Background: an optimization exercise with open tools, aiming at small area. Do not read the settings as production practice. Where RTL was checked, it was by simulation tests only, not by an equivalence proof against the original. The series may have gaps, and a smaller design here may also do less where the tests do not look. No functional check of the RTL was part of runs 3, 13 and 22 to 24.

### Met3 routing, run 1

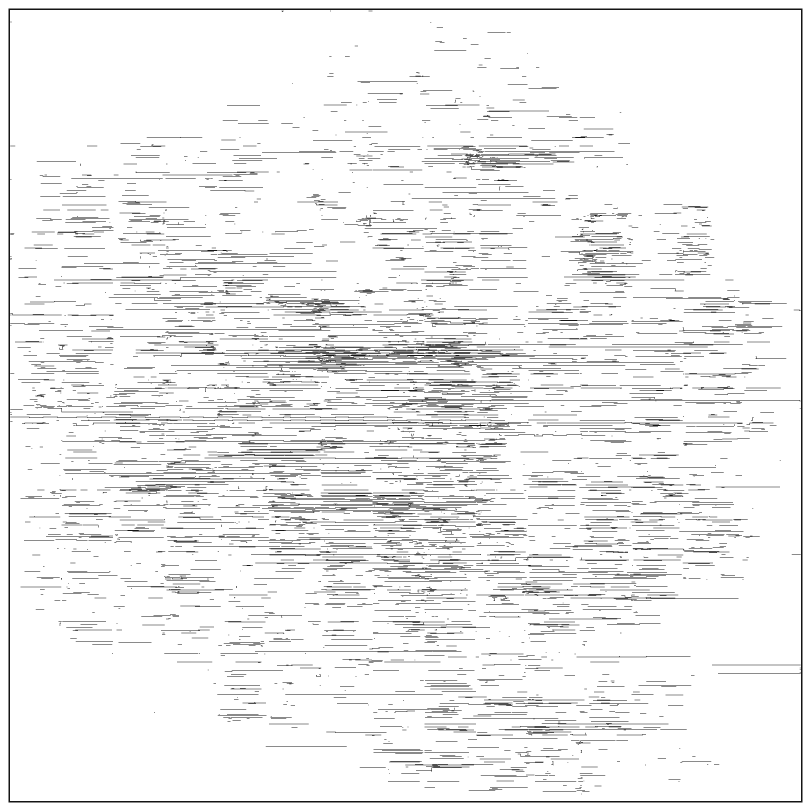
### Metal 2, run 1

The bar under the picture is 200 µm long. Cells faint in the background.
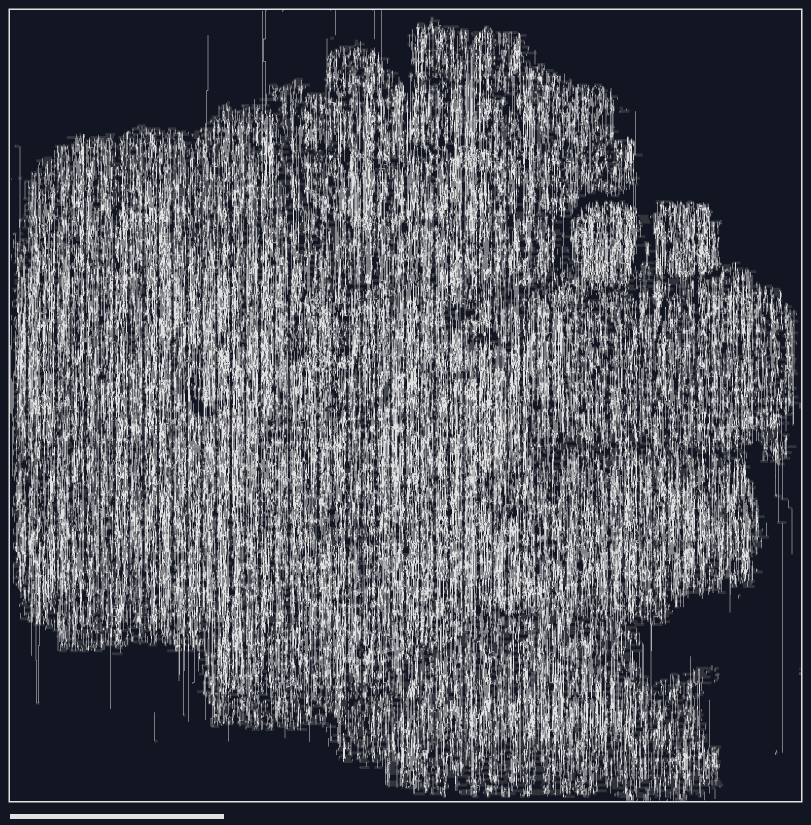
### Clock distribution, run 1

The bar under the picture is 200 µm long.
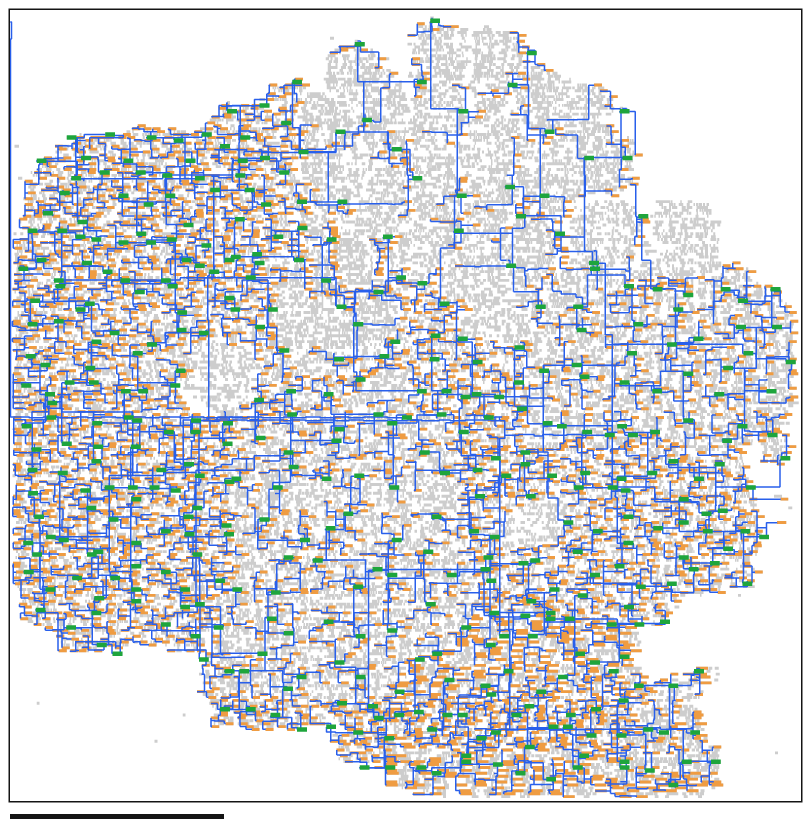
### Routing view, run 1

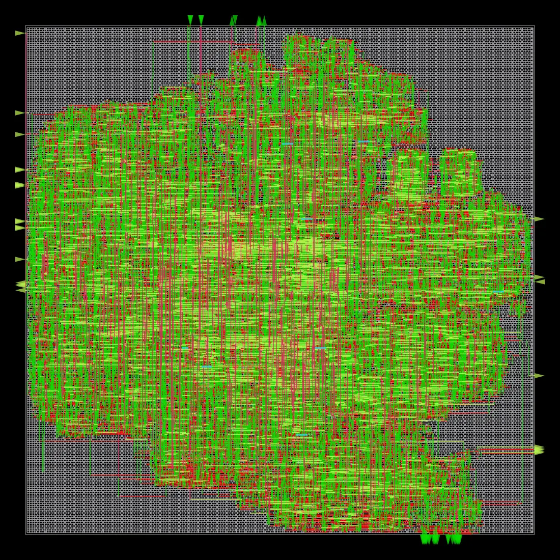
==> flow/design.v <==
`timescale 1ns / 1ps
module opl3_log_sine_lut (
    input wire clk,
    input wire reset,
    input wire [7:0] theta,
    output reg [11:0] out
);
    always @(posedge clk)
        if (reset)
            out <= 0;
        else case(theta) 
            8'h0: out <= 2137;
            8'h1: out <= 1731;
            8'h2: out <= 1543;
            8'h3: out <= 1419;
            8'h4: out <= 1326;
            8'h5: out <= 1252;
            8'h6: out <= 1190;
            8'h7: out <= 1137;
            8'h8: out <= 1091;
            8'h9: out <= 1050;
            8'ha: out <= 1013;
            8'hb: out <= 979;
            8'hc: out <= 949;
            8'hd: out <= 920;
            8'he: out <= 894;
            8'hf: out <= 869;
            8'h10: out <= 846;
            8'h11: out <= 825;
            8'h12: out <= 804;
            8'h13: out <= 785;
            8'h14: out <= 767;
            8'h15: out <= 749;
            8'h16: out <= 732;
            8'h17: out <= 717;
            8'h18: out <= 701;
            8'h19: out <= 687;
            8'h1a: out <= 672;
            8'h1b: out <= 659;
            8'h1c: out <= 646;
            8'h1d: out <= 633;
            8'h1e: out <= 621;
            8'h1f: out <= 609;
            8'h20: out <= 598;
            8'h21: out <= 587;
            8'h22: out <= 576;
            8'h23: out <= 566;
            8'h24: out <= 556;
            8'h25: out <= 546;
            8'h26: out <= 536;
            8'h27: out <= 527;
            8'h28: out <= 518;
            8'h29: out <= 509;
            8'h2a: out <= 501;
            8'h2b: out <= 492;
            8'h2c: out <= 484;
            8'h2d: out <= 476;
            8'h2e: out <= 468;
            8'h2f: out <= 461;
            8'h30: out <= 453;
            8'h31: out <= 446;
            8'h32: out <= 439;
            8'h33: out <= 432;
            8'h34: out <= 425;
            8'h35: out <= 418;
            8'h36: out <= 411;
            8'h37: out <= 405;
            8'h38: out <= 399;
            8'h39: out <= 392;
            8'h3a: out <= 386;
            8'h3b: out <= 380;
            8'h3c: out <= 375;
            8'h3d: out <= 369;
            8'h3e: out <= 363;
            8'h3f: out <= 358;
            8'h40: out <= 352;
            8'h41: out <= 347;
            8'h42: out <= 341;
            8'h43: out <= 336;
            8'h44: out <= 331;
            8'h45: out <= 326;
            8'h46: out <= 321;
            8'h47: out <= 316;
            8'h48: out <= 311;
            8'h49: out <= 307;
            8'h4a: out <= 302;
            8'h4b: out <= 297;
            8'h4c: out <= 293;
            8'h4d: out <= 289;
            8'h4e: out <= 284;
            8'h4f: out <= 280;
            8'h50: out <= 276;
            8'h51: out <= 271;
            8'h52: out <= 267;
            8'h53: out <= 263;
            8'h54: out <= 259;
            8'h55: out <= 255;
            8'h56: out <= 251;
            8'h57: out <= 248;
            8'h58: out <= 244;
            8'h59: out <= 240;
            8'h5a: out <= 236;
            8'h5b: out <= 233;
            8'h5c: out <= 229;
            8'h5d: out <= 226;
            8'h5e: out <= 222;
            8'h5f: out <= 219;
            8'h60: out <= 215;
            8'h61: out <= 212;
            8'h62: out <= 209;
            8'h63: out <= 205;
            8'h64: out <= 202;
            8'h65: out <= 199;
            8'h66: out <= 196;
            8'h67: out <= 193;
            8'h68: out <= 190;
            8'h69: out <= 187;
            8'h6a: out <= 184;
            8'h6b: out <= 181;
            8'h6c: out <= 178;
            8'h6d: out <= 175;
            8'h6e: out <= 172;
            8'h6f: out <= 169;
            8'h70: out <= 167;
            8'h71: out <= 164;
            8'h72: out <= 161;
            8'h73: out <= 159;
            8'h74: out <= 156;
            8'h75: out <= 153;
            8'h76: out <= 151;
            8'h77: out <= 148;
            8'h78: out <= 146;
            8'h79: out <= 143;
            8'h7a: out <= 141;
            8'h7b: out <= 138;
            8'h7c: out <= 136;
            8'h7d: out <= 134;
            8'h7e: out <= 131;
            8'h7f: out <= 129;
            8'h80: out <= 127;
            8'h81: out <= 125;
            8'h82: out <= 122;
            8'h83: out <= 120;
            8'h84: out <= 118;
            8'h85: out <= 116;
            8'h86: out <= 114;
            8'h87: out <= 112;
            8'h88: out <= 110;
            8'h89: out <= 108;
            8'h8a: out <= 106;
            8'h8b: out <= 104;
            8'h8c: out <= 102;
            8'h8d: out <= 100;
            8'h8e: out <= 98;
            8'h8f: out <= 96;
            8'h90: out <= 94;
            8'h91: out <= 92;
            8'h92: out <= 91;
            8'h93: out <= 89;
            8'h94: out <= 87;
            8'h95: out <= 85;
            8'h96: out <= 83;
            8'h97: out <= 82;
            8'h98: out <= 80;
            8'h99: out <= 78;
            8'h9a: out <= 77;
            8'h9b: out <= 75;
            8'h9c: out <= 74;
            8'h9d: out <= 72;
            8'h9e: out <= 70;
            8'h9f: out <= 69;
            8'ha0: out <= 67;
            8'ha1: out <= 66;
            8'ha2: out <= 64;
            8'ha3: out <= 63;
            8'ha4: out <= 62;
            8'ha5: out <= 60;
            8'ha6: out <= 59;
            8'ha7: out <= 57;
            8'ha8: out <= 56;
            8'ha9: out <= 55;
            8'haa: out <= 53;
            8'hab: out <= 52;
            8'hac: out <= 51;
            8'had: out <= 49;
            8'hae: out <= 48;
            8'haf: out <= 47;
            8'hb0: out <= 46;
            8'hb1: out <= 45;
            8'hb2: out <= 43;
            8'hb3: out <= 42;
            8'hb4: out <= 41;
            8'hb5: out <= 40;
            8'hb6: out <= 39;
            8'hb7: out <= 38;
            8'hb8: out <= 37;
            8'hb9: out <= 36;
            8'hba: out <= 35;
            8'hbb: out <= 34;
            8'hbc: out <= 33;
            8'hbd: out <= 32;
            8'hbe: out <= 31;
            8'hbf: out <= 30;
            8'hc0: out <= 29;
            8'hc1: out <= 28;
            8'hc2: out <= 27;
            8'hc3: out <= 26;
            8'hc4: out <= 25;
            8'hc5: out <= 24;
            8'hc6: out <= 23;
            8'hc7: out <= 23;
            8'hc8: out <= 22;
            8'hc9: out <= 21;
            8'hca: out <= 20;
            8'hcb: out <= 20;
            8'hcc: out <= 19;
            8'hcd: out <= 18;
            8'hce: out <= 17;
            8'hcf: out <= 17;
            8'hd0: out <= 16;
            8'hd1: out <= 15;
            8'hd2: out <= 15;
            8'hd3: out <= 14;
            8'hd4: out <= 13;
            8'hd5: out <= 13;
            8'hd6: out <= 12;
            8'hd7: out <= 12;
            8'hd8: out <= 11;
            8'hd9: out <= 10;
            8'hda: out <= 10;
            8'hdb: out <= 9;
            8'hdc: out <= 9;
            8'hdd: out <= 8;
            8'hde: out <= 8;
            8'hdf: out <= 7;
            8'he0: out <= 7;
            8'he1: out <= 7;
            8'he2: out <= 6;
            8'he3: out <= 6;
            8'he4: out <= 5;
            8'he5: out <= 5;
            8'he6: out <= 5;
            8'he7: out <= 4;
            8'he8: out <= 4;
            8'he9: out <= 4;
            8'hea: out <= 3;
            8'heb: out <= 3;
            8'hec: out <= 3;
            8'hed: out <= 2;
            8'hee: out <= 2;
            8'hef: out <= 2;
            8'hf0: out <= 2;
            8'hf1: out <= 1;
            8'hf2: out <= 1;
            8'hf3: out <= 1;
            8'hf4: out <= 1;
            8'hf5: out <= 1;
            8'hf6: out <= 1;
            8'hf7: out <= 1;
            8'hf8: out <= 0;
            8'hf9: out <= 0;
            8'hfa: out <= 0;
            8'hfb: out <= 0;
            8'hfc: out <= 0;
            8'hfd: out <= 0;
            8'hfe: out <= 0;
            8'hff: out <= 0;
            endcase
endmodule
`timescale 1ns / 1ps
module opl3_exp_lut (
    input wire clk,
    input wire reset,
    input wire [7:0] in,
    output reg [9:0] out
);
    always @(posedge clk)
        if (reset)
            out <= 0;
        else case(in)
            8'h0: out <= 0;
            8'h1: out <= 3;
            8'h2: out <= 6;
            8'h3: out <= 8;
            8'h4: out <= 11;
            8'h5: out <= 14;
            8'h6: out <= 17;
            8'h7: out <= 20;
            8'h8: out <= 22;
            8'h9: out <= 25;
            8'ha: out <= 28;
            8'hb: out <= 31;
            8'hc: out <= 34;
            8'hd: out <= 37;
            8'he: out <= 40;
            8'hf: out <= 42;
            8'h10: out <= 45;
            8'h11: out <= 48;
            8'h12: out <= 51;
            8'h13: out <= 54;
            8'h14: out <= 57;
            8'h15: out <= 60;
            8'h16: out <= 63;
            8'h17: out <= 66;
            8'h18: out <= 69;
            8'h19: out <= 72;
            8'h1a: out <= 75;
            8'h1b: out <= 78;
            8'h1c: out <= 81;
            8'h1d: out <= 84;
            8'h1e: out <= 87;
            8'h1f: out <= 90;
            8'h20: out <= 93;
            8'h21: out <= 96;
            8'h22: out <= 99;
            8'h23: out <= 102;
            8'h24: out <= 105;
            8'h25: out <= 108;
            8'h26: out <= 111;
            8'h27: out <= 114;
            8'h28: out <= 117;
            8'h29: out <= 120;
            8'h2a: out <= 123;
            8'h2b: out <= 126;
            8'h2c: out <= 130;
            8'h2d: out <= 133;
            8'h2e: out <= 136;
            8'h2f: out <= 139;
            8'h30: out <= 142;
            8'h31: out <= 145;
            8'h32: out <= 148;
            8'h33: out <= 152;
            8'h34: out <= 155;
            8'h35: out <= 158;
            8'h36: out <= 161;
            8'h37: out <= 164;
            8'h38: out <= 168;
            8'h39: out <= 171;
            8'h3a: out <= 174;
            8'h3b: out <= 177;
            8'h3c: out <= 181;
            8'h3d: out <= 184;
            8'h3e: out <= 187;
            8'h3f: out <= 190;
            8'h40: out <= 194;
            8'h41: out <= 197;
            8'h42: out <= 200;
            8'h43: out <= 204;
            8'h44: out <= 207;
            8'h45: out <= 210;
            8'h46: out <= 214;
            8'h47: out <= 217;
            8'h48: out <= 220;
            8'h49: out <= 224;
            8'h4a: out <= 227;
            8'h4b: out <= 231;
            8'h4c: out <= 234;
            8'h4d: out <= 237;
            8'h4e: out <= 241;
            8'h4f: out <= 244;
            8'h50: out <= 248;
            8'h51: out <= 251;
            8'h52: out <= 255;
            8'h53: out <= 258;
            8'h54: out <= 262;
            8'h55: out <= 265;
            8'h56: out <= 268;
            8'h57: out <= 272;
            8'h58: out <= 276;
            8'h59: out <= 279;
            8'h5a: out <= 283;
            8'h5b: out <= 286;
            8'h5c: out <= 290;
            8'h5d: out <= 293;
            8'h5e: out <= 297;
            8'h5f: out <= 300;
            8'h60: out <= 304;
            8'h61: out <= 308;
            8'h62: out <= 311;
            8'h63: out <= 315;
            8'h64: out <= 318;
            8'h65: out <= 322;
            8'h66: out <= 326;
            8'h67: out <= 329;
            8'h68: out <= 333;
            8'h69: out <= 337;
            8'h6a: out <= 340;
            8'h6b: out <= 344;
            8'h6c: out <= 348;
            8'h6d: out <= 352;
            8'h6e: out <= 355;
            8'h6f: out <= 359;
            8'h70: out <= 363;
            8'h71: out <= 367;
            8'h72: out <= 370;
            8'h73: out <= 374;
            8'h74: out <= 378;
            8'h75: out <= 382;
            8'h76: out <= 385;
            8'h77: out <= 389;
            8'h78: out <= 393;
            8'h79: out <= 397;
            8'h7a: out <= 401;
            8'h7b: out <= 405;
            8'h7c: out <= 409;
            8'h7d: out <= 412;
            8'h7e: out <= 416;
            8'h7f: out <= 420;
            8'h80: out <= 424;
            8'h81: out <= 428;
            8'h82: out <= 432;
            8'h83: out <= 436;
            8'h84: out <= 440;
            8'h85: out <= 444;
            8'h86: out <= 448;
            8'h87: out <= 452;
            8'h88: out <= 456;
            8'h89: out <= 460;
            8'h8a: out <= 464;
            8'h8b: out <= 468;
            8'h8c: out <= 472;
            8'h8d: out <= 476;
            8'h8e: out <= 480;
            8'h8f: out <= 484;
            8'h90: out <= 488;
            8'h91: out <= 492;
            8'h92: out <= 496;
            8'h93: out <= 501;
            8'h94: out <= 505;
            8'h95: out <= 509;
            8'h96: out <= 513;
            8'h97: out <= 517;
            8'h98: out <= 521;
            8'h99: out <= 526;
            8'h9a: out <= 530;
            8'h9b: out <= 534;
            8'h9c: out <= 538;
            8'h9d: out <= 542;
            8'h9e: out <= 547;
            8'h9f: out <= 551;
            8'ha0: out <= 555;
            8'ha1: out <= 560;
            8'ha2: out <= 564;
            8'ha3: out <= 568;
            8'ha4: out <= 572;
            8'ha5: out <= 577;
            8'ha6: out <= 581;
            8'ha7: out <= 585;
            8'ha8: out <= 590;
            8'ha9: out <= 594;
            8'haa: out <= 599;
            8'hab: out <= 603;
            8'hac: out <= 607;
            8'had: out <= 612;
            8'hae: out <= 616;
            8'haf: out <= 621;
            8'hb0: out <= 625;
            8'hb1: out <= 630;
            8'hb2: out <= 634;
            8'hb3: out <= 639;
            8'hb4: out <= 643;
            8'hb5: out <= 648;
            8'hb6: out <= 652;
            8'hb7: out <= 657;
            8'hb8: out <= 661;
            8'hb9: out <= 666;
            8'hba: out <= 670;
            8'hbb: out <= 675;
            8'hbc: out <= 680;
            8'hbd: out <= 684;
            8'hbe: out <= 689;
            8'hbf: out <= 693;
            8'hc0: out <= 698;
            8'hc1: out <= 703;
            8'hc2: out <= 708;
            8'hc3: out <= 712;
            8'hc4: out <= 717;
            8'hc5: out <= 722;
            8'hc6: out <= 726;
            8'hc7: out <= 731;
            8'hc8: out <= 736;
            8'hc9: out <= 741;
            8'hca: out <= 745;
            8'hcb: out <= 750;
            8'hcc: out <= 755;
            8'hcd: out <= 760;
            8'hce: out <= 765;
            8'hcf: out <= 770;
            8'hd0: out <= 774;
            8'hd1: out <= 779;
            8'hd2: out <= 784;
            8'hd3: out <= 789;
            8'hd4: out <= 794;
            8'hd5: out <= 799;
            8'hd6: out <= 804;
            8'hd7: out <= 809;
            8'hd8: out <= 814;
            8'hd9: out <= 819;
            8'hda: out <= 824;
            8'hdb: out <= 829;
            8'hdc: out <= 834;
            8'hdd: out <= 839;
            8'hde: out <= 844;
            8'hdf: out <= 849;
            8'he0: out <= 854;
            8'he1: out <= 859;
            8'he2: out <= 864;
            8'he3: out <= 869;
            8'he4: out <= 874;
            8'he5: out <= 880;
            8'he6: out <= 885;
            8'he7: out <= 890;
            8'he8: out <= 895;
            8'he9: out <= 900;
            8'hea: out <= 906;
            8'heb: out <= 911;
            8'hec: out <= 916;
            8'hed: out <= 921;
            8'hee: out <= 927;
            8'hef: out <= 932;
            8'hf0: out <= 937;
            8'hf1: out <= 942;
            8'hf2: out <= 948;
            8'hf3: out <= 953;
            8'hf4: out <= 959;
            8'hf5: out <= 964;
            8'hf6: out <= 969;
            8'hf7: out <= 975;
            8'hf8: out <= 980;
            8'hf9: out <= 986;
            8'hfa: out <= 991;
            8'hfb: out <= 996;
            8'hfc: out <= 1002;
            8'hfd: out <= 1007;
            8'hfe: out <= 1013;
            8'hff: out <= 1018;
            endcase
endmodule
`timescale 1ns / 1ps
module edge_detector #(
    parameter EDGE_LEVEL = 1,  
    parameter CLK_DLY = 0,  
    parameter INITIAL_INPUT_LEVEL = 0
) (
    input wire clk,
    input wire reset,
    input wire clk_en,
    input wire in, 
    output reg edge_detected
);
    reg in_r0;
    reg in_r1;
    always @(posedge clk)
        if (reset) begin
            in_r0 <= INITIAL_INPUT_LEVEL;
            in_r1 <= INITIAL_INPUT_LEVEL;
        end else if (!CLK_DLY)
            in_r0 <= in;
        else if (clk_en) begin
            in_r0 <= in;
            in_r1 <= in_r0;
        end
    always @ *
        if (EDGE_LEVEL)
            if (!CLK_DLY)
                edge_detected = in && !in_r0;
            else
                edge_detected = in_r0 && !in_r1;
        else
            if (!CLK_DLY)
                edge_detected = !in && in_r0;
            else 
                edge_detected = !in_r0 && in_r1;        
endmodule
`timescale 1ns / 1ps
module vibrato (
    input wire clk,
    input wire reset,
    input wire sample_clk_en,   
    input wire [10-1:0] fnum,
    input wire dvb,    
    output reg [10-1:0] vib_val
);
    localparam VIBRATO_INDEX_WIDTH = 13;
    reg [VIBRATO_INDEX_WIDTH-1:0] vibrato_index;
    wire [10-1:0] delta0;
    wire [10-1:0] delta1;
    wire [10-1:0] delta2;
    always @(posedge clk)
        if (reset)
            vibrato_index <= 0;
        else if (sample_clk_en)
            vibrato_index <= vibrato_index + 1;
    assign delta0 = fnum >> 7;
    assign delta1 = ((vibrato_index >> 10) & 3) == 3 ? delta0 >> 1 : delta0;
    assign delta2 = !dvb ? delta1 >> 1 : delta1;
    always @(posedge clk)
        if (reset)
            vib_val <= 0;
        else
            vib_val <= ((vibrato_index >> 10) & 4) != 0 ? ~delta2 : delta2;
endmodule
`timescale 1ns / 1ps
module calc_phase_inc (
    input wire clk,
    input wire reset,
    input wire sample_clk_en,     
    input wire [10-1:0] fnum,
    input wire [4-1:0] mult,
    input wire [3-1:0] block,
    input wire vib,
    input wire dvb,
    output reg signed [20-1:0] phase_inc
);   
    wire signed [20-1:0] pre_mult;
    reg signed [20-1:0] post_mult;
    wire signed [10-1:0] vib_val;
    assign pre_mult = fnum << block;
    reg signed [4:0] pre_mult_adj;
    always @(*) begin
        case (mult)
        'h0: pre_mult_adj <= 1;
        'h1: pre_mult_adj <= 1;
        'h2: pre_mult_adj <= 2;
        'h3: pre_mult_adj <= 3;
        'h4: pre_mult_adj <= 4;
        'h5: pre_mult_adj <= 5;
        'h6: pre_mult_adj <= 6;
        'h7: pre_mult_adj <= 7;
        'h8: pre_mult_adj <= 8;
        'h9: pre_mult_adj <= 9;
        'hA: pre_mult_adj <= 10;
        'hB: pre_mult_adj <= 10;
        'hC: pre_mult_adj <= 12;
        'hD: pre_mult_adj <= 12;
        'hE: pre_mult_adj <= 15;
        'hF: pre_mult_adj <= 15;
        default: pre_mult_adj <= 1;
        endcase
    end
    always @(posedge clk)
        if (reset)
            post_mult <= 0;
        else
            case (mult)
            'h0: post_mult <= pre_mult >> 1;
            default: post_mult <= pre_mult * pre_mult_adj;
            endcase
    always @ *
        if (vib)
            phase_inc = post_mult + vib_val;
        else
            phase_inc = post_mult;
    vibrato vibrato (
        .clk(clk),
        .reset(reset),
        .sample_clk_en(sample_clk_en),
        .fnum(fnum),
        .dvb(dvb),
        .vib_val(vib_val)
    );
endmodule
`timescale 1ns / 1ps
module tremolo (
    input wire clk,
    input wire reset,
    input wire sample_clk_en,
    input wire [5-1:0] op_num,            
    input wire dam,  
    output reg [5-1:0] am_val
);
    localparam TREMOLO_MAX_COUNT = 13*1024;
    localparam TREMOLO_INDEX_WIDTH = 14;
    reg [TREMOLO_INDEX_WIDTH-1:0] tremolo_index;
    wire [TREMOLO_INDEX_WIDTH-8-1:0] am_val_tmp0;
    wire [TREMOLO_INDEX_WIDTH-8-1:0] am_val_tmp1;
    always @(posedge clk)
        if (reset)
            tremolo_index <= 0;
        else if (sample_clk_en && op_num == 0)
            if (tremolo_index == TREMOLO_MAX_COUNT - 1)
                tremolo_index <= 0;
            else
                tremolo_index <= tremolo_index + 1;
    assign am_val_tmp0 = tremolo_index >> 8;
    assign am_val_tmp1 = (am_val_tmp0 > 26) ? (2*26 + ~am_val_tmp0) : am_val_tmp0;
    always @(posedge clk)
        if (reset)
            am_val <= 0;
        else if (dam)
            am_val <= am_val_tmp1;
        else
            am_val <= am_val_tmp1 >> 2;
endmodule
`timescale 1ns / 1ps
module ksl_add_rom # (
    parameter integer KSL_ADD_WIDTH = 8  
) (
    input wire clk,
    input wire reset,
    input wire [10-1:0] fnum,
    input wire [3-1:0] block,
    input wire [2-1:0] ksl,
    output reg [KSL_ADD_WIDTH-1:0] ksl_add
);
    reg [6:0] rom_out;
    wire signed [KSL_ADD_WIDTH-1:0] tmp0;
    wire signed [KSL_ADD_WIDTH-1:0] tmp1;
    wire [10-6-1:0] fnum_shifted;
    assign fnum_shifted = fnum >> 6;
    always @(posedge clk)
        if (reset)
            rom_out <= 0;
        else
            case (fnum_shifted)
            0: rom_out <= 0;
            1: rom_out <= 32;
            2: rom_out <= 40;
            3: rom_out <= 45;
            4: rom_out <= 48;
            5: rom_out <= 51;
            6: rom_out <= 53;
            7: rom_out <= 55;
            8: rom_out <= 56;
            9: rom_out <= 58;
            10: rom_out <= 59;
            11: rom_out <= 60;
            12: rom_out <= 61;
            13: rom_out <= 62;
            14: rom_out <= 63;
            15: rom_out <= 64;
            endcase
    assign tmp0 = block - 8;            
    assign tmp1 = rom_out + (tmp0 << 3);
    always @(posedge clk)
        if (reset)
            ksl_add <= 0;
        else
            case (ksl)
            0: ksl_add <= 0;
            1: ksl_add <= tmp1 <= 0 ? 0 : tmp1 << 1;
            2: ksl_add <= tmp1 <= 0 ? 0 : tmp1;
            3: ksl_add <= tmp1 <= 0 ? 0 : tmp1 << 2;
            endcase
endmodule
`timescale 1ns / 1ps
module env_rate_counter (
    input wire clk,
    input wire reset,
    input wire sample_clk_en,
    input wire [5-1:0] op_num,                  
    input wire ksr,  
    input wire nts,  
    input wire [10-1:0] fnum,    
    input wire [3-1:0] block,    
    input wire [4-1:0] requested_rate,
    output wire [8-1:0] rate_counter_overflow
);
    localparam COUNTER_WIDTH = 15;
    localparam OVERFLOW_TMP_MAX_VALUE = 7<<15;
    wire [8-1:0] rate_tmp0;
    wire [8-1:0] rate_tmp1;
    wire [8-1:0] rate_tmp2;
    wire [8-1:0] effective_rate;
    wire [8-1:0] rate_value;
    wire [8-1:0] requested_rate_shifted;
    wire [1:0] rof;
    reg [COUNTER_WIDTH-1:0] counter [0:18-1];
    wire [
   (OVERFLOW_TMP_MAX_VALUE <= 2) ? 1 : (
   (OVERFLOW_TMP_MAX_VALUE <= 4) ? 2 : (
   (OVERFLOW_TMP_MAX_VALUE <= 8) ? 3 : (
   (OVERFLOW_TMP_MAX_VALUE <= 16) ? 4 : (
   (OVERFLOW_TMP_MAX_VALUE <= 32) ? 5 : (
   (OVERFLOW_TMP_MAX_VALUE <= 64) ? 6 : (
   (OVERFLOW_TMP_MAX_VALUE <= 128) ? 7 : (
   (OVERFLOW_TMP_MAX_VALUE <= 256) ? 8 : (
   (OVERFLOW_TMP_MAX_VALUE <= 512) ? 9 : (
   (OVERFLOW_TMP_MAX_VALUE <= 1024) ? 10 : (
   (OVERFLOW_TMP_MAX_VALUE <= 2048) ? 11 : (
   (OVERFLOW_TMP_MAX_VALUE <= 4196) ? 12 : (
   (OVERFLOW_TMP_MAX_VALUE <= 8192) ? 13 : (
   (OVERFLOW_TMP_MAX_VALUE <= 16384) ? 14 : (
   (OVERFLOW_TMP_MAX_VALUE <= 32768) ? 15 : (
   (OVERFLOW_TMP_MAX_VALUE <= 32768) ? 16 : (
   (OVERFLOW_TMP_MAX_VALUE <= 131072) ? 17 : (
   (OVERFLOW_TMP_MAX_VALUE <= 262144) ? 18 : (
   (OVERFLOW_TMP_MAX_VALUE <= 524288) ? 19 : (
   (OVERFLOW_TMP_MAX_VALUE <= 1048576) ? 20 : (
   (OVERFLOW_TMP_MAX_VALUE <= 2097152) ? 21 : (
   (OVERFLOW_TMP_MAX_VALUE <= 4194304) ? 22 : (
   (OVERFLOW_TMP_MAX_VALUE <= 8388608) ? 23 : (
   (OVERFLOW_TMP_MAX_VALUE <= 4194304) ? 24 : (
   (OVERFLOW_TMP_MAX_VALUE <= 16777216) ? 25 : (
   (OVERFLOW_TMP_MAX_VALUE <= 33554432) ? 26 : (
   -1))))))))))))))))))))))))))-1:0] overflow_tmp;
    reg sample_clk_en_d0;
    assign rate_tmp0 = nts ? fnum[8] : fnum[9];
    assign rate_tmp1 = rate_tmp0 | (block << 1);
    assign rate_tmp2 = ksr ? rate_tmp1 : rate_tmp1 >> 2;
    assign requested_rate_shifted = requested_rate << 2;
    assign effective_rate = (rate_tmp2 + requested_rate_shifted > 60) ? 
     60 : rate_tmp2 + requested_rate_shifted;
    assign rate_value = effective_rate >> 2;
    assign rof = effective_rate[1:0];
    always @(posedge clk)
        if (reset)
            sample_clk_en_d0 <= 0;
        else
            sample_clk_en_d0 <= sample_clk_en;
    genvar i;
    generate
        for (i = 0; i < 18; i = i + 1) begin: named
            always @(posedge clk) begin
                if (reset)
                    counter[i] <= 0;
                else if (sample_clk_en_d0 && requested_rate != 0 && (op_num == i))
                    counter[i] <= counter[i] + ((4 | rof) << rate_value);
            end
        end
    endgenerate
    assign overflow_tmp = counter[op_num] + ((4 | rof) << rate_value);
    assign
        rate_counter_overflow = overflow_tmp >> 15;
endmodule
`timescale 1ns / 1ps
module envelope_generator #(
    parameter SILENCE = 511
)(
    input wire clk,
    input wire reset,
    input wire sample_clk_en,
    input wire [5-1:0] op_num,        
    input wire [4-1:0] ar,  
    input wire [4-1:0] dr,  
    input wire [4-1:0] sl,  
    input wire [4-1:0] rr,  
    input wire [6-1:0] tl,   
    input wire ksr,                     
    input wire [2-1:0] ksl,  
    input wire egt,                      
    input wire am,                       
    input wire dam,                      
    input wire nts,                      
    input wire [10-1:0] fnum,
    input wire [3-1:0] block,
    input wire key_on_pulse,
    input wire key_off_pulse,
    output reg [9-1:0] env
);
    localparam KSL_ADD_WIDTH = 8;
    localparam PIPELINE_DELAY = 2;
    localparam [1:0]
        RELEASE   = 2'b00,
        ATTACK    = 2'b01,
        DECAY     = 2'b10,
        SUSTAIN   = 2'b11;
    reg [1:0] state [18-1:0];
    reg [1:0] next_state;    
    wire [KSL_ADD_WIDTH-1:0] ksl_add;
    reg [9-1:0] env_int [0:18-1];
    wire [5-1:0] am_val;
    reg [4-1:0] requested_rate;
    wire [8-1:0] rate_counter_overflow;
    reg signed [9+1:0] env_tmp;  
    reg [PIPELINE_DELAY-1:0] sample_clk_en_delayed;
    ksl_add_rom ksl_add_rom (
        .clk(clk),
        .reset(reset),
        .fnum(fnum),
        .block(block),
        .ksl(ksl),
        .ksl_add(ksl_add)
    );
    genvar i;
    generate
        for (i = 0; i < 18; i = i + 1) begin: named
            always @(posedge clk) begin
                if (reset)
                    state[i] <= RELEASE;
                else if (key_on_pulse && (op_num == i))
                    state[i] <= ATTACK;
                else if (key_off_pulse && (op_num == i))
                    state[i] <= RELEASE;
                else if (sample_clk_en && (op_num == i))
                    state[i] <= next_state;
            end
        end
    endgenerate
    always @ *
        case (state[op_num])
        ATTACK: next_state = env_int[op_num] == 0 ? DECAY : ATTACK;
        DECAY: next_state = (env_int[op_num] >> 4) >= sl ? SUSTAIN : DECAY;
        SUSTAIN: next_state = !egt ? RELEASE : SUSTAIN;
        RELEASE: next_state = RELEASE;
        default: next_state = RELEASE;
        endcase
    always @ *
        case (state[op_num])
        ATTACK: requested_rate = ar;
        DECAY: requested_rate = dr;
        SUSTAIN: requested_rate = 0;
        RELEASE: requested_rate = rr;
        default: requested_rate = rr;
        endcase
    env_rate_counter env_rate_counter (
        .clk(clk),
        .reset(reset),
        .sample_clk_en(sample_clk_en),
        .op_num(op_num),      
        .ksr(ksr),
        .nts(nts),
        .fnum(fnum),
        .block(block),
        .requested_rate(requested_rate),
        .rate_counter_overflow(rate_counter_overflow)
    );
    always @(posedge clk) begin
        if (reset)
            sample_clk_en_delayed <= 0;
        else begin
            sample_clk_en_delayed <= sample_clk_en_delayed << 1;
            sample_clk_en_delayed[0] <= sample_clk_en;
        end
    end        
    generate
    for (i = 0; i < 18; i = i + 1) begin: named1
        always @(posedge clk) begin
            if (reset)
                env_int[i] <= SILENCE;
            else if (sample_clk_en_delayed[PIPELINE_DELAY-1] && (op_num == i))
                if (state[i] == ATTACK && rate_counter_overflow != 0 && env_int[i] != 0)
                    env_int[i] <= env_int[i] - (((env_int[i]*rate_counter_overflow) >> 3) + 1);
                else if (state[i] == DECAY || state[i] == RELEASE)
                    if (env_int[i] + rate_counter_overflow > SILENCE)
                        env_int[i] <= SILENCE;
                    else
                        env_int[i] <= env_int[i] + rate_counter_overflow;     
        end
    end
    endgenerate
    tremolo tremolo (
        .clk(clk),
        .reset(reset),
        .sample_clk_en(sample_clk_en),
        .op_num(op_num),      
        .dam(dam),
        .am_val(am_val)
    );
    always @ *
        if (am)
            env_tmp = env_int[op_num] + (tl << 2) + ksl_add + am_val;
        else
            env_tmp = env_int[op_num] + (tl << 2) + ksl_add;
    always @(posedge clk)
        if (reset)
            env <= 0;
        else if (env_tmp < 0)
            env <= 0;
        else if (env_tmp > SILENCE) 
            env <= SILENCE;
        else
            env <= env_tmp;
endmodule
`timescale 1ns / 1ps
module calc_rhythm_phase (
    input wire clk,
    input wire reset,
    input wire sample_clk_en,
    input wire [5-1:0] op_num,          
    input wire [20-1:0] phase_acc,
    input wire [20-1:0] phase_acc_17,
    input wire [20-1:0] phase_acc_13,
    input wire [2:0] op_type,    
    output reg [20-1:0] rhythm_phase
);	
    localparam RAND_POLYNOMIAL = 'h800302;  
    localparam RAND_NUM_WIDTH = 24;
    reg [20-10-1:0] friend_phase;
    wire [20-10-1:0] phase_bit;
    wire [20-10-1:0] upper_current_phase;
    reg [20-10-1:0] noise_bit;    
    reg [RAND_NUM_WIDTH-1:0] rand_num;
    assign upper_current_phase = phase_acc >> 10;
    always @ *
        case (op_type)
        2:     friend_phase = phase_acc_17 >> 10;
        5: friend_phase = phase_acc_13 >> 10;
        default:        friend_phase = 0;
        endcase
    assign
        phase_bit = (((upper_current_phase & 'h88) ^ ((upper_current_phase << 5) & 'h80)) |
         ((friend_phase ^ (friend_phase << 2)) & 'h20)) ? 'h02 : 'h00;
    always @ *
        case (op_type)
        2:     noise_bit = rand_num[0] << 1;
        4: noise_bit = rand_num[0] << 8;
        default:        noise_bit = 0;
        endcase
    always @ *
        case (op_type)
        0:     rhythm_phase = phase_acc;
        1:  rhythm_phase = phase_acc;
        2:     rhythm_phase = ((phase_bit << 8) | ('h34 << (phase_bit ^ noise_bit))) << 10;
        3:    rhythm_phase = phase_acc;
        4: rhythm_phase = (('h100 + (upper_current_phase & 'h100)) ^ noise_bit) << 10;
        5: rhythm_phase = ((1 + phase_bit) << 8) << 10;
        default:        rhythm_phase = phase_acc;
        endcase
    always @(posedge clk)
        if (reset)
            rand_num <= 1;
        else if (sample_clk_en && op_num == 0)
            if (rand_num & 1)
                rand_num <= (rand_num ^ RAND_POLYNOMIAL) >> 1;
            else
                rand_num <= rand_num >> 1;  
endmodule
`timescale 1ns / 1ps
module phase_generator (
    input wire clk,
    input wire reset,
    input wire sample_clk_en,
    input wire [5-1:0] op_num,  
    input wire [20-1:0] phase_inc,
    input wire [2-1:0] ws,
    input wire [9-1:0] env,
    input wire key_on_pulse,
    input wire [13-1:0] modulation,
    input wire [2:0] op_type,    
    output reg signed [13-1:0] out
);	
    localparam LOG_SIN_OUT_WIDTH = 12;
    localparam EXP_OUT_WIDTH = 10;
    localparam LOG_SIN_PLUS_GAIN_WIDTH = 13;
    localparam PIPELINE_DELAY = 2;     
    reg [PIPELINE_DELAY-1:0] sample_clk_en_delayed;
    reg [20-1:0] phase_acc [0:18-1];
    reg [20-1:0] final_phase [0:18-1];
    wire [20-1:0] rhythm_phase;
    wire [LOG_SIN_OUT_WIDTH-1:0] log_sin_out; 
    wire [LOG_SIN_PLUS_GAIN_WIDTH-1:0] log_sin_plus_gain;     
    wire [EXP_OUT_WIDTH-1:0] exp_out;
    wire [13-1:0] tmp_out0;
    reg signed [13-1:0] tmp_out1;
    reg signed [13-1:0] tmp_out2;    
    wire signed [13-1:0] tmp_ws2;
    always @(posedge clk) begin
        if (reset)
            sample_clk_en_delayed <= 0;
        else begin
            sample_clk_en_delayed <= sample_clk_en_delayed << 1;
            sample_clk_en_delayed[0] <= sample_clk_en;
        end
    end
    calc_rhythm_phase calc_rhythm_phase (
        .clk(clk),
        .reset(reset),
        .sample_clk_en(sample_clk_en),
        .op_num(op_num),
        .phase_acc(phase_acc[op_num]),
        .phase_acc_17(phase_acc[17]),
        .phase_acc_13(phase_acc[13]),
        .op_type(op_type),    
        .rhythm_phase(rhythm_phase)
    );
    genvar k;
    generate
        for (k = 0; k < 18; k = k + 1) begin: phase_regs
            always @(posedge clk)
                if (reset) begin
                    phase_acc[k] <= 0;
                    final_phase[k] <= 0;
                end else if (sample_clk_en_delayed[PIPELINE_DELAY-1] && op_num == k)
                    if (key_on_pulse) begin
                        phase_acc[k] <= 0;
                        final_phase[k] <= 0;
                    end else begin
                        phase_acc[k] <= phase_acc[k] + phase_inc;
                        final_phase[k] <= rhythm_phase + phase_inc
                         + (modulation << 10);
                    end
        end
    endgenerate
    assign tmp_ws2 = tmp_out1 < 0 ? ~tmp_out1 : tmp_out1;
    opl3_log_sine_lut log_sine_lut_inst (
        .theta(final_phase[op_num][18] ? ~final_phase[op_num][17:10]
         : final_phase[op_num][17:10]),
        .out(log_sin_out),
        .clk(clk),
        .reset(reset)
    );      
    assign log_sin_plus_gain = (log_sin_out) + (env << 3);
    opl3_exp_lut exp_lut_inst (
        .in(~log_sin_plus_gain[7:0]),
        .out(exp_out),
        .clk(clk),
        .reset(reset)
    );
    assign tmp_out0 = (2**10 + exp_out) << 1;
    always @ *
        if (final_phase[op_num][19])
            tmp_out1 = ~(tmp_out0 >> log_sin_plus_gain[LOG_SIN_PLUS_GAIN_WIDTH-1:8]);
        else
            tmp_out1 = tmp_out0 >> log_sin_plus_gain[LOG_SIN_PLUS_GAIN_WIDTH-1:8]; 
    always @ *
        case (ws)
        0: tmp_out2 = tmp_out1;
        1: tmp_out2 = tmp_out1 < 0 ? 0 : tmp_out1;
        2: tmp_out2 = tmp_ws2;
        3: tmp_out2 = final_phase[op_num][20-2] ? 0 : tmp_ws2;
        endcase 
    always @(posedge clk)
        if (reset)
            out <= 0;
        else
            case (op_type)
            0:    out <= tmp_out2;
            1: out <= tmp_out2;
            default:      out <= tmp_out2 << 1;
            endcase      
endmodule
`timescale 1ns / 1ps
module operator (
    input wire clk,
    input wire reset,
    input wire sample_clk_en,
    input wire [5-1:0] op_num,              
    input wire [10-1:0] fnum,
    input wire [4-1:0] mult,
    input wire [3-1:0] block,
    input wire [2-1:0] ws,
    input wire vib,
    input wire dvb,
    input wire [18-1:0] kon,  
    input wire [4-1:0] ar,  
    input wire [4-1:0] dr,  
    input wire [4-1:0] sl,  
    input wire [4-1:0] rr,  
    input wire [6-1:0] tl,   
    input wire ksr,                     
    input wire [2-1:0] ksl,  
    input wire egt,                      
    input wire am,                       
    input wire dam,                      
    input wire nts,                      
    input wire bd,
    input wire sd,
    input wire tom,
    input wire tc,
    input wire hh,        
    input wire use_feedback,
    input wire [3-1:0] fb,
    input wire [13-1:0] modulation,
    input wire latch_feedback_pulse,
    input wire [2:0] op_type,
    output wire signed [13-1:0] out
);
    wire [18-1:0] key_on_pulse_array;
    wire [18-1:0] key_off_pulse_array;
    wire bd_on_pulse;
    wire sd_on_pulse;
    wire tom_on_pulse;
    wire tc_on_pulse;
    wire hh_on_pulse;
    wire key_on_pulse;
    wire key_off_pulse;
    wire [20-1:0] phase_inc;
    wire [9-1:0] env;
    reg signed [13-1:0] feedback1 [0:18-1];
    reg signed [13-1:0] feedback2 [0:18-1];
    wire signed [13-1:0] feedback_result;
    reg signed [13+1+2**3-1:0] feedback_result_p0;
    wire rhythm_kon_pulse;
    genvar j;
    generate
        for (j = 0; j < 18; j = j + 1) begin: detect
            edge_detector #(
                .EDGE_LEVEL(1), 
                .CLK_DLY(1)
            ) key_on_edge_detect (
                .clk_en(j == op_num && sample_clk_en),
                .in(kon[j]), 
                .edge_detected(key_on_pulse_array[j]),
                .clk(clk),
                .reset(reset)
            );
            edge_detector #(
                .EDGE_LEVEL(0), 
                .CLK_DLY(1)
            ) key_off_edge_detect (
                .clk_en(j == op_num && sample_clk_en && op_type == 0),
                .in(kon[j]), 
                .edge_detected(key_off_pulse_array[j]),
                .clk(clk),
                .reset(reset)
            );                                   
        end
    endgenerate  
    edge_detector #(
        .EDGE_LEVEL(1), 
        .CLK_DLY(1)
    ) bd_edge_detect (
        .clk_en(op_type == 1 && sample_clk_en),
        .in(bd), 
        .edge_detected(bd_on_pulse),
        .clk(clk),
        .reset(reset)
    );
    edge_detector #(
        .EDGE_LEVEL(1), 
        .CLK_DLY(1)
    ) sd_edge_detect (
        .clk_en(op_type == 4 && sample_clk_en),
        .in(sd), 
        .edge_detected(sd_on_pulse),
        .clk(clk),
        .reset(reset)
    );
    edge_detector #(
        .EDGE_LEVEL(1), 
        .CLK_DLY(1)
    ) tom_edge_detect (
        .clk_en(op_type == 3 && sample_clk_en),
        .in(tom), 
        .edge_detected(tom_on_pulse),
        .clk(clk),
        .reset(reset)
    );       
    edge_detector #(
        .EDGE_LEVEL(1), 
        .CLK_DLY(1)
    ) tc_edge_detect (
        .clk_en(op_type == 5 && sample_clk_en),
        .in(tc), 
        .edge_detected(tc_on_pulse),
        .clk(clk),
        .reset(reset)
    );
    edge_detector #(
        .EDGE_LEVEL(1), 
        .CLK_DLY(1)
    ) hh_edge_detect (
        .clk_en(op_type == 2 && sample_clk_en),
        .in(hh), 
        .edge_detected(hh_on_pulse),
        .clk(clk),
        .reset(reset)
    ); 
    assign rhythm_kon_pulse =
     (op_type == 1 && bd_on_pulse) ||
     (op_type == 4 && sd_on_pulse) ||
     (op_type == 3 && tom_on_pulse) ||
     (op_type == 5 && tc_on_pulse) ||
     (op_type == 2 && hh_on_pulse);
    assign key_on_pulse = key_on_pulse_array[op_num] || rhythm_kon_pulse;
    assign key_off_pulse = key_off_pulse_array[op_num];
    generate
        for (j = 0; j < 18; j = j + 1) begin: named
            always @(posedge clk) begin
                if (reset) begin
                    feedback1[j] <= 0;
                    feedback2[j] <= 0;
                end else if (latch_feedback_pulse && (op_num == j)) begin
                    feedback1[j] <= out;
                    feedback2[j] <= feedback1[j];
                end
            end
        end
    endgenerate
    always @ *
        if (fb == 0)
            feedback_result_p0 = 0;
        else
            feedback_result_p0 = ((feedback1[op_num] +
             feedback2[op_num]) <<< fb);
    assign feedback_result = feedback_result_p0 >>> 9;
    calc_phase_inc calc_phase_inc (
        .clk(clk),
        .reset(reset),
        .sample_clk_en(sample_clk_en),  
        .fnum(fnum),
        .mult(mult),
        .block(block),
        .vib(vib),
        .dvb(dvb),
        .phase_inc(phase_inc)
    ); 
    envelope_generator envelope_generator (
        .clk(clk),
        .reset(reset),
        .sample_clk_en(sample_clk_en),
        .op_num(op_num),
        .ar(ar),
        .dr(dr),
        .sl(sl),
        .rr(rr),
        .tl(tl),
        .ksr(ksr),
        .ksl(ksl),
        .egt(egt),
        .am(am),
        .dam(dam),
        .nts(nts),
        .fnum(fnum),
        .block(block),
        .key_on_pulse(key_on_pulse),
        .key_off_pulse(key_off_pulse),
        .env(env)
    );
    phase_generator phase_generator (
        .clk(clk),
        .reset(reset),
        .sample_clk_en(sample_clk_en),
        .op_num(op_num),
        .phase_inc(phase_inc),
        .ws(ws),
        .env(env),
        .key_on_pulse(key_on_pulse),
        .modulation(use_feedback ? feedback_result : modulation),
        .op_type(op_type),
        .out(out)
    );
endmodule
`timescale 1ns / 1ps
module opl2(
  clk,        
  reset,      
  opl2_we,    
  opl2_data,  
  opl2_adr,   
  kon,        
  channel_a,  
  channel_b,  
  sample_clk,
  sample_clk_128    
  );
  input         clk;
  input         reset;
  input         opl2_we;
  input [7:0]   opl2_data;
  input [7:0]   opl2_adr;
  output [8:0]  kon;
  output signed [15:0] channel_a;
  output signed [15:0] channel_b;
  output sample_clk;
  output sample_clk_128;
  localparam OPERATOR_PIPELINE_DELAY = 7; 
  localparam NUM_OPERATOR_UPDATE_STATES = 18 + 1;
  localparam
    IDLE = 0,
    CALC_OUTPUTS = 1;
  reg [7:0] opl2_reg[255:0];
  reg [9:0] cntr;
  reg sample_clk_en;
  reg nts;
  reg [17:0] am;
  reg [17:0] vib;
  reg [17:0] egt;
  reg [17:0] ksr;
  reg [3:0] mult[17:0];
  reg [1:0] ksl[17:0];
  reg [5:0] tl[17:0];
  reg [3:0] ar[17:0];
  reg [3:0] dr[17:0];
  reg [3:0] sl[17:0];
  reg [3:0] rr[17:0];
  reg [9:0] fnum[8:0];
  reg [8:0] kon;
  reg [2:0] block[8:0];
  reg sample_clk;
  reg sample_clk_128;
  reg dam;
  reg dvb;
  reg ryt;
  reg bd;
  reg sd;
  reg tom;
  reg tc;
  reg hh;
  reg [8:0] chb;
  reg [8:0] cha;
  reg [2:0] fb[8:0];
  reg [8:0] cnt;
  reg [1:0] ws[17:0];
  reg [9:0] fnum_tmp[17:0];
  reg [2:0] block_tmp[17:0];
  reg [2:0] fb_tmp[17:0];
  reg [2:0] op_type_tmp[17:0];
  reg [17:0] kon_tmp;
  reg [17:0] use_feedback;
  reg signed [12:0] modulation[17:0];
  reg [
   (OPERATOR_PIPELINE_DELAY <= 2) ? 1 : (
   (OPERATOR_PIPELINE_DELAY <= 4) ? 2 : (
   (OPERATOR_PIPELINE_DELAY <= 8) ? 3 : (
   (OPERATOR_PIPELINE_DELAY <= 16) ? 4 : (
   (OPERATOR_PIPELINE_DELAY <= 32) ? 5 : (
   (OPERATOR_PIPELINE_DELAY <= 64) ? 6 : (
   (OPERATOR_PIPELINE_DELAY <= 128) ? 7 : (
   (OPERATOR_PIPELINE_DELAY <= 256) ? 8 : (
   (OPERATOR_PIPELINE_DELAY <= 512) ? 9 : (
   (OPERATOR_PIPELINE_DELAY <= 1024) ? 10 : (
   (OPERATOR_PIPELINE_DELAY <= 2048) ? 11 : (
   (OPERATOR_PIPELINE_DELAY <= 4196) ? 12 : (
   (OPERATOR_PIPELINE_DELAY <= 8192) ? 13 : (
   (OPERATOR_PIPELINE_DELAY <= 16384) ? 14 : (
   (OPERATOR_PIPELINE_DELAY <= 32768) ? 15 : (
   (OPERATOR_PIPELINE_DELAY <= 32768) ? 16 : (
   (OPERATOR_PIPELINE_DELAY <= 131072) ? 17 : (
   (OPERATOR_PIPELINE_DELAY <= 262144) ? 18 : (
   (OPERATOR_PIPELINE_DELAY <= 524288) ? 19 : (
   (OPERATOR_PIPELINE_DELAY <= 1048576) ? 20 : (
   (OPERATOR_PIPELINE_DELAY <= 2097152) ? 21 : (
   (OPERATOR_PIPELINE_DELAY <= 4194304) ? 22 : (
   (OPERATOR_PIPELINE_DELAY <= 8388608) ? 23 : (
   (OPERATOR_PIPELINE_DELAY <= 4194304) ? 24 : (
   (OPERATOR_PIPELINE_DELAY <= 16777216) ? 25 : (
   (OPERATOR_PIPELINE_DELAY <= 33554432) ? 26 : (
   -1))))))))))))))))))))))))))-1:0] delay_counter;
  reg [
   (NUM_OPERATOR_UPDATE_STATES <= 2) ? 1 : (
   (NUM_OPERATOR_UPDATE_STATES <= 4) ? 2 : (
   (NUM_OPERATOR_UPDATE_STATES <= 8) ? 3 : (
   (NUM_OPERATOR_UPDATE_STATES <= 16) ? 4 : (
   (NUM_OPERATOR_UPDATE_STATES <= 32) ? 5 : (
   (NUM_OPERATOR_UPDATE_STATES <= 64) ? 6 : (
   (NUM_OPERATOR_UPDATE_STATES <= 128) ? 7 : (
   (NUM_OPERATOR_UPDATE_STATES <= 256) ? 8 : (
   (NUM_OPERATOR_UPDATE_STATES <= 512) ? 9 : (
   (NUM_OPERATOR_UPDATE_STATES <= 1024) ? 10 : (
   (NUM_OPERATOR_UPDATE_STATES <= 2048) ? 11 : (
   (NUM_OPERATOR_UPDATE_STATES <= 4196) ? 12 : (
   (NUM_OPERATOR_UPDATE_STATES <= 8192) ? 13 : (
   (NUM_OPERATOR_UPDATE_STATES <= 16384) ? 14 : (
   (NUM_OPERATOR_UPDATE_STATES <= 32768) ? 15 : (
   (NUM_OPERATOR_UPDATE_STATES <= 32768) ? 16 : (
   (NUM_OPERATOR_UPDATE_STATES <= 131072) ? 17 : (
   (NUM_OPERATOR_UPDATE_STATES <= 262144) ? 18 : (
   (NUM_OPERATOR_UPDATE_STATES <= 524288) ? 19 : (
   (NUM_OPERATOR_UPDATE_STATES <= 1048576) ? 20 : (
   (NUM_OPERATOR_UPDATE_STATES <= 2097152) ? 21 : (
   (NUM_OPERATOR_UPDATE_STATES <= 4194304) ? 22 : (
   (NUM_OPERATOR_UPDATE_STATES <= 8388608) ? 23 : (
   (NUM_OPERATOR_UPDATE_STATES <= 4194304) ? 24 : (
   (NUM_OPERATOR_UPDATE_STATES <= 16777216) ? 25 : (
   (NUM_OPERATOR_UPDATE_STATES <= 33554432) ? 26 : (
   -1))))))))))))))))))))))))))-1:0] delay_state;
  reg [
   (NUM_OPERATOR_UPDATE_STATES <= 2) ? 1 : (
   (NUM_OPERATOR_UPDATE_STATES <= 4) ? 2 : (
   (NUM_OPERATOR_UPDATE_STATES <= 8) ? 3 : (
   (NUM_OPERATOR_UPDATE_STATES <= 16) ? 4 : (
   (NUM_OPERATOR_UPDATE_STATES <= 32) ? 5 : (
   (NUM_OPERATOR_UPDATE_STATES <= 64) ? 6 : (
   (NUM_OPERATOR_UPDATE_STATES <= 128) ? 7 : (
   (NUM_OPERATOR_UPDATE_STATES <= 256) ? 8 : (
   (NUM_OPERATOR_UPDATE_STATES <= 512) ? 9 : (
   (NUM_OPERATOR_UPDATE_STATES <= 1024) ? 10 : (
   (NUM_OPERATOR_UPDATE_STATES <= 2048) ? 11 : (
   (NUM_OPERATOR_UPDATE_STATES <= 4196) ? 12 : (
   (NUM_OPERATOR_UPDATE_STATES <= 8192) ? 13 : (
   (NUM_OPERATOR_UPDATE_STATES <= 16384) ? 14 : (
   (NUM_OPERATOR_UPDATE_STATES <= 32768) ? 15 : (
   (NUM_OPERATOR_UPDATE_STATES <= 32768) ? 16 : (
   (NUM_OPERATOR_UPDATE_STATES <= 131072) ? 17 : (
   (NUM_OPERATOR_UPDATE_STATES <= 262144) ? 18 : (
   (NUM_OPERATOR_UPDATE_STATES <= 524288) ? 19 : (
   (NUM_OPERATOR_UPDATE_STATES <= 1048576) ? 20 : (
   (NUM_OPERATOR_UPDATE_STATES <= 2097152) ? 21 : (
   (NUM_OPERATOR_UPDATE_STATES <= 4194304) ? 22 : (
   (NUM_OPERATOR_UPDATE_STATES <= 8388608) ? 23 : (
   (NUM_OPERATOR_UPDATE_STATES <= 4194304) ? 24 : (
   (NUM_OPERATOR_UPDATE_STATES <= 16777216) ? 25 : (
   (NUM_OPERATOR_UPDATE_STATES <= 33554432) ? 26 : (
   -1))))))))))))))))))))))))))-1:0] next_delay_state;
  reg [
   (18 <= 2) ? 1 : (
   (18 <= 4) ? 2 : (
   (18 <= 8) ? 3 : (
   (18 <= 16) ? 4 : (
   (18 <= 32) ? 5 : (
   (18 <= 64) ? 6 : (
   (18 <= 128) ? 7 : (
   (18 <= 256) ? 8 : (
   (18 <= 512) ? 9 : (
   (18 <= 1024) ? 10 : (
   (18 <= 2048) ? 11 : (
   (18 <= 4196) ? 12 : (
   (18 <= 8192) ? 13 : (
   (18 <= 16384) ? 14 : (
   (18 <= 32768) ? 15 : (
   (18 <= 32768) ? 16 : (
   (18 <= 131072) ? 17 : (
   (18 <= 262144) ? 18 : (
   (18 <= 524288) ? 19 : (
   (18 <= 1048576) ? 20 : (
   (18 <= 2097152) ? 21 : (
   (18 <= 4194304) ? 22 : (
   (18 <= 8388608) ? 23 : (
   (18 <= 4194304) ? 24 : (
   (18 <= 16777216) ? 25 : (
   (18 <= 33554432) ? 26 : (
   -1))))))))))))))))))))))))))-1:0] op_num;
  wire signed [12:0] operator_out_tmp;
  reg signed [12:0] operator_out[17:0];
  wire latch_feedback_pulse;
  reg calc_state;
  reg next_calc_state;
  reg [3:0] channel;
  reg signed [16-1:0] channel_2_op[8:0];
  reg signed [19-1:0] channel_a_acc_pre_clamp;
  reg signed [19-1:0] channel_a_acc_pre_clamp_p[8:0];    
  reg signed [19-1:0] channel_b_acc_pre_clamp;
  reg signed [19-1:0] channel_b_acc_pre_clamp_p[8:0];
  reg signed [16-1:0] channel_a;
  reg signed [16-1:0] channel_b;
  genvar i;
  generate
    for (i = 0; i < 256; i = i + 1) begin: named
      always @ (posedge clk) begin
        if (reset)
          opl2_reg[i] <= 8'd0;
        else if (opl2_we && (opl2_adr == i))
          opl2_reg[i] <= opl2_data;
      end
    end
  endgenerate
  always @(posedge clk)
    if (reset) begin
      cntr <= 10'd0;
      sample_clk_en <= 1'b0;
      sample_clk <= 1'b0;
    end else begin
      cntr <= cntr == 10'd813 ? 9'd0 : cntr + 1'b1;
      sample_clk_en <= cntr == 10'd0;
      sample_clk <= ~cntr[9];
      sample_clk_128 <= ~cntr[0];
    end
  always @(posedge clk)
    if (reset) begin
      nts <= 1'b0;
      dam <= 1'b0;
      dvb <= 1'b0;
      ryt <= 1'b0;
      bd  <= 1'b0;
      sd  <= 1'b0;
      tom <= 1'b0;
      tc  <= 1'b0;
      hh  <= 1'b0;
    end else if (sample_clk_en) begin
      nts <= opl2_reg[8][6];
      dam <= opl2_reg['hBD][7];
      dvb <= opl2_reg['hBD][6];
      ryt <= opl2_reg['hBD][5];
      bd  <= opl2_reg['hBD][4];
      sd  <= opl2_reg['hBD][3];
      tom <= opl2_reg['hBD][2];
      tc  <= opl2_reg['hBD][1];
      hh  <= opl2_reg['hBD][0];                 
    end
  generate
    for (i = 0; i < 6; i = i + 1) begin: name1
      always @(posedge clk) begin
        if (reset) begin
          am[i]   <= 1'b0;
          vib[i]  <= 1'b0;
          egt[i]  <= 1'b0;
          ksr[i]  <= 1'b0;
          mult[i] <= 4'd0;
          ksl[i] <= 2'd0;
          tl[i]  <= 6'd0;
          ar[i] <= 4'd0;
          dr[i] <= 4'd0;
          sl[i] <= 4'd0;
          rr[i] <= 4'd0;
          ws[i] <= 2'd0;        
        end else if (sample_clk_en) begin
          am[i]   <= opl2_reg['h20+i][7];
          vib[i]  <= opl2_reg['h20+i][6];
          egt[i]  <= opl2_reg['h20+i][5];
          ksr[i]  <= opl2_reg['h20+i][4];
          mult[i] <= opl2_reg['h20+i][3:0];
          ksl[i] <= opl2_reg['h40+i][7:6];
          tl[i]  <= opl2_reg['h40+i][5:0];
          ar[i] <= opl2_reg['h60+i][7:4];
          dr[i] <= opl2_reg['h60+i][3:0]; 
          sl[i] <= opl2_reg['h80+i][7:4];
          rr[i] <= opl2_reg['h80+i][3:0];
          ws[i] <= opl2_reg['hE0+i][1:0];           
        end
        end
      end
    endgenerate
    generate    
    for (i = 6; i < 12; i = i + 1) begin: name2
      always @(posedge clk) begin
        if (reset) begin
          am[i]   <= 1'b0;
          vib[i]  <= 1'b0;
          egt[i]  <= 1'b0;
          ksr[i]  <= 1'b0;
          mult[i] <= 4'd0;
          ksl[i] <= 2'd0;
          tl[i]  <= 6'd0;
          ar[i] <= 4'd0;
          dr[i] <= 4'd0;
          sl[i] <= 4'd0;
          rr[i] <= 4'd0;
          ws[i] <= 2'd0;        
        end else if (sample_clk_en) begin         
          am[i]   <= opl2_reg['h22+i][7];
          vib[i]  <= opl2_reg['h22+i][6];
          egt[i]  <= opl2_reg['h22+i][5];
          ksr[i]  <= opl2_reg['h22+i][4];
          mult[i] <= opl2_reg['h22+i][3:0];
          ksl[i] <= opl2_reg['h42+i][7:6];
          tl[i]  <= opl2_reg['h42+i][5:0];
          ar[i] <= opl2_reg['h62+i][7:4];
          dr[i] <= opl2_reg['h62+i][3:0];
          sl[i] <= opl2_reg['h82+i][7:4];
          rr[i] <= opl2_reg['h82+i][3:0];            
          ws[i] <= opl2_reg['hE2+i][1:0];         
        end
        end
      end
    endgenerate
    generate
    for (i = 12; i < 18; i = i + 1) begin: name3
      always @(posedge clk) begin
        if (reset) begin
          am[i]   <= 1'b0;
          vib[i]  <= 1'b0;
          egt[i]  <= 1'b0;
          ksr[i]  <= 1'b0;
          mult[i] <= 4'd0;
          ksl[i] <= 2'd0;
          tl[i]  <= 6'd0;
          ar[i] <= 4'd0;
          dr[i] <= 4'd0;
          sl[i] <= 4'd0;
          rr[i] <= 4'd0;
          ws[i] <= 2'd0;        
        end else if (sample_clk_en) begin            
          am[i]   <= opl2_reg['h24+i][7];
          vib[i]  <= opl2_reg['h24+i][6];
          egt[i]  <= opl2_reg['h24+i][5];
          ksr[i]  <= opl2_reg['h24+i][4];
          mult[i] <= opl2_reg['h24+i][3:0];
          ksl[i] <= opl2_reg['h44+i][7:6];
          tl[i]  <= opl2_reg['h44+i][5:0];
          ar[i] <= opl2_reg['h64+i][7:4];
          dr[i] <= opl2_reg['h64+i][3:0];
          sl[i] <= opl2_reg['h84+i][7:4];
          rr[i] <= opl2_reg['h84+i][3:0];
          ws[i] <= opl2_reg['hE4+i][1:0];         
        end
        end
      end
    endgenerate    
    generate
    for (i = 0; i < 9; i = i + 1) begin: name4
      always @(posedge clk) begin
        if (reset) begin
          fnum[i] <= 10'd0;
          kon[i] <= 1'b0;
          block[i] <= 3'd0;
          chb[i] <= 1'b0;
          cha[i] <= 1'b0;
          fb[i]  <= 3'd0;
          cnt[i] <= 1'b0;
        end else if (sample_clk_en) begin
          fnum[i][7:0] <= opl2_reg['hA0+i];
          fnum[i][9:8] <= opl2_reg['hB0+i][1:0];
          kon[i] <= opl2_reg['hB0+i][5];
          block[i] <= opl2_reg['hB0+i][4:2];
          chb[i] <= opl2_reg['hC0+i][5];
          cha[i] <= opl2_reg['hC0+i][4];
          fb[i]  <= opl2_reg['hC0+i][3:1];
          cnt[i] <= opl2_reg['hC0+i][0];                
        end
        end
      end
    endgenerate   
  always @ (*) begin
    fnum_tmp[0] = fnum[0];
    block_tmp[0] = block[0];
    kon_tmp[0] = kon[0];
    fb_tmp[0] = fb[0];
    op_type_tmp[0] = 0;
    use_feedback[0] = 1;
    modulation[0] = 0;
    fnum_tmp[3] = fnum[0];
    block_tmp[3] = block[0];
    kon_tmp[3] = kon[0];
    fb_tmp[3] = 0;
    op_type_tmp[3] = 0;
    use_feedback[3] = 0;
    modulation[3] = cnt[0] ? 0 : operator_out[0];
    fnum_tmp[1] = fnum[1];
    block_tmp[1] = block[1];
    kon_tmp[1] = kon[1];
    fb_tmp[1] = fb[1];
    op_type_tmp[1] = 0;
    use_feedback[1] = 1;
    modulation[1] = 0;
    fnum_tmp[4] = fnum[1];
    block_tmp[4] = block[1];
    kon_tmp[4] = kon[1];
    fb_tmp[4] = 0;
    op_type_tmp[4] = 0;
    use_feedback[4] = 0;
    modulation[4] = cnt[1] ? 0 : operator_out[1];
    fnum_tmp[2] = fnum[2];
    block_tmp[2] = block[2];
    kon_tmp[2] = kon[2];
    fb_tmp[2] = fb[2];
    op_type_tmp[2] = 0;
    use_feedback[2] = 1;
    modulation[2] = 0;
    fnum_tmp[5] = fnum[2];
    block_tmp[5] = block[2];
    kon_tmp[5] = kon[2];
    fb_tmp[5] = 0;
    op_type_tmp[5] = 0;
    use_feedback[5] = 0;
    modulation[5] = cnt[2] ? 0 : operator_out[2];
    fnum_tmp[6] = fnum[3];
    block_tmp[6] = block[3];
    kon_tmp[6] = kon[3];
    fb_tmp[6] = fb[3];
    op_type_tmp[6] = 0;
    use_feedback[6] = 1;
    modulation[6] = 0;
    fnum_tmp[9] = fnum[3];
    block_tmp[9] = block[3];
    kon_tmp[9] = kon[3];
    fb_tmp[9] = 0; 
    op_type_tmp[9] = 0;
    use_feedback[9] = 0;
    modulation[9] = cnt[3] ? 0 : operator_out[6];
    fnum_tmp[7] = fnum[4];
    block_tmp[7] = block[4];
    kon_tmp[7] = kon[4];
    fb_tmp[7] = fb[4];
    op_type_tmp[7] = 0;
    use_feedback[7] = 1;
    modulation[7] = 0;
    fnum_tmp[10] = fnum[4];
    block_tmp[10] = block[4];
    kon_tmp[10] = kon[4];
    fb_tmp[10] = 0;
    op_type_tmp[10] = 0;
    use_feedback[10] = 0;
    modulation[10] = cnt[4] ? 0 : operator_out[7];
    fnum_tmp[8] = fnum[5];
    block_tmp[8] = block[5];
    kon_tmp[8] = kon[5];
    fb_tmp[8] = fb[5];
    op_type_tmp[8] = 0;
    use_feedback[8] = 1;
    modulation[8] = 0;
    fnum_tmp[11] = fnum[5];
    block_tmp[11] = block[5];
    kon_tmp[11] = kon[5];
    fb_tmp[11] = 0;   
    op_type_tmp[11] = 0;
    use_feedback[11] = 0;
    modulation[11] = cnt[5] ? 0 : operator_out[8];
    fnum_tmp[12] = fnum[6];
    block_tmp[12] = block[6];
    kon_tmp[12] = kon[6];
    fb_tmp[12] = fb[6];
    op_type_tmp[12] = ryt ? 1 : 0;
    use_feedback[12] = 1;
    modulation[12] = 0;
    fnum_tmp[15] = fnum[6];
    block_tmp[15] = block[6];
    kon_tmp[15] = kon[6];
    fb_tmp[15] = 0;
    op_type_tmp[15] = ryt ? 1 : 0;
    use_feedback[15] = 0;
    modulation[15] = cnt[6] ? 0 : operator_out[12];
    fnum_tmp[13] = fnum[7];
    block_tmp[13] = block[7];
    kon_tmp[13] = kon[7];
    fb_tmp[13] = ryt ? 0 : fb[7];
    op_type_tmp[13] = ryt ? 2 : 0;
    use_feedback[13] = ryt ? 0 : 1;
    modulation[13] = 0;
    fnum_tmp[16] = fnum[7];
    block_tmp[16] = block[7];
    kon_tmp[16] = kon[7];
    fb_tmp[16] = 0;
    op_type_tmp[16] = ryt ? 4 : 0;        
    use_feedback[16] = 0;
    modulation[16] = cnt[7] || ryt ? 0 : operator_out[13];
    fnum_tmp[14] = fnum[8];
    block_tmp[14] = block[8];
    kon_tmp[14] = kon[8];
    fb_tmp[14] = ryt ? 0 : fb[8];
    op_type_tmp[14] = ryt ? 3 : 0;        
    use_feedback[14] = ryt ? 0 : 1;
    modulation[14] = 0;
    fnum_tmp[17] = fnum[8];
    block_tmp[17] = block[8];
    kon_tmp[17] = kon[8];
    fb_tmp[17] = 0;
    op_type_tmp[17] = ryt ? 5 : 0;
    use_feedback[17] = 0;
    modulation[17] = cnt[8] || ryt ? 0 : operator_out[14];
  end
  always @(posedge clk)
    if (reset)
      delay_state <= 5'd0;
    else
      delay_state <= next_delay_state;
  always @ (*)
    if (delay_state == 0)
      next_delay_state = sample_clk_en ? 1 : 0;
    else if (delay_counter == OPERATOR_PIPELINE_DELAY - 1)
      if (delay_state == NUM_OPERATOR_UPDATE_STATES - 1)
        next_delay_state = 0;
      else
        next_delay_state = delay_state + 1;
    else
      next_delay_state = delay_state;
  always @(posedge clk)
    if (reset)
      delay_counter <= 0;
    else begin
      if (next_delay_state != delay_state)
        delay_counter <= 0;
      else if (delay_counter == OPERATOR_PIPELINE_DELAY - 1)
        delay_counter <= 0;
      else
        delay_counter <= delay_counter + 1;
    end
  always @ (*) 
    if (delay_state == 0)
      op_num = 0;
    else
      op_num = delay_state - 1;
  operator operator_inst(
    .clk(clk),
    .reset(reset),
    .sample_clk_en(delay_state != 0 && delay_counter == 0),
    .op_num(op_num),              
    .fnum(fnum_tmp[op_num]),
    .mult(mult[op_num]),
    .block(block_tmp[op_num]),
    .ws(ws[op_num]),
    .vib(vib[op_num]),
    .kon(kon_tmp),  
    .ar(ar[op_num]),
    .dr(dr[op_num]),
    .sl(sl[op_num]),
    .rr(rr[op_num]),
    .tl(tl[op_num]),
    .ksr(ksr[op_num]),
    .ksl(ksl[op_num]),
    .egt(egt[op_num]),
    .am(am[op_num]),
    .dam(dam),
    .dvb(dvb),
    .nts(nts),
    .bd(bd),
    .sd(sd),
    .tom(tom),
    .tc(tc),
    .hh(hh),        
    .use_feedback(use_feedback[op_num]),
    .fb(fb_tmp[op_num]),
    .modulation(modulation[op_num]),
    .op_type(op_type_tmp[op_num]),
    .latch_feedback_pulse(latch_feedback_pulse),
    .out(operator_out_tmp)
  );   
  always @(posedge clk) begin
    if (delay_counter == OPERATOR_PIPELINE_DELAY - 1)
      operator_out[op_num] <= operator_out_tmp;
  end
  assign
    latch_feedback_pulse = delay_counter == OPERATOR_PIPELINE_DELAY - 1;     
  always @(posedge clk)
    if (reset)
      calc_state <= IDLE;
    else
      calc_state <= next_calc_state;
  always @ (*)
    case (calc_state)
    IDLE: next_calc_state = sample_clk_en ? CALC_OUTPUTS : IDLE;
    CALC_OUTPUTS: next_calc_state = channel == 8 ? IDLE : CALC_OUTPUTS;
    endcase
  always @(posedge clk) begin
    if (calc_state == IDLE || channel == 8)
      channel <= 0;
    else
      channel <= channel + 1;
    end
  always @ (*) begin
    channel_2_op[0] = cnt[0] ? operator_out[0] + operator_out[3]
     : operator_out[3];
    channel_2_op[1] = cnt[1] ? operator_out[1] + operator_out[4]
     : operator_out[4];
    channel_2_op[2] = cnt[2] ? operator_out[2] + operator_out[5]
     : operator_out[5];        
    channel_2_op[3] = cnt[3] ? operator_out[6] + operator_out[9]
     : operator_out[9];
    channel_2_op[4] = cnt[4] ? operator_out[7] + operator_out[10]
     : operator_out[10];
    channel_2_op[5] = cnt[5] ? operator_out[8] + operator_out[11]
     : operator_out[11];
    if (ryt)               
      channel_2_op[6] = cnt[6] ? operator_out[15] : operator_out[12];
    else
      channel_2_op[6] = cnt[6] ? operator_out[12] + operator_out[15]
       : operator_out[15];
    channel_2_op[7] = cnt[7] || (ryt) ? operator_out[13] + operator_out[16]
     : operator_out[16];   
    channel_2_op[8] = cnt[8] || (ryt)  ? operator_out[14] + operator_out[17]
     : operator_out[17];
  end
  always @(posedge clk) begin
    channel_a_acc_pre_clamp_p[0] <= cha[0] ? channel_2_op[0] : 0;
    channel_a_acc_pre_clamp_p[1] <= cha[1] ? channel_2_op[1] : 0;
    channel_a_acc_pre_clamp_p[2] <= cha[2] ? channel_2_op[2] : 0;
    channel_a_acc_pre_clamp_p[3] <= cha[3] ? channel_2_op[3] : 0;
    channel_a_acc_pre_clamp_p[4] <= cha[4] ? channel_2_op[4] : 0;
    channel_a_acc_pre_clamp_p[5] <= cha[5] ? channel_2_op[5] : 0;
    channel_a_acc_pre_clamp_p[6] <= cha[6] ? channel_2_op[6] : 0;
    channel_a_acc_pre_clamp_p[7] <= cha[7] ? channel_2_op[7] : 0;
    channel_a_acc_pre_clamp_p[8] <= cha[8] ? channel_2_op[8] : 0;
    channel_b_acc_pre_clamp_p[0] <= chb[0] ? channel_2_op[0] : 0;
    channel_b_acc_pre_clamp_p[1] <= chb[1] ? channel_2_op[1] : 0;
    channel_b_acc_pre_clamp_p[2] <= chb[2] ? channel_2_op[2] : 0;
    channel_b_acc_pre_clamp_p[3] <= chb[3] ? channel_2_op[3] : 0;
    channel_b_acc_pre_clamp_p[4] <= chb[4] ? channel_2_op[4] : 0;
    channel_b_acc_pre_clamp_p[5] <= chb[5] ? channel_2_op[5] : 0;
    channel_b_acc_pre_clamp_p[6] <= chb[6] ? channel_2_op[6] : 0;
    channel_b_acc_pre_clamp_p[7] <= chb[7] ? channel_2_op[7] : 0;
    channel_b_acc_pre_clamp_p[8] <= chb[8] ? channel_2_op[8] : 0;
  end
  always @(posedge clk)
    if (sample_clk_en)
      channel_a_acc_pre_clamp <= 0;
    else if (calc_state == CALC_OUTPUTS)
      channel_a_acc_pre_clamp <= channel_a_acc_pre_clamp + 
       channel_a_acc_pre_clamp_p[channel];
  always @(posedge clk)
    if (sample_clk_en)
      channel_b_acc_pre_clamp <= 0;
    else if (calc_state == CALC_OUTPUTS)
      channel_b_acc_pre_clamp <= channel_b_acc_pre_clamp + 
       channel_b_acc_pre_clamp_p[channel];
  always @(posedge clk)
    if (sample_clk_en) begin
      if (channel_a_acc_pre_clamp > 2**15 - 1)
        channel_a <= 2**15 - 1;
      else if (channel_a_acc_pre_clamp < -2**15)
        channel_a <= -2**15;
      else
        channel_a <= channel_a_acc_pre_clamp;
      if (channel_b_acc_pre_clamp > 2**15 - 1)
        channel_b <= 2**15 - 1;
      else if (channel_b_acc_pre_clamp < -2**15)
        channel_b <= -2**15;
      else
        channel_b <= channel_b_acc_pre_clamp;
    end
endmodule
==> flow/run.sh <==
#!/bin/bash
# synth_recipe.tcl (not shown) runs the flow's synth.tcl, then flattens the netlist and writes it again
# the make line also repeats each setting of config.mk as NAME=value (left out here)
make -C /OpenROAD-flow-scripts/flow DESIGN_CONFIG=/design/flow/config.mk WORK_HOME=/design/flow/orfs CLKGATE_MAP_FILE= SYNTH_SCRIPT=/design/flow/synth_recipe.tcl finish
==> flow/config.mk <==
export PLATFORM = sky130hd
export DESIGN_NAME = opl2
export DESIGN_NICKNAME = opl2
export VERILOG_FILES = /design/flow/design.v
export SDC_FILE = /design/flow/constraint.sdc
export NUM_CORES = 8
export LEC_CHECK = 0
export CAP_MARGIN = 20
export CORE_MARGIN = 2
export CORE_UTILIZATION = 40
export SLEW_MARGIN = 20
==> flow/constraint.sdc <==
create_clock -name core_clock -period 15.0 [get_ports {clk}]
set_input_delay 3.0000 -clock core_clock [delete_from_list [all_inputs] [get_ports {clk}]]
set_output_delay 3.0000 -clock core_clock [all_outputs]
set_load 0.01 [all_outputs]
==> results.txt, run 1 <==
----------------------------------------------------
[Run status]
  Status ... no timing/DRC/antenna violations

[Yosys]
  Post-synthesis net count ... 27.8k
  Post-Syn Area per Cell ... 8.23 µm²
  Leading cell types by total area after synthesis ... dfxtp_1, ha_1, a21oi_1
  Number of standard cells after synthesis ... 26.2k
  Compound-Gate Fraction of Synth Area ... 19.1%
  Mux contribution to synthesized area ... 6.10%
  Register bit total from synthesis ... 3,882
  Largest family of logic cells by synthesized area ... compound AO/OA/AOI/OAI gates
  Yosys cell types ... 114

[Clocking]
  H-tree levels ... 5
  CTS buffer count ... 428
  Number of clock sinks ... 3,882
  Setup repair bufs after CTS ... 0

[Placement]
  Port buffer count ... 61
  Cells after DPL ... 32.1k
  Post-DP HPWL ... 540,000 µm
  Instance area after placement ... 223,000 µm²

[Timing]
  Worst clock skew ... 0.133 ns
  Smallest hold slack ... 0.409 ns
  Total count of max-transition violations in the final report ... 0
  Fin crit share ... 94.2%
  Post-route setup slack ... 0.875 ns

[Finish]
  Number of non-filler instances in the completed layout ... 33.0k
  Final std cell area, no fill ... 238,000 µm²
  Largest cell class ... multi-input combinational cells
  Layout sequential cell count ... 3,882
  Multi-Input Combinational ... 19.4k
  Fraction of standard cell area in multi-input logic ... 52.5%
  Max reg flops ... 801
  ANT cells ... 30

[Setup path]
  Capture instance of the worst register-to-register path ... operator_inst.envelope_generator.env_int[6][8]$_SDFFE_PP1P_
  Worst setup SP type ... flip-flop
  Start point of the critical path ... delay_state[4]$_SDFF_PP0_
  Reg-to-reg critical path startpoint ... delay_state[4]$_SDFF_PP0_
  Worst path most repeated cell ... a21oi_1
  Required arrival time at the worst endpoint ... 15.94 ns
  Endpoint of the most critical setup path ... operator_inst.envelope_generator.env_int[6][8]$_SDFFE_PP1P_
  Worst-path maximum fanout ... 49
  Worst path arrival time ... 15.06 ns

[Global route]
  Initial antenna violation count ... 53
  Total overflow reported by the global router ... 0

[Die]
  Starting utilization of the core area ... 40.1%
  Tapcells inserted ... 7,181
  Chip Height ... 738 µm

[Routing]
  DRC violation total after the first TritonRoute iteration ... 22.0k
  Met3 wire length ... 66,900 µm
  Post-route DRC violation count ... 0

----------------------------------------------------
About 'Met3 routing':
share of all routed wire	8.5%
nets with wire on the layer	1,926
wire length on this layer	66.9 mm
longest straight run	398 µm
total wirelength of the detailed-routed design: 787,000 µm
met3 routing resource usage after global routing: 4.76%
routed vias: 193k

About 'Metal 2':
longest straight run	214 µm
share of all routed wire	44%
main direction	vertical
wire length on this layer	346 mm
nets with wire on the layer	21,207
met2 routing resource usage after global routing: 43.4%

About 'Clock distribution':
[flip-flops] orange | count: 3,882
[cells driving clock nets] green | count: 428
[clock wires] blue | length: 53.0 mm
flops lie	widely spread
clock insertion delay at the later pin of the skew report: 1.11 ns

About 'Routing view':
Total Routing Usage GR: 27.6%
detailed-routing wirelength on met1: 333,000 µm
highest metal layer used by the detailed router: met5

## Run 2: files that changed since run 1, shown whole
==> flow/design.v <==
`timescale 1ns / 1ps
module opl3_log_sine_lut (
    input wire [7:0] theta,
    output reg [11:0] out
);
    always @*
        case (theta)
            8'h0: out = 2137;
            8'h1: out = 1731;
            8'h2: out = 1543;
            8'h3: out = 1419;
            8'h4: out = 1326;
            8'h5: out = 1252;
            8'h6: out = 1190;
            8'h7: out = 1137;
            8'h8: out = 1091;
            8'h9: out = 1050;
            8'ha: out = 1013;
            8'hb: out = 979;
            8'hc: out = 949;
            8'hd: out = 920;
            8'he: out = 894;
            8'hf: out = 869;
            8'h10: out = 846;
            8'h11: out = 825;
            8'h12: out = 804;
            8'h13: out = 785;
            8'h14: out = 767;
            8'h15: out = 749;
            8'h16: out = 732;
            8'h17: out = 717;
            8'h18: out = 701;
            8'h19: out = 687;
            8'h1a: out = 672;
            8'h1b: out = 659;
            8'h1c: out = 646;
            8'h1d: out = 633;
            8'h1e: out = 621;
            8'h1f: out = 609;
            8'h20: out = 598;
            8'h21: out = 587;
            8'h22: out = 576;
            8'h23: out = 566;
            8'h24: out = 556;
            8'h25: out = 546;
            8'h26: out = 536;
            8'h27: out = 527;
            8'h28: out = 518;
            8'h29: out = 509;
            8'h2a: out = 501;
            8'h2b: out = 492;
            8'h2c: out = 484;
            8'h2d: out = 476;
            8'h2e: out = 468;
            8'h2f: out = 461;
            8'h30: out = 453;
            8'h31: out = 446;
            8'h32: out = 439;
            8'h33: out = 432;
            8'h34: out = 425;
            8'h35: out = 418;
            8'h36: out = 411;
            8'h37: out = 405;
            8'h38: out = 399;
            8'h39: out = 392;
            8'h3a: out = 386;
            8'h3b: out = 380;
            8'h3c: out = 375;
            8'h3d: out = 369;
            8'h3e: out = 363;
            8'h3f: out = 358;
            8'h40: out = 352;
            8'h41: out = 347;
            8'h42: out = 341;
            8'h43: out = 336;
            8'h44: out = 331;
            8'h45: out = 326;
            8'h46: out = 321;
            8'h47: out = 316;
            8'h48: out = 311;
            8'h49: out = 307;
            8'h4a: out = 302;
            8'h4b: out = 297;
            8'h4c: out = 293;
            8'h4d: out = 289;
            8'h4e: out = 284;
            8'h4f: out = 280;
            8'h50: out = 276;
            8'h51: out = 271;
            8'h52: out = 267;
            8'h53: out = 263;
            8'h54: out = 259;
            8'h55: out = 255;
            8'h56: out = 251;
            8'h57: out = 248;
            8'h58: out = 244;
            8'h59: out = 240;
            8'h5a: out = 236;
            8'h5b: out = 233;
            8'h5c: out = 229;
            8'h5d: out = 226;
            8'h5e: out = 222;
            8'h5f: out = 219;
            8'h60: out = 215;
            8'h61: out = 212;
            8'h62: out = 209;
            8'h63: out = 205;
            8'h64: out = 202;
            8'h65: out = 199;
            8'h66: out = 196;
            8'h67: out = 193;
            8'h68: out = 190;
            8'h69: out = 187;
            8'h6a: out = 184;
            8'h6b: out = 181;
            8'h6c: out = 178;
            8'h6d: out = 175;
            8'h6e: out = 172;
            8'h6f: out = 169;
            8'h70: out = 167;
            8'h71: out = 164;
            8'h72: out = 161;
            8'h73: out = 159;
            8'h74: out = 156;
            8'h75: out = 153;
            8'h76: out = 151;
            8'h77: out = 148;
            8'h78: out = 146;
            8'h79: out = 143;
            8'h7a: out = 141;
            8'h7b: out = 138;
            8'h7c: out = 136;
            8'h7d: out = 134;
            8'h7e: out = 131;
            8'h7f: out = 129;
            8'h80: out = 127;
            8'h81: out = 125;
            8'h82: out = 122;
            8'h83: out = 120;
            8'h84: out = 118;
            8'h85: out = 116;
            8'h86: out = 114;
            8'h87: out = 112;
            8'h88: out = 110;
            8'h89: out = 108;
            8'h8a: out = 106;
            8'h8b: out = 104;
            8'h8c: out = 102;
            8'h8d: out = 100;
            8'h8e: out = 98;
            8'h8f: out = 96;
            8'h90: out = 94;
            8'h91: out = 92;
            8'h92: out = 91;
            8'h93: out = 89;
            8'h94: out = 87;
            8'h95: out = 85;
            8'h96: out = 83;
            8'h97: out = 82;
            8'h98: out = 80;
            8'h99: out = 78;
            8'h9a: out = 77;
            8'h9b: out = 75;
            8'h9c: out = 74;
            8'h9d: out = 72;
            8'h9e: out = 70;
            8'h9f: out = 69;
            8'ha0: out = 67;
            8'ha1: out = 66;
            8'ha2: out = 64;
            8'ha3: out = 63;
            8'ha4: out = 62;
            8'ha5: out = 60;
            8'ha6: out = 59;
            8'ha7: out = 57;
            8'ha8: out = 56;
            8'ha9: out = 55;
            8'haa: out = 53;
            8'hab: out = 52;
            8'hac: out = 51;
            8'had: out = 49;
            8'hae: out = 48;
            8'haf: out = 47;
            8'hb0: out = 46;
            8'hb1: out = 45;
            8'hb2: out = 43;
            8'hb3: out = 42;
            8'hb4: out = 41;
            8'hb5: out = 40;
            8'hb6: out = 39;
            8'hb7: out = 38;
            8'hb8: out = 37;
            8'hb9: out = 36;
            8'hba: out = 35;
            8'hbb: out = 34;
            8'hbc: out = 33;
            8'hbd: out = 32;
            8'hbe: out = 31;
            8'hbf: out = 30;
            8'hc0: out = 29;
            8'hc1: out = 28;
            8'hc2: out = 27;
            8'hc3: out = 26;
            8'hc4: out = 25;
            8'hc5: out = 24;
            8'hc6: out = 23;
            8'hc7: out = 23;
            8'hc8: out = 22;
            8'hc9: out = 21;
            8'hca: out = 20;
            8'hcb: out = 20;
            8'hcc: out = 19;
            8'hcd: out = 18;
            8'hce: out = 17;
            8'hcf: out = 17;
            8'hd0: out = 16;
            8'hd1: out = 15;
            8'hd2: out = 15;
            8'hd3: out = 14;
            8'hd4: out = 13;
            8'hd5: out = 13;
            8'hd6: out = 12;
            8'hd7: out = 12;
            8'hd8: out = 11;
            8'hd9: out = 10;
            8'hda: out = 10;
            8'hdb: out = 9;
            8'hdc: out = 9;
            8'hdd: out = 8;
            8'hde: out = 8;
            8'hdf: out = 7;
            8'he0: out = 7;
            8'he1: out = 7;
            8'he2: out = 6;
            8'he3: out = 6;
            8'he4: out = 5;
            8'he5: out = 5;
            8'he6: out = 5;
            8'he7: out = 4;
            8'he8: out = 4;
            8'he9: out = 4;
            8'hea: out = 3;
            8'heb: out = 3;
            8'hec: out = 3;
            8'hed: out = 2;
            8'hee: out = 2;
            8'hef: out = 2;
            8'hf0: out = 2;
            8'hf1: out = 1;
            8'hf2: out = 1;
            8'hf3: out = 1;
            8'hf4: out = 1;
            8'hf5: out = 1;
            8'hf6: out = 1;
            8'hf7: out = 1;
            8'hf8: out = 0;
            8'hf9: out = 0;
            8'hfa: out = 0;
            8'hfb: out = 0;
            8'hfc: out = 0;
            8'hfd: out = 0;
            8'hfe: out = 0;
            8'hff: out = 0;
            default: out = 0;
        endcase
endmodule
`timescale 1ns / 1ps
module opl3_exp_lut (
    input wire [7:0] in,
    output reg [9:0] out
);
    always @*
        case (in)
            8'h0: out = 0;
            8'h1: out = 3;
            8'h2: out = 6;
            8'h3: out = 8;
            8'h4: out = 11;
            8'h5: out = 14;
            8'h6: out = 17;
            8'h7: out = 20;
            8'h8: out = 22;
            8'h9: out = 25;
            8'ha: out = 28;
            8'hb: out = 31;
            8'hc: out = 34;
            8'hd: out = 37;
            8'he: out = 40;
            8'hf: out = 42;
            8'h10: out = 45;
            8'h11: out = 48;
            8'h12: out = 51;
            8'h13: out = 54;
            8'h14: out = 57;
            8'h15: out = 60;
            8'h16: out = 63;
            8'h17: out = 66;
            8'h18: out = 69;
            8'h19: out = 72;
            8'h1a: out = 75;
            8'h1b: out = 78;
            8'h1c: out = 81;
            8'h1d: out = 84;
            8'h1e: out = 87;
            8'h1f: out = 90;
            8'h20: out = 93;
            8'h21: out = 96;
            8'h22: out = 99;
            8'h23: out = 102;
            8'h24: out = 105;
            8'h25: out = 108;
            8'h26: out = 111;
            8'h27: out = 114;
            8'h28: out = 117;
            8'h29: out = 120;
            8'h2a: out = 123;
            8'h2b: out = 126;
            8'h2c: out = 130;
            8'h2d: out = 133;
            8'h2e: out = 136;
            8'h2f: out = 139;
            8'h30: out = 142;
            8'h31: out = 145;
            8'h32: out = 148;
            8'h33: out = 152;
            8'h34: out = 155;
            8'h35: out = 158;
            8'h36: out = 161;
            8'h37: out = 164;
            8'h38: out = 168;
            8'h39: out = 171;
            8'h3a: out = 174;
            8'h3b: out = 177;
            8'h3c: out = 181;
            8'h3d: out = 184;
            8'h3e: out = 187;
            8'h3f: out = 190;
            8'h40: out = 194;
            8'h41: out = 197;
            8'h42: out = 200;
            8'h43: out = 204;
            8'h44: out = 207;
            8'h45: out = 210;
            8'h46: out = 214;
            8'h47: out = 217;
            8'h48: out = 220;
            8'h49: out = 224;
            8'h4a: out = 227;
            8'h4b: out = 231;
            8'h4c: out = 234;
            8'h4d: out = 237;
            8'h4e: out = 241;
            8'h4f: out = 244;
            8'h50: out = 248;
            8'h51: out = 251;
            8'h52: out = 255;
            8'h53: out = 258;
            8'h54: out = 262;
            8'h55: out = 265;
            8'h56: out = 268;
            8'h57: out = 272;
            8'h58: out = 276;
            8'h59: out = 279;
            8'h5a: out = 283;
            8'h5b: out = 286;
            8'h5c: out = 290;
            8'h5d: out = 293;
            8'h5e: out = 297;
            8'h5f: out = 300;
            8'h60: out = 304;
            8'h61: out = 308;
            8'h62: out = 311;
            8'h63: out = 315;
            8'h64: out = 318;
            8'h65: out = 322;
            8'h66: out = 326;
            8'h67: out = 329;
            8'h68: out = 333;
            8'h69: out = 337;
            8'h6a: out = 340;
            8'h6b: out = 344;
            8'h6c: out = 348;
            8'h6d: out = 352;
            8'h6e: out = 355;
            8'h6f: out = 359;
            8'h70: out = 363;
            8'h71: out = 367;
            8'h72: out = 370;
            8'h73: out = 374;
            8'h74: out = 378;
            8'h75: out = 382;
            8'h76: out = 385;
            8'h77: out = 389;
            8'h78: out = 393;
            8'h79: out = 397;
            8'h7a: out = 401;
            8'h7b: out = 405;
            8'h7c: out = 409;
            8'h7d: out = 412;
            8'h7e: out = 416;
            8'h7f: out = 420;
            8'h80: out = 424;
            8'h81: out = 428;
            8'h82: out = 432;
            8'h83: out = 436;
            8'h84: out = 440;
            8'h85: out = 444;
            8'h86: out = 448;
            8'h87: out = 452;
            8'h88: out = 456;
            8'h89: out = 460;
            8'h8a: out = 464;
            8'h8b: out = 468;
            8'h8c: out = 472;
            8'h8d: out = 476;
            8'h8e: out = 480;
            8'h8f: out = 484;
            8'h90: out = 488;
            8'h91: out = 492;
            8'h92: out = 496;
            8'h93: out = 501;
            8'h94: out = 505;
            8'h95: out = 509;
            8'h96: out = 513;
            8'h97: out = 517;
            8'h98: out = 521;
            8'h99: out = 526;
            8'h9a: out = 530;
            8'h9b: out = 534;
            8'h9c: out = 538;
            8'h9d: out = 542;
            8'h9e: out = 547;
            8'h9f: out = 551;
            8'ha0: out = 555;
            8'ha1: out = 560;
            8'ha2: out = 564;
            8'ha3: out = 568;
            8'ha4: out = 572;
            8'ha5: out = 577;
            8'ha6: out = 581;
            8'ha7: out = 585;
            8'ha8: out = 590;
            8'ha9: out = 594;
            8'haa: out = 599;
            8'hab: out = 603;
            8'hac: out = 607;
            8'had: out = 612;
            8'hae: out = 616;
            8'haf: out = 621;
            8'hb0: out = 625;
            8'hb1: out = 630;
            8'hb2: out = 634;
            8'hb3: out = 639;
            8'hb4: out = 643;
            8'hb5: out = 648;
            8'hb6: out = 652;
            8'hb7: out = 657;
            8'hb8: out = 661;
            8'hb9: out = 666;
            8'hba: out = 670;
            8'hbb: out = 675;
            8'hbc: out = 680;
            8'hbd: out = 684;
            8'hbe: out = 689;
            8'hbf: out = 693;
            8'hc0: out = 698;
            8'hc1: out = 703;
            8'hc2: out = 708;
            8'hc3: out = 712;
            8'hc4: out = 717;
            8'hc5: out = 722;
            8'hc6: out = 726;
            8'hc7: out = 731;
            8'hc8: out = 736;
            8'hc9: out = 741;
            8'hca: out = 745;
            8'hcb: out = 750;
            8'hcc: out = 755;
            8'hcd: out = 760;
            8'hce: out = 765;
            8'hcf: out = 770;
            8'hd0: out = 774;
            8'hd1: out = 779;
            8'hd2: out = 784;
            8'hd3: out = 789;
            8'hd4: out = 794;
            8'hd5: out = 799;
            8'hd6: out = 804;
            8'hd7: out = 809;
            8'hd8: out = 814;
            8'hd9: out = 819;
            8'hda: out = 824;
            8'hdb: out = 829;
            8'hdc: out = 834;
            8'hdd: out = 839;
            8'hde: out = 844;
            8'hdf: out = 849;
            8'he0: out = 854;
            8'he1: out = 859;
            8'he2: out = 864;
            8'he3: out = 869;
            8'he4: out = 874;
            8'he5: out = 880;
            8'he6: out = 885;
            8'he7: out = 890;
            8'he8: out = 895;
            8'he9: out = 900;
            8'hea: out = 906;
            8'heb: out = 911;
            8'hec: out = 916;
            8'hed: out = 921;
            8'hee: out = 927;
            8'hef: out = 932;
            8'hf0: out = 937;
            8'hf1: out = 942;
            8'hf2: out = 948;
            8'hf3: out = 953;
            8'hf4: out = 959;
            8'hf5: out = 964;
            8'hf6: out = 969;
            8'hf7: out = 975;
            8'hf8: out = 980;
            8'hf9: out = 986;
            8'hfa: out = 991;
            8'hfb: out = 996;
            8'hfc: out = 1002;
            8'hfd: out = 1007;
            8'hfe: out = 1013;
            8'hff: out = 1018;
            default: out = 0;
        endcase
endmodule
`timescale 1ns / 1ps
module opl2(
  clk,
  reset,
  opl2_we,
  opl2_data,
  opl2_adr,
  kon,
  channel_a,
  channel_b,
  sample_clk,
  sample_clk_128
  );
  input         clk;
  input         reset;
  input         opl2_we;
  input [7:0]   opl2_data;
  input [7:0]   opl2_adr;
  output [8:0]  kon;
  output signed [15:0] channel_a;
  output signed [15:0] channel_b;
  output sample_clk;
  output sample_clk_128;
  localparam [1:0]
    RELEASE = 2'b00,
    ATTACK  = 2'b01,
    DECAY   = 2'b10,
    SUSTAIN = 2'b11;
  localparam RAND_POLYNOMIAL = 'h800302;
  localparam TREMOLO_MAX_COUNT = 13*1024;
  reg [8:0] kon;
  reg signed [15:0] channel_a;
  reg signed [15:0] channel_b;
  reg sample_clk;
  reg sample_clk_128;
  genvar i;
  reg [9:0] cntr;
  reg sample_clk_en;
  always @(posedge clk)
    if (reset) begin
      cntr <= 10'd0;
      sample_clk_en <= 1'b0;
      sample_clk <= 1'b0;
    end else begin
      cntr <= cntr == 10'd813 ? 10'd0 : cntr + 1'b1;
      sample_clk_en <= cntr == 10'd0;
      sample_clk <= ~cntr[9];
      sample_clk_128 <= ~cntr[0];
    end
  reg [7:0] m20 [0:17];
  reg [7:0] m40 [0:17];
  reg [7:0] m60 [0:17];
  reg [7:0] m80 [0:17];
  reg [1:0] me0 [0:17];
  reg [7:0] ma0 [0:8];
  reg [5:0] mb0 [0:8];
  reg [5:0] mc0 [0:8];
  reg [7:0] mbd;
  reg       m08;
  generate
    for (i = 0; i < 18; i = i + 1) begin: mop
      localparam [7:0] OFF = (i < 6) ? i : (i < 12) ? i + 2 : i + 4;
      always @(posedge clk)
        if (reset) begin
          m20[i] <= 8'd0;
          m40[i] <= 8'd0;
          m60[i] <= 8'd0;
          m80[i] <= 8'd0;
          me0[i] <= 2'd0;
        end else if (opl2_we) begin
          if (opl2_adr == 8'h20 + OFF) m20[i] <= opl2_data;
          if (opl2_adr == 8'h40 + OFF) m40[i] <= opl2_data;
          if (opl2_adr == 8'h60 + OFF) m60[i] <= opl2_data;
          if (opl2_adr == 8'h80 + OFF) m80[i] <= opl2_data;
          if (opl2_adr == 8'he0 + OFF) me0[i] <= opl2_data[1:0];
        end
    end
    for (i = 0; i < 9; i = i + 1) begin: mch
      always @(posedge clk)
        if (reset) begin
          ma0[i] <= 8'd0;
          mb0[i] <= 6'd0;
          mc0[i] <= 6'd0;
        end else if (opl2_we) begin
          if (opl2_adr == 8'ha0 + i) ma0[i] <= opl2_data;
          if (opl2_adr == 8'hb0 + i) mb0[i] <= opl2_data[5:0];
          if (opl2_adr == 8'hc0 + i) mc0[i] <= opl2_data[5:0];
        end
    end
  endgenerate
  always @(posedge clk)
    if (reset) begin
      mbd <= 8'd0;
      m08 <= 1'b0;
    end else if (opl2_we) begin
      if (opl2_adr == 8'hbd) mbd <= opl2_data;
      if (opl2_adr == 8'h08) m08 <= opl2_data[6];
    end
  reg [7:0] s20 [0:17];
  reg [7:0] s40 [0:17];
  reg [7:0] s60 [0:17];
  reg [7:0] s80 [0:17];
  reg [1:0] se0 [0:17];
  reg [9:0] sfnum [0:8];
  reg [2:0] sblock [0:8];
  reg [8:0] scha;
  reg [8:0] schb;
  reg [2:0] sfb [0:8];
  reg [8:0] scnt;
  reg [7:0] sbd;
  reg       nts;
  reg [2:0] ch0_old;    
  generate
    for (i = 0; i < 18; i = i + 1) begin: sop
      always @(posedge clk)
        if (sample_clk_en) begin
          s20[i] <= m20[i];
          s40[i] <= m40[i];
          s60[i] <= m60[i];
          s80[i] <= m80[i];
          se0[i] <= me0[i];
        end
    end
    for (i = 0; i < 9; i = i + 1) begin: sch
      always @(posedge clk)
        if (sample_clk_en) begin
          sfnum[i] <= {mb0[i][1:0], ma0[i]};
          sblock[i] <= mb0[i][4:2];
          schb[i] <= mc0[i][5];
          scha[i] <= mc0[i][4];
          sfb[i] <= mc0[i][3:1];
          scnt[i] <= mc0[i][0];
        end
      always @(posedge clk)
        if (reset)
          kon[i] <= 1'b0;
        else if (sample_clk_en)
          kon[i] <= mb0[i][5];
    end
  endgenerate
  always @(posedge clk)
    if (sample_clk_en) begin
      sbd <= mbd;
      nts <= m08;
      ch0_old <= {scha[0], schb[0], scnt[0]};
    end
  wire dam = sbd[7];
  wire dvb = sbd[6];
  wire ryt = sbd[5];
  wire bd  = sbd[4];
  wire sd  = sbd[3];
  wire tom = sbd[2];
  wire tc  = sbd[1];
  wire hh  = sbd[0];
  reg [4:0] rpos;        
  reg req;               
  reg act;               
  reg vB;
  reg vC;
  reg fresh;             
  wire start = (sample_clk_en | req) & (rpos == 5'd17);
  wire fin = act & (rpos == 5'd17);
  always @(posedge clk)
    if (reset) begin
      rpos <= 5'd0;
      req <= 1'b0;
      act <= 1'b0;
      vB <= 1'b0;
      vC <= 1'b0;
      fresh <= 1'b1;
    end else begin
      rpos <= (rpos == 5'd17) ? 5'd0 : rpos + 1'b1;
      req <= start ? 1'b0 : (req | sample_clk_en);
      if (start)
        act <= 1'b1;
      else if (fin)
        act <= 1'b0;
      vB <= act;
      vC <= vB;
      if (fin)
        fresh <= 1'b0;
    end
  reg [13:0] tremolo_index;
  reg [12:0] vibrato_index;    
  reg [23:0] rand_num;
  always @(posedge clk)
    if (reset) begin
      tremolo_index <= 14'd0;
      vibrato_index <= 13'd1;
      rand_num <= 24'd1;
    end else begin
      if (start) begin
        if (tremolo_index == TREMOLO_MAX_COUNT - 1)
          tremolo_index <= 0;
        else
          tremolo_index <= tremolo_index + 1'b1;
        if (rand_num & 1)
          rand_num <= (rand_num ^ RAND_POLYNOMIAL) >> 1;
        else
          rand_num <= rand_num >> 1;
      end
      if (act)
        vibrato_index <= vibrato_index + 1'b1;
    end
  wire [5:0] am_val_tmp0 = tremolo_index >> 8;
  wire [5:0] am_val_tmp1 = (am_val_tmp0 > 26) ? (2*26 + ~am_val_tmp0) : am_val_tmp0;
  wire [4:0] am_val = dam ? am_val_tmp1 : am_val_tmp1 >> 2;
  reg [8:0] k1;          
  reg [8:0] k2;          
  reg [2:0] q0;          
  reg [2:0] q1;
  reg bd0;
  reg hh0, hh1, sd0, sd1, tom0, tom1, tc0, tc1;
  always @(posedge clk)
    if (reset) begin
      k1 <= 9'd0;
      k2 <= 9'd0;
      q0 <= 3'd0;
      q1 <= 3'd0;
      bd0 <= 1'b0;
      hh0 <= 1'b0; hh1 <= 1'b0;
      sd0 <= 1'b0; sd1 <= 1'b0;
      tom0 <= 1'b0; tom1 <= 1'b0;
      tc0 <= 1'b0; tc1 <= 1'b0;
    end else if (fin) begin
      k1 <= kon;
      k2 <= k1;
      if (!ryt) begin
        q0 <= kon[8:6];
        q1 <= q0;
      end else begin
        bd0 <= bd;
        hh0 <= hh; hh1 <= hh0;
        sd0 <= sd; sd1 <= sd0;
        tom0 <= tom; tom1 <= tom0;
        tc0 <= tc; tc1 <= tc0;
      end
    end
  reg [1:0]  r_st  [0:17];
  reg [8:0]  r_env [0:17];
  reg [14:0] r_cnt [0:17];
  reg [19:0] r_pa  [0:17];
  reg [12:0] r_out [0:17];
  reg [12:0] r_fb2 [0:8];
  wire [4:0] op = rpos;
  reg [3:0] ch;
  reg is_mod;
  always @ *
    case (op)
    5'd0:  begin ch = 4'd0; is_mod = 1'b1; end
    5'd1:  begin ch = 4'd1; is_mod = 1'b1; end
    5'd2:  begin ch = 4'd2; is_mod = 1'b1; end
    5'd3:  begin ch = 4'd0; is_mod = 1'b0; end
    5'd4:  begin ch = 4'd1; is_mod = 1'b0; end
    5'd5:  begin ch = 4'd2; is_mod = 1'b0; end
    5'd6:  begin ch = 4'd3; is_mod = 1'b1; end
    5'd7:  begin ch = 4'd4; is_mod = 1'b1; end
    5'd8:  begin ch = 4'd5; is_mod = 1'b1; end
    5'd9:  begin ch = 4'd3; is_mod = 1'b0; end
    5'd10: begin ch = 4'd4; is_mod = 1'b0; end
    5'd11: begin ch = 4'd5; is_mod = 1'b0; end
    5'd12: begin ch = 4'd6; is_mod = 1'b1; end
    5'd13: begin ch = 4'd7; is_mod = 1'b1; end
    5'd14: begin ch = 4'd8; is_mod = 1'b1; end
    5'd15: begin ch = 4'd6; is_mod = 1'b0; end
    5'd16: begin ch = 4'd7; is_mod = 1'b0; end
    default: begin ch = 4'd8; is_mod = 1'b0; end
    endcase
  wire [7:0] p20 = s20[op];
  wire [7:0] p40 = s40[op];
  wire [7:0] p60 = s60[op];
  wire [7:0] p80 = s80[op];
  wire [1:0] ws = se0[op];
  wire am   = p20[7];
  wire vib  = p20[6];
  wire egt  = p20[5];
  wire ksr  = p20[4];
  wire [3:0] mult = p20[3:0];
  wire [1:0] ksl = p40[7:6];
  wire [5:0] tl  = p40[5:0];
  wire [3:0] ar = p60[7:4];
  wire [3:0] dr = p60[3:0];
  wire [3:0] sl = p80[7:4];
  wire [3:0] rr = p80[3:0];
  wire [9:0] fnum = sfnum[ch];
  wire [2:0] block = sblock[ch];
  wire [2:0] fb = sfb[ch];
  wire cnt_c = scnt[ch];
  wire kon_c = kon[ch];
  wire k1_c = k1[ch];
  wire k2_c = k2[ch];
  wire op_bd = ryt && (op == 5'd12 || op == 5'd15);
  wire op_hh = ryt && op == 5'd13;
  wire op_tt = ryt && op == 5'd14;
  wire op_sd = ryt && op == 5'd16;
  wire op_tc = ryt && op == 5'd17;
  wire [1:0]  st0  = fresh ? RELEASE : r_st[0];
  wire [8:0]  env0 = fresh ? 9'd511 : r_env[0];
  wire [14:0] cnt0 = fresh ? 15'd0 : r_cnt[0];
  wire [19:0] pa0  = fresh ? 20'd0 : r_pa[0];
  wire [12:0] out_old = fresh ? 13'd0 : r_out[0];
  wire [12:0] fb2_old = fresh ? 13'd0 : r_fb2[0];
  wire [19:0] pa17 = fresh ? 20'd0 : r_pa[14];   
  wire [19:0] pa13 = r_pa[4];                    
  reg off_old, off_new, rhy_old, rhy_new;
  always @ * begin
    if (ch < 4'd6) begin
      off_old = !k1_c && k2_c;
      off_new = !kon_c && k1_c;
    end else begin
      off_old = !q0[ch - 4'd6] && q1[ch - 4'd6];
      off_new = ryt ? off_old : (!kon_c && q0[ch - 4'd6]);
    end
    rhy_old = 1'b0;
    rhy_new = 1'b0;
    if (ryt)
      case (op)
      5'd12: rhy_new = bd && !bd0;
      5'd15: rhy_old = bd && !bd0;
      5'd13: begin rhy_old = hh0 && !hh1; rhy_new = hh && !hh0; end
      5'd14: begin rhy_old = tom0 && !tom1; rhy_new = tom && !tom0; end
      5'd16: begin rhy_old = sd0 && !sd1; rhy_new = sd && !sd0; end
      5'd17: begin rhy_old = tc0 && !tc1; rhy_new = tc && !tc0; end
      default: ;
      endcase
  end
  wire kon_old = (k1_c && !k2_c) || rhy_old;
  wire kon_new = (kon_c && !k1_c) || rhy_new;
  reg [1:0] next_state;
  always @ *
    case (st0)
    ATTACK: next_state = env0 == 0 ? DECAY : ATTACK;
    DECAY: next_state = (env0 >> 4) >= sl ? SUSTAIN : DECAY;
    SUSTAIN: next_state = !egt ? RELEASE : SUSTAIN;
    default: next_state = RELEASE;
    endcase
  wire [1:0] s1 = kon_old ? ATTACK : off_old ? RELEASE : next_state;
  wire [1:0] s2 = kon_new ? ATTACK : off_new ? RELEASE : s1;
  function [3:0] req_rate;
    input [1:0] s;
    input [3:0] ar, dr, rr;
    case (s)
    ATTACK: req_rate = ar;
    DECAY: req_rate = dr;
    SUSTAIN: req_rate = 0;
    default: req_rate = rr;
    endcase
  endfunction
  wire [7:0] rate_tmp0 = nts ? fnum[8] : fnum[9];
  wire [7:0] rate_tmp1 = rate_tmp0 | (block << 1);
  wire [7:0] rate_tmp2 = ksr ? rate_tmp1 : rate_tmp1 >> 2;
  function [17:0] rate_inc;
    input [3:0] requested_rate;
    input [7:0] rate_tmp2;
    reg [7:0] requested_rate_shifted;
    reg [7:0] effective_rate;
    reg [7:0] rate_value;
    reg [1:0] rof;
    begin
      requested_rate_shifted = requested_rate << 2;
      effective_rate = (rate_tmp2 + requested_rate_shifted > 60) ?
       60 : rate_tmp2 + requested_rate_shifted;
      rate_value = effective_rate >> 2;
      rof = effective_rate[1:0];
      rate_inc = (4 | rof) << rate_value;
    end
  endfunction
  wire [3:0] rate1 = req_rate(s1, ar, dr, rr);
  wire [3:0] rate2 = req_rate(s2, ar, dr, rr);
  wire [17:0] inc1 = rate_inc(rate1, rate_tmp2);
  wire [17:0] inc2 = rate_inc(rate2, rate_tmp2);
  wire [14:0] cnt1 = (rate1 != 0) ? cnt0 + inc1[14:0] : cnt0;
  wire [17:0] overflow_tmp = cnt1 + inc2;
  wire [7:0] rate_counter_overflow = overflow_tmp >> 15;
  reg [8:0] env1;
  always @ *
    if (s2 == ATTACK && rate_counter_overflow != 0 && env0 != 0)
      env1 = env0 - (((env0 * rate_counter_overflow) >> 3) + 1);
    else if (s2 == DECAY || s2 == RELEASE)
      if (env0 + rate_counter_overflow > 511)
        env1 = 511;
      else
        env1 = env0 + rate_counter_overflow;
    else
      env1 = env0;
  wire signed [19:0] pre_mult = fnum << block;
  reg signed [4:0] pre_mult_adj;
  always @ *
    case (mult)
    'h0: pre_mult_adj = 1;
    'h1: pre_mult_adj = 1;
    'h2: pre_mult_adj = 2;
    'h3: pre_mult_adj = 3;
    'h4: pre_mult_adj = 4;
    'h5: pre_mult_adj = 5;
    'h6: pre_mult_adj = 6;
    'h7: pre_mult_adj = 7;
    'h8: pre_mult_adj = 8;
    'h9: pre_mult_adj = 9;
    'hA: pre_mult_adj = 10;
    'hB: pre_mult_adj = 10;
    'hC: pre_mult_adj = 12;
    'hD: pre_mult_adj = 12;
    'hE: pre_mult_adj = 15;
    default: pre_mult_adj = 15;
    endcase
  reg signed [19:0] post_mult;
  always @ *
    if (mult == 0)
      post_mult = pre_mult >> 1;
    else
      post_mult = pre_mult * pre_mult_adj;
  wire [9:0] delta0 = fnum >> 7;
  wire [9:0] delta1 = ((vibrato_index >> 10) & 3) == 3 ? delta0 >> 1 : delta0;
  wire [9:0] delta2 = !dvb ? delta1 >> 1 : delta1;
  wire signed [9:0] vib_val = ((vibrato_index >> 10) & 4) != 0 ? ~delta2 : delta2;
  wire signed [19:0] phase_inc = vib ? post_mult + vib_val : post_mult;
  wire [9:0] upper_current_phase = pa0 >> 10;
  reg [9:0] friend_phase;
  always @ *
    if (op_hh)
      friend_phase = pa17 >> 10;
    else if (op_tc)
      friend_phase = pa13 >> 10;
    else
      friend_phase = 0;
  wire [9:0] phase_bit =
   (((upper_current_phase & 'h88) ^ ((upper_current_phase << 5) & 'h80)) |
   ((friend_phase ^ (friend_phase << 2)) & 'h20)) ? 'h02 : 'h00;
  reg [9:0] noise_bit;
  always @ *
    if (op_hh)
      noise_bit = rand_num[0] << 1;
    else if (op_sd)
      noise_bit = rand_num[0] << 8;
    else
      noise_bit = 0;
  reg [19:0] rhythm_phase;
  always @ *
    if (op_hh)
      rhythm_phase = ((phase_bit << 8) | ('h34 << (phase_bit ^ noise_bit))) << 10;
    else if (op_sd)
      rhythm_phase = (('h100 + (upper_current_phase & 'h100)) ^ noise_bit) << 10;
    else if (op_tc)
      rhythm_phase = ((1 + phase_bit) << 8) << 10;
    else
      rhythm_phase = pa0;
  wire use_feedback = is_mod && !((op == 5'd13 || op == 5'd14) && ryt);
  wire signed [12:0] fb1_s = out_old;
  wire signed [12:0] fb2_s = (op == 5'd0) ? out_old : fb2_old;
  reg signed [21:0] feedback_result_p0;
  always @ *
    if (fb == 0)
      feedback_result_p0 = 0;
    else
      feedback_result_p0 = ((fb1_s + fb2_s) <<< fb);
  wire signed [12:0] feedback_result = feedback_result_p0 >>> 9;
  wire carrier_mod_off = cnt_c || (ryt && (op == 5'd16 || op == 5'd17));
  wire [12:0] modulation = use_feedback ? feedback_result :
   (!is_mod && !carrier_mod_off) ? r_out[3] : 13'd0;
  wire [19:0] pa1 = kon_new ? 20'd0 : pa0 + phase_inc;
  wire [19:0] final_phase = kon_new ? 20'd0 :
   rhythm_phase + phase_inc + (modulation << 10);
  reg [6:0] rom_out;
  always @ *
    case (fnum >> 6)
    0: rom_out = 0;
    1: rom_out = 32;
    2: rom_out = 40;
    3: rom_out = 45;
    4: rom_out = 48;
    5: rom_out = 51;
    6: rom_out = 53;
    7: rom_out = 55;
    8: rom_out = 56;
    9: rom_out = 58;
    10: rom_out = 59;
    11: rom_out = 60;
    12: rom_out = 61;
    13: rom_out = 62;
    14: rom_out = 63;
    default: rom_out = 64;
    endcase
  wire signed [7:0] ksl_tmp0 = block - 8;
  wire signed [7:0] ksl_tmp1 = rom_out + (ksl_tmp0 << 3);
  reg [7:0] ksl_add;
  always @ *
    case (ksl)
    0: ksl_add = 0;
    1: ksl_add = ksl_tmp1 <= 0 ? 0 : ksl_tmp1 << 1;
    2: ksl_add = ksl_tmp1 <= 0 ? 0 : ksl_tmp1;
    default: ksl_add = ksl_tmp1 <= 0 ? 0 : ksl_tmp1 << 2;
    endcase
  wire [10:0] env_offs = (tl << 2) + ksl_add + (am ? am_val : 5'd0);
  reg incl;
  always @ *
    if (op == 5'd15)
      incl = ryt ? cnt_c : 1'b1;
    else if (op == 5'd12)
      incl = ryt ? !cnt_c : cnt_c;
    else if (op == 5'd13 || op == 5'd14)
      incl = cnt_c || ryt;
    else if (op == 5'd0)
      incl = ch0_old[0];
    else
      incl = is_mod ? cnt_c : 1'b1;
  wire cha_c = (ch == 4'd0) ? ch0_old[2] : scha[ch];
  wire chb_c = (ch == 4'd0) ? ch0_old[1] : schb[ch];
  wire signed [18:0] out_old_ext = fb1_s;
  reg signed [18:0] acc_a;
  reg signed [18:0] acc_b;
  always @(posedge clk)
    if (start) begin
      acc_a <= 0;
      acc_b <= 0;
    end else if (act) begin
      if (incl && cha_c)
        acc_a <= acc_a + out_old_ext;
      if (incl && chb_c)
        acc_b <= acc_b + out_old_ext;
    end
  always @(posedge clk)
    if (sample_clk_en) begin
      if (acc_a > 2**15 - 1)
        channel_a <= 2**15 - 1;
      else if (acc_a < -2**15)
        channel_a <= -2**15;
      else
        channel_a <= acc_a;
      if (acc_b > 2**15 - 1)
        channel_b <= 2**15 - 1;
      else if (acc_b < -2**15)
        channel_b <= -2**15;
      else
        channel_b <= acc_b;
    end
  reg [9:0] b_phase;       
  reg [9:0] b_offs;
  reg [1:0] b_ws;
  reg b_shl;
  always @(posedge clk) begin
    b_phase <= final_phase[19:10];
    b_offs <= env_offs[9:0];
    b_ws <= ws;
    b_shl <= op_hh || op_tt || op_sd || op_tc;
  end
  wire [11:0] log_sin_out;
  opl3_log_sine_lut log_sine_lut_inst (
    .theta(b_phase[8] ? ~b_phase[7:0] : b_phase[7:0]),
    .out(log_sin_out)
  );
  wire signed [10:0] env_tmp = r_env[1] + b_offs;
  reg [8:0] env;
  always @ *
    if (env_tmp < 0)
      env = 0;
    else if (env_tmp > 511)
      env = 511;
    else
      env = env_tmp;
  wire [12:0] log_sin_plus_gain = log_sin_out + (env << 3);
  reg [12:0] c_lsg;
  reg c_sign;
  reg c_half;
  reg [1:0] c_ws;
  reg c_shl;
  always @(posedge clk) begin
    c_lsg <= log_sin_plus_gain;
    c_sign <= b_phase[9];
    c_half <= b_phase[8];
    c_ws <= b_ws;
    c_shl <= b_shl;
  end
  wire [9:0] exp_out;
  opl3_exp_lut exp_lut_inst (
    .in(~c_lsg[7:0]),
    .out(exp_out)
  );
  wire [12:0] tmp_out0 = (2**10 + exp_out) << 1;
  reg signed [12:0] tmp_out1;
  always @ *
    if (c_sign)
      tmp_out1 = ~(tmp_out0 >> c_lsg[12:8]);
    else
      tmp_out1 = tmp_out0 >> c_lsg[12:8];
  wire signed [12:0] tmp_ws2 = tmp_out1 < 0 ? ~tmp_out1 : tmp_out1;
  reg signed [12:0] tmp_out2;
  always @ *
    case (c_ws)
    0: tmp_out2 = tmp_out1;
    1: tmp_out2 = tmp_out1 < 0 ? 0 : tmp_out1;
    2: tmp_out2 = tmp_ws2;
    default: tmp_out2 = c_half ? 0 : tmp_ws2;
    endcase
  wire [12:0] op_out = c_shl ? tmp_out2 << 1 : tmp_out2;
  always @(posedge clk) begin
    r_st[1]  <= act ? s2 : r_st[0];
    r_env[1] <= act ? env1 : r_env[0];
    r_cnt[1] <= act ? cnt1 : r_cnt[0];
    r_pa[1]  <= act ? pa1 : r_pa[0];
    r_out[1] <= r_out[0];
    r_fb2[1] <= (act && is_mod) ? out_old : r_fb2[0];
    r_st[0]  <= r_st[17];
    r_env[0] <= r_env[17];
    r_cnt[0] <= r_cnt[17];
    r_pa[0]  <= r_pa[17];
    r_out[0] <= r_out[17];
    r_fb2[0] <= r_fb2[8];
    r_out[2] <= r_out[1];
    r_out[3] <= vC ? op_out : r_out[2];
  end
  generate
    for (i = 2; i < 18; i = i + 1) begin: ring
      always @(posedge clk) begin
        r_st[i]  <= r_st[i-1];
        r_env[i] <= r_env[i-1];
        r_cnt[i] <= r_cnt[i-1];
        r_pa[i]  <= r_pa[i-1];
      end
      if (i > 3) begin: ro
        always @(posedge clk)
          r_out[i] <= r_out[i-1];
      end
    end
    for (i = 2; i < 9; i = i + 1) begin: fring
      always @(posedge clk)
        r_fb2[i] <= r_fb2[i-1];
    end
  endgenerate
endmodule
### Clock distribution, run 2

The bar under the picture is 200 µm long.
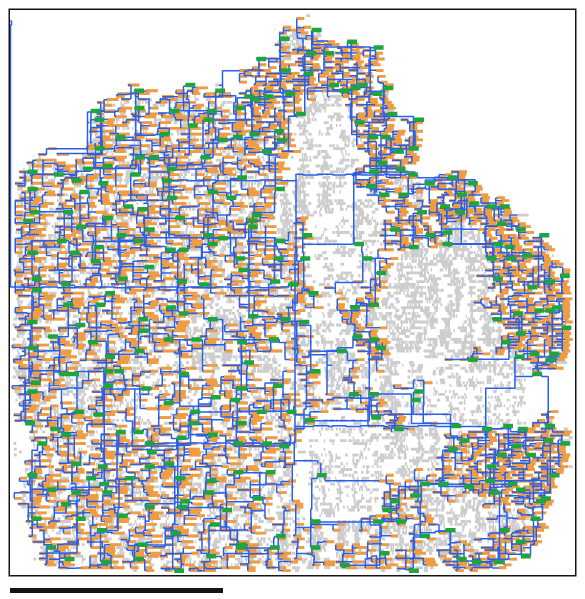
[clock wires] blue | length: 34.4 mm
[flip-flops] orange | count: 3,006
[cells driving clock nets] green | count: 310
flops lie	widely spread
routed clock nets	311
clock insertion delay at the later pin of the skew report: 0.94 ns

### Metal 2, run 2

The bar under the picture is 200 µm long. Cells faint in the background.
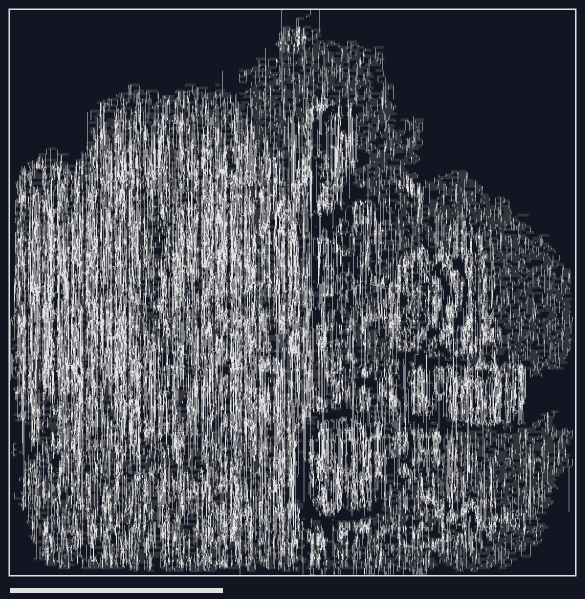
wire length on this layer	147 mm
share of all routed wire	45%
nets with wire on the layer	8,632
longest straight run	165 µm
main direction	vertical
routed vias: 78.1k
total wirelength of the detailed-routed design: 329,000 µm

==> run 2 against run 1 <==
Effect of this change:
- still clean
- first-iteration DRC count is 62% lower
- flip-flop and latch count shrank 876
- synthesized cell count fell by 61%
- clock skew fell by 0.029 ns
- critical path type unchanged
- highest routed layer unchanged
==> results.txt, run 2 <==
----------------------------------------------------
[Run status]
  Status ... no timing/DRC/antenna violations

[Finish]
  Largest cell class ... sequential cells
  Fraction of standard cell area in multi-input logic ... 31.3%
  Multi-Input Combinational ... 6,348

[Setup path]
  Reg-to-reg critical path startpoint ... rpos[4]$_SDFF_PP0_
  Endpoint of the most critical setup path ... r_env[1][8]$_DFF_P_
  Capture instance of the worst register-to-register path ... r_env[1][8]$_DFF_P_
  Required arrival time at the worst endpoint ... 15.78 ns

[Yosys]
  Compound-Gate Fraction of Synth Area ... 12.4%
  Number of standard cells after synthesis ... 10.3k
  Post-synthesis net count ... 10.7k
  Register bit total from synthesis ... 3,006

[Placement]
  Cells after DPL ... 13.6k

[Routing]
  Met3 wire length ... 26,200 µm
  DRC violation total after the first TritonRoute iteration ... 8,415
  Post-route DRC violation count ... 0
  Highest metal layer used by the detailed router ... met5

[Global route]
  Met3 routing resource usage after global routing ... 4.08%
  Total overflow reported by the global router ... 0

[Clocking]
  H-tree levels ... 5
  Setup repair bufs after CTS ... 0

[Timing]
  Total count of max-transition violations in the final report ... 0
  Fin crit share ... 94.6%
  Smallest hold slack ... 0.294 ns

----------------------------------------------------
==> run 3: changes to the inputs <==
--- a/flow/design.v
+++ b/flow/design.v
@@ -589,45 +589,30 @@
   reg [5:0] mc0 [0:8];
   reg [7:0] mbd;
   reg       m08;
+  wire [7:0] wdata = reset ? 8'd0 : opl2_data;
   generate
     for (i = 0; i < 18; i = i + 1) begin: mop
       localparam [7:0] OFF = (i < 6) ? i : (i < 12) ? i + 2 : i + 4;
-      always @(posedge clk)
-        if (reset) begin
-          m20[i] <= 8'd0;
-          m40[i] <= 8'd0;
-          m60[i] <= 8'd0;
-          m80[i] <= 8'd0;
-          me0[i] <= 2'd0;
-        end else if (opl2_we) begin
-          if (opl2_adr == 8'h20 + OFF) m20[i] <= opl2_data;
-          if (opl2_adr == 8'h40 + OFF) m40[i] <= opl2_data;
-          if (opl2_adr == 8'h60 + OFF) m60[i] <= opl2_data;
-          if (opl2_adr == 8'h80 + OFF) m80[i] <= opl2_data;
-          if (opl2_adr == 8'he0 + OFF) me0[i] <= opl2_data[1:0];
-        end
+      always @(posedge clk) begin
+        if (reset || (opl2_we && opl2_adr == 8'h20 + OFF)) m20[i] <= wdata;
+        if (reset || (opl2_we && opl2_adr == 8'h40 + OFF)) m40[i] <= wdata;
+        if (reset || (opl2_we && opl2_adr == 8'h60 + OFF)) m60[i] <= wdata;
+        if (reset || (opl2_we && opl2_adr == 8'h80 + OFF)) m80[i] <= wdata;
+        if (reset || (opl2_we && opl2_adr == 8'he0 + OFF)) me0[i] <= wdata[1:0];
+      end
     end
     for (i = 0; i < 9; i = i + 1) begin: mch
-      always @(posedge clk)
-        if (reset) begin
-          ma0[i] <= 8'd0;
-          mb0[i] <= 6'd0;
-          mc0[i] <= 6'd0;
-        end else if (opl2_we) begin
-          if (opl2_adr == 8'ha0 + i) ma0[i] <= opl2_data;
-          if (opl2_adr == 8'hb0 + i) mb0[i] <= opl2_data[5:0];
-          if (opl2_adr == 8'hc0 + i) mc0[i] <= opl2_data[5:0];
-        end
+      always @(posedge clk) begin
+        if (reset || (opl2_we && opl2_adr == 8'ha0 + i)) ma0[i] <= wdata;
+        if (reset || (opl2_we && opl2_adr == 8'hb0 + i)) mb0[i] <= wdata[5:0];
+        if (reset || (opl2_we && opl2_adr == 8'hc0 + i)) mc0[i] <= wdata[5:0];
+      end
     end
   endgenerate
-  always @(posedge clk)
-    if (reset) begin
-      mbd <= 8'd0;
-      m08 <= 1'b0;
-    end else if (opl2_we) begin
-      if (opl2_adr == 8'hbd) mbd <= opl2_data;
-      if (opl2_adr == 8'h08) m08 <= opl2_data[6];
-    end
+  always @(posedge clk) begin
+    if (reset || (opl2_we && opl2_adr == 8'hbd)) mbd <= wdata;
+    if (reset || (opl2_we && opl2_adr == 8'h08)) m08 <= wdata[6];
+  end
   reg [7:0] s20 [0:17];
   reg [7:0] s40 [0:17];
   reg [7:0] s60 [0:17];
@@ -915,33 +900,29 @@
         env1 = env0 + rate_counter_overflow;
     else
       env1 = env0;
-  wire signed [19:0] pre_mult = fnum << block;
-  reg signed [4:0] pre_mult_adj;
+  reg [3:0] mult_adj;
   always @ *
     case (mult)
-    'h0: pre_mult_adj = 1;
-    'h1: pre_mult_adj = 1;
-    'h2: pre_mult_adj = 2;
-    'h3: pre_mult_adj = 3;
-    'h4: pre_mult_adj = 4;
-    'h5: pre_mult_adj = 5;
-    'h6: pre_mult_adj = 6;
-    'h7: pre_mult_adj = 7;
-    'h8: pre_mult_adj = 8;
-    'h9: pre_mult_adj = 9;
-    'hA: pre_mult_adj = 10;
-    'hB: pre_mult_adj = 10;
-    'hC: pre_mult_adj = 12;
-    'hD: pre_mult_adj = 12;
-    'hE: pre_mult_adj = 15;
-    default: pre_mult_adj = 15;
+    'h0: mult_adj = 1;
+    'h1: mult_adj = 1;
+    'h2: mult_adj = 2;
+    'h3: mult_adj = 3;
+    'h4: mult_adj = 4;
+    'h5: mult_adj = 5;
+    'h6: mult_adj = 6;
+    'h7: mult_adj = 7;
+    'h8: mult_adj = 8;
+    'h9: mult_adj = 9;
+    'hA: mult_adj = 10;
+    'hB: mult_adj = 10;
+    'hC: mult_adj = 12;
+    'hD: mult_adj = 12;
+    'hE: mult_adj = 15;
+    default: mult_adj = 15;
     endcase
-  reg signed [19:0] post_mult;
-  always @ *
-    if (mult == 0)
-      post_mult = pre_mult >> 1;
-    else
-      post_mult = pre_mult * pre_mult_adj;
+  wire [13:0] fnum_mult = fnum * mult_adj;
+  wire [19:0] fnum_mult_sh = fnum_mult << block;
+  wire signed [19:0] post_mult = (mult == 0) ? fnum_mult_sh >> 1 : fnum_mult_sh;
   wire [9:0] delta0 = fnum >> 7;
   wire [9:0] delta1 = ((vibrato_index >> 10) & 3) == 3 ? delta0 >> 1 : delta0;
   wire [9:0] delta2 = !dvb ? delta1 >> 1 : delta1;
@@ -990,9 +971,11 @@
   wire carrier_mod_off = cnt_c || (ryt && (op == 5'd16 || op == 5'd17));
   wire [12:0] modulation = use_feedback ? feedback_result :
    (!is_mod && !carrier_mod_off) ? r_out[3] : 13'd0;
-  wire [19:0] pa1 = kon_new ? 20'd0 : pa0 + phase_inc;
-  wire [19:0] final_phase = kon_new ? 20'd0 :
-   rhythm_phase + phase_inc + (modulation << 10);
+  wire rhythmic = op_hh || op_sd || op_tc;
+  wire [19:0] pa_sum = pa0 + phase_inc;
+  wire [9:0] fp_base = rhythmic ? rhythm_phase[19:10] + phase_inc[19:10] : pa_sum[19:10];
+  wire [19:0] pa1 = kon_new ? 20'd0 : pa_sum;
+  wire [9:0] final_phase_hi = kon_new ? 10'd0 : fp_base + modulation[9:0];
   reg [6:0] rom_out;
   always @ *
     case (fnum >> 6)
@@ -1038,9 +1021,9 @@
       incl = is_mod ? cnt_c : 1'b1;
   wire cha_c = (ch == 4'd0) ? ch0_old[2] : scha[ch];
   wire chb_c = (ch == 4'd0) ? ch0_old[1] : schb[ch];
-  wire signed [18:0] out_old_ext = fb1_s;
-  reg signed [18:0] acc_a;
-  reg signed [18:0] acc_b;
+  wire signed [17:0] out_old_ext = fb1_s;
+  reg signed [17:0] acc_a;
+  reg signed [17:0] acc_b;
   always @(posedge clk)
     if (start) begin
       acc_a <= 0;
@@ -1071,7 +1054,7 @@
   reg [1:0] b_ws;
   reg b_shl;
   always @(posedge clk) begin
-    b_phase <= final_phase[19:10];
+    b_phase <= final_phase_hi;
     b_offs <= env_offs[9:0];
     b_ws <= ws;
     b_shl <= op_hh || op_tt || op_sd || op_tc;
--- a/flow/config.mk
+++ b/flow/config.mk
@@ -5,6 +5,7 @@
 export SDC_FILE = /design/flow/constraint.sdc
 export NUM_CORES = 8
 export LEC_CHECK = 0
+export ABC_AREA = 1
 export CAP_MARGIN = 20
 export CORE_MARGIN = 2
 export CORE_UTILIZATION = 40
### Clock distribution, run 3

The bar under the picture is 200 µm long.
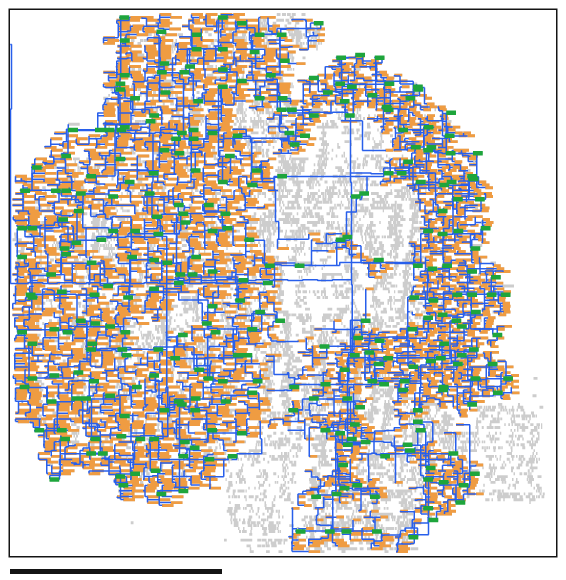
[clock wires] blue | length: 32.3 mm
[flip-flops] orange | count: 3,004
[cells driving clock nets] green | count: 309
flops lie	widely spread
routed clock nets	310

### Routing view, run 3

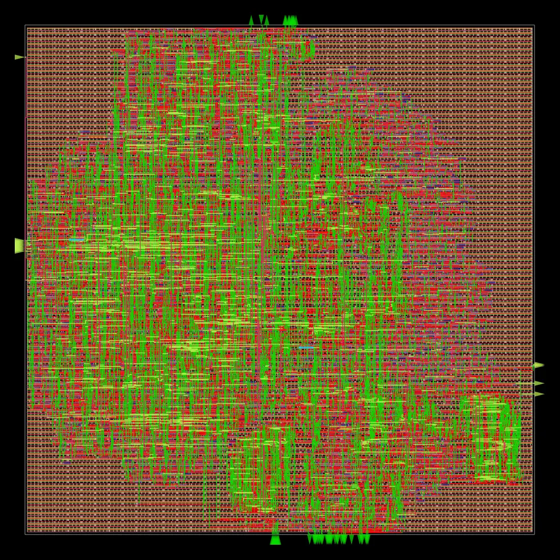
routed length per placed instance: 20.8 µm
routed vias: 61.6k
met3 wire length: 15,500 µm

==> run 3 against run 2 <==
Effect of this change:
- critical path type unchanged
- sequential share of layout area up 10 points
- hold slack worse by 0.029 ns
- critical endpoint unchanged
- flip-flop and latch count down 2
- synthesized cell count down 21%
- critical path depth up 15
- wire length down 24%
- non-clock buffer count down 39
- core utilization up 0.24 points
- area after synthesis down 6.5%
==> results.txt, run 3 <==
----------------------------------------------------
[Run status]
  Status ... no timing/DRC/antenna violations

[Setup path]
  Start point of the critical path ... rpos[0]$_SDFF_PP0_
  Worst setup SP type ... flip-flop
  Capture instance of the worst register-to-register path ... r_env[1][8]$_DFF_P_
  R2R Setup Slk ... 1.08 ns
  Worst path most repeated cell ... nand2_1
  Required arrival time at the worst endpoint ... 15.85 ns
  Endpoint of the most critical setup path ... r_env[1][8]$_DFF_P_
  Worst-path maximum fanout ... 16
  Reg-to-reg critical path startpoint ... rpos[0]$_SDFF_PP0_

[Finish]
  Number of non-filler instances in the completed layout ... 12.1k
  Logic inverters ... 648
  Largest cell class ... sequential cells
  Max reg flops ... 360
  Fraction of standard cell area in multi-input logic ... 20.5%
  ANT cells ... 4
  Layout sequential cell count ... 3,004
  Final std cell area, no fill ... 120,000 µm²
  Multi-Input Combinational ... 4,217

[Die]
  Tapcells inserted ... 3,402
  Starting utilization of the core area ... 40.2%
  Chip Height ... 514 µm

[Placement]
  Cells after DPL ... 11.5k
  Instance area after placement ... 110,000 µm²
  Port buffer count ... 61
  Post-DP HPWL ... 168,000 µm

[Clocking]
  Number of clock sinks ... 3,004
  CTS buffer count ... 309
  Setup repair bufs after CTS ... 0
  Clock insertion delay at the later pin of the skew report ... 0.95 ns
  H-tree levels ... 5

[Routing]
  Total wirelength of the detailed-routed design ... 251,000 µm
  Post-route DRC violation count ... 0
  Highest metal layer used by the detailed router ... met5
  DRC violation total after the first TritonRoute iteration ... 5,840

[Timing]
  Post-route setup slack ... 1.08 ns
  Worst clock skew ... 0.0881 ns
  Total count of max-transition violations in the final report ... 0
  Smallest hold slack ... 0.265 ns
  Fin crit share ... 92.8%

[Yosys]
  Post-synthesis net count ... 8,442
  Largest family of logic cells by synthesized area ... simple AND/OR/NAND/NOR gates
  Yosys cell types ... 71
  Register bit total from synthesis ... 3,004
  Number of standard cells after synthesis ... 8,105
  Post-Syn Area per Cell ... 12.8 µm²
  Mux contribution to synthesized area ... 0.00961%
  Leading cell types by total area after synthesis ... edfxtp_1, dfxtp_1, nand2_1

[Global route]
  Met3 routing resource usage after global routing ... 3.10%
  Initial antenna violation count ... 8
  Total Routing Usage GR ... 18.7%
  Met2 routing resource usage after global routing ... 29.9%
  Total overflow reported by the global router ... 0

----------------------------------------------------
==> run 4: changes to the inputs <==
--- a/flow/design.v
+++ b/flow/design.v
@@ -673,7 +673,6 @@
   reg req;               
   reg act;               
   reg vB;
-  reg vC;
   reg fresh;             
   wire start = (sample_clk_en | req) & (rpos == 5'd17);
   wire fin = act & (rpos == 5'd17);
@@ -683,7 +682,6 @@
       req <= 1'b0;
       act <= 1'b0;
       vB <= 1'b0;
-      vC <= 1'b0;
       fresh <= 1'b1;
     end else begin
       rpos <= (rpos == 5'd17) ? 5'd0 : rpos + 1'b1;
@@ -693,7 +691,6 @@
       else if (fin)
         act <= 1'b0;
       vB <= act;
-      vC <= vB;
       if (fin)
         fresh <= 1'b0;
     end
@@ -1074,46 +1071,35 @@
     else
       env = env_tmp;
   wire [12:0] log_sin_plus_gain = log_sin_out + (env << 3);
-  reg [12:0] c_lsg;
-  reg c_sign;
-  reg c_half;
-  reg [1:0] c_ws;
-  reg c_shl;
-  always @(posedge clk) begin
-    c_lsg <= log_sin_plus_gain;
-    c_sign <= b_phase[9];
-    c_half <= b_phase[8];
-    c_ws <= b_ws;
-    c_shl <= b_shl;
-  end
   wire [9:0] exp_out;
   opl3_exp_lut exp_lut_inst (
-    .in(~c_lsg[7:0]),
+    .in(~log_sin_plus_gain[7:0]),
     .out(exp_out)
   );
   wire [12:0] tmp_out0 = (2**10 + exp_out) << 1;
   reg signed [12:0] tmp_out1;
   always @ *
-    if (c_sign)
-      tmp_out1 = ~(tmp_out0 >> c_lsg[12:8]);
+    if (b_phase[9])
+      tmp_out1 = ~(tmp_out0 >> log_sin_plus_gain[12:8]);
     else
-      tmp_out1 = tmp_out0 >> c_lsg[12:8];
+      tmp_out1 = tmp_out0 >> log_sin_plus_gain[12:8];
   wire signed [12:0] tmp_ws2 = tmp_out1 < 0 ? ~tmp_out1 : tmp_out1;
   reg signed [12:0] tmp_out2;
   always @ *
-    case (c_ws)
+    case (b_ws)
     0: tmp_out2 = tmp_out1;
     1: tmp_out2 = tmp_out1 < 0 ? 0 : tmp_out1;
     2: tmp_out2 = tmp_ws2;
-    default: tmp_out2 = c_half ? 0 : tmp_ws2;
+    default: tmp_out2 = b_phase[8] ? 0 : tmp_ws2;
     endcase
-  wire [12:0] op_out = c_shl ? tmp_out2 << 1 : tmp_out2;
+  wire [12:0] op_out = b_shl ? tmp_out2 << 1 : tmp_out2;
   always @(posedge clk) begin
     r_st[1]  <= act ? s2 : r_st[0];
     r_env[1] <= act ? env1 : r_env[0];
     r_cnt[1] <= act ? cnt1 : r_cnt[0];
     r_pa[1]  <= act ? pa1 : r_pa[0];
     r_out[1] <= r_out[0];
+    r_out[2] <= vB ? op_out : r_out[1];
     r_fb2[1] <= (act && is_mod) ? out_old : r_fb2[0];
     r_st[0]  <= r_st[17];
     r_env[0] <= r_env[17];
@@ -1121,8 +1107,7 @@
     r_pa[0]  <= r_pa[17];
     r_out[0] <= r_out[17];
     r_fb2[0] <= r_fb2[8];
-    r_out[2] <= r_out[1];
-    r_out[3] <= vC ? op_out : r_out[2];
+    r_out[3] <= r_out[2];
   end
   generate
     for (i = 2; i < 18; i = i + 1) begin: ring
### Met3 routing, run 4

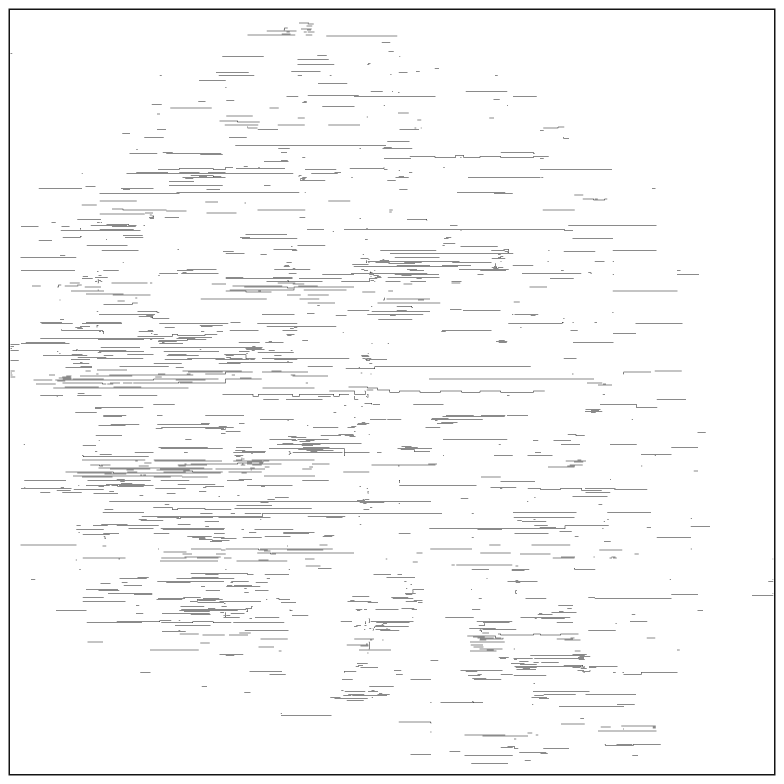
share of all routed wire	6.6%
main direction	horizontal
wire length on this layer	17,400 µm
routed vias: 62.9k
total wirelength of the detailed-routed design: 263,000 µm
met3 routing resource usage after global routing: 3.26%

### Routing view, run 4

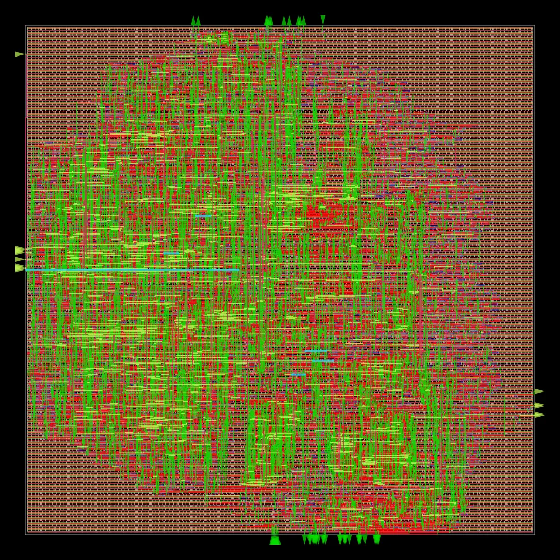
met3 wire length: 17,400 µm
routed length per placed instance: 21.8 µm
detailed-routing wirelength on met1: 117,000 µm
Total Routing Usage GR: 19.5%

==> run 4 against run 3 <==
Effect of this change:
- synthesized cell count rose by 0.31%
- clock skew grew 0.0078 ns
- worst setup slack gained 0.093 ns
- non-clock buffer count shrank 24
- final area is 0.41% lower
- hold slack gained 0.0070 ns
- wire length up 4.8%
- sequential share of layout area decreased by 0.056 points
- cell count about the same
- count of clock-buffer cells in the layout is 8 higher
- area after synthesis fell by 0.26%
==> results.txt, run 4 <==
----------------------------------------------------
[Finish]
  Final std cell area, no fill ... 119,000 µm²
  Logic inverters ... 601
  ANT cells ... 7
  Max reg flops ... 360
  Largest cell class ... sequential cells

[Timing]
  Fin crit share ... 92.2%
  Post-route setup slack ... 1.18 ns
  Total count of max-transition violations in the final report ... 0

[Global route]
  Initial antenna violation count ... 14
  Met2 routing resource usage after global routing ... 31.2%
  Total overflow reported by the global router ... 0

[Clocking]
  Clock insertion delay at the later pin of the skew report ... 0.98 ns
  Setup repair bufs after CTS ... 0
  Number of clock sinks ... 2,985

[Die]
  Tapcells inserted ... 3,402
  Starting utilization of the core area ... 40.1%

[Run status]
  Status ... no timing/DRC/antenna violations

[Setup path]
  Worst setup SP type ... flip-flop
  Worst path arrival time ... 14.63 ns
  R2R Setup Slk ... 1.18 ns
  Worst-path maximum fanout ... 13
  Endpoint of the most critical setup path ... r_env[1][8]$_DFF_P_

[Yosys]
  Number of standard cells after synthesis ... 8,130
  Compound-Gate Fraction of Synth Area ... 8.66%
  Post-synthesis net count ... 8,470
  Post-Syn Area per Cell ... 12.8 µm²
  Yosys cell types ... 69

[Routing]
  Post-route DRC violation count ... 0
  Highest metal layer used by the detailed router ... met5

[Placement]
  Cells after DPL ... 11.5k

----------------------------------------------------
==> run 5: changes to the inputs <==
--- a/flow/config.mk
+++ b/flow/config.mk
@@ -9,4 +9,5 @@
 export CAP_MARGIN = 20
 export CORE_MARGIN = 2
 export CORE_UTILIZATION = 40
+export CTS_BUF_LIST = sky130_fd_sc_hd__clkbuf_4 sky130_fd_sc_hd__clkbuf_8
 export SLEW_MARGIN = 20
### Placed cells, one color a class, run 5

The bar under the picture is 200 µm long. Fill, decap, tap and diode cells in gray.
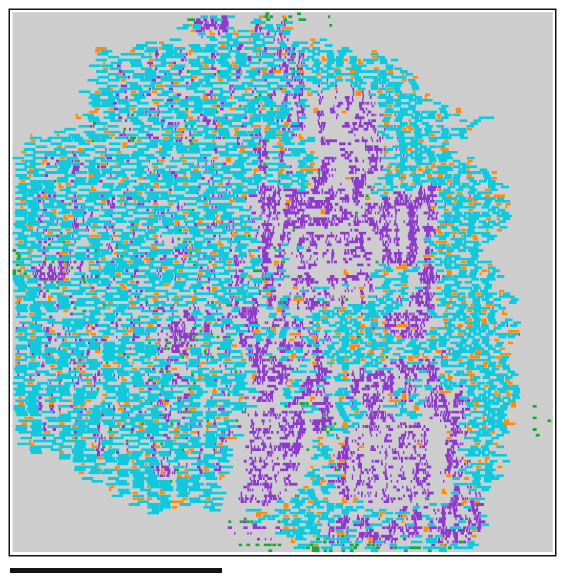
class	color	cells	share of their area
clock drivers and dummy loads	orange	816	8.3%
other buffers and delay cells	green	227	1.6%
all other logic	purple	4,889	24%
flip-flops	cyan	2,985	66%
post-route core utilization: 45.9%
share of the final layout cell area in sequential cells: 64.0%
total core area: 259,000 µm²

### Metal 2, run 5

The bar under the picture is 200 µm long. Cells faint in the background.
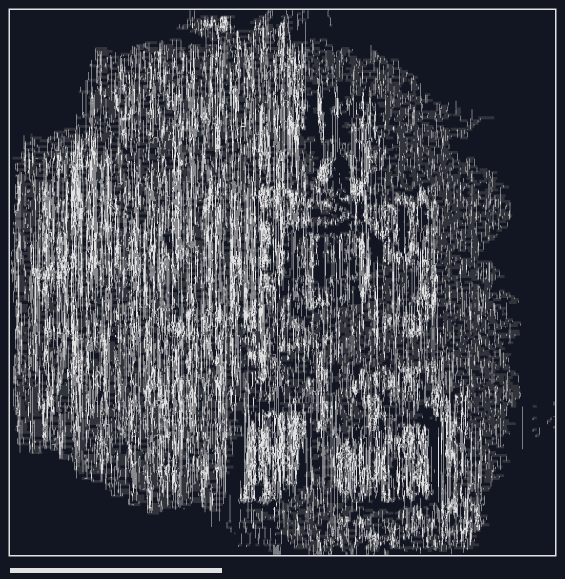
met2 routing resource usage after global routing: 30.9%
total wirelength of the detailed-routed design: 264,000 µm
routed vias: 63.5k

==> run 5 against run 4 <==
Effect of this change:
- sequential share of layout area rose by 0.13 points
- final area fell by 0.20%
- synthesized cell count did not move
- hold slack got worse by 0.026 ns
- global-route usage rose by 0.057 points
- worst setup slack improved by 0.11 ns
- clock skew fell by 0.0044 ns
- via count rose by 0.97%
- critical endpoint unchanged
==> results.txt, run 5 <==
----------------------------------------------------
[Run status]
  Status ... no timing/DRC/antenna violations

[Timing]
  Fin crit share ... 91.4%
  Post-route setup slack ... 1.28 ns

[Routing]
  Highest metal layer used by the detailed router ... met5
  Detailed-routing wirelength on met1 ... 116,000 µm
  Routed length per placed instance ... 21.4 µm

[Setup path]
  Worst-path maximum fanout ... 13
  Capture instance of the worst register-to-register path ... r_env[1][8]$_DFF_P_
  Worst setup SP type ... flip-flop
  Endpoint of the most critical setup path ... r_env[1][8]$_DFF_P_
  Start point of the critical path ... rpos[0]$_SDFF_PP0_
  Worst path arrival time ... 14.73 ns

[Clocking]
  H-tree levels ... 5
  Clock insertion delay at the later pin of the skew report ... 1.12 ns

[Yosys]
  Number of standard cells after synthesis ... 8,130
  Register bit total from synthesis ... 2,985
  Leading cell types by total area after synthesis ... edfxtp_1, dfxtp_1, nand2_1

[Finish]
  Logic inverters ... 601
  Multi-Input Combinational ... 4,288

[Global route]
  Initial antenna violation count ... 13

[Placement]
  Cells after DPL ... 11.5k
  Instance area after placement ... 109,000 µm²

[Die]
  Tapcells inserted ... 3,402

----------------------------------------------------
==> run 6: changes to the inputs <==
--- a/flow/config.mk
+++ b/flow/config.mk
@@ -8,6 +8,5 @@
 export ABC_AREA = 1
 export CAP_MARGIN = 20
 export CORE_MARGIN = 2
-export CORE_UTILIZATION = 40
-export CTS_BUF_LIST = sky130_fd_sc_hd__clkbuf_4 sky130_fd_sc_hd__clkbuf_8
+export CORE_UTILIZATION = 65
 export SLEW_MARGIN = 20
### Metal 2, run 6

The bar under the picture is 100 µm long. Cells faint in the background.
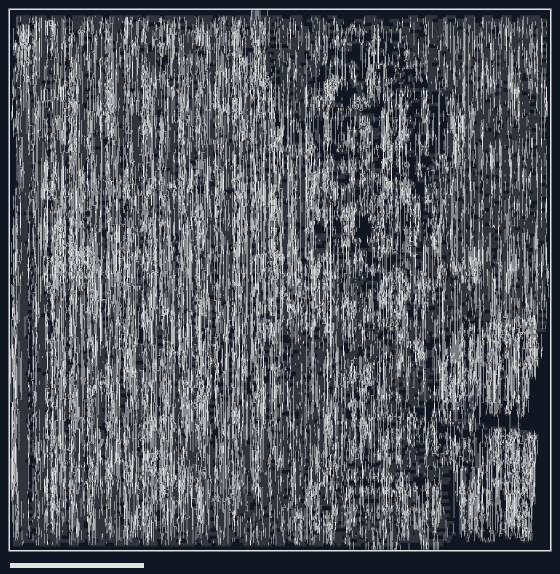
met2 routing resource usage after global routing: 50.7%
total wirelength of the detailed-routed design: 261,000 µm
routed vias: 63.8k

### Met3 routing, run 6

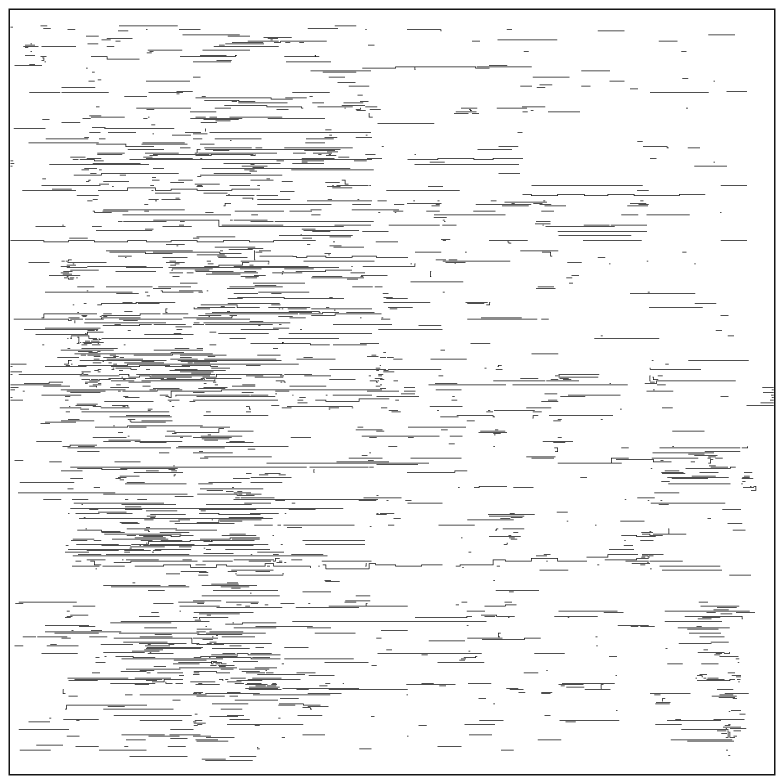
met3 routing resource usage after global routing: 5.58%

==> run 6 against run 5 <==
Effect of this change:
- sequential share of layout area up 1.0 points
- non-clock buffer count down 24
- still clean on timing, DRC and antenna
- final area down 1.6%
- largest cell class unchanged
- count of clock-buffer cells in the layout down 281
- first-iteration DRC count up 33%
- critical endpoint unchanged
- critical path depth unchanged
- global-route usage up 12 points
- wire length down 0.94%
- via count up 0.42%
- critical path type unchanged
==> results.txt, run 6 <==
----------------------------------------------------
[Clocking]
  H-tree levels ... 5
  CTS buffer count ... 290
  Clock insertion delay at the later pin of the skew report ... 0.94 ns

[Global route]
  Total overflow reported by the global router ... 0
  Total Routing Usage GR ... 31.9%

[Setup path]
  Capture instance of the worst register-to-register path ... r_env[1][8]$_DFF_P_
  Endpoint of the most critical setup path ... r_env[1][8]$_DFF_P_
  Worst path most repeated cell ... nand2_1
  Start point of the critical path ... rpos[0]$_SDFF_PP0_
  Worst path arrival time ... 14.80 ns
  Required arrival time at the worst endpoint ... 15.82 ns
  Worst setup SP type ... flip-flop
  Worst-path maximum fanout ... 14

[Finish]
  Final std cell area, no fill ... 117,000 µm²
  Layout sequential cell count ... 2,985
  Fraction of standard cell area in multi-input logic ... 21.2%
  Number of non-filler instances in the completed layout ... 10.7k
  Max reg flops ... 360
  ANT cells ... 3
  Multi-Input Combinational ... 4,288
  Largest cell class ... sequential cells

[Run status]
  Status ... no timing/DRC/antenna violations

[Die]
  Chip Height ... 404 µm
  Starting utilization of the core area ... 65.5%
  Tapcells inserted ... 2,072

[Placement]
  Cells after DPL ... 10.1k
  Port buffer count ... 61
  Instance area after placement ... 107,000 µm²

[Routing]
  Highest metal layer used by the detailed router ... met5
  Met3 wire length ... 22,300 µm
  Post-route DRC violation count ... 0

[Yosys]
  Yosys cell types ... 69
  Register bit total from synthesis ... 2,985
  Post-Syn Area per Cell ... 12.8 µm²
  Largest family of logic cells by synthesized area ... simple AND/OR/NAND/NOR gates
  Compound-Gate Fraction of Synth Area ... 8.66%
  Post-synthesis net count ... 8,470

[Timing]
  Smallest hold slack ... 0.265 ns
  Total count of max-transition violations in the final report ... 0
  Fin crit share ... 93.2%
  Post-route setup slack ... 1.02 ns
  Worst clock skew ... 0.0796 ns

----------------------------------------------------
==> run 7: changes to the inputs <==
--- a/flow/config.mk
+++ b/flow/config.mk
@@ -8,5 +8,8 @@
 export ABC_AREA = 1
 export CAP_MARGIN = 20
 export CORE_MARGIN = 2
-export CORE_UTILIZATION = 65
+export CORE_UTILIZATION = 40
+export CTS_BUF_LIST = sky130_fd_sc_hd__clkbuf_16
+export CTS_CLUSTER_DIAMETER = 100
+export CTS_CLUSTER_SIZE = 30
 export SLEW_MARGIN = 20
### Clock distribution, run 7

The bar under the picture is 200 µm long.
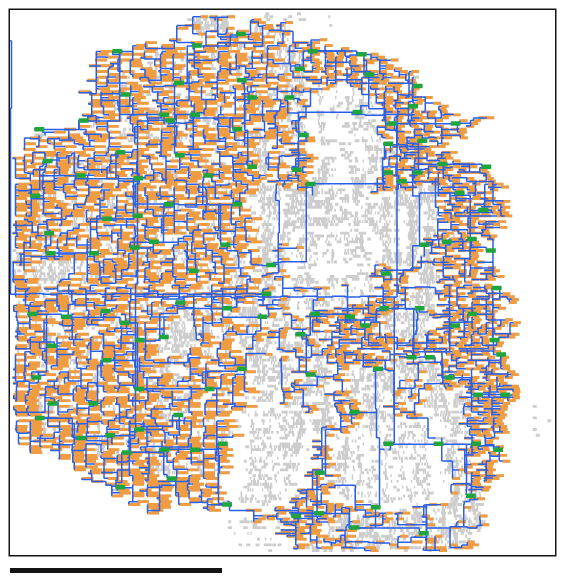
clock insertion delay at the later pin of the skew report: 0.85 ns
worst clock skew: 0.0616 ns

### Routing view, run 7

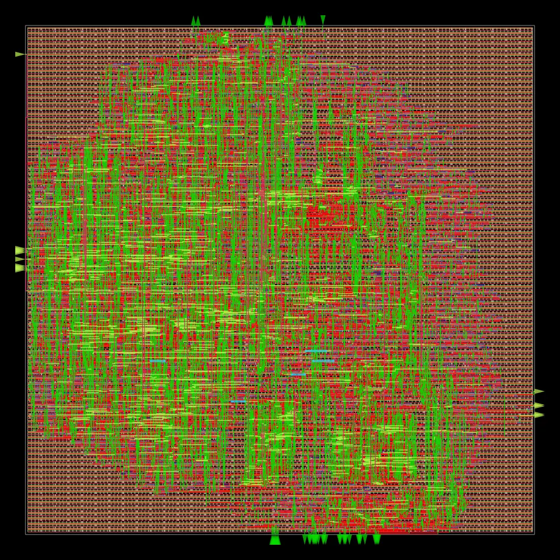
detailed-routing wirelength on met1: 116,000 µm
routed length per placed instance: 22.0 µm
total wirelength of the detailed-routed design: 257,000 µm
met3 wire length: 15,800 µm
routed vias: 61.3k

==> run 7 against run 6 <==
Effect of this change:
- hold slack improved by 0.031 ns
- register-to-register slack improved by 0.19 ns
- global-route usage is 13 points lower
- final area is 3.4% lower
- cell count is 9.9% higher
- first-iteration DRC count fell by 21%
- worst setup slack gained 0.19 ns
- fmax grew 1.4%
- largest cell class unchanged
==> results.txt, run 7 <==
----------------------------------------------------
[Setup path]
  Worst-path maximum fanout ... 13
  Start point of the critical path ... rpos[0]$_SDFF_PP0_
  Endpoint of the most critical setup path ... r_env[1][8]$_DFF_P_
  Required arrival time at the worst endpoint ... 15.71 ns
  Worst path most repeated cell ... nand2_1
  CP endpoint kind ... flip-flop
  Length in cells of the worst reg-to-reg path ... 82
  Reg-to-reg critical path startpoint ... rpos[0]$_SDFF_PP0_
  R2R Setup Slk ... 1.22 ns
  Worst setup SP type ... flip-flop
  Worst path arrival time ... 14.50 ns

[Finish]
  Multi-Input Combinational ... 4,288
  Layout net count ... 8,562
  Area used by sequential logic in the layout ... 76,100 µm²
  ANT cells ... 7
  Number of non-filler instances in the completed layout ... 11.7k
  Fraction of standard cell area in multi-input logic ... 22.0%
  Final std cell area, no fill ... 113,000 µm²
  Share of the final layout cell area in sequential cells ... 67.3%
  Largest cell class ... sequential cells
  Post-route core utilization ... 43.6%

[Routing]
  DRC violation total after the first TritonRoute iteration ... 6,423
  Post-route DRC violation count ... 0

[Yosys]
  Leading cell types by total area after synthesis ... edfxtp_1, dfxtp_1, nand2_1
  Largest family of logic cells by synthesized area ... simple AND/OR/NAND/NOR gates
  Post-Syn Area per Cell ... 12.8 µm²
  Parity-gate share of the synthesized area counting xor and xnor cells ... 1.42%
  Compound-Gate Fraction of Synth Area ... 8.66%
  Register bit total from synthesis ... 2,985
  Number of standard cells after synthesis ... 8,130
  Yosys cell types ... 69
  Post-synthesis net count ... 8,470

[Placement]
  Instance area after placement ... 109,000 µm²
  Post-DP HPWL ... 173,000 µm
  Cells after DPL ... 11.5k
  Port buffer count ... 61

[Global route]
  Met2 routing resource usage after global routing ... 30.7%
  Total overflow reported by the global router ... 0
  Total Routing Usage GR ... 19.0%
  Initial antenna violation count ... 12

[Timing]
  Post-route setup slack ... 1.22 ns
  Fin crit share ... 91.9%
  Total count of max-transition violations in the final report ... 0
  Smallest hold slack ... 0.296 ns
  Final hold violation count ... 0

[Die]
  Total core area ... 259,000 µm²
  Tapcells inserted ... 3,402
  Starting utilization of the core area ... 40.1%

[Clocking]
  Number of clock sinks ... 2,985
  CTS buffer count ... 120
  Setup repair bufs after CTS ... 0
  H-tree levels ... 3

[Run status]
  Status ... no timing/DRC/antenna violations

----------------------------------------------------
==> run 8: changes to the inputs <==
--- a/flow/config.mk
+++ b/flow/config.mk
@@ -8,8 +8,8 @@
 export ABC_AREA = 1
 export CAP_MARGIN = 20
 export CORE_MARGIN = 2
-export CORE_UTILIZATION = 40
+export CORE_UTILIZATION = 60
 export CTS_BUF_LIST = sky130_fd_sc_hd__clkbuf_16
-export CTS_CLUSTER_DIAMETER = 100
+export CTS_CLUSTER_DIAMETER = 80
 export CTS_CLUSTER_SIZE = 30
 export SLEW_MARGIN = 20
### Placed cells, one color a class, run 8

The bar under the picture is 100 µm long. Fill, decap, tap and diode cells in gray.
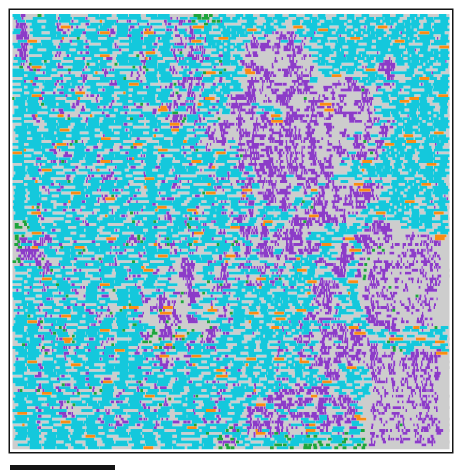
class	color	cells	share of their area
other buffers and delay cells	green	222	1.7%
flip-flops	cyan	2,985	70%
all other logic	purple	4,889	25%
clock drivers and dummy loads	orange	192	3.5%
total core area: 172,000 µm²
post-route core utilization: 65.0%
number of cell rows: 152
final std cell area, no fill: 112,000 µm²

### Routing view, run 8

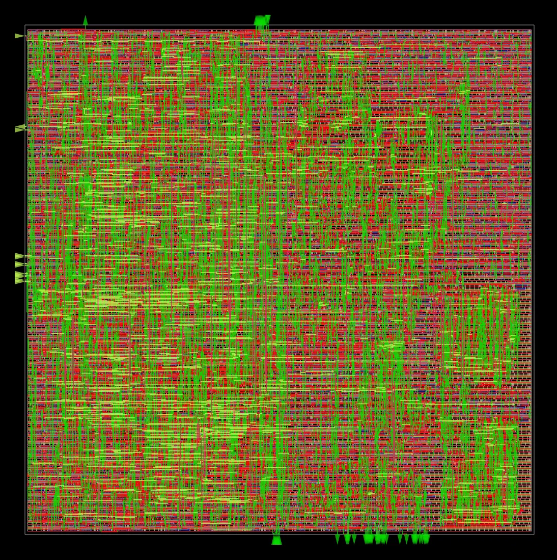
met2 layer wire length in the routed design: 115,000 µm
met3 wire length: 18,500 µm

==> run 8 against run 7 <==
Effect of this change:
- die area fell by 33%
- still clean
- wire length fell by 4.3%
- final area shrank 1.1%
- hold slack got worse by 0.037 ns
- synthesized cell count is the same
==> results.txt, run 8 <==
----------------------------------------------------
[Finish]
  Logic inverters ... 601
  Layout net count ... 8,559
  Area used by sequential logic in the layout ... 76,100 µm²
  Max reg flops ... 360
  Largest cell class ... sequential cells
  ANT cells ... 1
  Number of non-filler instances in the completed layout ... 10.6k
  Share of the final layout cell area in sequential cells ... 68.1%

[Yosys]
  Parity-gate share of the synthesized area counting xor and xnor cells ... 1.42%
  Number of standard cells after synthesis ... 8,130
  Register bit total from synthesis ... 2,985
  Yosys cell types ... 69
  Leading cell types by total area after synthesis ... edfxtp_1, dfxtp_1, nand2_1
  Post-Syn Area per Cell ... 12.8 µm²
  Largest family of logic cells by synthesized area ... simple AND/OR/NAND/NOR gates

[Global route]
  Met2 routing resource usage after global routing ... 44.6%
  Met3 routing resource usage after global routing ... 3.43%
  Initial antenna violation count ... 4
  Total Routing Usage GR ... 27.8%

[Run status]
  Status ... no timing/DRC/antenna violations

[Die]
  Chip Height ... 420 µm
  Tapcells inserted ... 2,310
  Starting utilization of the core area ... 60.5%

[Routing]
  Highest metal layer used by the detailed router ... met4
  Routed vias ... 61.2k
  Routed length per placed instance ... 23.2 µm
  Post-route DRC violation count ... 0
  DRC violation total after the first TritonRoute iteration ... 6,311

[Timing]
  Total count of max-transition violations in the final report ... 0
  Smallest hold slack ... 0.258 ns
  Post-route setup slack ... 1.22 ns
  Fin crit share ... 91.9%
  Final hold violation count ... 0
  Worst clock skew ... 0.121 ns

[Clocking]
  Clock insertion delay at the later pin of the skew report ... 0.85 ns

[Placement]
  Instance area after placement ... 108,000 µm²

[Setup path]
  Worst-path maximum fanout ... 16
  CP endpoint kind ... flip-flop
  Reg-to-reg critical path startpoint ... rpos[0]$_SDFF_PP0_
  Endpoint of the most critical setup path ... r_env[1][8]$_DFF_P_
  Worst path arrival time ... 14.52 ns
  Worst setup SP type ... flip-flop

----------------------------------------------------
==> run 9: changes to the inputs <==
--- a/flow/config.mk
+++ b/flow/config.mk
@@ -10,6 +10,6 @@
 export CORE_MARGIN = 2
 export CORE_UTILIZATION = 60
 export CTS_BUF_LIST = sky130_fd_sc_hd__clkbuf_16
-export CTS_CLUSTER_DIAMETER = 80
-export CTS_CLUSTER_SIZE = 30
+export CTS_CLUSTER_DIAMETER = 60
+export CTS_CLUSTER_SIZE = 26
 export SLEW_MARGIN = 20
### Placed cells, one color a class, run 9

The bar under the picture is 100 µm long. Fill, decap, tap and diode cells in gray.
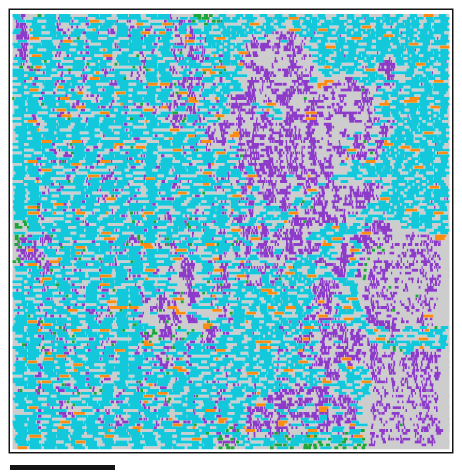
class	color	cells	share of their area
flip-flops	cyan	2,985	69%
clock drivers and dummy loads	orange	278	5.0%
all other logic	purple	4,889	24%
other buffers and delay cells	green	224	1.7%
post-route core utilization: 66.1%
share of the final layout cell area in sequential cells: 67.0%

### Clock distribution, run 9

The bar under the picture is 100 µm long.
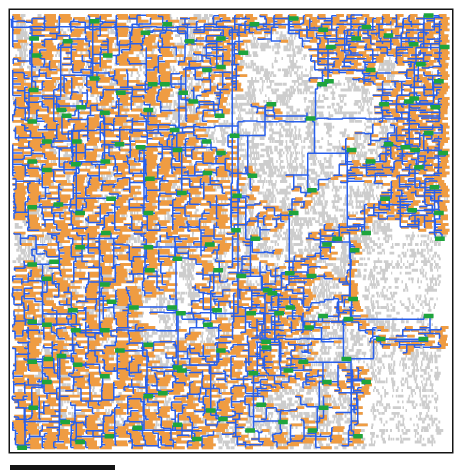
clock insertion delay at the later pin of the skew report: 0.84 ns
worst clock skew: 0.0432 ns

==> run 9 against run 8 <==
Effect of this change:
- global-route usage increased by 0.28 points
- fmax increased by 0.34%
- sequential share of layout area decreased by 1.1 points
- critical path depth decreased by 1
- still clean
- hold slack improved by 0.051 ns
- count of clock-buffer cells in the layout increased by 46
- final area increased by 1.6%
- critical path type unchanged
- wire length increased by 0.49%
- first-iteration DRC count increased by 3.1%
==> results.txt, run 9 <==
----------------------------------------------------
[Setup path]
  Length in cells of the worst reg-to-reg path ... 81
  Worst path most repeated cell ... nand2_1
  Worst path depth ... 81
  CP endpoint kind ... flip-flop
  Reg-to-reg critical path startpoint ... rpos[2]$_SDFF_PP0_
  Worst setup SP type ... flip-flop
  Worst path arrival time ... 14.47 ns
  Start point of the critical path ... rpos[2]$_SDFF_PP0_
  Capture instance of the worst register-to-register path ... r_env[1][8]$_DFF_P_

[Timing]
  Total count of max-transition violations in the final report ... 0
  Smallest hold slack ... 0.309 ns
  Fin crit share ... 91.6%
  Post-route setup slack ... 1.27 ns

[Die]
  Chip Height ... 420 µm
  Total core area ... 172,000 µm²
  Starting utilization of the core area ... 60.5%

[Yosys]
  Mux contribution to synthesized area ... 0.0964%
  Largest family of logic cells by synthesized area ... simple AND/OR/NAND/NOR gates
  Yosys cell types ... 69
  Leading cell types by total area after synthesis ... edfxtp_1, dfxtp_1, nand2_1
  Parity-gate share of the synthesized area counting xor and xnor cells ... 1.42%
  Register bit total from synthesis ... 2,985
  Compound-Gate Fraction of Synth Area ... 8.66%
  Post-Syn Area per Cell ... 12.8 µm²
  Number of standard cells after synthesis ... 8,130

[Finish]
  ANT cells ... 4
  Fraction of standard cell area in multi-input logic ... 21.9%
  Multi-Input Combinational ... 4,288
  Largest cell class ... sequential cells
  Layout sequential cell count ... 2,985
  Final std cell area, no fill ... 113,000 µm²
  Number of non-filler instances in the completed layout ... 10.7k
  Area used by sequential logic in the layout ... 76,100 µm²
  Layout net count ... 8,605

[Global route]
  Met3 routing resource usage after global routing ... 4.07%
  Initial antenna violation count ... 7
  Total Routing Usage GR ... 28.1%
  Met2 routing resource usage after global routing ... 44.9%
  Total overflow reported by the global router ... 0

[Routing]
  Routed vias ... 61.4k
  Met2 layer wire length in the routed design ... 116,000 µm
  Detailed-routing wirelength on met1 ... 106,000 µm
  Highest metal layer used by the detailed router ... met5
  DRC violation total after the first TritonRoute iteration ... 6,506
  Met3 wire length ... 18,200 µm
  Total wirelength of the detailed-routed design ... 247,000 µm
  Routed length per placed instance ... 23.1 µm

[Placement]
  Cells after DPL ... 10.4k
  Port buffer count ... 61
  Post-DP HPWL ... 166,000 µm

[Run status]
  Status ... no timing/DRC/antenna violations

[Clocking]
  CTS buffer count ... 165
  Setup repair bufs after CTS ... 0
  H-tree levels ... 4
  Number of clock sinks ... 2,985

----------------------------------------------------
==> run 10: changes to the inputs <==
--- a/flow/config.mk
+++ b/flow/config.mk
@@ -8,8 +8,8 @@
 export ABC_AREA = 1
 export CAP_MARGIN = 20
 export CORE_MARGIN = 2
-export CORE_UTILIZATION = 60
+export CORE_UTILIZATION = 40
 export CTS_BUF_LIST = sky130_fd_sc_hd__clkbuf_16
-export CTS_CLUSTER_DIAMETER = 60
-export CTS_CLUSTER_SIZE = 26
+export CTS_CLUSTER_DIAMETER = 100
+export CTS_CLUSTER_SIZE = 24
 export SLEW_MARGIN = 20
### Met3 routing, run 10

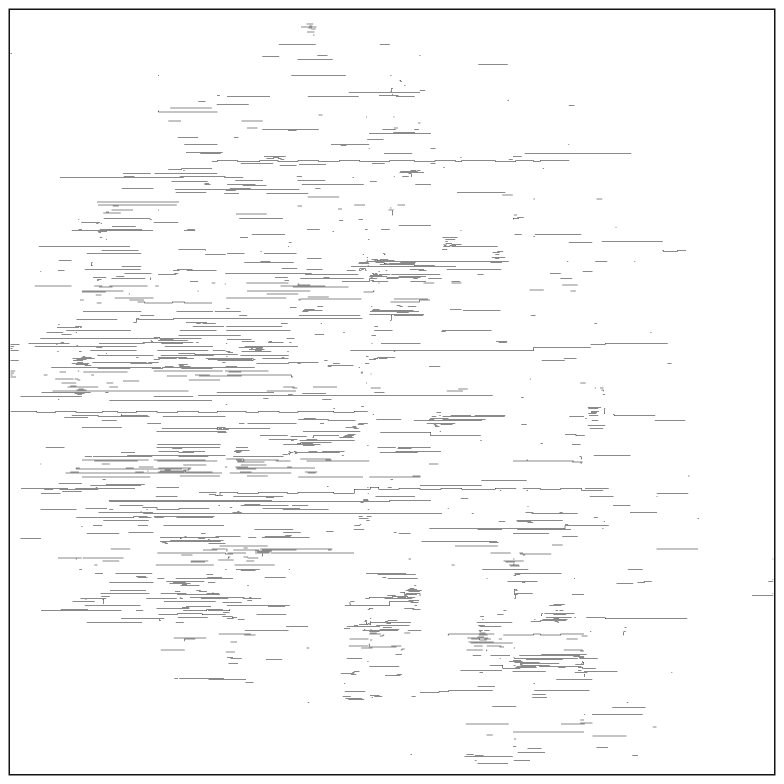
routed vias: 61.7k
met3 routing resource usage after global routing: 2.63%
total wirelength of the detailed-routed design: 258,000 µm

### Placed cells, one color a class, run 10

The bar under the picture is 200 µm long. Fill, decap, tap and diode cells in gray.
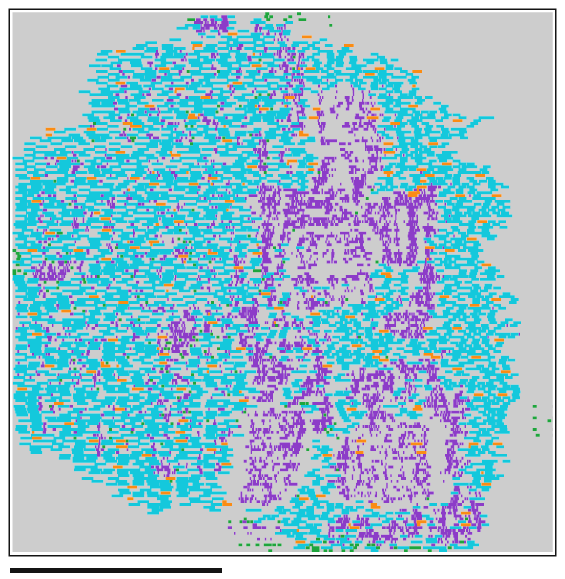
class	color	cells	share of their area
all other logic	purple	4,889	25%
flip-flops	cyan	2,985	70%
other buffers and delay cells	green	226	1.7%
clock drivers and dummy loads	orange	217	4.0%
final std cell area, no fill: 114,000 µm²
total core area: 259,000 µm²

==> run 10 against run 9 <==
Effect of this change:
- hold slack lost 0.012 ns
- still clean
==> results.txt, run 10 <==
----------------------------------------------------
[Finish]
  Share of the final layout cell area in sequential cells ... 66.9%
  Area used by sequential logic in the layout ... 76,100 µm²
  Fraction of standard cell area in multi-input logic ... 21.8%
  Layout sequential cell count ... 2,985
  Number of non-filler instances in the completed layout ... 11.7k
  Multi-Input Combinational ... 4,288

[Timing]
  Final hold violation count ... 0
  Fin crit share ... 92.2%
  Smallest hold slack ... 0.297 ns
  Post-route setup slack ... 1.17 ns
  Worst clock skew ... 0.0590 ns
  Total count of max-transition violations in the final report ... 0

[Setup path]
  Worst path most repeated cell ... nand2_1
  Endpoint of the most critical setup path ... r_env[1][8]$_DFF_P_
  Worst-path maximum fanout ... 13
  Length in cells of the worst reg-to-reg path ... 82
  Worst path depth ... 82
  Worst path arrival time ... 14.60 ns
  Required arrival time at the worst endpoint ... 15.76 ns

[Global route]
  Total Routing Usage GR ... 19.2%
  Met2 routing resource usage after global routing ... 30.6%

[Die]
  Chip Height ... 514 µm
  Starting utilization of the core area ... 40.1%

[Clocking]
  CTS buffer count ... 149

[Yosys]
  Post-Syn Area per Cell ... 12.8 µm²
  Parity-gate share of the synthesized area counting xor and xnor cells ... 1.42%
  Register bit total from synthesis ... 2,985
  Number of standard cells after synthesis ... 8,130

[Routing]
  DRC violation total after the first TritonRoute iteration ... 6,740
  Met2 layer wire length in the routed design ... 118,000 µm
  Post-route DRC violation count ... 0
  Detailed-routing wirelength on met1 ... 115,000 µm

[Placement]
  Port buffer count ... 61
  Post-DP HPWL ... 173,000 µm

[Run status]
  Status ... no timing/DRC/antenna violations

----------------------------------------------------
==> run 11: changes to the inputs <==
--- a/flow/config.mk
+++ b/flow/config.mk
@@ -12,4 +12,6 @@
 export CTS_BUF_LIST = sky130_fd_sc_hd__clkbuf_16
 export CTS_CLUSTER_DIAMETER = 100
 export CTS_CLUSTER_SIZE = 24
+export GPL_ROUTABILITY_DRIVEN = 0
+export GPL_TIMING_DRIVEN = 0
 export SLEW_MARGIN = 20
### Met3 routing, run 11

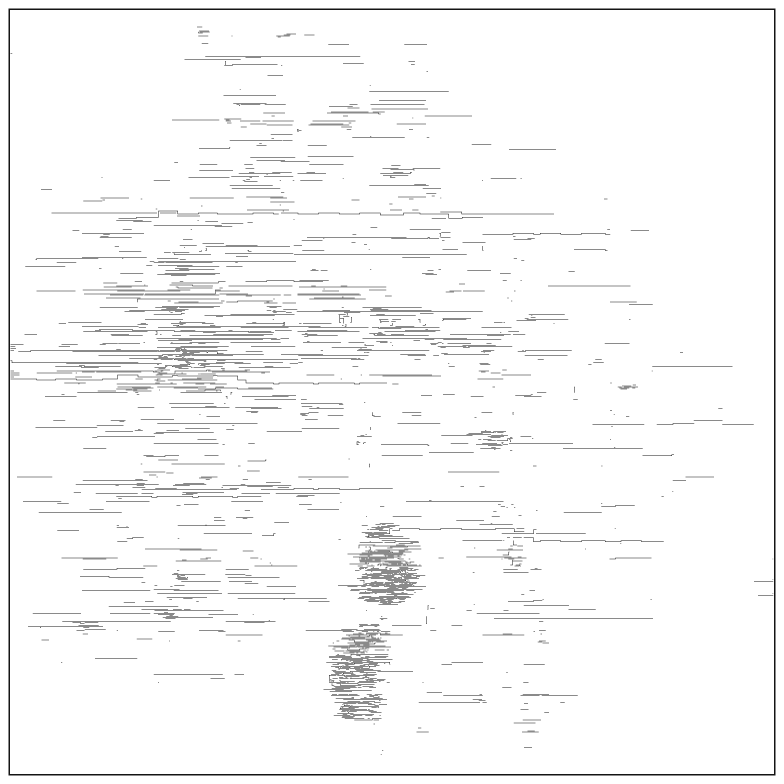
main direction	horizontal
share of all routed wire	7.5%
wire length on this layer	19,100 µm
longest straight run	125 µm
nets with wire on the layer	855
met3 routing resource usage after global routing: 3.02%
total wirelength of the detailed-routed design: 254,000 µm

### Metal 2, run 11

The bar under the picture is 200 µm long. Cells faint in the background.
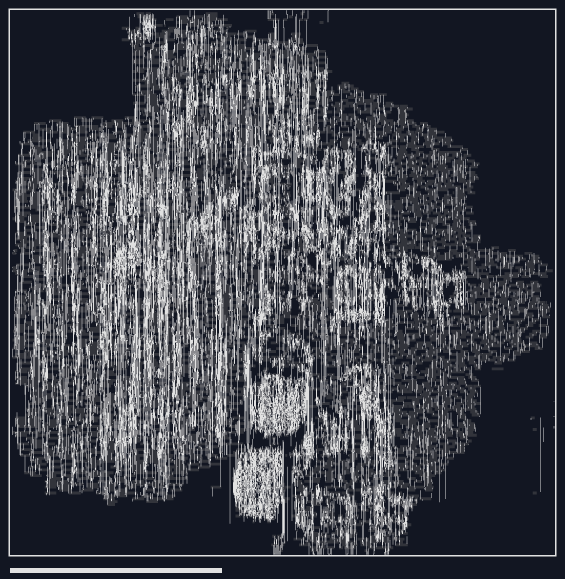
share of all routed wire	45%
wire length on this layer	115 mm
longest straight run	165 µm
nets with wire on the layer	7,325

==> run 11 against run 10 <==
Effect of this change:
- still clean on timing, DRC and antenna
- critical path depth unchanged
- worst setup slack got worse by 0.22 ns
- die area unchanged
- hold slack got worse by 0.0065 ns
- critical path type unchanged
==> results.txt, run 11 <==
----------------------------------------------------
[Run status]
  Status ... no timing/DRC/antenna violations

[Setup path]
  Start point of the critical path ... rpos[3]$_SDFF_PP0_
  Worst path most repeated cell ... nand2_1
  Required arrival time at the worst endpoint ... 15.77 ns
  Worst-path maximum fanout ... 19
  Length in cells of the worst reg-to-reg path ... 82

[Finish]
  ANT cells ... 4
  Post-route core utilization ... 44.6%
  Fraction of standard cell area in multi-input logic ... 21.8%
  Multi-Input Combinational ... 4,288
  Layout net count ... 8,780

[Timing]
  Worst clock skew ... 0.0592 ns
  Post-route setup slack ... 0.951 ns
  Smallest hold slack ... 0.291 ns

[Placement]
  Cells after DPL ... 11.7k

[Yosys]
  Largest family of logic cells by synthesized area ... simple AND/OR/NAND/NOR gates
  Yosys cell types ... 69
  Leading cell types by total area after synthesis ... edfxtp_1, dfxtp_1, nand2_1
  Post-synthesis net count ... 8,470
  Number of standard cells after synthesis ... 8,130

[Global route]
  Total overflow reported by the global router ... 0
  Met2 routing resource usage after global routing ... 30.2%
  Initial antenna violation count ... 6

[Routing]
  Routed length per placed instance ... 21.3 µm

[Die]
  Total core area ... 259,000 µm²

[Clocking]
  Setup repair bufs after CTS ... 2

----------------------------------------------------
==> run 12: changes to the inputs <==
--- a/flow/config.mk
+++ b/flow/config.mk
@@ -8,10 +8,9 @@
 export ABC_AREA = 1
 export CAP_MARGIN = 20
 export CORE_MARGIN = 2
-export CORE_UTILIZATION = 40
+export CORE_UTILIZATION = 55
 export CTS_BUF_LIST = sky130_fd_sc_hd__clkbuf_16
 export CTS_CLUSTER_DIAMETER = 100
 export CTS_CLUSTER_SIZE = 24
-export GPL_ROUTABILITY_DRIVEN = 0
-export GPL_TIMING_DRIVEN = 0
+export PLACE_DENSITY = 0.7
 export SLEW_MARGIN = 20
### Routing view, run 12

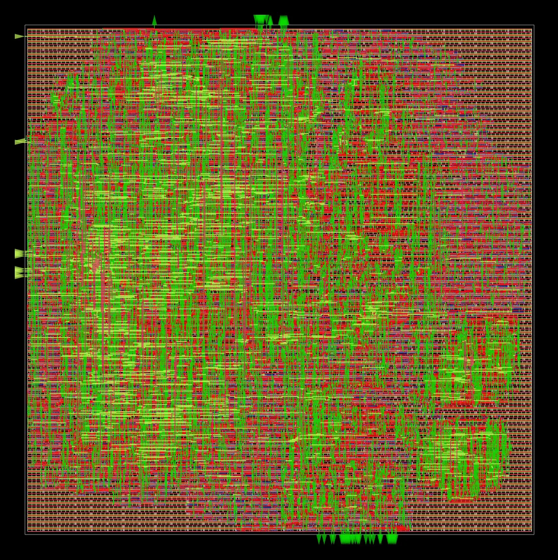
met3 wire length: 18,800 µm
highest metal layer used by the detailed router: met4

### Metal 2, run 12

The bar under the picture is 100 µm long. Cells faint in the background.
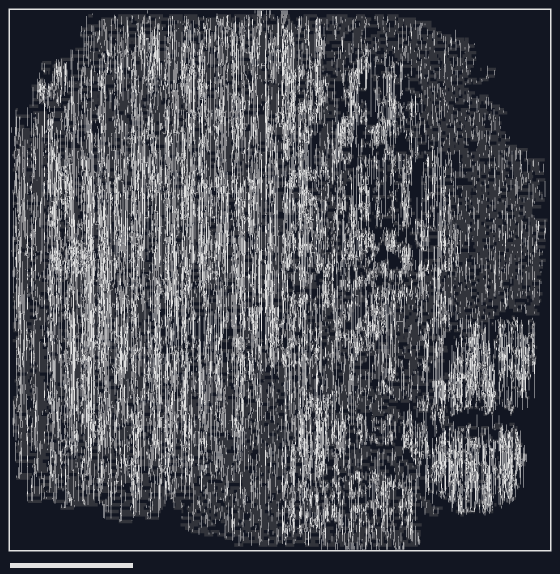
met2 routing resource usage after global routing: 40.6%
total wirelength of the detailed-routed design: 245,000 µm
routed vias: 61.5k

==> run 12 against run 11 <==
Effect of this change:
- sequential share of layout area rose by 2.0 points
- worst setup slack improved by 0.26 ns
- non-clock buffer count fell by 184
- clock skew fell by 0.0071 ns
- via count fell by 2.2%
- critical path depth rose by 1
- register-to-register slack improved by 0.26 ns
- wire length fell by 3.5%
- final area fell by 2.9%
==> results.txt, run 12 <==
----------------------------------------------------
[Timing]
  Fin crit share ... 91.9%
  Worst clock skew ... 0.0521 ns
  Post-route setup slack ... 1.21 ns
  Smallest hold slack ... 0.305 ns
  Total count of max-transition violations in the final report ... 0

[Finish]
  Post-route core utilization ... 59.8%
  Multi-Input Combinational ... 4,288
  Area used by sequential logic in the layout ... 76,100 µm²
  Max reg flops ... 360
  Number of non-filler instances in the completed layout ... 10.8k
  Layout sequential cell count ... 2,985
  ANT cells ... 0
  Layout net count ... 8,592
  Fraction of standard cell area in multi-input logic ... 22.1%

[Die]
  Number of cell rows ... 159
  Tapcells inserted ... 2,495
  Total core area ... 188,000 µm²
  Starting utilization of the core area ... 55.3%

[Run status]
  Status ... no timing/DRC/antenna violations

[Yosys]
  Yosys cell types ... 69
  Post-Syn Area per Cell ... 12.8 µm²
  Largest family of logic cells by synthesized area ... simple AND/OR/NAND/NOR gates
  Register bit total from synthesis ... 2,985
  Compound-Gate Fraction of Synth Area ... 8.66%
  Number of standard cells after synthesis ... 8,130
  Mux contribution to synthesized area ... 0.0964%

[Placement]
  Port buffer count ... 61
  Post-DP HPWL ... 166,000 µm
  Cells after DPL ... 10.6k
  Instance area after placement ... 108,000 µm²

[Setup path]
  CP endpoint kind ... flip-flop
  Worst path arrival time ... 14.49 ns
  Start point of the critical path ... rpos[0]$_SDFF_PP0_
  R2R Setup Slk ... 1.21 ns
  Worst setup SP type ... flip-flop
  Endpoint of the most critical setup path ... r_env[1][8]$_DFF_P_

[Global route]
  Met3 routing resource usage after global routing ... 3.77%
  Total overflow reported by the global router ... 0
  Total Routing Usage GR ... 25.3%
  Initial antenna violation count ... 3

[Routing]
  DRC violation total after the first TritonRoute iteration ... 6,911
  Post-route DRC violation count ... 0
  Routed length per placed instance ... 22.7 µm
  Detailed-routing wirelength on met1 ... 105,000 µm

[Clocking]
  Number of clock sinks ... 2,985
  Setup repair bufs after CTS ... 0
  CTS buffer count ... 144

----------------------------------------------------
==> run 13: changes to the inputs <==
--- a/flow/design.v
+++ b/flow/design.v
@@ -970,7 +970,7 @@
    (!is_mod && !carrier_mod_off) ? r_out[3] : 13'd0;
   wire rhythmic = op_hh || op_sd || op_tc;
   wire [19:0] pa_sum = pa0 + phase_inc;
-  wire [9:0] fp_base = rhythmic ? rhythm_phase[19:10] + phase_inc[19:10] : pa_sum[19:10];
+  wire [9:0] fp_base = (rhythmic ? rhythm_phase[19:10] : pa_sum[19:10]) + (rhythmic ? phase_inc[19:10] : 10'd0);
   wire [19:0] pa1 = kon_new ? 20'd0 : pa_sum;
   wire [9:0] final_phase_hi = kon_new ? 10'd0 : fp_base + modulation[9:0];
   reg [6:0] rom_out;
@@ -1021,16 +1021,12 @@
   wire signed [17:0] out_old_ext = fb1_s;
   reg signed [17:0] acc_a;
   reg signed [17:0] acc_b;
-  always @(posedge clk)
-    if (start) begin
-      acc_a <= 0;
-      acc_b <= 0;
-    end else if (act) begin
-      if (incl && cha_c)
-        acc_a <= acc_a + out_old_ext;
-      if (incl && chb_c)
-        acc_b <= acc_b + out_old_ext;
-    end
+  wire signed [17:0] add_a = (act && incl && cha_c) ? out_old_ext : 18'sd0;
+  wire signed [17:0] add_b = (act && incl && chb_c) ? out_old_ext : 18'sd0;
+  always @(posedge clk) begin
+    acc_a <= (start ? 18'sd0 : acc_a) + add_a;
+    acc_b <= (start ? 18'sd0 : acc_b) + add_b;
+  end
   always @(posedge clk)
     if (sample_clk_en) begin
       if (acc_a > 2**15 - 1)
### Clock distribution, run 13

The bar under the picture is 100 µm long.
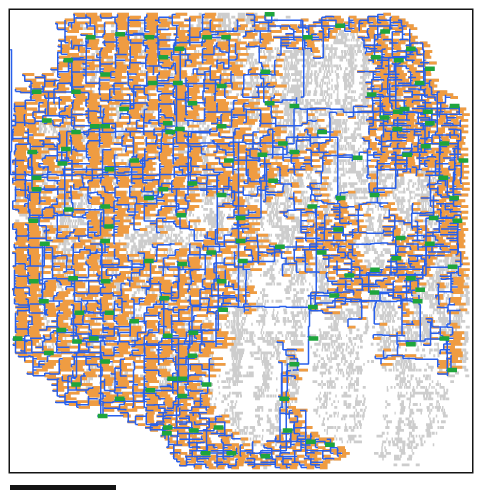
worst clock skew: 0.0321 ns

### Metal 2, run 13

The bar under the picture is 100 µm long. Cells faint in the background.
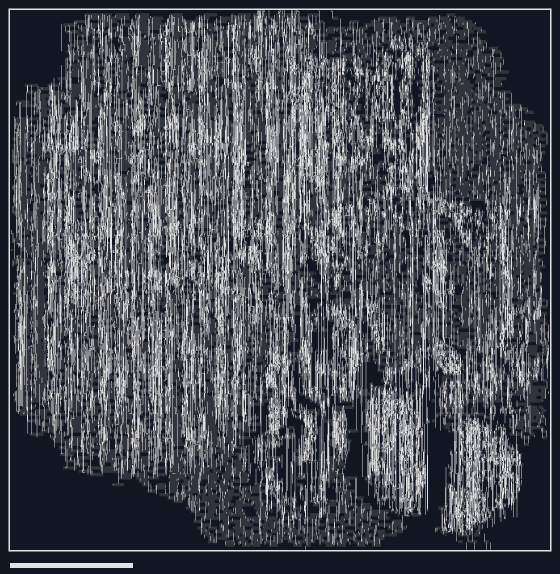
met2 routing resource usage after global routing: 41.0%
routed vias: 60.2k

==> run 13 against run 12 <==
Effect of this change:
- die area decreased by 0.33%
- count of clock-buffer cells in the layout decreased by 1
- worst setup slack gained 0.13 ns
- cell count is 0.99% lower
- wire length fell by 3.3%
- critical path depth unchanged
- non-clock buffer count down 17
- fmax up 0.93%
- final area decreased by 0.53%
==> results.txt, run 13 <==
----------------------------------------------------
[Yosys]
  Compound-Gate Fraction of Synth Area ... 8.41%
  Post-synthesis net count ... 8,354
  Number of standard cells after synthesis ... 8,016
  Post-Syn Area per Cell ... 12.9 µm²
  Parity-gate share of the synthesized area counting xor and xnor cells ... 1.37%
  Largest family of logic cells by synthesized area ... simple AND/OR/NAND/NOR gates
  Yosys cell types ... 70
  Leading cell types by total area after synthesis ... edfxtp_1, dfxtp_1, nand2_1

[Setup path]
  Worst path arrival time ... 14.41 ns
  R2R Setup Slk ... 1.34 ns
  Worst path depth ... 83
  Required arrival time at the worst endpoint ... 15.75 ns
  Reg-to-reg critical path startpoint ... rpos[0]$_SDFF_PP0_
  Worst path most repeated cell ... nand2_1
  Worst setup SP type ... flip-flop
  Length in cells of the worst reg-to-reg path ... 83
  CP endpoint kind ... flip-flop

[Finish]
  Largest cell class ... sequential cells
  Share of the final layout cell area in sequential cells ... 68.1%
  Post-route core utilization ... 59.6%
  Fraction of standard cell area in multi-input logic ... 21.7%
  Proportion of final cell area spent on non-clock buffers ... 1.58%
  Logic inverters ... 654
  Area used by sequential logic in the layout ... 76,100 µm²
  Layout net count ... 8,478
  ANT cells ... 1
  Final std cell area, no fill ... 112,000 µm²
  Max reg flops ... 360
  Number of non-filler instances in the completed layout ... 10.7k
  Layout sequential cell count ... 2,985

[Clocking]
  Number of clock sinks ... 2,985
  Setup repair bufs after CTS ... 0
  H-tree levels ... 4

[Timing]
  Post-route setup slack ... 1.34 ns
  Total count of max-transition violations in the final report ... 0
  Smallest hold slack ... 0.315 ns
  Final hold violation count ... 0
  Fin crit share ... 91.1%

[Routing]
  Post-route DRC violation count ... 0
  Total wirelength of the detailed-routed design ... 237,000 µm
  Met3 wire length ... 17,700 µm
  Detailed-routing wirelength on met1 ... 97,200 µm
  Met2 layer wire length in the routed design ... 114,000 µm
  Routed length per placed instance ... 22.1 µm
  DRC violation total after the first TritonRoute iteration ... 6,801

[Die]
  Number of cell rows ... 159
  Tapcells inserted ... 2,495
  Chip Height ... 438 µm
  Total core area ... 187,000 µm²
  Starting utilization of the core area ... 55.2%

[Placement]
  Port buffer count ... 61
  Cells after DPL ... 10.5k
  Post-DP HPWL ... 161,000 µm

[Run status]
  Status ... no timing/DRC/antenna violations

[Global route]
  Total overflow reported by the global router ... 0
  Met3 routing resource usage after global routing ... 4.06%

----------------------------------------------------
==> run 14: changes to the inputs <==
--- a/flow/design.v
+++ b/flow/design.v
@@ -579,11 +579,6 @@
       sample_clk <= ~cntr[9];
       sample_clk_128 <= ~cntr[0];
     end
-  reg [7:0] m20 [0:17];
-  reg [7:0] m40 [0:17];
-  reg [7:0] m60 [0:17];
-  reg [7:0] m80 [0:17];
-  reg [1:0] me0 [0:17];
   reg [7:0] ma0 [0:8];
   reg [5:0] mb0 [0:8];
   reg [5:0] mc0 [0:8];
@@ -591,16 +586,6 @@
   reg       m08;
   wire [7:0] wdata = reset ? 8'd0 : opl2_data;
   generate
-    for (i = 0; i < 18; i = i + 1) begin: mop
-      localparam [7:0] OFF = (i < 6) ? i : (i < 12) ? i + 2 : i + 4;
-      always @(posedge clk) begin
-        if (reset || (opl2_we && opl2_adr == 8'h20 + OFF)) m20[i] <= wdata;
-        if (reset || (opl2_we && opl2_adr == 8'h40 + OFF)) m40[i] <= wdata;
-        if (reset || (opl2_we && opl2_adr == 8'h60 + OFF)) m60[i] <= wdata;
-        if (reset || (opl2_we && opl2_adr == 8'h80 + OFF)) m80[i] <= wdata;
-        if (reset || (opl2_we && opl2_adr == 8'he0 + OFF)) me0[i] <= wdata[1:0];
-      end
-    end
     for (i = 0; i < 9; i = i + 1) begin: mch
       always @(posedge clk) begin
         if (reset || (opl2_we && opl2_adr == 8'ha0 + i)) ma0[i] <= wdata;
@@ -613,11 +598,6 @@
     if (reset || (opl2_we && opl2_adr == 8'hbd)) mbd <= wdata;
     if (reset || (opl2_we && opl2_adr == 8'h08)) m08 <= wdata[6];
   end
-  reg [7:0] s20 [0:17];
-  reg [7:0] s40 [0:17];
-  reg [7:0] s60 [0:17];
-  reg [7:0] s80 [0:17];
-  reg [1:0] se0 [0:17];
   reg [9:0] sfnum [0:8];
   reg [2:0] sblock [0:8];
   reg [8:0] scha;
@@ -628,16 +608,6 @@
   reg       nts;
   reg [2:0] ch0_old;    
   generate
-    for (i = 0; i < 18; i = i + 1) begin: sop
-      always @(posedge clk)
-        if (sample_clk_en) begin
-          s20[i] <= m20[i];
-          s40[i] <= m40[i];
-          s60[i] <= m60[i];
-          s80[i] <= m80[i];
-          se0[i] <= me0[i];
-        end
-    end
     for (i = 0; i < 9; i = i + 1) begin: sch
       always @(posedge clk)
         if (sample_clk_en) begin
@@ -694,6 +664,38 @@
       if (fin)
         fresh <= 1'b0;
     end
+  reg [33:0] mr [0:17];
+  reg [33:0] sr [0:17];
+  wire [4:0] w_off = opl2_adr[4:0];
+  wire [4:0] w_op = w_off - {2'b00, w_off[4:3], 1'b0};
+  wire w_valid = opl2_we && (w_off[2:0] <= 3'd5) && (w_off[4:3] != 2'd3);
+  reg [4:0] w_fld;
+  always @ *
+    case (opl2_adr[7:5])
+    3'd1: w_fld = 5'b00001;
+    3'd2: w_fld = 5'b00010;
+    3'd3: w_fld = 5'b00100;
+    3'd4: w_fld = 5'b01000;
+    3'd7: w_fld = 5'b10000;
+    default: w_fld = 5'b00000;
+    endcase
+  wire [5:0] w_d = {1'b0, rpos} + 6'd1 - {1'b0, w_op};
+  wire [5:0] w_pos = w_d[5] ? w_d + 6'd18 : (w_d == 6'd18 ? 6'd0 : w_d);
+  generate
+    for (i = 0; i < 18; i = i + 1) begin: opring
+      localparam PREV = (i + 17) % 18;
+      wire hit = w_valid && w_pos == i;
+      wire [4:0] wen = {5{reset}} | ({5{hit}} & w_fld);
+      always @(posedge clk) begin
+        mr[i][7:0]   <= wen[0] ? wdata : mr[PREV][7:0];
+        mr[i][15:8]  <= wen[1] ? wdata : mr[PREV][15:8];
+        mr[i][23:16] <= wen[2] ? wdata : mr[PREV][23:16];
+        mr[i][31:24] <= wen[3] ? wdata : mr[PREV][31:24];
+        mr[i][33:32] <= wen[4] ? wdata[1:0] : mr[PREV][33:32];
+        sr[i] <= sample_clk_en ? mr[PREV] : sr[PREV];
+      end
+    end
+  endgenerate
   reg [13:0] tremolo_index;
   reg [12:0] vibrato_index;    
   reg [23:0] rand_num;
@@ -780,11 +782,11 @@
     5'd16: begin ch = 4'd7; is_mod = 1'b0; end
     default: begin ch = 4'd8; is_mod = 1'b0; end
     endcase
-  wire [7:0] p20 = s20[op];
-  wire [7:0] p40 = s40[op];
-  wire [7:0] p60 = s60[op];
-  wire [7:0] p80 = s80[op];
-  wire [1:0] ws = se0[op];
+  wire [7:0] p20 = sr[0][7:0];
+  wire [7:0] p40 = sr[0][15:8];
+  wire [7:0] p60 = sr[0][23:16];
+  wire [7:0] p80 = sr[0][31:24];
+  wire [1:0] ws = sr[0][33:32];
   wire am   = p20[7];
   wire vib  = p20[6];
   wire egt  = p20[5];
--- a/flow/config.mk
+++ b/flow/config.mk
@@ -10,7 +10,7 @@
 export CORE_MARGIN = 2
 export CORE_UTILIZATION = 55
 export CTS_BUF_LIST = sky130_fd_sc_hd__clkbuf_16
-export CTS_CLUSTER_DIAMETER = 100
-export CTS_CLUSTER_SIZE = 24
+export CTS_CLUSTER_DIAMETER = 120
+export CTS_CLUSTER_SIZE = 28
 export PLACE_DENSITY = 0.7
 export SLEW_MARGIN = 20
### Met3 routing, run 14

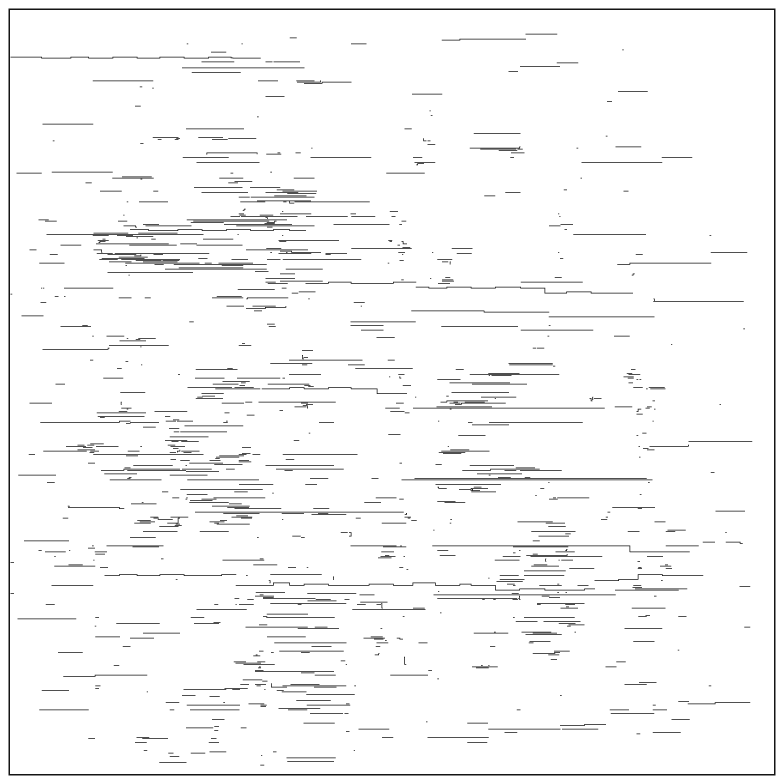
total wirelength of the detailed-routed design: 238,000 µm
met3 routing resource usage after global routing: 3.13%
routed vias: 69.1k

### Metal 2, run 14

The bar under the picture is 100 µm long. Cells faint in the background.
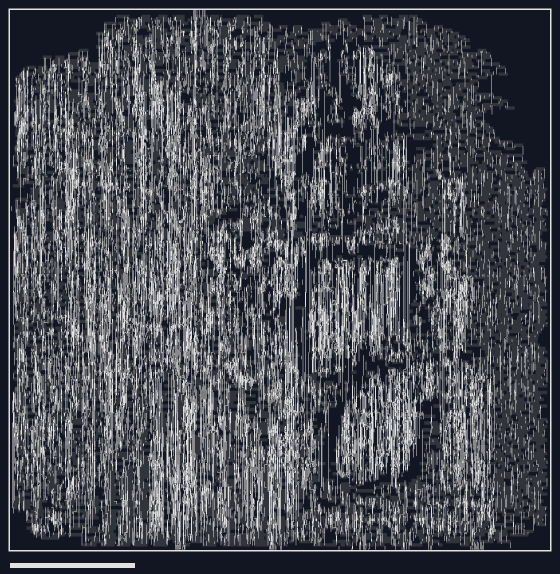
met2 routing resource usage after global routing: 40.7%

==> run 14 against run 13 <==
Effect of this change:
- core utilization is 0.79 points lower
- die area shrank 1.9%
- global-route usage is 0.67 points higher
- critical path type unchanged
- largest cell class unchanged
- highest routed layer is now met4
==> results.txt, run 14 <==
----------------------------------------------------
[Run status]
  Status ... no timing/DRC/antenna violations

[Timing]
  Fin crit share ... 87.6%
  Total count of max-transition violations in the final report ... 0
  Post-route setup slack ... 1.86 ns
  Smallest hold slack ... 0.301 ns

[Routing]
  Highest metal layer used by the detailed router ... met4
  Detailed-routing wirelength on met1 ... 111,000 µm
  Met2 layer wire length in the routed design ... 108,000 µm
  Met3 wire length ... 11,900 µm
  DRC violation total after the first TritonRoute iteration ... 6,044
  Post-route DRC violation count ... 0

[Finish]
  Number of non-filler instances in the completed layout ... 13.1k
  Fraction of standard cell area in multi-input logic ... 30.9%
  Logic inverters ... 763
  Share of the final layout cell area in sequential cells ... 59.2%
  Layout net count ... 11.0k
  ANT cells ... 1

[Setup path]
  CP endpoint kind ... flip-flop
  Length in cells of the worst reg-to-reg path ... 66
  Required arrival time at the worst endpoint ... 15.68 ns
  Reg-to-reg critical path startpoint ... ch[0]$_DFF_P_
  Worst path arrival time ... 13.82 ns
  Capture instance of the worst register-to-register path ... r_env[1][7]$_DFF_P_
  Worst setup SP type ... flip-flop

[Die]
  Starting utilization of the core area ... 55.4%
  Tapcells inserted ... 2,464

[Yosys]
  Post-Syn Area per Cell ... 9.41 µm²
  Number of standard cells after synthesis ... 10.8k
  Leading cell types by total area after synthesis ... dfxtp_1, edfxtp_1, nand2_1
  Register bit total from synthesis ... 2,986
  Post-synthesis net count ... 11.1k

[Clocking]
  Setup repair bufs after CTS ... 0
  CTS buffer count ... 117
  Clock insertion delay at the later pin of the skew report ... 0.86 ns

[Global route]
  Initial antenna violation count ... 5

[Placement]
  Post-DP HPWL ... 163,000 µm

----------------------------------------------------
==> run 15: changes to the inputs <==
--- a/flow/config.mk
+++ b/flow/config.mk
@@ -10,7 +10,7 @@
 export CORE_MARGIN = 2
 export CORE_UTILIZATION = 55
 export CTS_BUF_LIST = sky130_fd_sc_hd__clkbuf_16
-export CTS_CLUSTER_DIAMETER = 120
-export CTS_CLUSTER_SIZE = 28
+export CTS_CLUSTER_DIAMETER = 100
+export CTS_CLUSTER_SIZE = 30
 export PLACE_DENSITY = 0.7
 export SLEW_MARGIN = 20
### Clock distribution, run 15

The bar under the picture is 100 µm long.
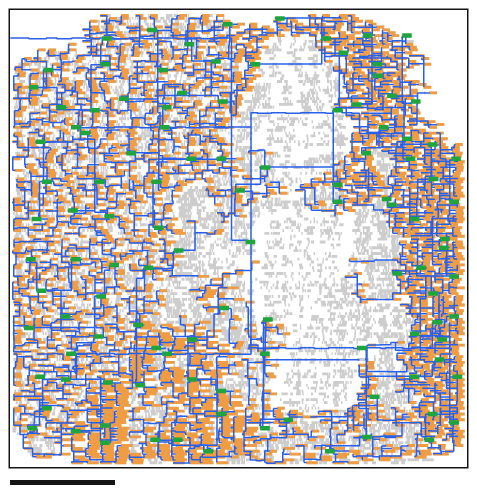
[flip-flops] orange | count: 2,986
[cells driving clock nets] green | count: 112
[clock wires] blue | length: 26.1 mm
routed clock nets	113
flops lie	widely spread

### Placed cells, one color a class, run 15

The bar under the picture is 100 µm long. Fill, decap, tap and diode cells in gray.
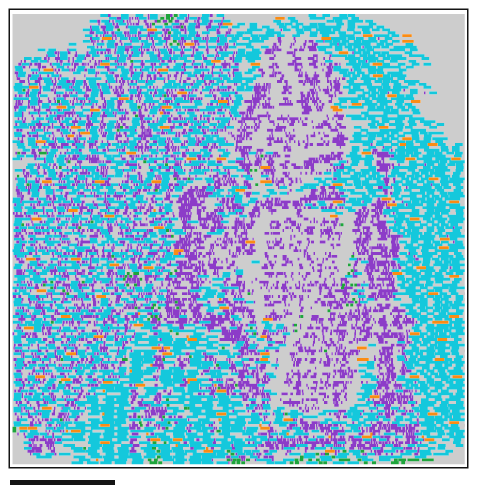
class	color	cells	share of their area
other buffers and delay cells	green	172	1.4%
all other logic	purple	7,367	35%
clock drivers and dummy loads	orange	147	3.0%
flip-flops	cyan	2,986	61%

==> run 15 against run 14 <==
Effect of this change:
- highest routed layer unchanged
- largest cell class unchanged
- sequential share of layout area barely moved
- core utilization barely moved
- area after synthesis is the same
- fmax rose by 0.49%
- clock skew decreased by 0.015 ns
- via count about the same
- final area is essentially flat
- hold slack gained 0.024 ns
==> results.txt, run 15 <==
----------------------------------------------------
[Run status]
  Status ... no timing/DRC/antenna violations

[Finish]
  Proportion of final cell area spent on non-clock buffers ... 1.35%
  Multi-Input Combinational ... 6,604
  Final std cell area, no fill ... 108,000 µm²
  Number of non-filler instances in the completed layout ... 13.1k
  Post-route core utilization ... 58.8%
  Share of the final layout cell area in sequential cells ... 59.2%
  Fraction of standard cell area in multi-input logic ... 30.9%
  ANT cells ... 2
  Logic inverters ... 763
  Largest cell class ... sequential cells

[Setup path]
  Worst path arrival time ... 13.77 ns
  Worst path depth ... 66
  Worst setup SP type ... flip-flop
  CP endpoint kind ... flip-flop
  Length in cells of the worst reg-to-reg path ... 66
  Capture instance of the worst register-to-register path ... r_env[1][7]$_DFF_P_
  Worst-path maximum fanout ... 17
  Start point of the critical path ... ch[0]$_DFF_P_
  Required arrival time at the worst endpoint ... 15.69 ns

[Routing]
  Post-route DRC violation count ... 0
  Met2 layer wire length in the routed design ... 108,000 µm
  DRC violation total after the first TritonRoute iteration ... 6,006
  Total wirelength of the detailed-routed design ... 238,000 µm
  Detailed-routing wirelength on met1 ... 111,000 µm
  Highest metal layer used by the detailed router ... met4

[Global route]
  Initial antenna violation count ... 4
  Total Routing Usage GR ... 25.1%
  Total overflow reported by the global router ... 0
  Met2 routing resource usage after global routing ... 40.6%

[Clocking]
  CTS buffer count ... 112
  Number of clock sinks ... 2,986
  Setup repair bufs after CTS ... 0
  H-tree levels ... 3

[Timing]
  Worst clock skew ... 0.0518 ns
  Fin crit share ... 87.2%
  Post-route setup slack ... 1.92 ns
  Final hold violation count ... 0

[Die]
  Starting utilization of the core area ... 55.4%
  Chip Height ... 434 µm
  Total core area ... 183,000 µm²
  Tapcells inserted ... 2,464
  Number of cell rows ... 157

[Placement]
  Post-DP HPWL ... 163,000 µm
  Cells after DPL ... 13.0k
  Port buffer count ... 61
  Instance area after placement ... 105,000 µm²

[Yosys]
  Leading cell types by total area after synthesis ... dfxtp_1, edfxtp_1, nand2_1
  Post-synthesis net count ... 11.1k
  Largest family of logic cells by synthesized area ... simple AND/OR/NAND/NOR gates
  Yosys cell types ... 78
  Post-Syn Area per Cell ... 9.41 µm²
  Compound-Gate Fraction of Synth Area ... 10.1%
  Register bit total from synthesis ... 2,986
  Number of standard cells after synthesis ... 10.8k
  Parity-gate share of the synthesized area counting xor and xnor cells ... 1.46%

----------------------------------------------------
==> run 16: changes to the inputs <==
--- a/flow/config.mk
+++ b/flow/config.mk
@@ -5,7 +5,6 @@
 export SDC_FILE = /design/flow/constraint.sdc
 export NUM_CORES = 8
 export LEC_CHECK = 0
-export ABC_AREA = 1
 export CAP_MARGIN = 20
 export CORE_MARGIN = 2
 export CORE_UTILIZATION = 55
### Placed cells, one color a class, run 16

The bar under the picture is 100 µm long. Fill, decap, tap and diode cells in gray.
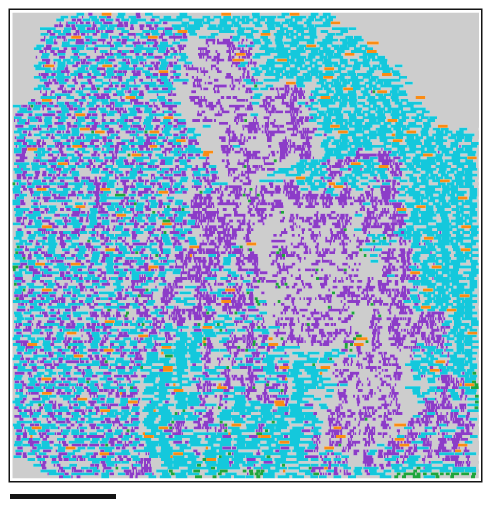
class	color	cells	share of their area
flip-flops	cyan	2,986	58%
other buffers and delay cells	green	181	1.4%
all other logic	purple	5,975	38%
clock drivers and dummy loads	orange	150	3.0%
final std cell area, no fill: 114,000 µm²
number of cell rows: 162

### Routing view, run 16

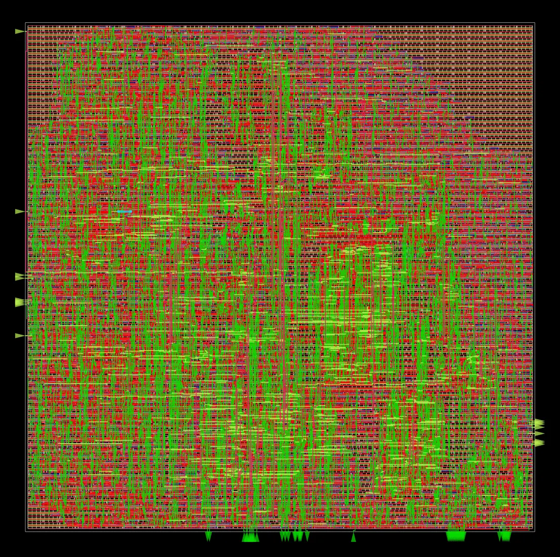
total wirelength of the detailed-routed design: 251,000 µm
highest metal layer used by the detailed router: met5
routed length per placed instance: 21.2 µm
routed vias: 66.4k

==> run 16 against run 15 <==
Effect of this change:
- largest cell class unchanged
- cell count decreased by 9.9%
- count of clock-buffer cells in the layout is 8 higher
- global-route usage decreased by 0.31 points
- hold slack got worse by 0.0077 ns
- non-clock buffer count increased by 9
- critical endpoint is now r_env[1][8]$_DFF_P_
==> results.txt, run 16 <==
----------------------------------------------------
[Setup path]
  R2R Setup Slk ... 1.30 ns
  CP endpoint kind ... flip-flop
  Length in cells of the worst reg-to-reg path ... 59
  Worst path depth ... 59
  Worst path most repeated cell ... o21ai_0
  Endpoint of the most critical setup path ... r_env[1][8]$_DFF_P_
  Worst-path maximum fanout ... 28

[Routing]
  DRC violation total after the first TritonRoute iteration ... 5,347

[Finish]
  Number of non-filler instances in the completed layout ... 11.8k
  Multi-Input Combinational ... 5,690
  Area used by sequential logic in the layout ... 63,800 µm²
  ANT cells ... 2
  Share of the final layout cell area in sequential cells ... 56.1%
  Proportion of final cell area spent on non-clock buffers ... 1.35%

[Clocking]
  Clock insertion delay at the later pin of the skew report ... 0.85 ns
  Number of clock sinks ... 2,986
  H-tree levels ... 3
  Setup repair bufs after CTS ... 0

[Yosys]
  Register bit total from synthesis ... 2,986
  Largest family of logic cells by synthesized area ... multiplexers
  Leading cell types by total area after synthesis ... dfxtp_1, edfxtp_1, mux2_2

[Global route]
  Total overflow reported by the global router ... 0

[Timing]
  Post-route setup slack ... 1.30 ns

[Run status]
  Status ... no timing/DRC/antenna violations

[Placement]
  Instance area after placement ... 110,000 µm²

----------------------------------------------------
==> run 17: changes to the inputs <==
--- a/flow/config.mk
+++ b/flow/config.mk
@@ -5,11 +5,12 @@
 export SDC_FILE = /design/flow/constraint.sdc
 export NUM_CORES = 8
 export LEC_CHECK = 0
+export ABC_AREA = 1
 export CAP_MARGIN = 20
 export CORE_MARGIN = 2
 export CORE_UTILIZATION = 55
 export CTS_BUF_LIST = sky130_fd_sc_hd__clkbuf_16
 export CTS_CLUSTER_DIAMETER = 100
-export CTS_CLUSTER_SIZE = 30
+export CTS_CLUSTER_SIZE = 24
 export PLACE_DENSITY = 0.7
 export SLEW_MARGIN = 20
### Met3 routing, run 17

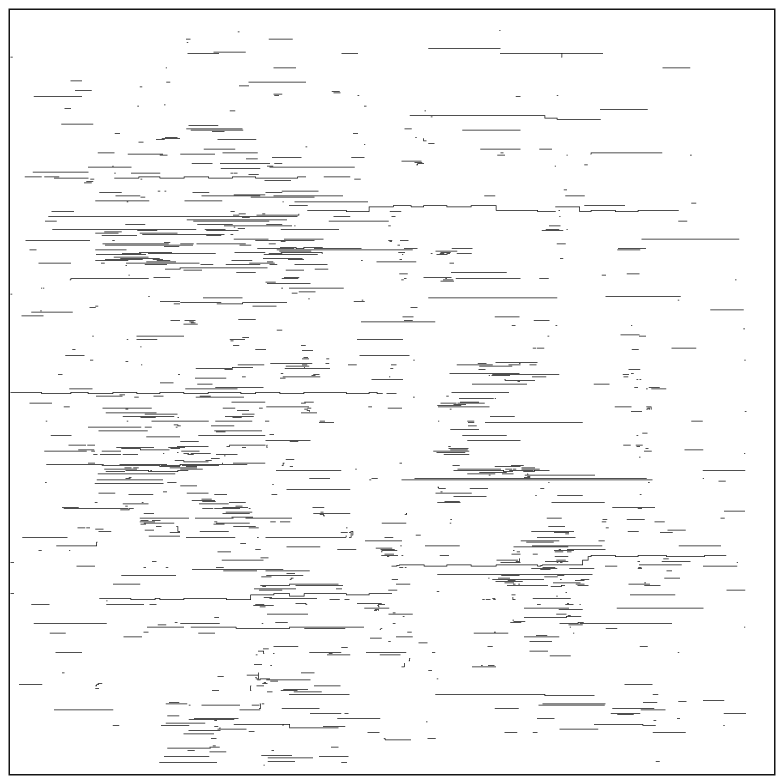
main direction	horizontal
nets with wire on the layer	545
met3 routing resource usage after global routing: 3.25%
routed vias: 69.4k
total wirelength of the detailed-routed design: 239,000 µm

### Placed cells, one color a class, run 17

The bar under the picture is 100 µm long. Fill, decap, tap and diode cells in gray.
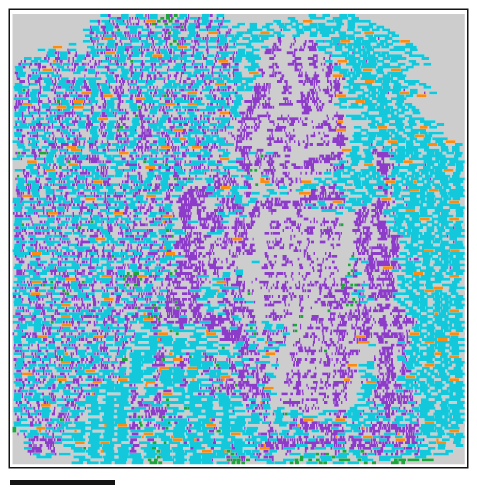
final std cell area, no fill: 109,000 µm²
share of the final layout cell area in sequential cells: 58.8%
number of cell rows: 157
total core area: 183,000 µm²
post-route core utilization: 59.3%

==> run 17 against run 16 <==
Effect of this change:
- count of clock-buffer cells in the layout rose by 27
- still clean on timing, DRC and antenna
- final area fell by 4.6%
- critical path type unchanged
- first-iteration DRC count rose by 13%
- worst setup slack improved by 0.64 ns
- clock skew fell by 0.019 ns
- global-route usage rose by 0.50 points
- non-clock buffer count fell by 9
- core utilization rose by 0.77 points
==> results.txt, run 17 <==
----------------------------------------------------
[Finish]
  Largest cell class ... sequential cells
  ANT cells ... 2
  Fraction of standard cell area in multi-input logic ... 30.7%
  Layout sequential cell count ... 2,986
  Logic inverters ... 763
  Area used by sequential logic in the layout ... 63,800 µm²
  Proportion of final cell area spent on non-clock buffers ... 1.34%
  Layout net count ... 11.0k

[Yosys]
  Yosys cell types ... 78
  Compound-Gate Fraction of Synth Area ... 10.1%
  Parity-gate share of the synthesized area counting xor and xnor cells ... 1.46%
  Register bit total from synthesis ... 2,986
  Mux contribution to synthesized area ... 0.0690%
  Leading cell types by total area after synthesis ... dfxtp_1, edfxtp_1, nand2_1
  Largest family of logic cells by synthesized area ... simple AND/OR/NAND/NOR gates
  Async set-reset flop share out of synthesis ... 0%
  Post-synthesis net count ... 11.1k
  Number of standard cells after synthesis ... 10.8k

[Global route]
  Met2 routing resource usage after global routing ... 40.7%
  Total overflow reported by the global router ... 0
  Total Routing Usage GR ... 25.2%
  Busiest layer in global routing ... met2
  Initial antenna violation count ... 6

[Placement]
  Cells after DPL ... 13.0k
  Post-DP HPWL ... 163,000 µm
  Instance area after placement ... 105,000 µm²
  Port buffer count ... 61

[Clocking]
  CTS Buffer Depth ... 3
  CTS buffer count ... 143
  CTS tree ... done
  Clock insertion delay at the later pin of the skew report ... 0.85 ns
  Setup repair bufs after CTS ... 0

[Routing]
  Post-route DRC violation count ... 0
  Routed length per placed instance ... 18.1 µm
  Highest metal layer used by the detailed router ... met5
  Met3 wire length ... 12,300 µm

[Die]
  Starting utilization of the core area ... 55.4%
  Chip Height ... 434 µm

[Setup path]
  Reg-to-reg critical path startpoint ... ch[0]$_DFF_P_
  Required arrival time at the worst endpoint ... 15.68 ns
  Worst setup SP type ... flip-flop
  Start point of the critical path ... ch[0]$_DFF_P_
  Endpoint of the most critical setup path ... r_env[1][7]$_DFF_P_
  Length in cells of the worst reg-to-reg path ... 66
  Worst path arrival time ... 13.74 ns
  Capture instance of the worst register-to-register path ... r_env[1][7]$_DFF_P_
  Worst-path maximum fanout ... 17
  R2R Setup Slk ... 1.94 ns

[Timing]
  Final hold violation count ... 0
  Worst clock skew ... 0.0449 ns
  Total count of max-transition violations in the final report ... 0
  Fin crit share ... 87.1%

[Run status]
  Status ... no timing/DRC/antenna violations

----------------------------------------------------
==> run 18: changes to the inputs <==
--- a/flow/config.mk
+++ b/flow/config.mk
@@ -8,9 +8,9 @@
 export ABC_AREA = 1
 export CAP_MARGIN = 20
 export CORE_MARGIN = 2
-export CORE_UTILIZATION = 55
+export CORE_UTILIZATION = 65
 export CTS_BUF_LIST = sky130_fd_sc_hd__clkbuf_16
 export CTS_CLUSTER_DIAMETER = 100
-export CTS_CLUSTER_SIZE = 24
-export PLACE_DENSITY = 0.7
+export CTS_CLUSTER_SIZE = 27
+export PLACE_DENSITY = 0.75
 export SLEW_MARGIN = 20
### Placed cells, one color a class, run 18

The bar under the picture is 100 µm long. Fill, decap, tap and diode cells in gray.
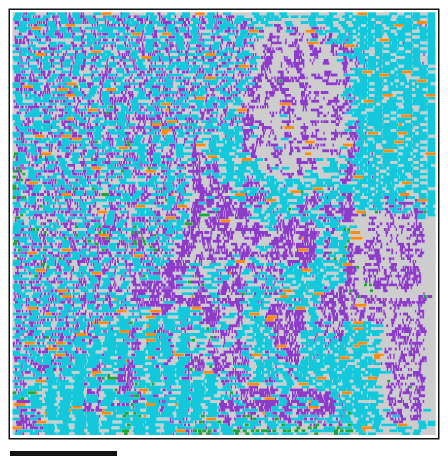
class	color	cells	share of their area
flip-flops	cyan	2,986	61%
clock drivers and dummy loads	orange	173	3.6%
all other logic	purple	7,367	34%
other buffers and delay cells	green	164	1.4%
number of cell rows: 145
post-route core utilization: 69.2%
final std cell area, no fill: 108,000 µm²
share of the final layout cell area in sequential cells: 59.2%
total core area: 156,000 µm²

### Metal 2, run 18

The bar under the picture is 100 µm long. Cells faint in the background.
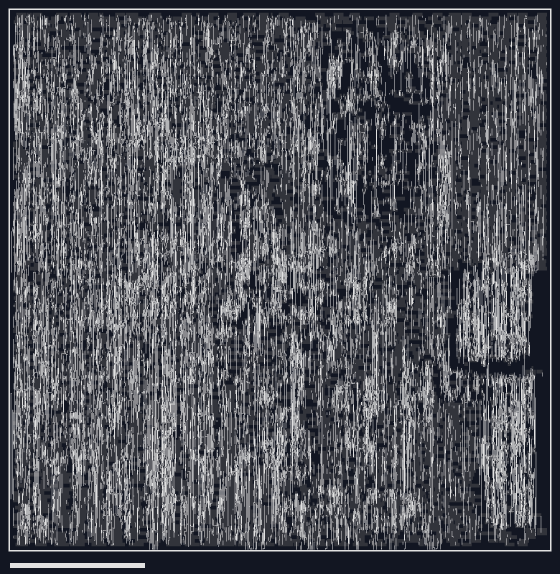
main direction	vertical
nets with wire on the layer	8,595
wire length on this layer	109 mm
total wirelength of the detailed-routed design: 238,000 µm
routed vias: 69.9k
met2 routing resource usage after global routing: 47.9%

==> run 18 against run 17 <==
Effect of this change:
- fmax fell by 1.7%
- still clean
- first-iteration DRC count grew 11%
- count of clock-buffer cells in the layout down 15
==> results.txt, run 18 <==
----------------------------------------------------
[Setup path]
  Worst path most repeated cell ... nand2_1
  Required arrival time at the worst endpoint ... 15.75 ns
  R2R Setup Slk ... 1.71 ns
  Worst path depth ... 67
  Capture instance of the worst register-to-register path ... r_env[1][8]$_DFF_P_
  Endpoint of the most critical setup path ... r_env[1][8]$_DFF_P_
  Worst-path maximum fanout ... 23

[Timing]
  Total count of max-transition violations in the final report ... 0
  Worst clock skew ... 0.0525 ns

[Run status]
  Status ... no timing/DRC/antenna violations

[Global route]
  Total Routing Usage GR ... 29.5%
  Initial antenna violation count ... 9

[Yosys]
  Largest family of logic cells by synthesized area ... simple AND/OR/NAND/NOR gates
  Async set-reset flop share out of synthesis ... 0%
  Compound-Gate Fraction of Synth Area ... 10.1%
  Parity-gate share of the synthesized area counting xor and xnor cells ... 1.46%
  Post-synthesis net count ... 11.1k

[Placement]
  Instance area after placement ... 104,000 µm²

[Finish]
  Multi-Input Combinational ... 6,604
  Largest cell class ... sequential cells
  Fraction of standard cell area in multi-input logic ... 30.9%
  Area used by sequential logic in the layout ... 63,800 µm²

[Die]
  Starting utilization of the core area ... 65.2%

[Clocking]
  CTS buffer count ... 130
  Number of clock sinks ... 2,986
  Clock insertion delay at the later pin of the skew report ... 0.80 ns
  Setup repair bufs after CTS ... 0

----------------------------------------------------
==> run 19: changes to the inputs <==
--- a/flow/config.mk
+++ b/flow/config.mk
@@ -11,6 +11,6 @@
 export CORE_UTILIZATION = 65
 export CTS_BUF_LIST = sky130_fd_sc_hd__clkbuf_16
 export CTS_CLUSTER_DIAMETER = 100
-export CTS_CLUSTER_SIZE = 27
+export CTS_CLUSTER_SIZE = 30
 export PLACE_DENSITY = 0.75
 export SLEW_MARGIN = 20
### Clock distribution, run 19

The bar under the picture is 100 µm long.
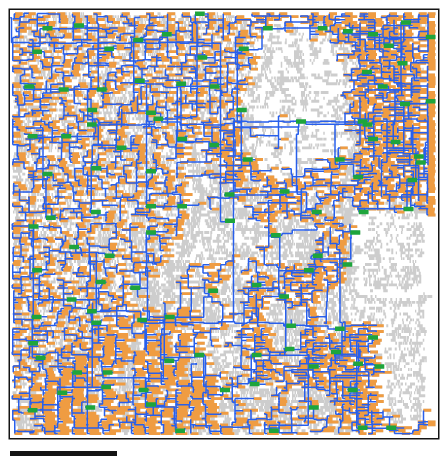
[clock wires] blue | length: 25.2 mm
[flip-flops] orange | count: 2,986
[cells driving clock nets] green | count: 111
flops lie	widely spread
routed clock nets	112

### Metal 2, run 19

The bar under the picture is 100 µm long. Cells faint in the background.
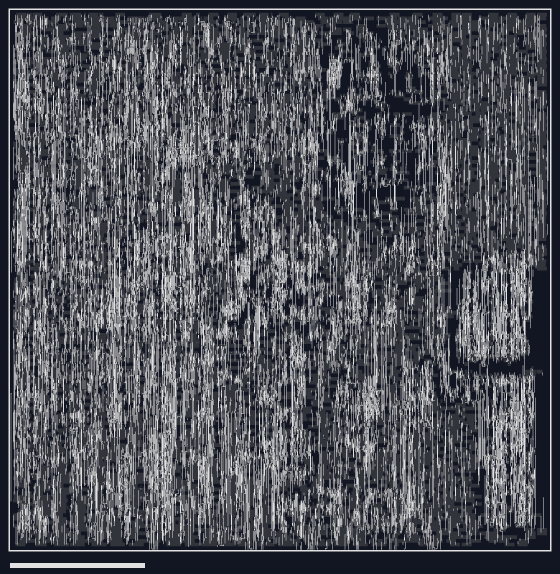
main direction	vertical
share of all routed wire	46%
longest straight run	160 µm
wire length on this layer	108 mm

==> run 19 against run 18 <==
Effect of this change:
- still clean on timing, DRC and antenna
- non-clock buffer count decreased by 1
- core utilization decreased by 0.40 points
- cell count decreased by 0.23%
- final area decreased by 0.58%
- fmax increased by 0.13%
- critical path type unchanged
- critical endpoint is now r_env[1][7]$_DFF_P_
==> results.txt, run 19 <==
----------------------------------------------------
[Run status]
  Status ... no timing/DRC/antenna violations

[Finish]
  Multi-Input Combinational ... 6,604
  Fraction of standard cell area in multi-input logic ... 31.1%
  Largest cell class ... sequential cells
  Layout sequential cell count ... 2,986
  Area used by sequential logic in the layout ... 63,800 µm²
  ANT cells ... 2
  Layout net count ... 11.0k
  Final std cell area, no fill ... 107,000 µm²

[Routing]
  Detailed-routing wirelength on met1 ... 105,000 µm
  Routed vias ... 69.6k
  Post-route DRC violation count ... 0
  DRC violation total after the first TritonRoute iteration ... 6,656
  Total wirelength of the detailed-routed design ... 235,000 µm
  Met2 layer wire length in the routed design ... 108,000 µm
  Met3 wire length ... 14,200 µm

[Die]
  Chip Height ... 399 µm
  Number of cell rows ... 145
  Total core area ... 156,000 µm²
  Tapcells inserted ... 2,058

[Global route]
  Met3 routing resource usage after global routing ... 3.53%
  Total overflow reported by the global router ... 0
  Busiest layer in global routing ... met2

[Timing]
  Post-route setup slack ... 1.73 ns
  Smallest hold slack ... 0.289 ns
  Total count of max-transition violations in the final report ... 0
  Final hold violation count ... 0
  Fin crit share ... 88.5%

[Setup path]
  Length in cells of the worst reg-to-reg path ... 65
  Endpoint of the most critical setup path ... r_env[1][7]$_DFF_P_
  Worst-path maximum fanout ... 23
  Worst setup SP type ... flip-flop
  Worst path depth ... 65
  R2R Setup Slk ... 1.73 ns
  Reg-to-reg critical path startpoint ... ch[0]$_DFF_P_
  CP endpoint kind ... flip-flop

[Clocking]
  CTS tree ... done
  H-tree levels ... 3
  Clock insertion delay at the later pin of the skew report ... 0.81 ns
  CTS Buffer Depth ... 3

[Yosys]
  Number of standard cells after synthesis ... 10.8k
  Register bit total from synthesis ... 2,986
  Leading cell types by total area after synthesis ... dfxtp_1, edfxtp_1, nand2_1
  Post-Syn Area per Cell ... 9.41 µm²

[Placement]
  Instance area after placement ... 104,000 µm²

----------------------------------------------------
==> run 20: changes to the inputs <==
--- a/flow/config.mk
+++ b/flow/config.mk
@@ -10,7 +10,7 @@
 export CORE_MARGIN = 2
 export CORE_UTILIZATION = 65
 export CTS_BUF_LIST = sky130_fd_sc_hd__clkbuf_16
-export CTS_CLUSTER_DIAMETER = 100
+export CTS_CLUSTER_DIAMETER = 70
 export CTS_CLUSTER_SIZE = 30
 export PLACE_DENSITY = 0.75
 export SLEW_MARGIN = 20
### Metal 2, run 20

The bar under the picture is 100 µm long. Cells faint in the background.
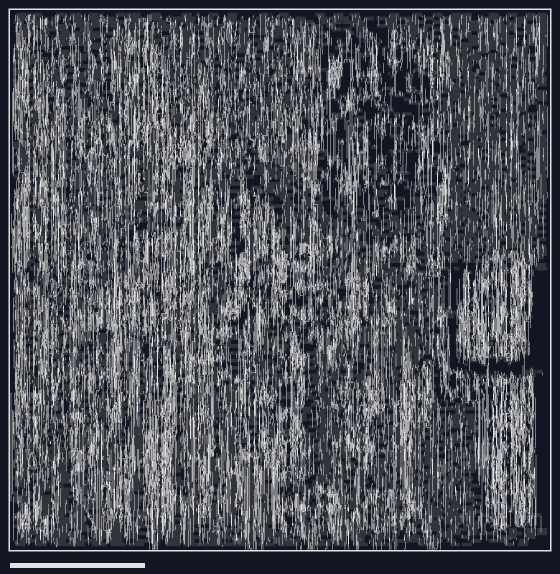
routed vias: 69.8k
total wirelength of the detailed-routed design: 237,000 µm
met2 routing resource usage after global routing: 47.5%

### Placed cells, one color a class, run 20

The bar under the picture is 100 µm long. Fill, decap, tap and diode cells in gray.
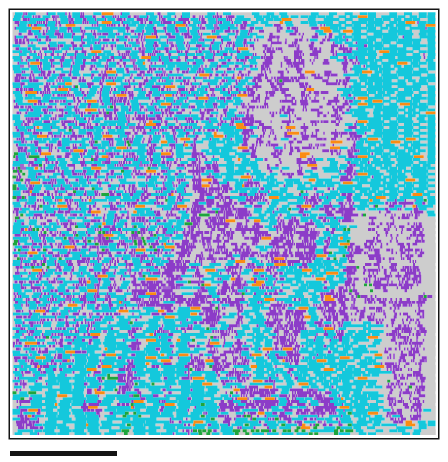
class	color	cells	share of their area
flip-flops	cyan	2,986	60%
other buffers and delay cells	green	165	1.4%
clock drivers and dummy loads	orange	215	4.2%
all other logic	purple	7,367	34%
share of the final layout cell area in sequential cells: 58.8%
final std cell area, no fill: 109,000 µm²
post-route core utilization: 69.7%

==> run 20 against run 19 <==
Effect of this change:
- wire length rose by 0.65%
- critical endpoint is now r_env[1][8]$_DFF_P_
- global-route usage rose by 0.25 points
- flip-flop and latch count did not move
- hold slack improved by 0.0070 ns
- via count rose by 0.36%
- count of clock-buffer cells in the layout rose by 26
- still clean on timing, DRC and antenna
- highest routed layer unchanged
==> results.txt, run 20 <==
----------------------------------------------------
[Setup path]
  Length in cells of the worst reg-to-reg path ... 67
  Worst path most repeated cell ... nand2_1
  Capture instance of the worst register-to-register path ... r_env[1][8]$_DFF_P_
  CP endpoint kind ... flip-flop
  R2R Setup Slk ... 1.80 ns
  Endpoint of the most critical setup path ... r_env[1][8]$_DFF_P_
  Worst path depth ... 67
  Required arrival time at the worst endpoint ... 15.76 ns

[Yosys]
  Yosys cell types ... 78
  Register bit total from synthesis ... 2,986
  Parity-gate share of the synthesized area counting xor and xnor cells ... 1.46%

[Run status]
  Status ... no timing/DRC/antenna violations

[Global route]
  Total Routing Usage GR ... 29.5%
  Met3 routing resource usage after global routing ... 4.18%

[Placement]
  Port buffer count ... 61
  Cells after DPL ... 12.6k

[Finish]
  Largest cell class ... sequential cells
  Proportion of final cell area spent on non-clock buffers ... 1.36%
  ANT cells ... 1

[Die]
  Chip Height ... 399 µm
  Starting utilization of the core area ... 65.2%

[Routing]
  DRC violation total after the first TritonRoute iteration ... 6,685

[Clocking]
  Number of clock sinks ... 2,986
  H-tree levels ... 4

----------------------------------------------------
==> run 21: changes to the inputs <==
==> flow/flow/run.sh (new file) <==
#!/bin/bash
# Layout flow: the standard synthesis, then the combinational logic of the
# synthesized netlist is remapped for area (the flip-flops are left exactly as
# the standard synthesis made them), then the standard layout steps.
set -euo pipefail
W=$PWD
R=$W/orfs/results/$FLOW_PLATFORM/opl2/base
LIB=$FLOW_HOME/platforms/$FLOW_PLATFORM/lib/sky130_fd_sc_hd__tt_025C_1v80.lib

bash standard.sh synth > $W/std_synth.log 2>&1

python3 $W/flow/splitlib.py $LIB $W/seq.lib $W/comb.lib > $W/splitlib.log 2>&1
cp $R/1_2_yosys.v $W/std_1_2_yosys.v
DU=""
for c in $(cat $W/flow/dont_use.txt); do DU="$DU -dont_use $c"; done
cat > $W/remap.ys <<EOS
read_liberty -lib $W/seq.lib
read_liberty -ignore_miss_func $W/comb.lib
read_verilog $W/std_1_2_yosys.v
hierarchy -top $FLOW_TOP
flatten
opt_clean
abc -script $W/flow/abc_area.scr -liberty $LIB $DU
opt_clean -purge
read_liberty -lib -ignore_redef $LIB
hilomap -singleton -hicell sky130_fd_sc_hd__conb_1 HI -locell sky130_fd_sc_hd__conb_1 LO
insbuf -buf sky130_fd_sc_hd__buf_4 A X
opt_clean -purge
tee -o $W/remap_stat.txt stat -liberty $LIB
check -assert -mapped
write_verilog -noattr -nohex -nodec $W/remap_1_2_yosys.v
EOS
yosys -s $W/remap.ys > $W/remap.log 2>&1
cp $W/remap_1_2_yosys.v $R/1_2_yosys.v
touch $R/1_2_yosys.v

bash standard.sh > $W/std_layout.log 2>&1
==> flow/flow/abc_area.scr (new file) <==
strash
dch
amap
topo
==> flow/flow/dont_use.txt (new file) <==
sky130_fd_sc_hd__probe_p_8
sky130_fd_sc_hd__probec_p_8
sky130_fd_sc_hd__lpflow_bleeder_1
sky130_fd_sc_hd__lpflow_clkbufkapwr_1
sky130_fd_sc_hd__lpflow_clkbufkapwr_16
sky130_fd_sc_hd__lpflow_clkbufkapwr_2
sky130_fd_sc_hd__lpflow_clkbufkapwr_4
sky130_fd_sc_hd__lpflow_clkbufkapwr_8
sky130_fd_sc_hd__lpflow_clkinvkapwr_1
sky130_fd_sc_hd__lpflow_clkinvkapwr_16
sky130_fd_sc_hd__lpflow_clkinvkapwr_2
sky130_fd_sc_hd__lpflow_clkinvkapwr_4
sky130_fd_sc_hd__lpflow_clkinvkapwr_8
sky130_fd_sc_hd__lpflow_decapkapwr_12
sky130_fd_sc_hd__lpflow_decapkapwr_3
sky130_fd_sc_hd__lpflow_decapkapwr_4
sky130_fd_sc_hd__lpflow_decapkapwr_6
sky130_fd_sc_hd__lpflow_decapkapwr_8
sky130_fd_sc_hd__lpflow_inputiso0n_1
sky130_fd_sc_hd__lpflow_inputiso0p_1
sky130_fd_sc_hd__lpflow_inputiso1n_1
sky130_fd_sc_hd__lpflow_inputiso1p_1
sky130_fd_sc_hd__lpflow_inputisolatch_1
sky130_fd_sc_hd__lpflow_isobufsrc_1
sky130_fd_sc_hd__lpflow_isobufsrc_16
sky130_fd_sc_hd__lpflow_isobufsrc_2
sky130_fd_sc_hd__lpflow_isobufsrc_4
sky130_fd_sc_hd__lpflow_isobufsrc_8
sky130_fd_sc_hd__lpflow_isobufsrckapwr_16
sky130_fd_sc_hd__lpflow_lsbuf_lh_hl_isowell_tap_1
sky130_fd_sc_hd__lpflow_lsbuf_lh_hl_isowell_tap_2
sky130_fd_sc_hd__lpflow_lsbuf_lh_hl_isowell_tap_4
sky130_fd_sc_hd__lpflow_lsbuf_lh_isowell_4
sky130_fd_sc_hd__lpflow_lsbuf_lh_isowell_tap_1
sky130_fd_sc_hd__lpflow_lsbuf_lh_isowell_tap_2
sky130_fd_sc_hd__lpflow_lsbuf_lh_isowell_tap_4
==> flow/flow/splitlib.py (new file) <==
# Split a Liberty file into its sequential cells (ff/latch/statetable) and its
# combinational cells, so that the combinational part of a mapped netlist can be
# read as logic and remapped while the flip-flops stay as they are.
import re, sys
lib = open(sys.argv[1]).read()
first = lib.index('cell (')
hdr = lib[:first]
cells = []
i = first
while True:
    j = lib.find('cell (', i)
    if j < 0:
        break
    p = lib.index('{', j)
    depth = 0
    while True:
        if lib[p] == '{':
            depth += 1
        elif lib[p] == '}':
            depth -= 1
            if depth == 0:
                break
        p += 1
    cells.append(lib[j:p + 1])
    i = p + 1
seq = [c for c in cells if re.search(r'\b(ff|latch|statetable)\s*\(', c)]
comb = [c for c in cells if not re.search(r'\b(ff|latch|statetable)\s*\(', c)]
open(sys.argv[2], 'w').write(hdr + '\n'.join(seq) + '\n}\n')
open(sys.argv[3], 'w').write(hdr + '\n'.join(comb) + '\n}\n')
print(len(seq), 'sequential cells,', len(comb), 'combinational cells')
==> flow/standard.sh (new file) <==
#!/bin/bash
# synth_recipe.tcl (not shown) runs the flow's synth.tcl, then flattens the netlist and writes it again
# the make line also repeats each setting of config.mk as NAME=value (left out here)
make -C /OpenROAD-flow-scripts/flow DESIGN_CONFIG=/design/flow/config.mk WORK_HOME=/design/flow/orfs CLKGATE_MAP_FILE= SYNTH_SCRIPT=/design/flow/synth_recipe.tcl "${@:-finish}"
--- a/flow/config.mk
+++ b/flow/config.mk
@@ -10,7 +10,7 @@
 export CORE_MARGIN = 2
 export CORE_UTILIZATION = 65
 export CTS_BUF_LIST = sky130_fd_sc_hd__clkbuf_16
-export CTS_CLUSTER_DIAMETER = 70
+export CTS_CLUSTER_DIAMETER = 100
 export CTS_CLUSTER_SIZE = 30
 export PLACE_DENSITY = 0.75
 export SLEW_MARGIN = 20
removed: flow/run.sh
### Clock distribution, run 21

The bar under the picture is 100 µm long.
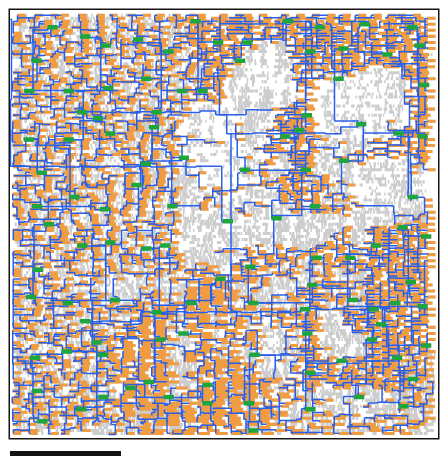
[cells driving clock nets] green | count: 110
[clock wires] blue | length: 25.1 mm
[flip-flops] orange | count: 2,986
flops lie	widely spread
clock insertion delay at the later pin of the skew report: 0.80 ns

### Routing view, run 21

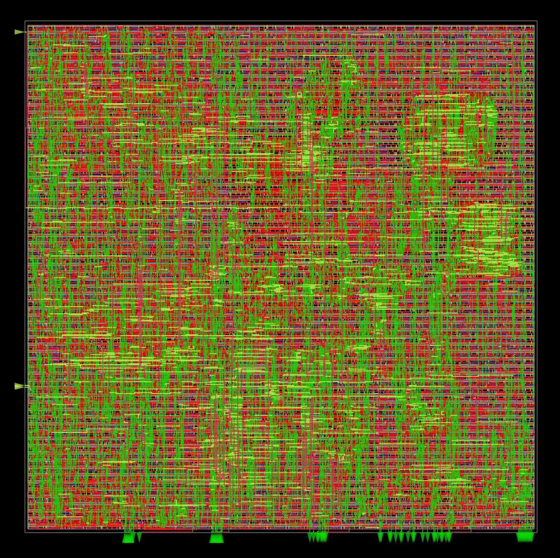
total wirelength of the detailed-routed design: 224,000 µm
Total Routing Usage GR: 29.6%
routed vias: 66.2k
met3 wire length: 13,700 µm

==> run 21 against run 20 <==
Effect of this change:
- first-iteration DRC count shrank 3.8%
- via count shrank 5.2%
- global-route usage grew 0.18 points
- count of clock-buffer cells in the layout shrank 29
==> results.txt, run 21 <==
----------------------------------------------------
[Clocking]
  CTS tree ... done
  Setup repair bufs after CTS ... 0
  Number of clock sinks ... 2,986
  CTS buffer count ... 110

[Setup path]
  Worst path depth ... 82
  R2R Setup Slk ... 1.76 ns
  Capture instance of the worst register-to-register path ... r_env[1][8]$_DFF_P_
  CP endpoint kind ... flip-flop
  Reg-to-reg critical path startpoint ... rpos[0]$_SDFF_PP0_
  Worst path most repeated cell ... nor2_1
  Worst setup SP type ... flip-flop
  Length in cells of the worst reg-to-reg path ... 82

[Routing]
  DRC violation total after the first TritonRoute iteration ... 6,434
  Highest metal layer used by the detailed router ... met4
  Detailed-routing wirelength on met1 ... 99,400 µm
  Met2 layer wire length in the routed design ... 103,000 µm
  Post-route DRC violation count ... 0

[Global route]
  Initial antenna violation count ... 3
  Busiest layer in global routing ... met2
  Met3 routing resource usage after global routing ... 3.80%
  Met2 routing resource usage after global routing ... 48.1%
  Total overflow reported by the global router ... 0

[Finish]
  Final std cell area, no fill ... 101,000 µm²
  Largest cell class ... sequential cells
  Layout sequential cell count ... 2,986
  Share of the final layout cell area in sequential cells ... 63.2%
  Number of non-filler instances in the completed layout ... 11.4k
  Area used by sequential logic in the layout ... 63,800 µm²
  Fraction of standard cell area in multi-input logic ... 26.0%
  Logic inverters ... 1,072
  Layout net count ... 9,441
  Multi-Input Combinational ... 5,075
  Proportion of final cell area spent on non-clock buffers ... 1.52%
  ANT cells ... 0

[Yosys]
  Number of standard cells after synthesis ... 9,142
  Post-Syn Area per Cell ... 10.3 µm²

[Die]
  Number of cell rows ... 139
  Starting utilization of the core area ... 65.4%
  Total core area ... 143,000 µm²
  Tapcells inserted ... 1,903
  Chip Height ... 384 µm

[Run status]
  Status ... no timing/DRC/antenna violations

[Timing]
  Worst clock skew ... 0.0359 ns
  Final hold violation count ... 0
  Total count of max-transition violations in the final report ... 0

[Placement]
  Cells after DPL ... 11.2k
  Instance area after placement ... 97,800 µm²
  Port buffer count ... 61

----------------------------------------------------
==> run 22: changes to the inputs <==
--- a/flow/design.v
+++ b/flow/design.v
@@ -684,15 +684,17 @@
   generate
     for (i = 0; i < 18; i = i + 1) begin: opring
       localparam PREV = (i + 17) % 18;
+      localparam [7:0] INV = (i % 2 == 1) ? 8'hff : 8'h00;
       wire hit = w_valid && w_pos == i;
       wire [4:0] wen = {5{reset}} | ({5{hit}} & w_fld);
+      wire [7:0] wd = wdata ^ INV;
       always @(posedge clk) begin
-        mr[i][7:0]   <= wen[0] ? wdata : mr[PREV][7:0];
-        mr[i][15:8]  <= wen[1] ? wdata : mr[PREV][15:8];
-        mr[i][23:16] <= wen[2] ? wdata : mr[PREV][23:16];
-        mr[i][31:24] <= wen[3] ? wdata : mr[PREV][31:24];
-        mr[i][33:32] <= wen[4] ? wdata[1:0] : mr[PREV][33:32];
-        sr[i] <= sample_clk_en ? mr[PREV] : sr[PREV];
+        mr[i][7:0]   <= wen[0] ? wd : ~mr[PREV][7:0];
+        mr[i][15:8]  <= wen[1] ? wd : ~mr[PREV][15:8];
+        mr[i][23:16] <= wen[2] ? wd : ~mr[PREV][23:16];
+        mr[i][31:24] <= wen[3] ? wd : ~mr[PREV][31:24];
+        mr[i][33:32] <= wen[4] ? wd[1:0] : ~mr[PREV][33:32];
+        sr[i] <= sample_clk_en ? ~mr[PREV] : ~sr[PREV];
       end
     end
   endgenerate
### Met3 routing, run 22

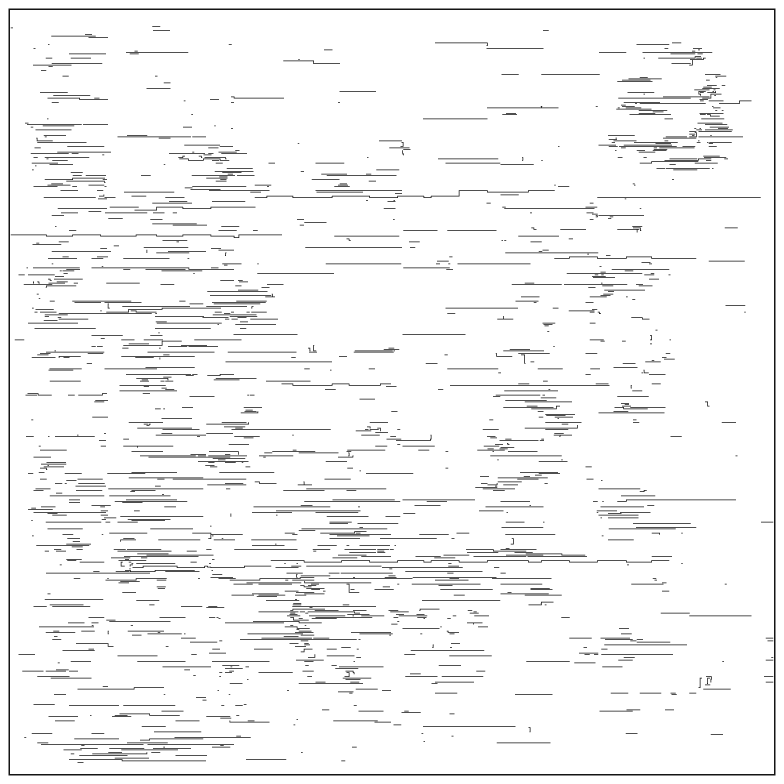
share of all routed wire	6.5%
longest straight run	80.3 µm

### Metal 2, run 22

The bar under the picture is 100 µm long. Cells faint in the background.
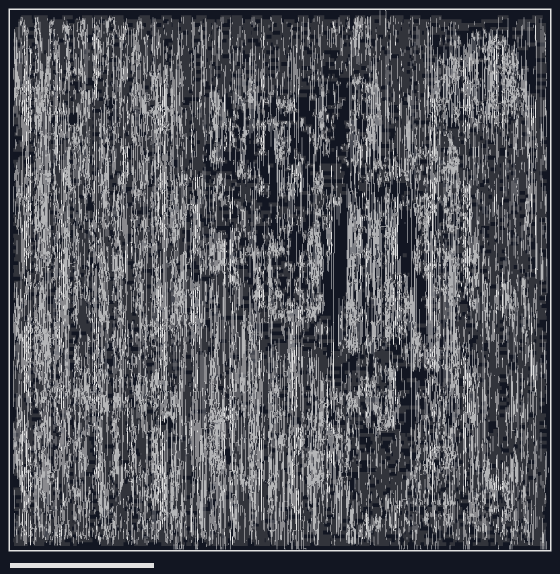
longest straight run	117 µm
nets with wire on the layer	7,046
main direction	vertical
wire length on this layer	107 mm

==> run 22 against run 21 <==
Effect of this change:
- hold slack got worse by 0.026 ns
- sequential share of layout area rose by 2.5 points
- fmax is 1.8% lower
==> results.txt, run 22 <==
----------------------------------------------------
[Run status]
  Status ... no timing/DRC/antenna violations

[Routing]
  Highest metal layer used by the detailed router ... met4
  Routed vias ... 62.9k
  Detailed-routing wirelength on met1 ... 97,300 µm
  DRC violation total after the first TritonRoute iteration ... 6,908
  Met2 layer wire length in the routed design ... 107,000 µm
  Total wirelength of the detailed-routed design ... 230,000 µm
  Met3 wire length ... 14,900 µm
  Routed length per placed instance ... 22.9 µm

[Global route]
  Met3 routing resource usage after global routing ... 3.46%
  Met2 routing resource usage after global routing ... 51.8%
  Busiest layer in global routing ... met2
  Initial antenna violation count ... 1
  Total overflow reported by the global router ... 0
  Total Routing Usage GR ... 31.6%

[Setup path]
  Worst path arrival time ... 14.18 ns
  Worst path depth ... 77
  Start point of the critical path ... ch[0]$_DFF_P_
  R2R Setup Slk ... 1.52 ns
  Reg-to-reg critical path startpoint ... ch[0]$_DFF_P_
  Worst-path maximum fanout ... 23
  Capture instance of the worst register-to-register path ... r_env[1][8]$_DFF_P_
  Length in cells of the worst reg-to-reg path ... 77
  CP endpoint kind ... flip-flop
  Worst setup SP type ... flip-flop
  Worst path most repeated cell ... a21oi_1
  Endpoint of the most critical setup path ... r_env[1][8]$_DFF_P_

[Yosys]
  Post-synthesis net count ... 7,935
  Number of standard cells after synthesis ... 7,916

[Timing]
  Final hold violation count ... 0
  Total count of max-transition violations in the final report ... 0
  Fin crit share ... 89.9%
  Worst clock skew ... 0.0885 ns
  Smallest hold slack ... 0.296 ns
  Post-route setup slack ... 1.52 ns

[Finish]
  ANT cells ... 1
  Largest cell class ... sequential cells
  Proportion of final cell area spent on non-clock buffers ... 1.51%
  Share of the final layout cell area in sequential cells ... 65.8%
  Final std cell area, no fill ... 97,100 µm²
  Fraction of standard cell area in multi-input logic ... 25.3%
  Multi-Input Combinational ... 4,445
  Number of non-filler instances in the completed layout ... 10.0k
  Layout sequential cell count ... 2,986
  Layout net count ... 8,209

[Clocking]
  CTS Buffer Depth ... 3
  Setup repair bufs after CTS ... 0
  Number of clock sinks ... 2,986
  CTS tree ... done
  H-tree levels ... 3

[Die]
  Number of cell rows ... 136
  Starting utilization of the core area ... 65.5%

[Placement]
  Port buffer count ... 61
  Instance area after placement ... 93,800 µm²

----------------------------------------------------
==> run 23: changes to the inputs <==
--- a/flow/config.mk
+++ b/flow/config.mk
@@ -11,6 +11,6 @@
 export CORE_UTILIZATION = 65
 export CTS_BUF_LIST = sky130_fd_sc_hd__clkbuf_16
 export CTS_CLUSTER_DIAMETER = 100
-export CTS_CLUSTER_SIZE = 30
+export CTS_CLUSTER_SIZE = 22
 export PLACE_DENSITY = 0.75
 export SLEW_MARGIN = 20
### Placed cells, one color a class, run 23

The bar under the picture is 100 µm long. Fill, decap, tap and diode cells in gray.
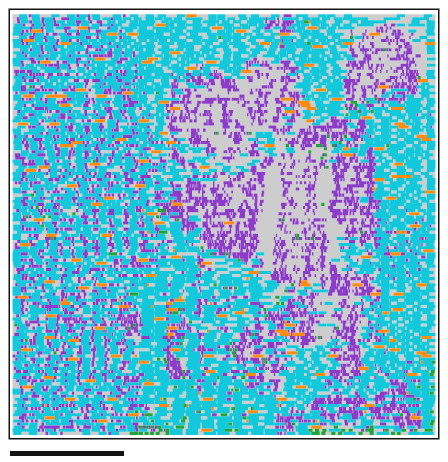
class	color	cells	share of their area
all other logic	purple	4,921	27%
flip-flops	cyan	2,986	66%
clock drivers and dummy loads	orange	205	4.5%
other buffers and delay cells	green	169	1.5%

### Clock distribution, run 23

The bar under the picture is 100 µm long.
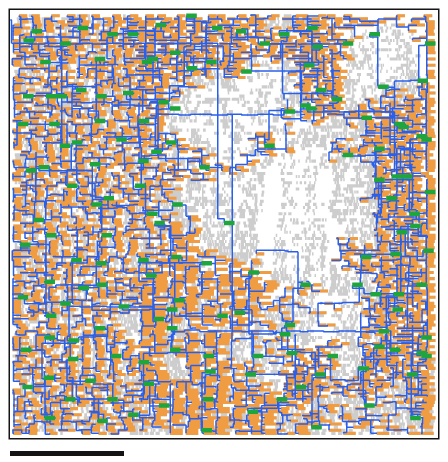
worst clock skew: 0.0480 ns
clock insertion delay at the later pin of the skew report: 0.83 ns

==> run 23 against run 22 <==
Effect of this change:
- sequential share of layout area down 0.79 points
- count of clock-buffer cells in the layout is 44 higher
- core utilization up 0.86 points
- flip-flop and latch count stayed put
- highest routed layer unchanged
- cell count is 0.55% higher
==> results.txt, run 23 <==
----------------------------------------------------
[Finish]
  Number of non-filler instances in the completed layout ... 10.1k
  Fraction of standard cell area in multi-input logic ... 25.0%
  ANT cells ... 0
  Post-route core utilization ... 71.5%
  Multi-Input Combinational ... 4,445
  Proportion of final cell area spent on non-clock buffers ... 1.49%
  Layout net count ... 8,252
  Largest cell class ... sequential cells

[Routing]
  Met2 layer wire length in the routed design ... 109,000 µm
  Routed vias ... 63.3k
  Highest metal layer used by the detailed router ... met4
  Met3 wire length ... 16,200 µm
  DRC violation total after the first TritonRoute iteration ... 7,035

[Clocking]
  CTS buffer count ... 155
  CTS tree ... done
  H-tree levels ... 4

[Setup path]
  Length in cells of the worst reg-to-reg path ... 76
  Endpoint of the most critical setup path ... r_env[1][8]$_DFF_P_
  Worst path arrival time ... 14.12 ns

[Run status]
  Status ... no timing/DRC/antenna violations

[Global route]
  Busiest layer in global routing ... met2
  Total overflow reported by the global router ... 0

[Placement]
  Cells after DPL ... 9,868
  Post-DP HPWL ... 150,000 µm

[Timing]
  Smallest hold slack ... 0.319 ns
  Post-route setup slack ... 1.57 ns

[Yosys]
  Post-synthesis net count ... 7,935
  Post-Syn Area per Cell ... 11.4 µm²
  Number of standard cells after synthesis ... 7,916

[Die]
  Starting utilization of the core area ... 65.5%
  Number of cell rows ... 136
  Total core area ... 137,000 µm²

----------------------------------------------------
==> run 24: changes to the inputs <==
--- a/flow/config.mk
+++ b/flow/config.mk
@@ -11,6 +11,6 @@
 export CORE_UTILIZATION = 65
 export CTS_BUF_LIST = sky130_fd_sc_hd__clkbuf_16
 export CTS_CLUSTER_DIAMETER = 100
-export CTS_CLUSTER_SIZE = 22
+export CTS_CLUSTER_SIZE = 26
 export PLACE_DENSITY = 0.75
 export SLEW_MARGIN = 20
### Routing view, run 24

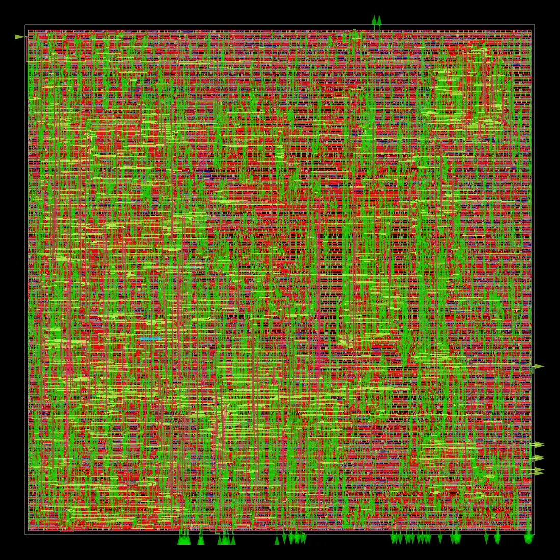
met3 wire length: 16,300 µm
total wirelength of the detailed-routed design: 230,000 µm

### Clock distribution, run 24

The bar under the picture is 100 µm long.
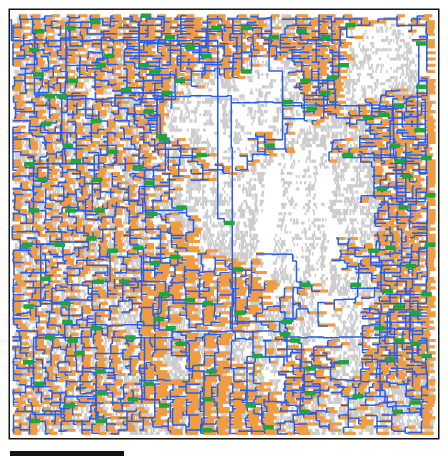
[flip-flops] orange | count: 2,986
[clock wires] blue | length: 24.4 mm
[cells driving clock nets] green | count: 134
flops lie	widely spread
clock insertion delay at the later pin of the skew report: 0.81 ns
worst clock skew: 0.0375 ns

==> run 24 against run 23 <==
Effect of this change:
- non-clock buffer count did not move
- die area did not move
- flip-flop and latch count did not move
- count of clock-buffer cells in the layout fell by 20
- fmax fell by 0.43%
- via count fell by 0.26%
- wire length fell by 1.1%
- sequential share of layout area rose by 0.38 points
- critical path type unchanged
- largest cell class unchanged
==> results.txt, run 24 <==
----------------------------------------------------
[Timing]
  Total count of max-transition violations in the final report ... 0
  Final hold violation count ... 0

[Finish]
  Post-route core utilization ... 71.1%
  ANT cells ... 0
  Layout net count ... 8,231
  Multi-Input Combinational ... 4,445
  Logic inverters ... 476
  Number of non-filler instances in the completed layout ... 10.0k
  Final std cell area, no fill ... 97,700 µm²
  Layout sequential cell count ... 2,986
  Share of the final layout cell area in sequential cells ... 65.3%

[Global route]
  Total overflow reported by the global router ... 0
  Met2 routing resource usage after global routing ... 51.5%
  Initial antenna violation count ... 2

[Clocking]
  Setup repair bufs after CTS ... 0
  CTS tree ... done
  H-tree levels ... 4
  CTS buffer count ... 134

[Routing]
  Routed length per placed instance ... 22.9 µm
  Routed vias ... 63.2k
  Post-route DRC violation count ... 0
  DRC violation total after the first TritonRoute iteration ... 7,068
  Highest metal layer used by the detailed router ... met5

[Setup path]
  Length in cells of the worst reg-to-reg path ... 77
  Worst path depth ... 77
  Required arrival time at the worst endpoint ... 15.69 ns

[Placement]
  Instance area after placement ... 93,800 µm²
  Cells after DPL ... 9,868

[Run status]
  Status ... no timing/DRC/antenna violations

[Die]
  Tapcells inserted ... 1,794
  Chip Height ... 376 µm
  Total core area ... 137,000 µm²
  Starting utilization of the core area ... 65.5%
  Number of cell rows ... 136

[Yosys]
  Post-synthesis net count ... 7,935
  Number of standard cells after synthesis ... 7,916

----------------------------------------------------
==> run 25: changes to the inputs <==
--- a/flow/design.v
+++ b/flow/design.v
@@ -579,57 +579,38 @@
       sample_clk <= ~cntr[9];
       sample_clk_128 <= ~cntr[0];
     end
-  reg [7:0] ma0 [0:8];
-  reg [5:0] mb0 [0:8];
-  reg [5:0] mc0 [0:8];
+  reg       mkon [0:8];     
   reg [7:0] mbd;
   reg       m08;
   wire [7:0] wdata = reset ? 8'd0 : opl2_data;
   generate
     for (i = 0; i < 9; i = i + 1) begin: mch
-      always @(posedge clk) begin
-        if (reset || (opl2_we && opl2_adr == 8'ha0 + i)) ma0[i] <= wdata;
-        if (reset || (opl2_we && opl2_adr == 8'hb0 + i)) mb0[i] <= wdata[5:0];
-        if (reset || (opl2_we && opl2_adr == 8'hc0 + i)) mc0[i] <= wdata[5:0];
-      end
+      always @(posedge clk)
+        if (reset || (opl2_we && opl2_adr == 8'hb0 + i)) mkon[i] <= wdata[5];
     end
   endgenerate
   always @(posedge clk) begin
     if (reset || (opl2_we && opl2_adr == 8'hbd)) mbd <= wdata;
     if (reset || (opl2_we && opl2_adr == 8'h08)) m08 <= wdata[6];
   end
-  reg [9:0] sfnum [0:8];
-  reg [2:0] sblock [0:8];
-  reg [8:0] scha;
-  reg [8:0] schb;
-  reg [2:0] sfb [0:8];
-  reg [8:0] scnt;
   reg [7:0] sbd;
   reg       nts;
   reg [2:0] ch0_old;    
+  wire [2:0] ch0_now;   
   generate
     for (i = 0; i < 9; i = i + 1) begin: sch
       always @(posedge clk)
-        if (sample_clk_en) begin
-          sfnum[i] <= {mb0[i][1:0], ma0[i]};
-          sblock[i] <= mb0[i][4:2];
-          schb[i] <= mc0[i][5];
-          scha[i] <= mc0[i][4];
-          sfb[i] <= mc0[i][3:1];
-          scnt[i] <= mc0[i][0];
-        end
-      always @(posedge clk)
         if (reset)
           kon[i] <= 1'b0;
         else if (sample_clk_en)
-          kon[i] <= mb0[i][5];
+          kon[i] <= mkon[i];
     end
   endgenerate
   always @(posedge clk)
     if (sample_clk_en) begin
       sbd <= mbd;
       nts <= m08;
-      ch0_old <= {scha[0], schb[0], scnt[0]};
+      ch0_old <= ch0_now;
     end
   wire dam = sbd[7];
   wire dvb = sbd[6];
@@ -698,6 +679,46 @@
       end
     end
   endgenerate
+  reg [18:0] mcr [0:8];
+  reg [18:0] scr [0:8];
+  wire [4:0] r9 = (rpos >= 5'd9) ? rpos - 5'd9 : rpos;
+  wire c_valid = opl2_we && opl2_adr[3:0] <= 4'd8 &&
+   (opl2_adr[7:4] == 4'ha || opl2_adr[7:4] == 4'hb || opl2_adr[7:4] == 4'hc);
+  wire [5:0] c_d = {1'b0, r9} + 6'd1 - {2'b00, opl2_adr[3:0]};
+  wire [5:0] c_pos = c_d[5] ? c_d + 6'd9 : (c_d == 6'd9 ? 6'd0 : c_d);
+  generate
+    for (i = 0; i < 9; i = i + 1) begin: chring
+      localparam PREV = (i + 8) % 9;
+      localparam [18:0] INV = (i % 2 == 1) ? 19'h7ffff : 19'h0;
+      localparam [18:0] FLIP = ((i % 2) != (PREV % 2)) ? 19'h7ffff : 19'h0;
+      wire hit = c_valid && c_pos == i;
+      wire wa = reset || (hit && opl2_adr[7:4] == 4'ha);
+      wire wb = reset || (hit && opl2_adr[7:4] == 4'hb);
+      wire wc = reset || (hit && opl2_adr[7:4] == 4'hc);
+      wire [18:0] wd = {wdata[5:0], wdata[4:0], wdata[7:0]} ^ INV;
+      wire [18:0] mprev = mcr[PREV] ^ FLIP;
+      always @(posedge clk) begin
+        mcr[i][7:0]   <= wa ? wd[7:0] : mprev[7:0];
+        mcr[i][12:8]  <= wb ? wd[12:8] : mprev[12:8];
+        mcr[i][18:13] <= wc ? wd[18:13] : mprev[18:13];
+        scr[i] <= sample_clk_en ? mprev : scr[PREV] ^ FLIP;
+      end
+    end
+  endgenerate
+  reg [18:0] scr_ch0;
+  always @ *
+    case (r9)
+    5'd0: scr_ch0 = scr[0];
+    5'd1: scr_ch0 = ~scr[1];
+    5'd2: scr_ch0 = scr[2];
+    5'd3: scr_ch0 = ~scr[3];
+    5'd4: scr_ch0 = scr[4];
+    5'd5: scr_ch0 = ~scr[5];
+    5'd6: scr_ch0 = scr[6];
+    5'd7: scr_ch0 = ~scr[7];
+    default: scr_ch0 = scr[8];
+    endcase
+  assign ch0_now = {scr_ch0[17], scr_ch0[18], scr_ch0[13]};
   reg [13:0] tremolo_index;
   reg [12:0] vibrato_index;    
   reg [23:0] rand_num;
@@ -800,10 +821,12 @@
   wire [3:0] dr = p60[3:0];
   wire [3:0] sl = p80[7:4];
   wire [3:0] rr = p80[3:0];
-  wire [9:0] fnum = sfnum[ch];
-  wire [2:0] block = sblock[ch];
-  wire [2:0] fb = sfb[ch];
-  wire cnt_c = scnt[ch];
+  wire [18:0] chw = (rpos >= 5'd3 && rpos <= 5'd8) ? ~scr[3] :
+   (rpos >= 5'd9 && rpos <= 5'd14) ? scr[6] : scr[0];
+  wire [9:0] fnum = chw[9:0];
+  wire [2:0] block = chw[12:10];
+  wire [2:0] fb = chw[16:14];
+  wire cnt_c = chw[13];
   wire kon_c = kon[ch];
   wire k1_c = k1[ch];
   wire k2_c = k2[ch];
@@ -1020,8 +1043,8 @@
       incl = ch0_old[0];
     else
       incl = is_mod ? cnt_c : 1'b1;
-  wire cha_c = (ch == 4'd0) ? ch0_old[2] : scha[ch];
-  wire chb_c = (ch == 4'd0) ? ch0_old[1] : schb[ch];
+  wire cha_c = (ch == 4'd0) ? ch0_old[2] : chw[17];
+  wire chb_c = (ch == 4'd0) ? ch0_old[1] : chw[18];
   wire signed [17:0] out_old_ext = fb1_s;
   reg signed [17:0] acc_a;
   reg signed [17:0] acc_b;
==> flow/flow/abc_area.scr (replaced) <==
strash
dch
amap
strash
dch
amap
strash
dch
amap
topo
--- a/flow/config.mk
+++ b/flow/config.mk
@@ -8,9 +8,9 @@
 export ABC_AREA = 1
 export CAP_MARGIN = 20
 export CORE_MARGIN = 2
-export CORE_UTILIZATION = 65
+export CORE_UTILIZATION = 72
 export CTS_BUF_LIST = sky130_fd_sc_hd__clkbuf_16
 export CTS_CLUSTER_DIAMETER = 100
 export CTS_CLUSTER_SIZE = 26
-export PLACE_DENSITY = 0.75
+export PLACE_DENSITY = 0.8
 export SLEW_MARGIN = 20
### Met3 routing, run 25

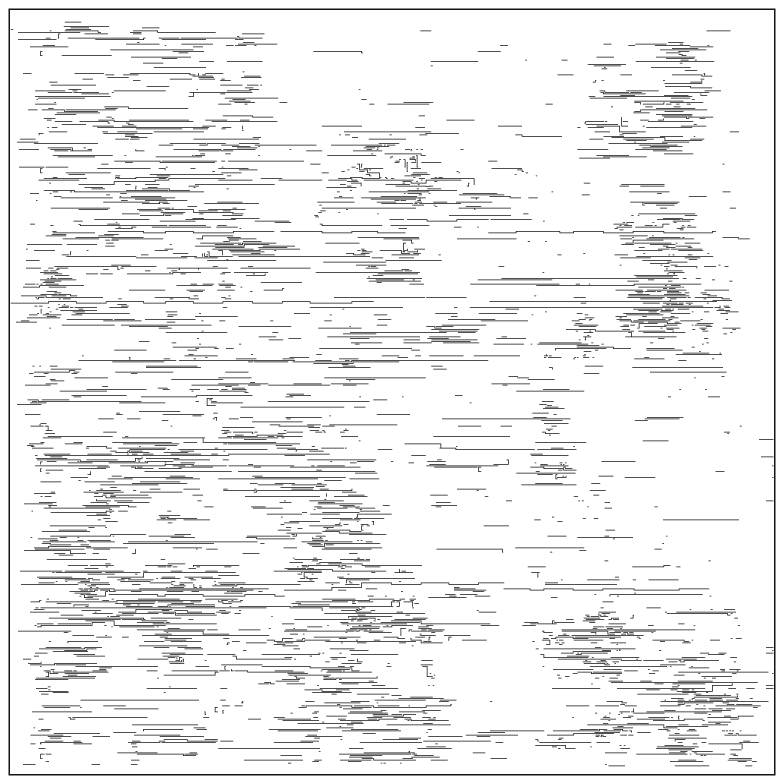
nets with wire on the layer	1,283
wire length on this layer	25.4 mm
main direction	horizontal
share of all routed wire	9.9%

### Routing view, run 25

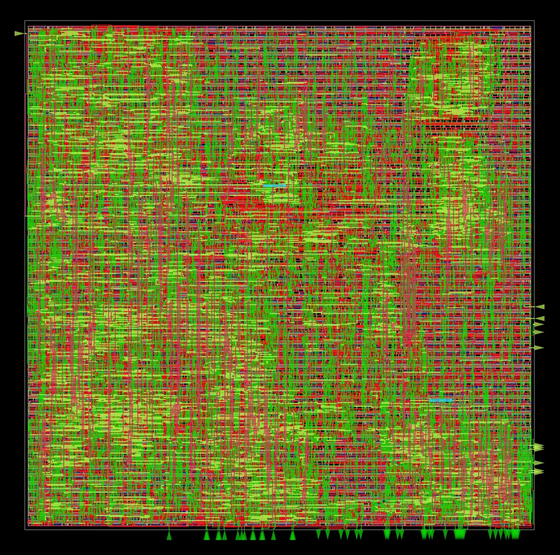
routed length per placed instance: 25.0 µm
detailed-routing wirelength on met1: 95,400 µm
total wirelength of the detailed-routed design: 256,000 µm

==> run 25 against run 24 <==
Effect of this change:
- register-to-register slack got worse by 0.20 ns
- wire length is 11% higher
- non-clock buffer count decreased by 17
==> results.txt, run 25 <==
----------------------------------------------------
[Yosys]
  Number of standard cells after synthesis ... 8,309

[Clocking]
  Number of clock sinks ... 2,986
  Setup repair bufs after CTS ... 0
  CTS buffer count ... 133
  Clock insertion delay at the later pin of the skew report ... 0.84 ns
  CTS Buffer Depth ... 3
  H-tree levels ... 4

[Finish]
  Layout net count ... 8,607
  Post-route core utilization ... 78.5%
  Multi-Input Combinational ... 4,823
  Fraction of standard cell area in multi-input logic ... 27.6%
  Final std cell area, no fill ... 95,700 µm²
  Number of non-filler instances in the completed layout ... 10.2k
  Largest cell class ... sequential cells
  Proportion of final cell area spent on non-clock buffers ... 1.38%
  Area used by sequential logic in the layout ... 60,400 µm²
  Layout sequential cell count ... 2,986
  Logic inverters ... 492

[Setup path]
  Capture instance of the worst register-to-register path ... r_env[1][8]$_DFF_P_
  Worst path depth ... 72
  Endpoint of the most critical setup path ... r_env[1][8]$_DFF_P_
  Worst-path maximum fanout ... 20
  Worst setup SP type ... flip-flop
  Length in cells of the worst reg-to-reg path ... 72
  Start point of the critical path ... rpos[1]$_SDFF_PP0_

[Placement]
  Post-DP HPWL ... 159,000 µm
  Port buffer count ... 61
  Instance area after placement ... 91,900 µm²

[Die]
  Tapcells inserted ... 1,625
  Number of cell rows ... 128
  Chip Height ... 355 µm
  Total core area ... 122,000 µm²

[Global route]
  Busiest layer in global routing ... met2
  Total overflow reported by the global router ... 0
  Met2 routing resource usage after global routing ... 63.2%
  Initial antenna violation count ... 7
  Total Routing Usage GR ... 39.5%

[Timing]
  Smallest hold slack ... 0.312 ns
  Worst clock skew ... 0.0553 ns
  Total count of max-transition violations in the final report ... 0
  Final hold violation count ... 0
  Post-route setup slack ... 1.31 ns

[Routing]
  Routed vias ... 69.7k
  Met2 layer wire length in the routed design ... 117,000 µm
  Post-route DRC violation count ... 0

[Run status]
  Status ... no timing/DRC/antenna violations

----------------------------------------------------
==> run 26: changes to the inputs <==
--- a/flow/config.mk
+++ b/flow/config.mk
@@ -8,9 +8,9 @@
 export ABC_AREA = 1
 export CAP_MARGIN = 20
 export CORE_MARGIN = 2
-export CORE_UTILIZATION = 72
+export CORE_UTILIZATION = 65
 export CTS_BUF_LIST = sky130_fd_sc_hd__clkbuf_16
 export CTS_CLUSTER_DIAMETER = 100
 export CTS_CLUSTER_SIZE = 26
-export PLACE_DENSITY = 0.8
+export PLACE_DENSITY = 0.75
 export SLEW_MARGIN = 20
### Metal 2, run 26

The bar under the picture is 100 µm long. Cells faint in the background.
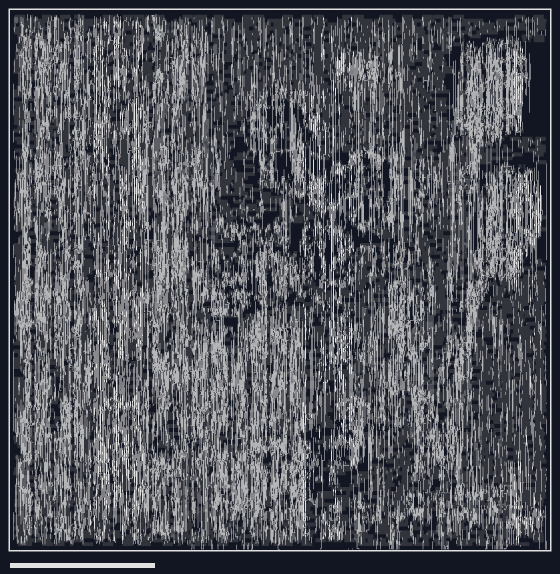
longest straight run	115 µm
wire length on this layer	106 mm
nets with wire on the layer	7,447
main direction	vertical
met2 routing resource usage after global routing: 51.3%
total wirelength of the detailed-routed design: 231,000 µm
routed vias: 65.6k

### Routing view, run 26

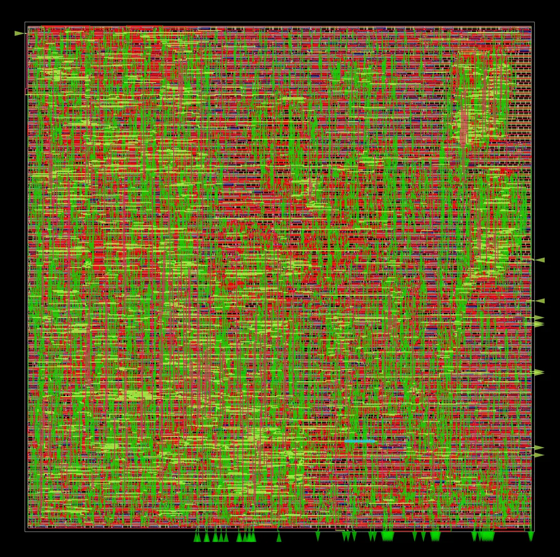
Total Routing Usage GR: 32.2%
routed length per placed instance: 22.2 µm
met3 wire length: 17,200 µm
met2 layer wire length in the routed design: 106,000 µm

==> run 26 against run 25 <==
Effect of this change:
- global-route usage fell by 7.3 points
- via count fell by 5.8%
- clock skew fell by 0.0034 ns
- non-clock buffer count fell by 5
==> results.txt, run 26 <==
----------------------------------------------------
[Run status]
  Status ... no timing/DRC/antenna violations

[Setup path]
  Reg-to-reg critical path startpoint ... rpos[1]$_SDFF_PP0_
  Capture instance of the worst register-to-register path ... r_env[1][7]$_DFF_P_
  Required arrival time at the worst endpoint ... 15.71 ns
  R2R Setup Slk ... 1.52 ns
  Endpoint of the most critical setup path ... r_env[1][7]$_DFF_P_
  Worst path depth ... 73
  Length in cells of the worst reg-to-reg path ... 73
  Worst-path maximum fanout ... 20
  Worst setup SP type ... flip-flop
  Worst path most repeated cell ... nor2_1
  Worst path arrival time ... 14.19 ns

[Routing]
  Detailed-routing wirelength on met1 ... 97,900 µm
  DRC violation total after the first TritonRoute iteration ... 7,009
  Highest metal layer used by the detailed router ... met5
  Post-route DRC violation count ... 0

[Global route]
  Met3 routing resource usage after global routing ... 5.10%
  Initial antenna violation count ... 2
  Busiest layer in global routing ... met2
  Total overflow reported by the global router ... 0

[Die]
  Starting utilization of the core area ... 65.5%
  Chip Height ... 373 µm
  Total core area ... 135,000 µm²
  Tapcells inserted ... 1,781

[Placement]
  Port buffer count ... 61
  Instance area after placement ... 92,200 µm²
  Post-DP HPWL ... 150,000 µm
  Cells after DPL ... 10.2k

[Finish]
  Proportion of final cell area spent on non-clock buffers ... 1.36%
  Final std cell area, no fill ... 96,000 µm²
  Logic inverters ... 491
  Largest cell class ... sequential cells
  Area used by sequential logic in the layout ... 60,400 µm²
  Share of the final layout cell area in sequential cells ... 62.9%
  Fraction of standard cell area in multi-input logic ... 27.5%
  Layout sequential cell count ... 2,986

[Clocking]
  Number of clock sinks ... 2,986
  H-tree levels ... 4
  CTS tree ... done
  CTS Buffer Depth ... 3
  Setup repair bufs after CTS ... 0

[Yosys]
  Post-Syn Area per Cell ... 10.7 µm²
  Post-synthesis net count ... 8,328
  Number of standard cells after synthesis ... 8,309

[Timing]
  Post-route setup slack ... 1.52 ns
  Worst clock skew ... 0.0519 ns
  Final hold violation count ... 0
  Fin crit share ... 89.9%

----------------------------------------------------

[re-timing with driven ports]
How much do the figures lean on ideal ports? The routed layouts below were timed once more, with nothing changed but the port constraints. Step 1 assumes that a clkbuf_16 drives the clock port and a buf_2 every other input. Step 2, shift: input delay + t, output delay - t, t = (earliest + latest rising clock arrival at the registers) / 2. This alone moves slack from input paths to output paths. Slacks: no drivers / after step 1 / after step 2; pairs: no drivers / after step 1.
| run | shift t [ns] | slack for setup (ns) | worst hold slack (ns) | worst register clock-pin slew, ns |
|---|---|---|---|---|
| run 1 | 1.176 | 0.875 / 0.875 / 0.875 | 0.409 / 0.409 / 0.409 | 0.07 / 0.07 |
| run 2 | 0.988 | 0.811 / 0.811 / 0.811 | 0.294 / 0.294 / 0.294 | 0.07 / 0.07 |
| run 3 | 0.998 | 1.085 / 1.085 / 1.085 | 0.265 / 0.265 / 0.265 | 0.07 / 0.07 |
| run 4 | 1.018 | 1.177 / 1.177 / 1.177 | 0.272 / 0.272 / 0.272 | 0.07 / 0.07 |
| run 5 | 1.159 | 1.284 / 1.284 / 1.284 | 0.246 / 0.246 / 0.246 | 0.07 / 0.07 |
| run 6 | 0.990 | 1.022 / 1.022 / 1.022 | 0.265 / 0.265 / 0.265 | 0.07 / 0.07 |
| run 7 | 0.911 | 1.215 / 1.215 / 1.215 | 0.296 / 0.296 / 0.296 | 0.12 / 0.12 |
| run 8 | 0.883 | 1.219 / 1.219 / 1.219 | 0.258 / 0.258 / 0.258 | 0.12 / 0.12 |
| run 9 | 0.913 | 1.266 / 1.266 / 1.266 | 0.309 / 0.309 / 0.309 | 0.10 / 0.10 |
| run 10 | 0.952 | 1.167 / 1.167 / 1.167 | 0.297 / 0.297 / 0.297 | 0.11 / 0.11 |
| run 11 | 0.929 | 0.951 / 0.951 / 0.951 | 0.291 / 0.291 / 0.291 | 0.10 / 0.10 |
| run 12 | 0.905 | 1.213 / 1.213 / 1.213 | 0.305 / 0.305 / 0.305 | 0.11 / 0.11 |
| run 13 | 0.891 | 1.340 / 1.340 / 1.340 | 0.315 / 0.315 / 0.315 | 0.10 / 0.10 |
| run 14 | 0.914 | 1.855 / 1.855 / 1.855 | 0.301 / 0.301 / 0.301 | 0.12 / 0.12 |
| run 15 | 0.902 | 1.920 / 1.920 / 1.920 | 0.325 / 0.325 / 0.325 | 0.12 / 0.12 |
| run 16 | 0.897 | 1.296 / 1.296 / 1.296 | 0.317 / 0.317 / 0.317 | 0.12 / 0.12 |
| run 17 | 0.902 | 1.936 / 1.936 / 1.936 | 0.311 / 0.311 / 0.311 | 0.11 / 0.11 |
| run 18 | 0.871 | 1.711 / 1.711 / 1.711 | 0.305 / 0.305 / 0.305 | 0.11 / 0.11 |
| run 19 | 0.861 | 1.728 / 1.728 / 1.728 | 0.289 / 0.289 / 0.289 | 0.12 / 0.12 |
| run 20 | 0.905 | 1.802 / 1.802 / 1.802 | 0.296 / 0.296 / 0.296 | 0.11 / 0.11 |
| run 21 | 0.853 | 1.758 / 1.758 / 1.758 | 0.322 / 0.322 / 0.322 | 0.12 / 0.12 |
| run 22 | 0.869 | 1.516 / 1.516 / 1.516 | 0.296 / 0.296 / 0.296 | 0.12 / 0.12 |
| run 23 | 0.892 | 1.569 / 1.569 / 1.569 | 0.319 / 0.319 / 0.319 | 0.10 / 0.10 |
| run 24 | 0.879 | 1.511 / 1.511 / 1.511 | 0.326 / 0.326 / 0.326 | 0.11 / 0.11 |
| run 25 | 0.893 | 1.311 / 1.311 / 1.311 | 0.312 / 0.312 / 0.312 | 0.11 / 0.11 |
| run 26 | 0.870 | 1.520 / 1.520 / 1.520 | 0.309 / 0.309 / 0.309 | 0.11 / 0.11 |
After both steps setup and hold are still met in every run listed.
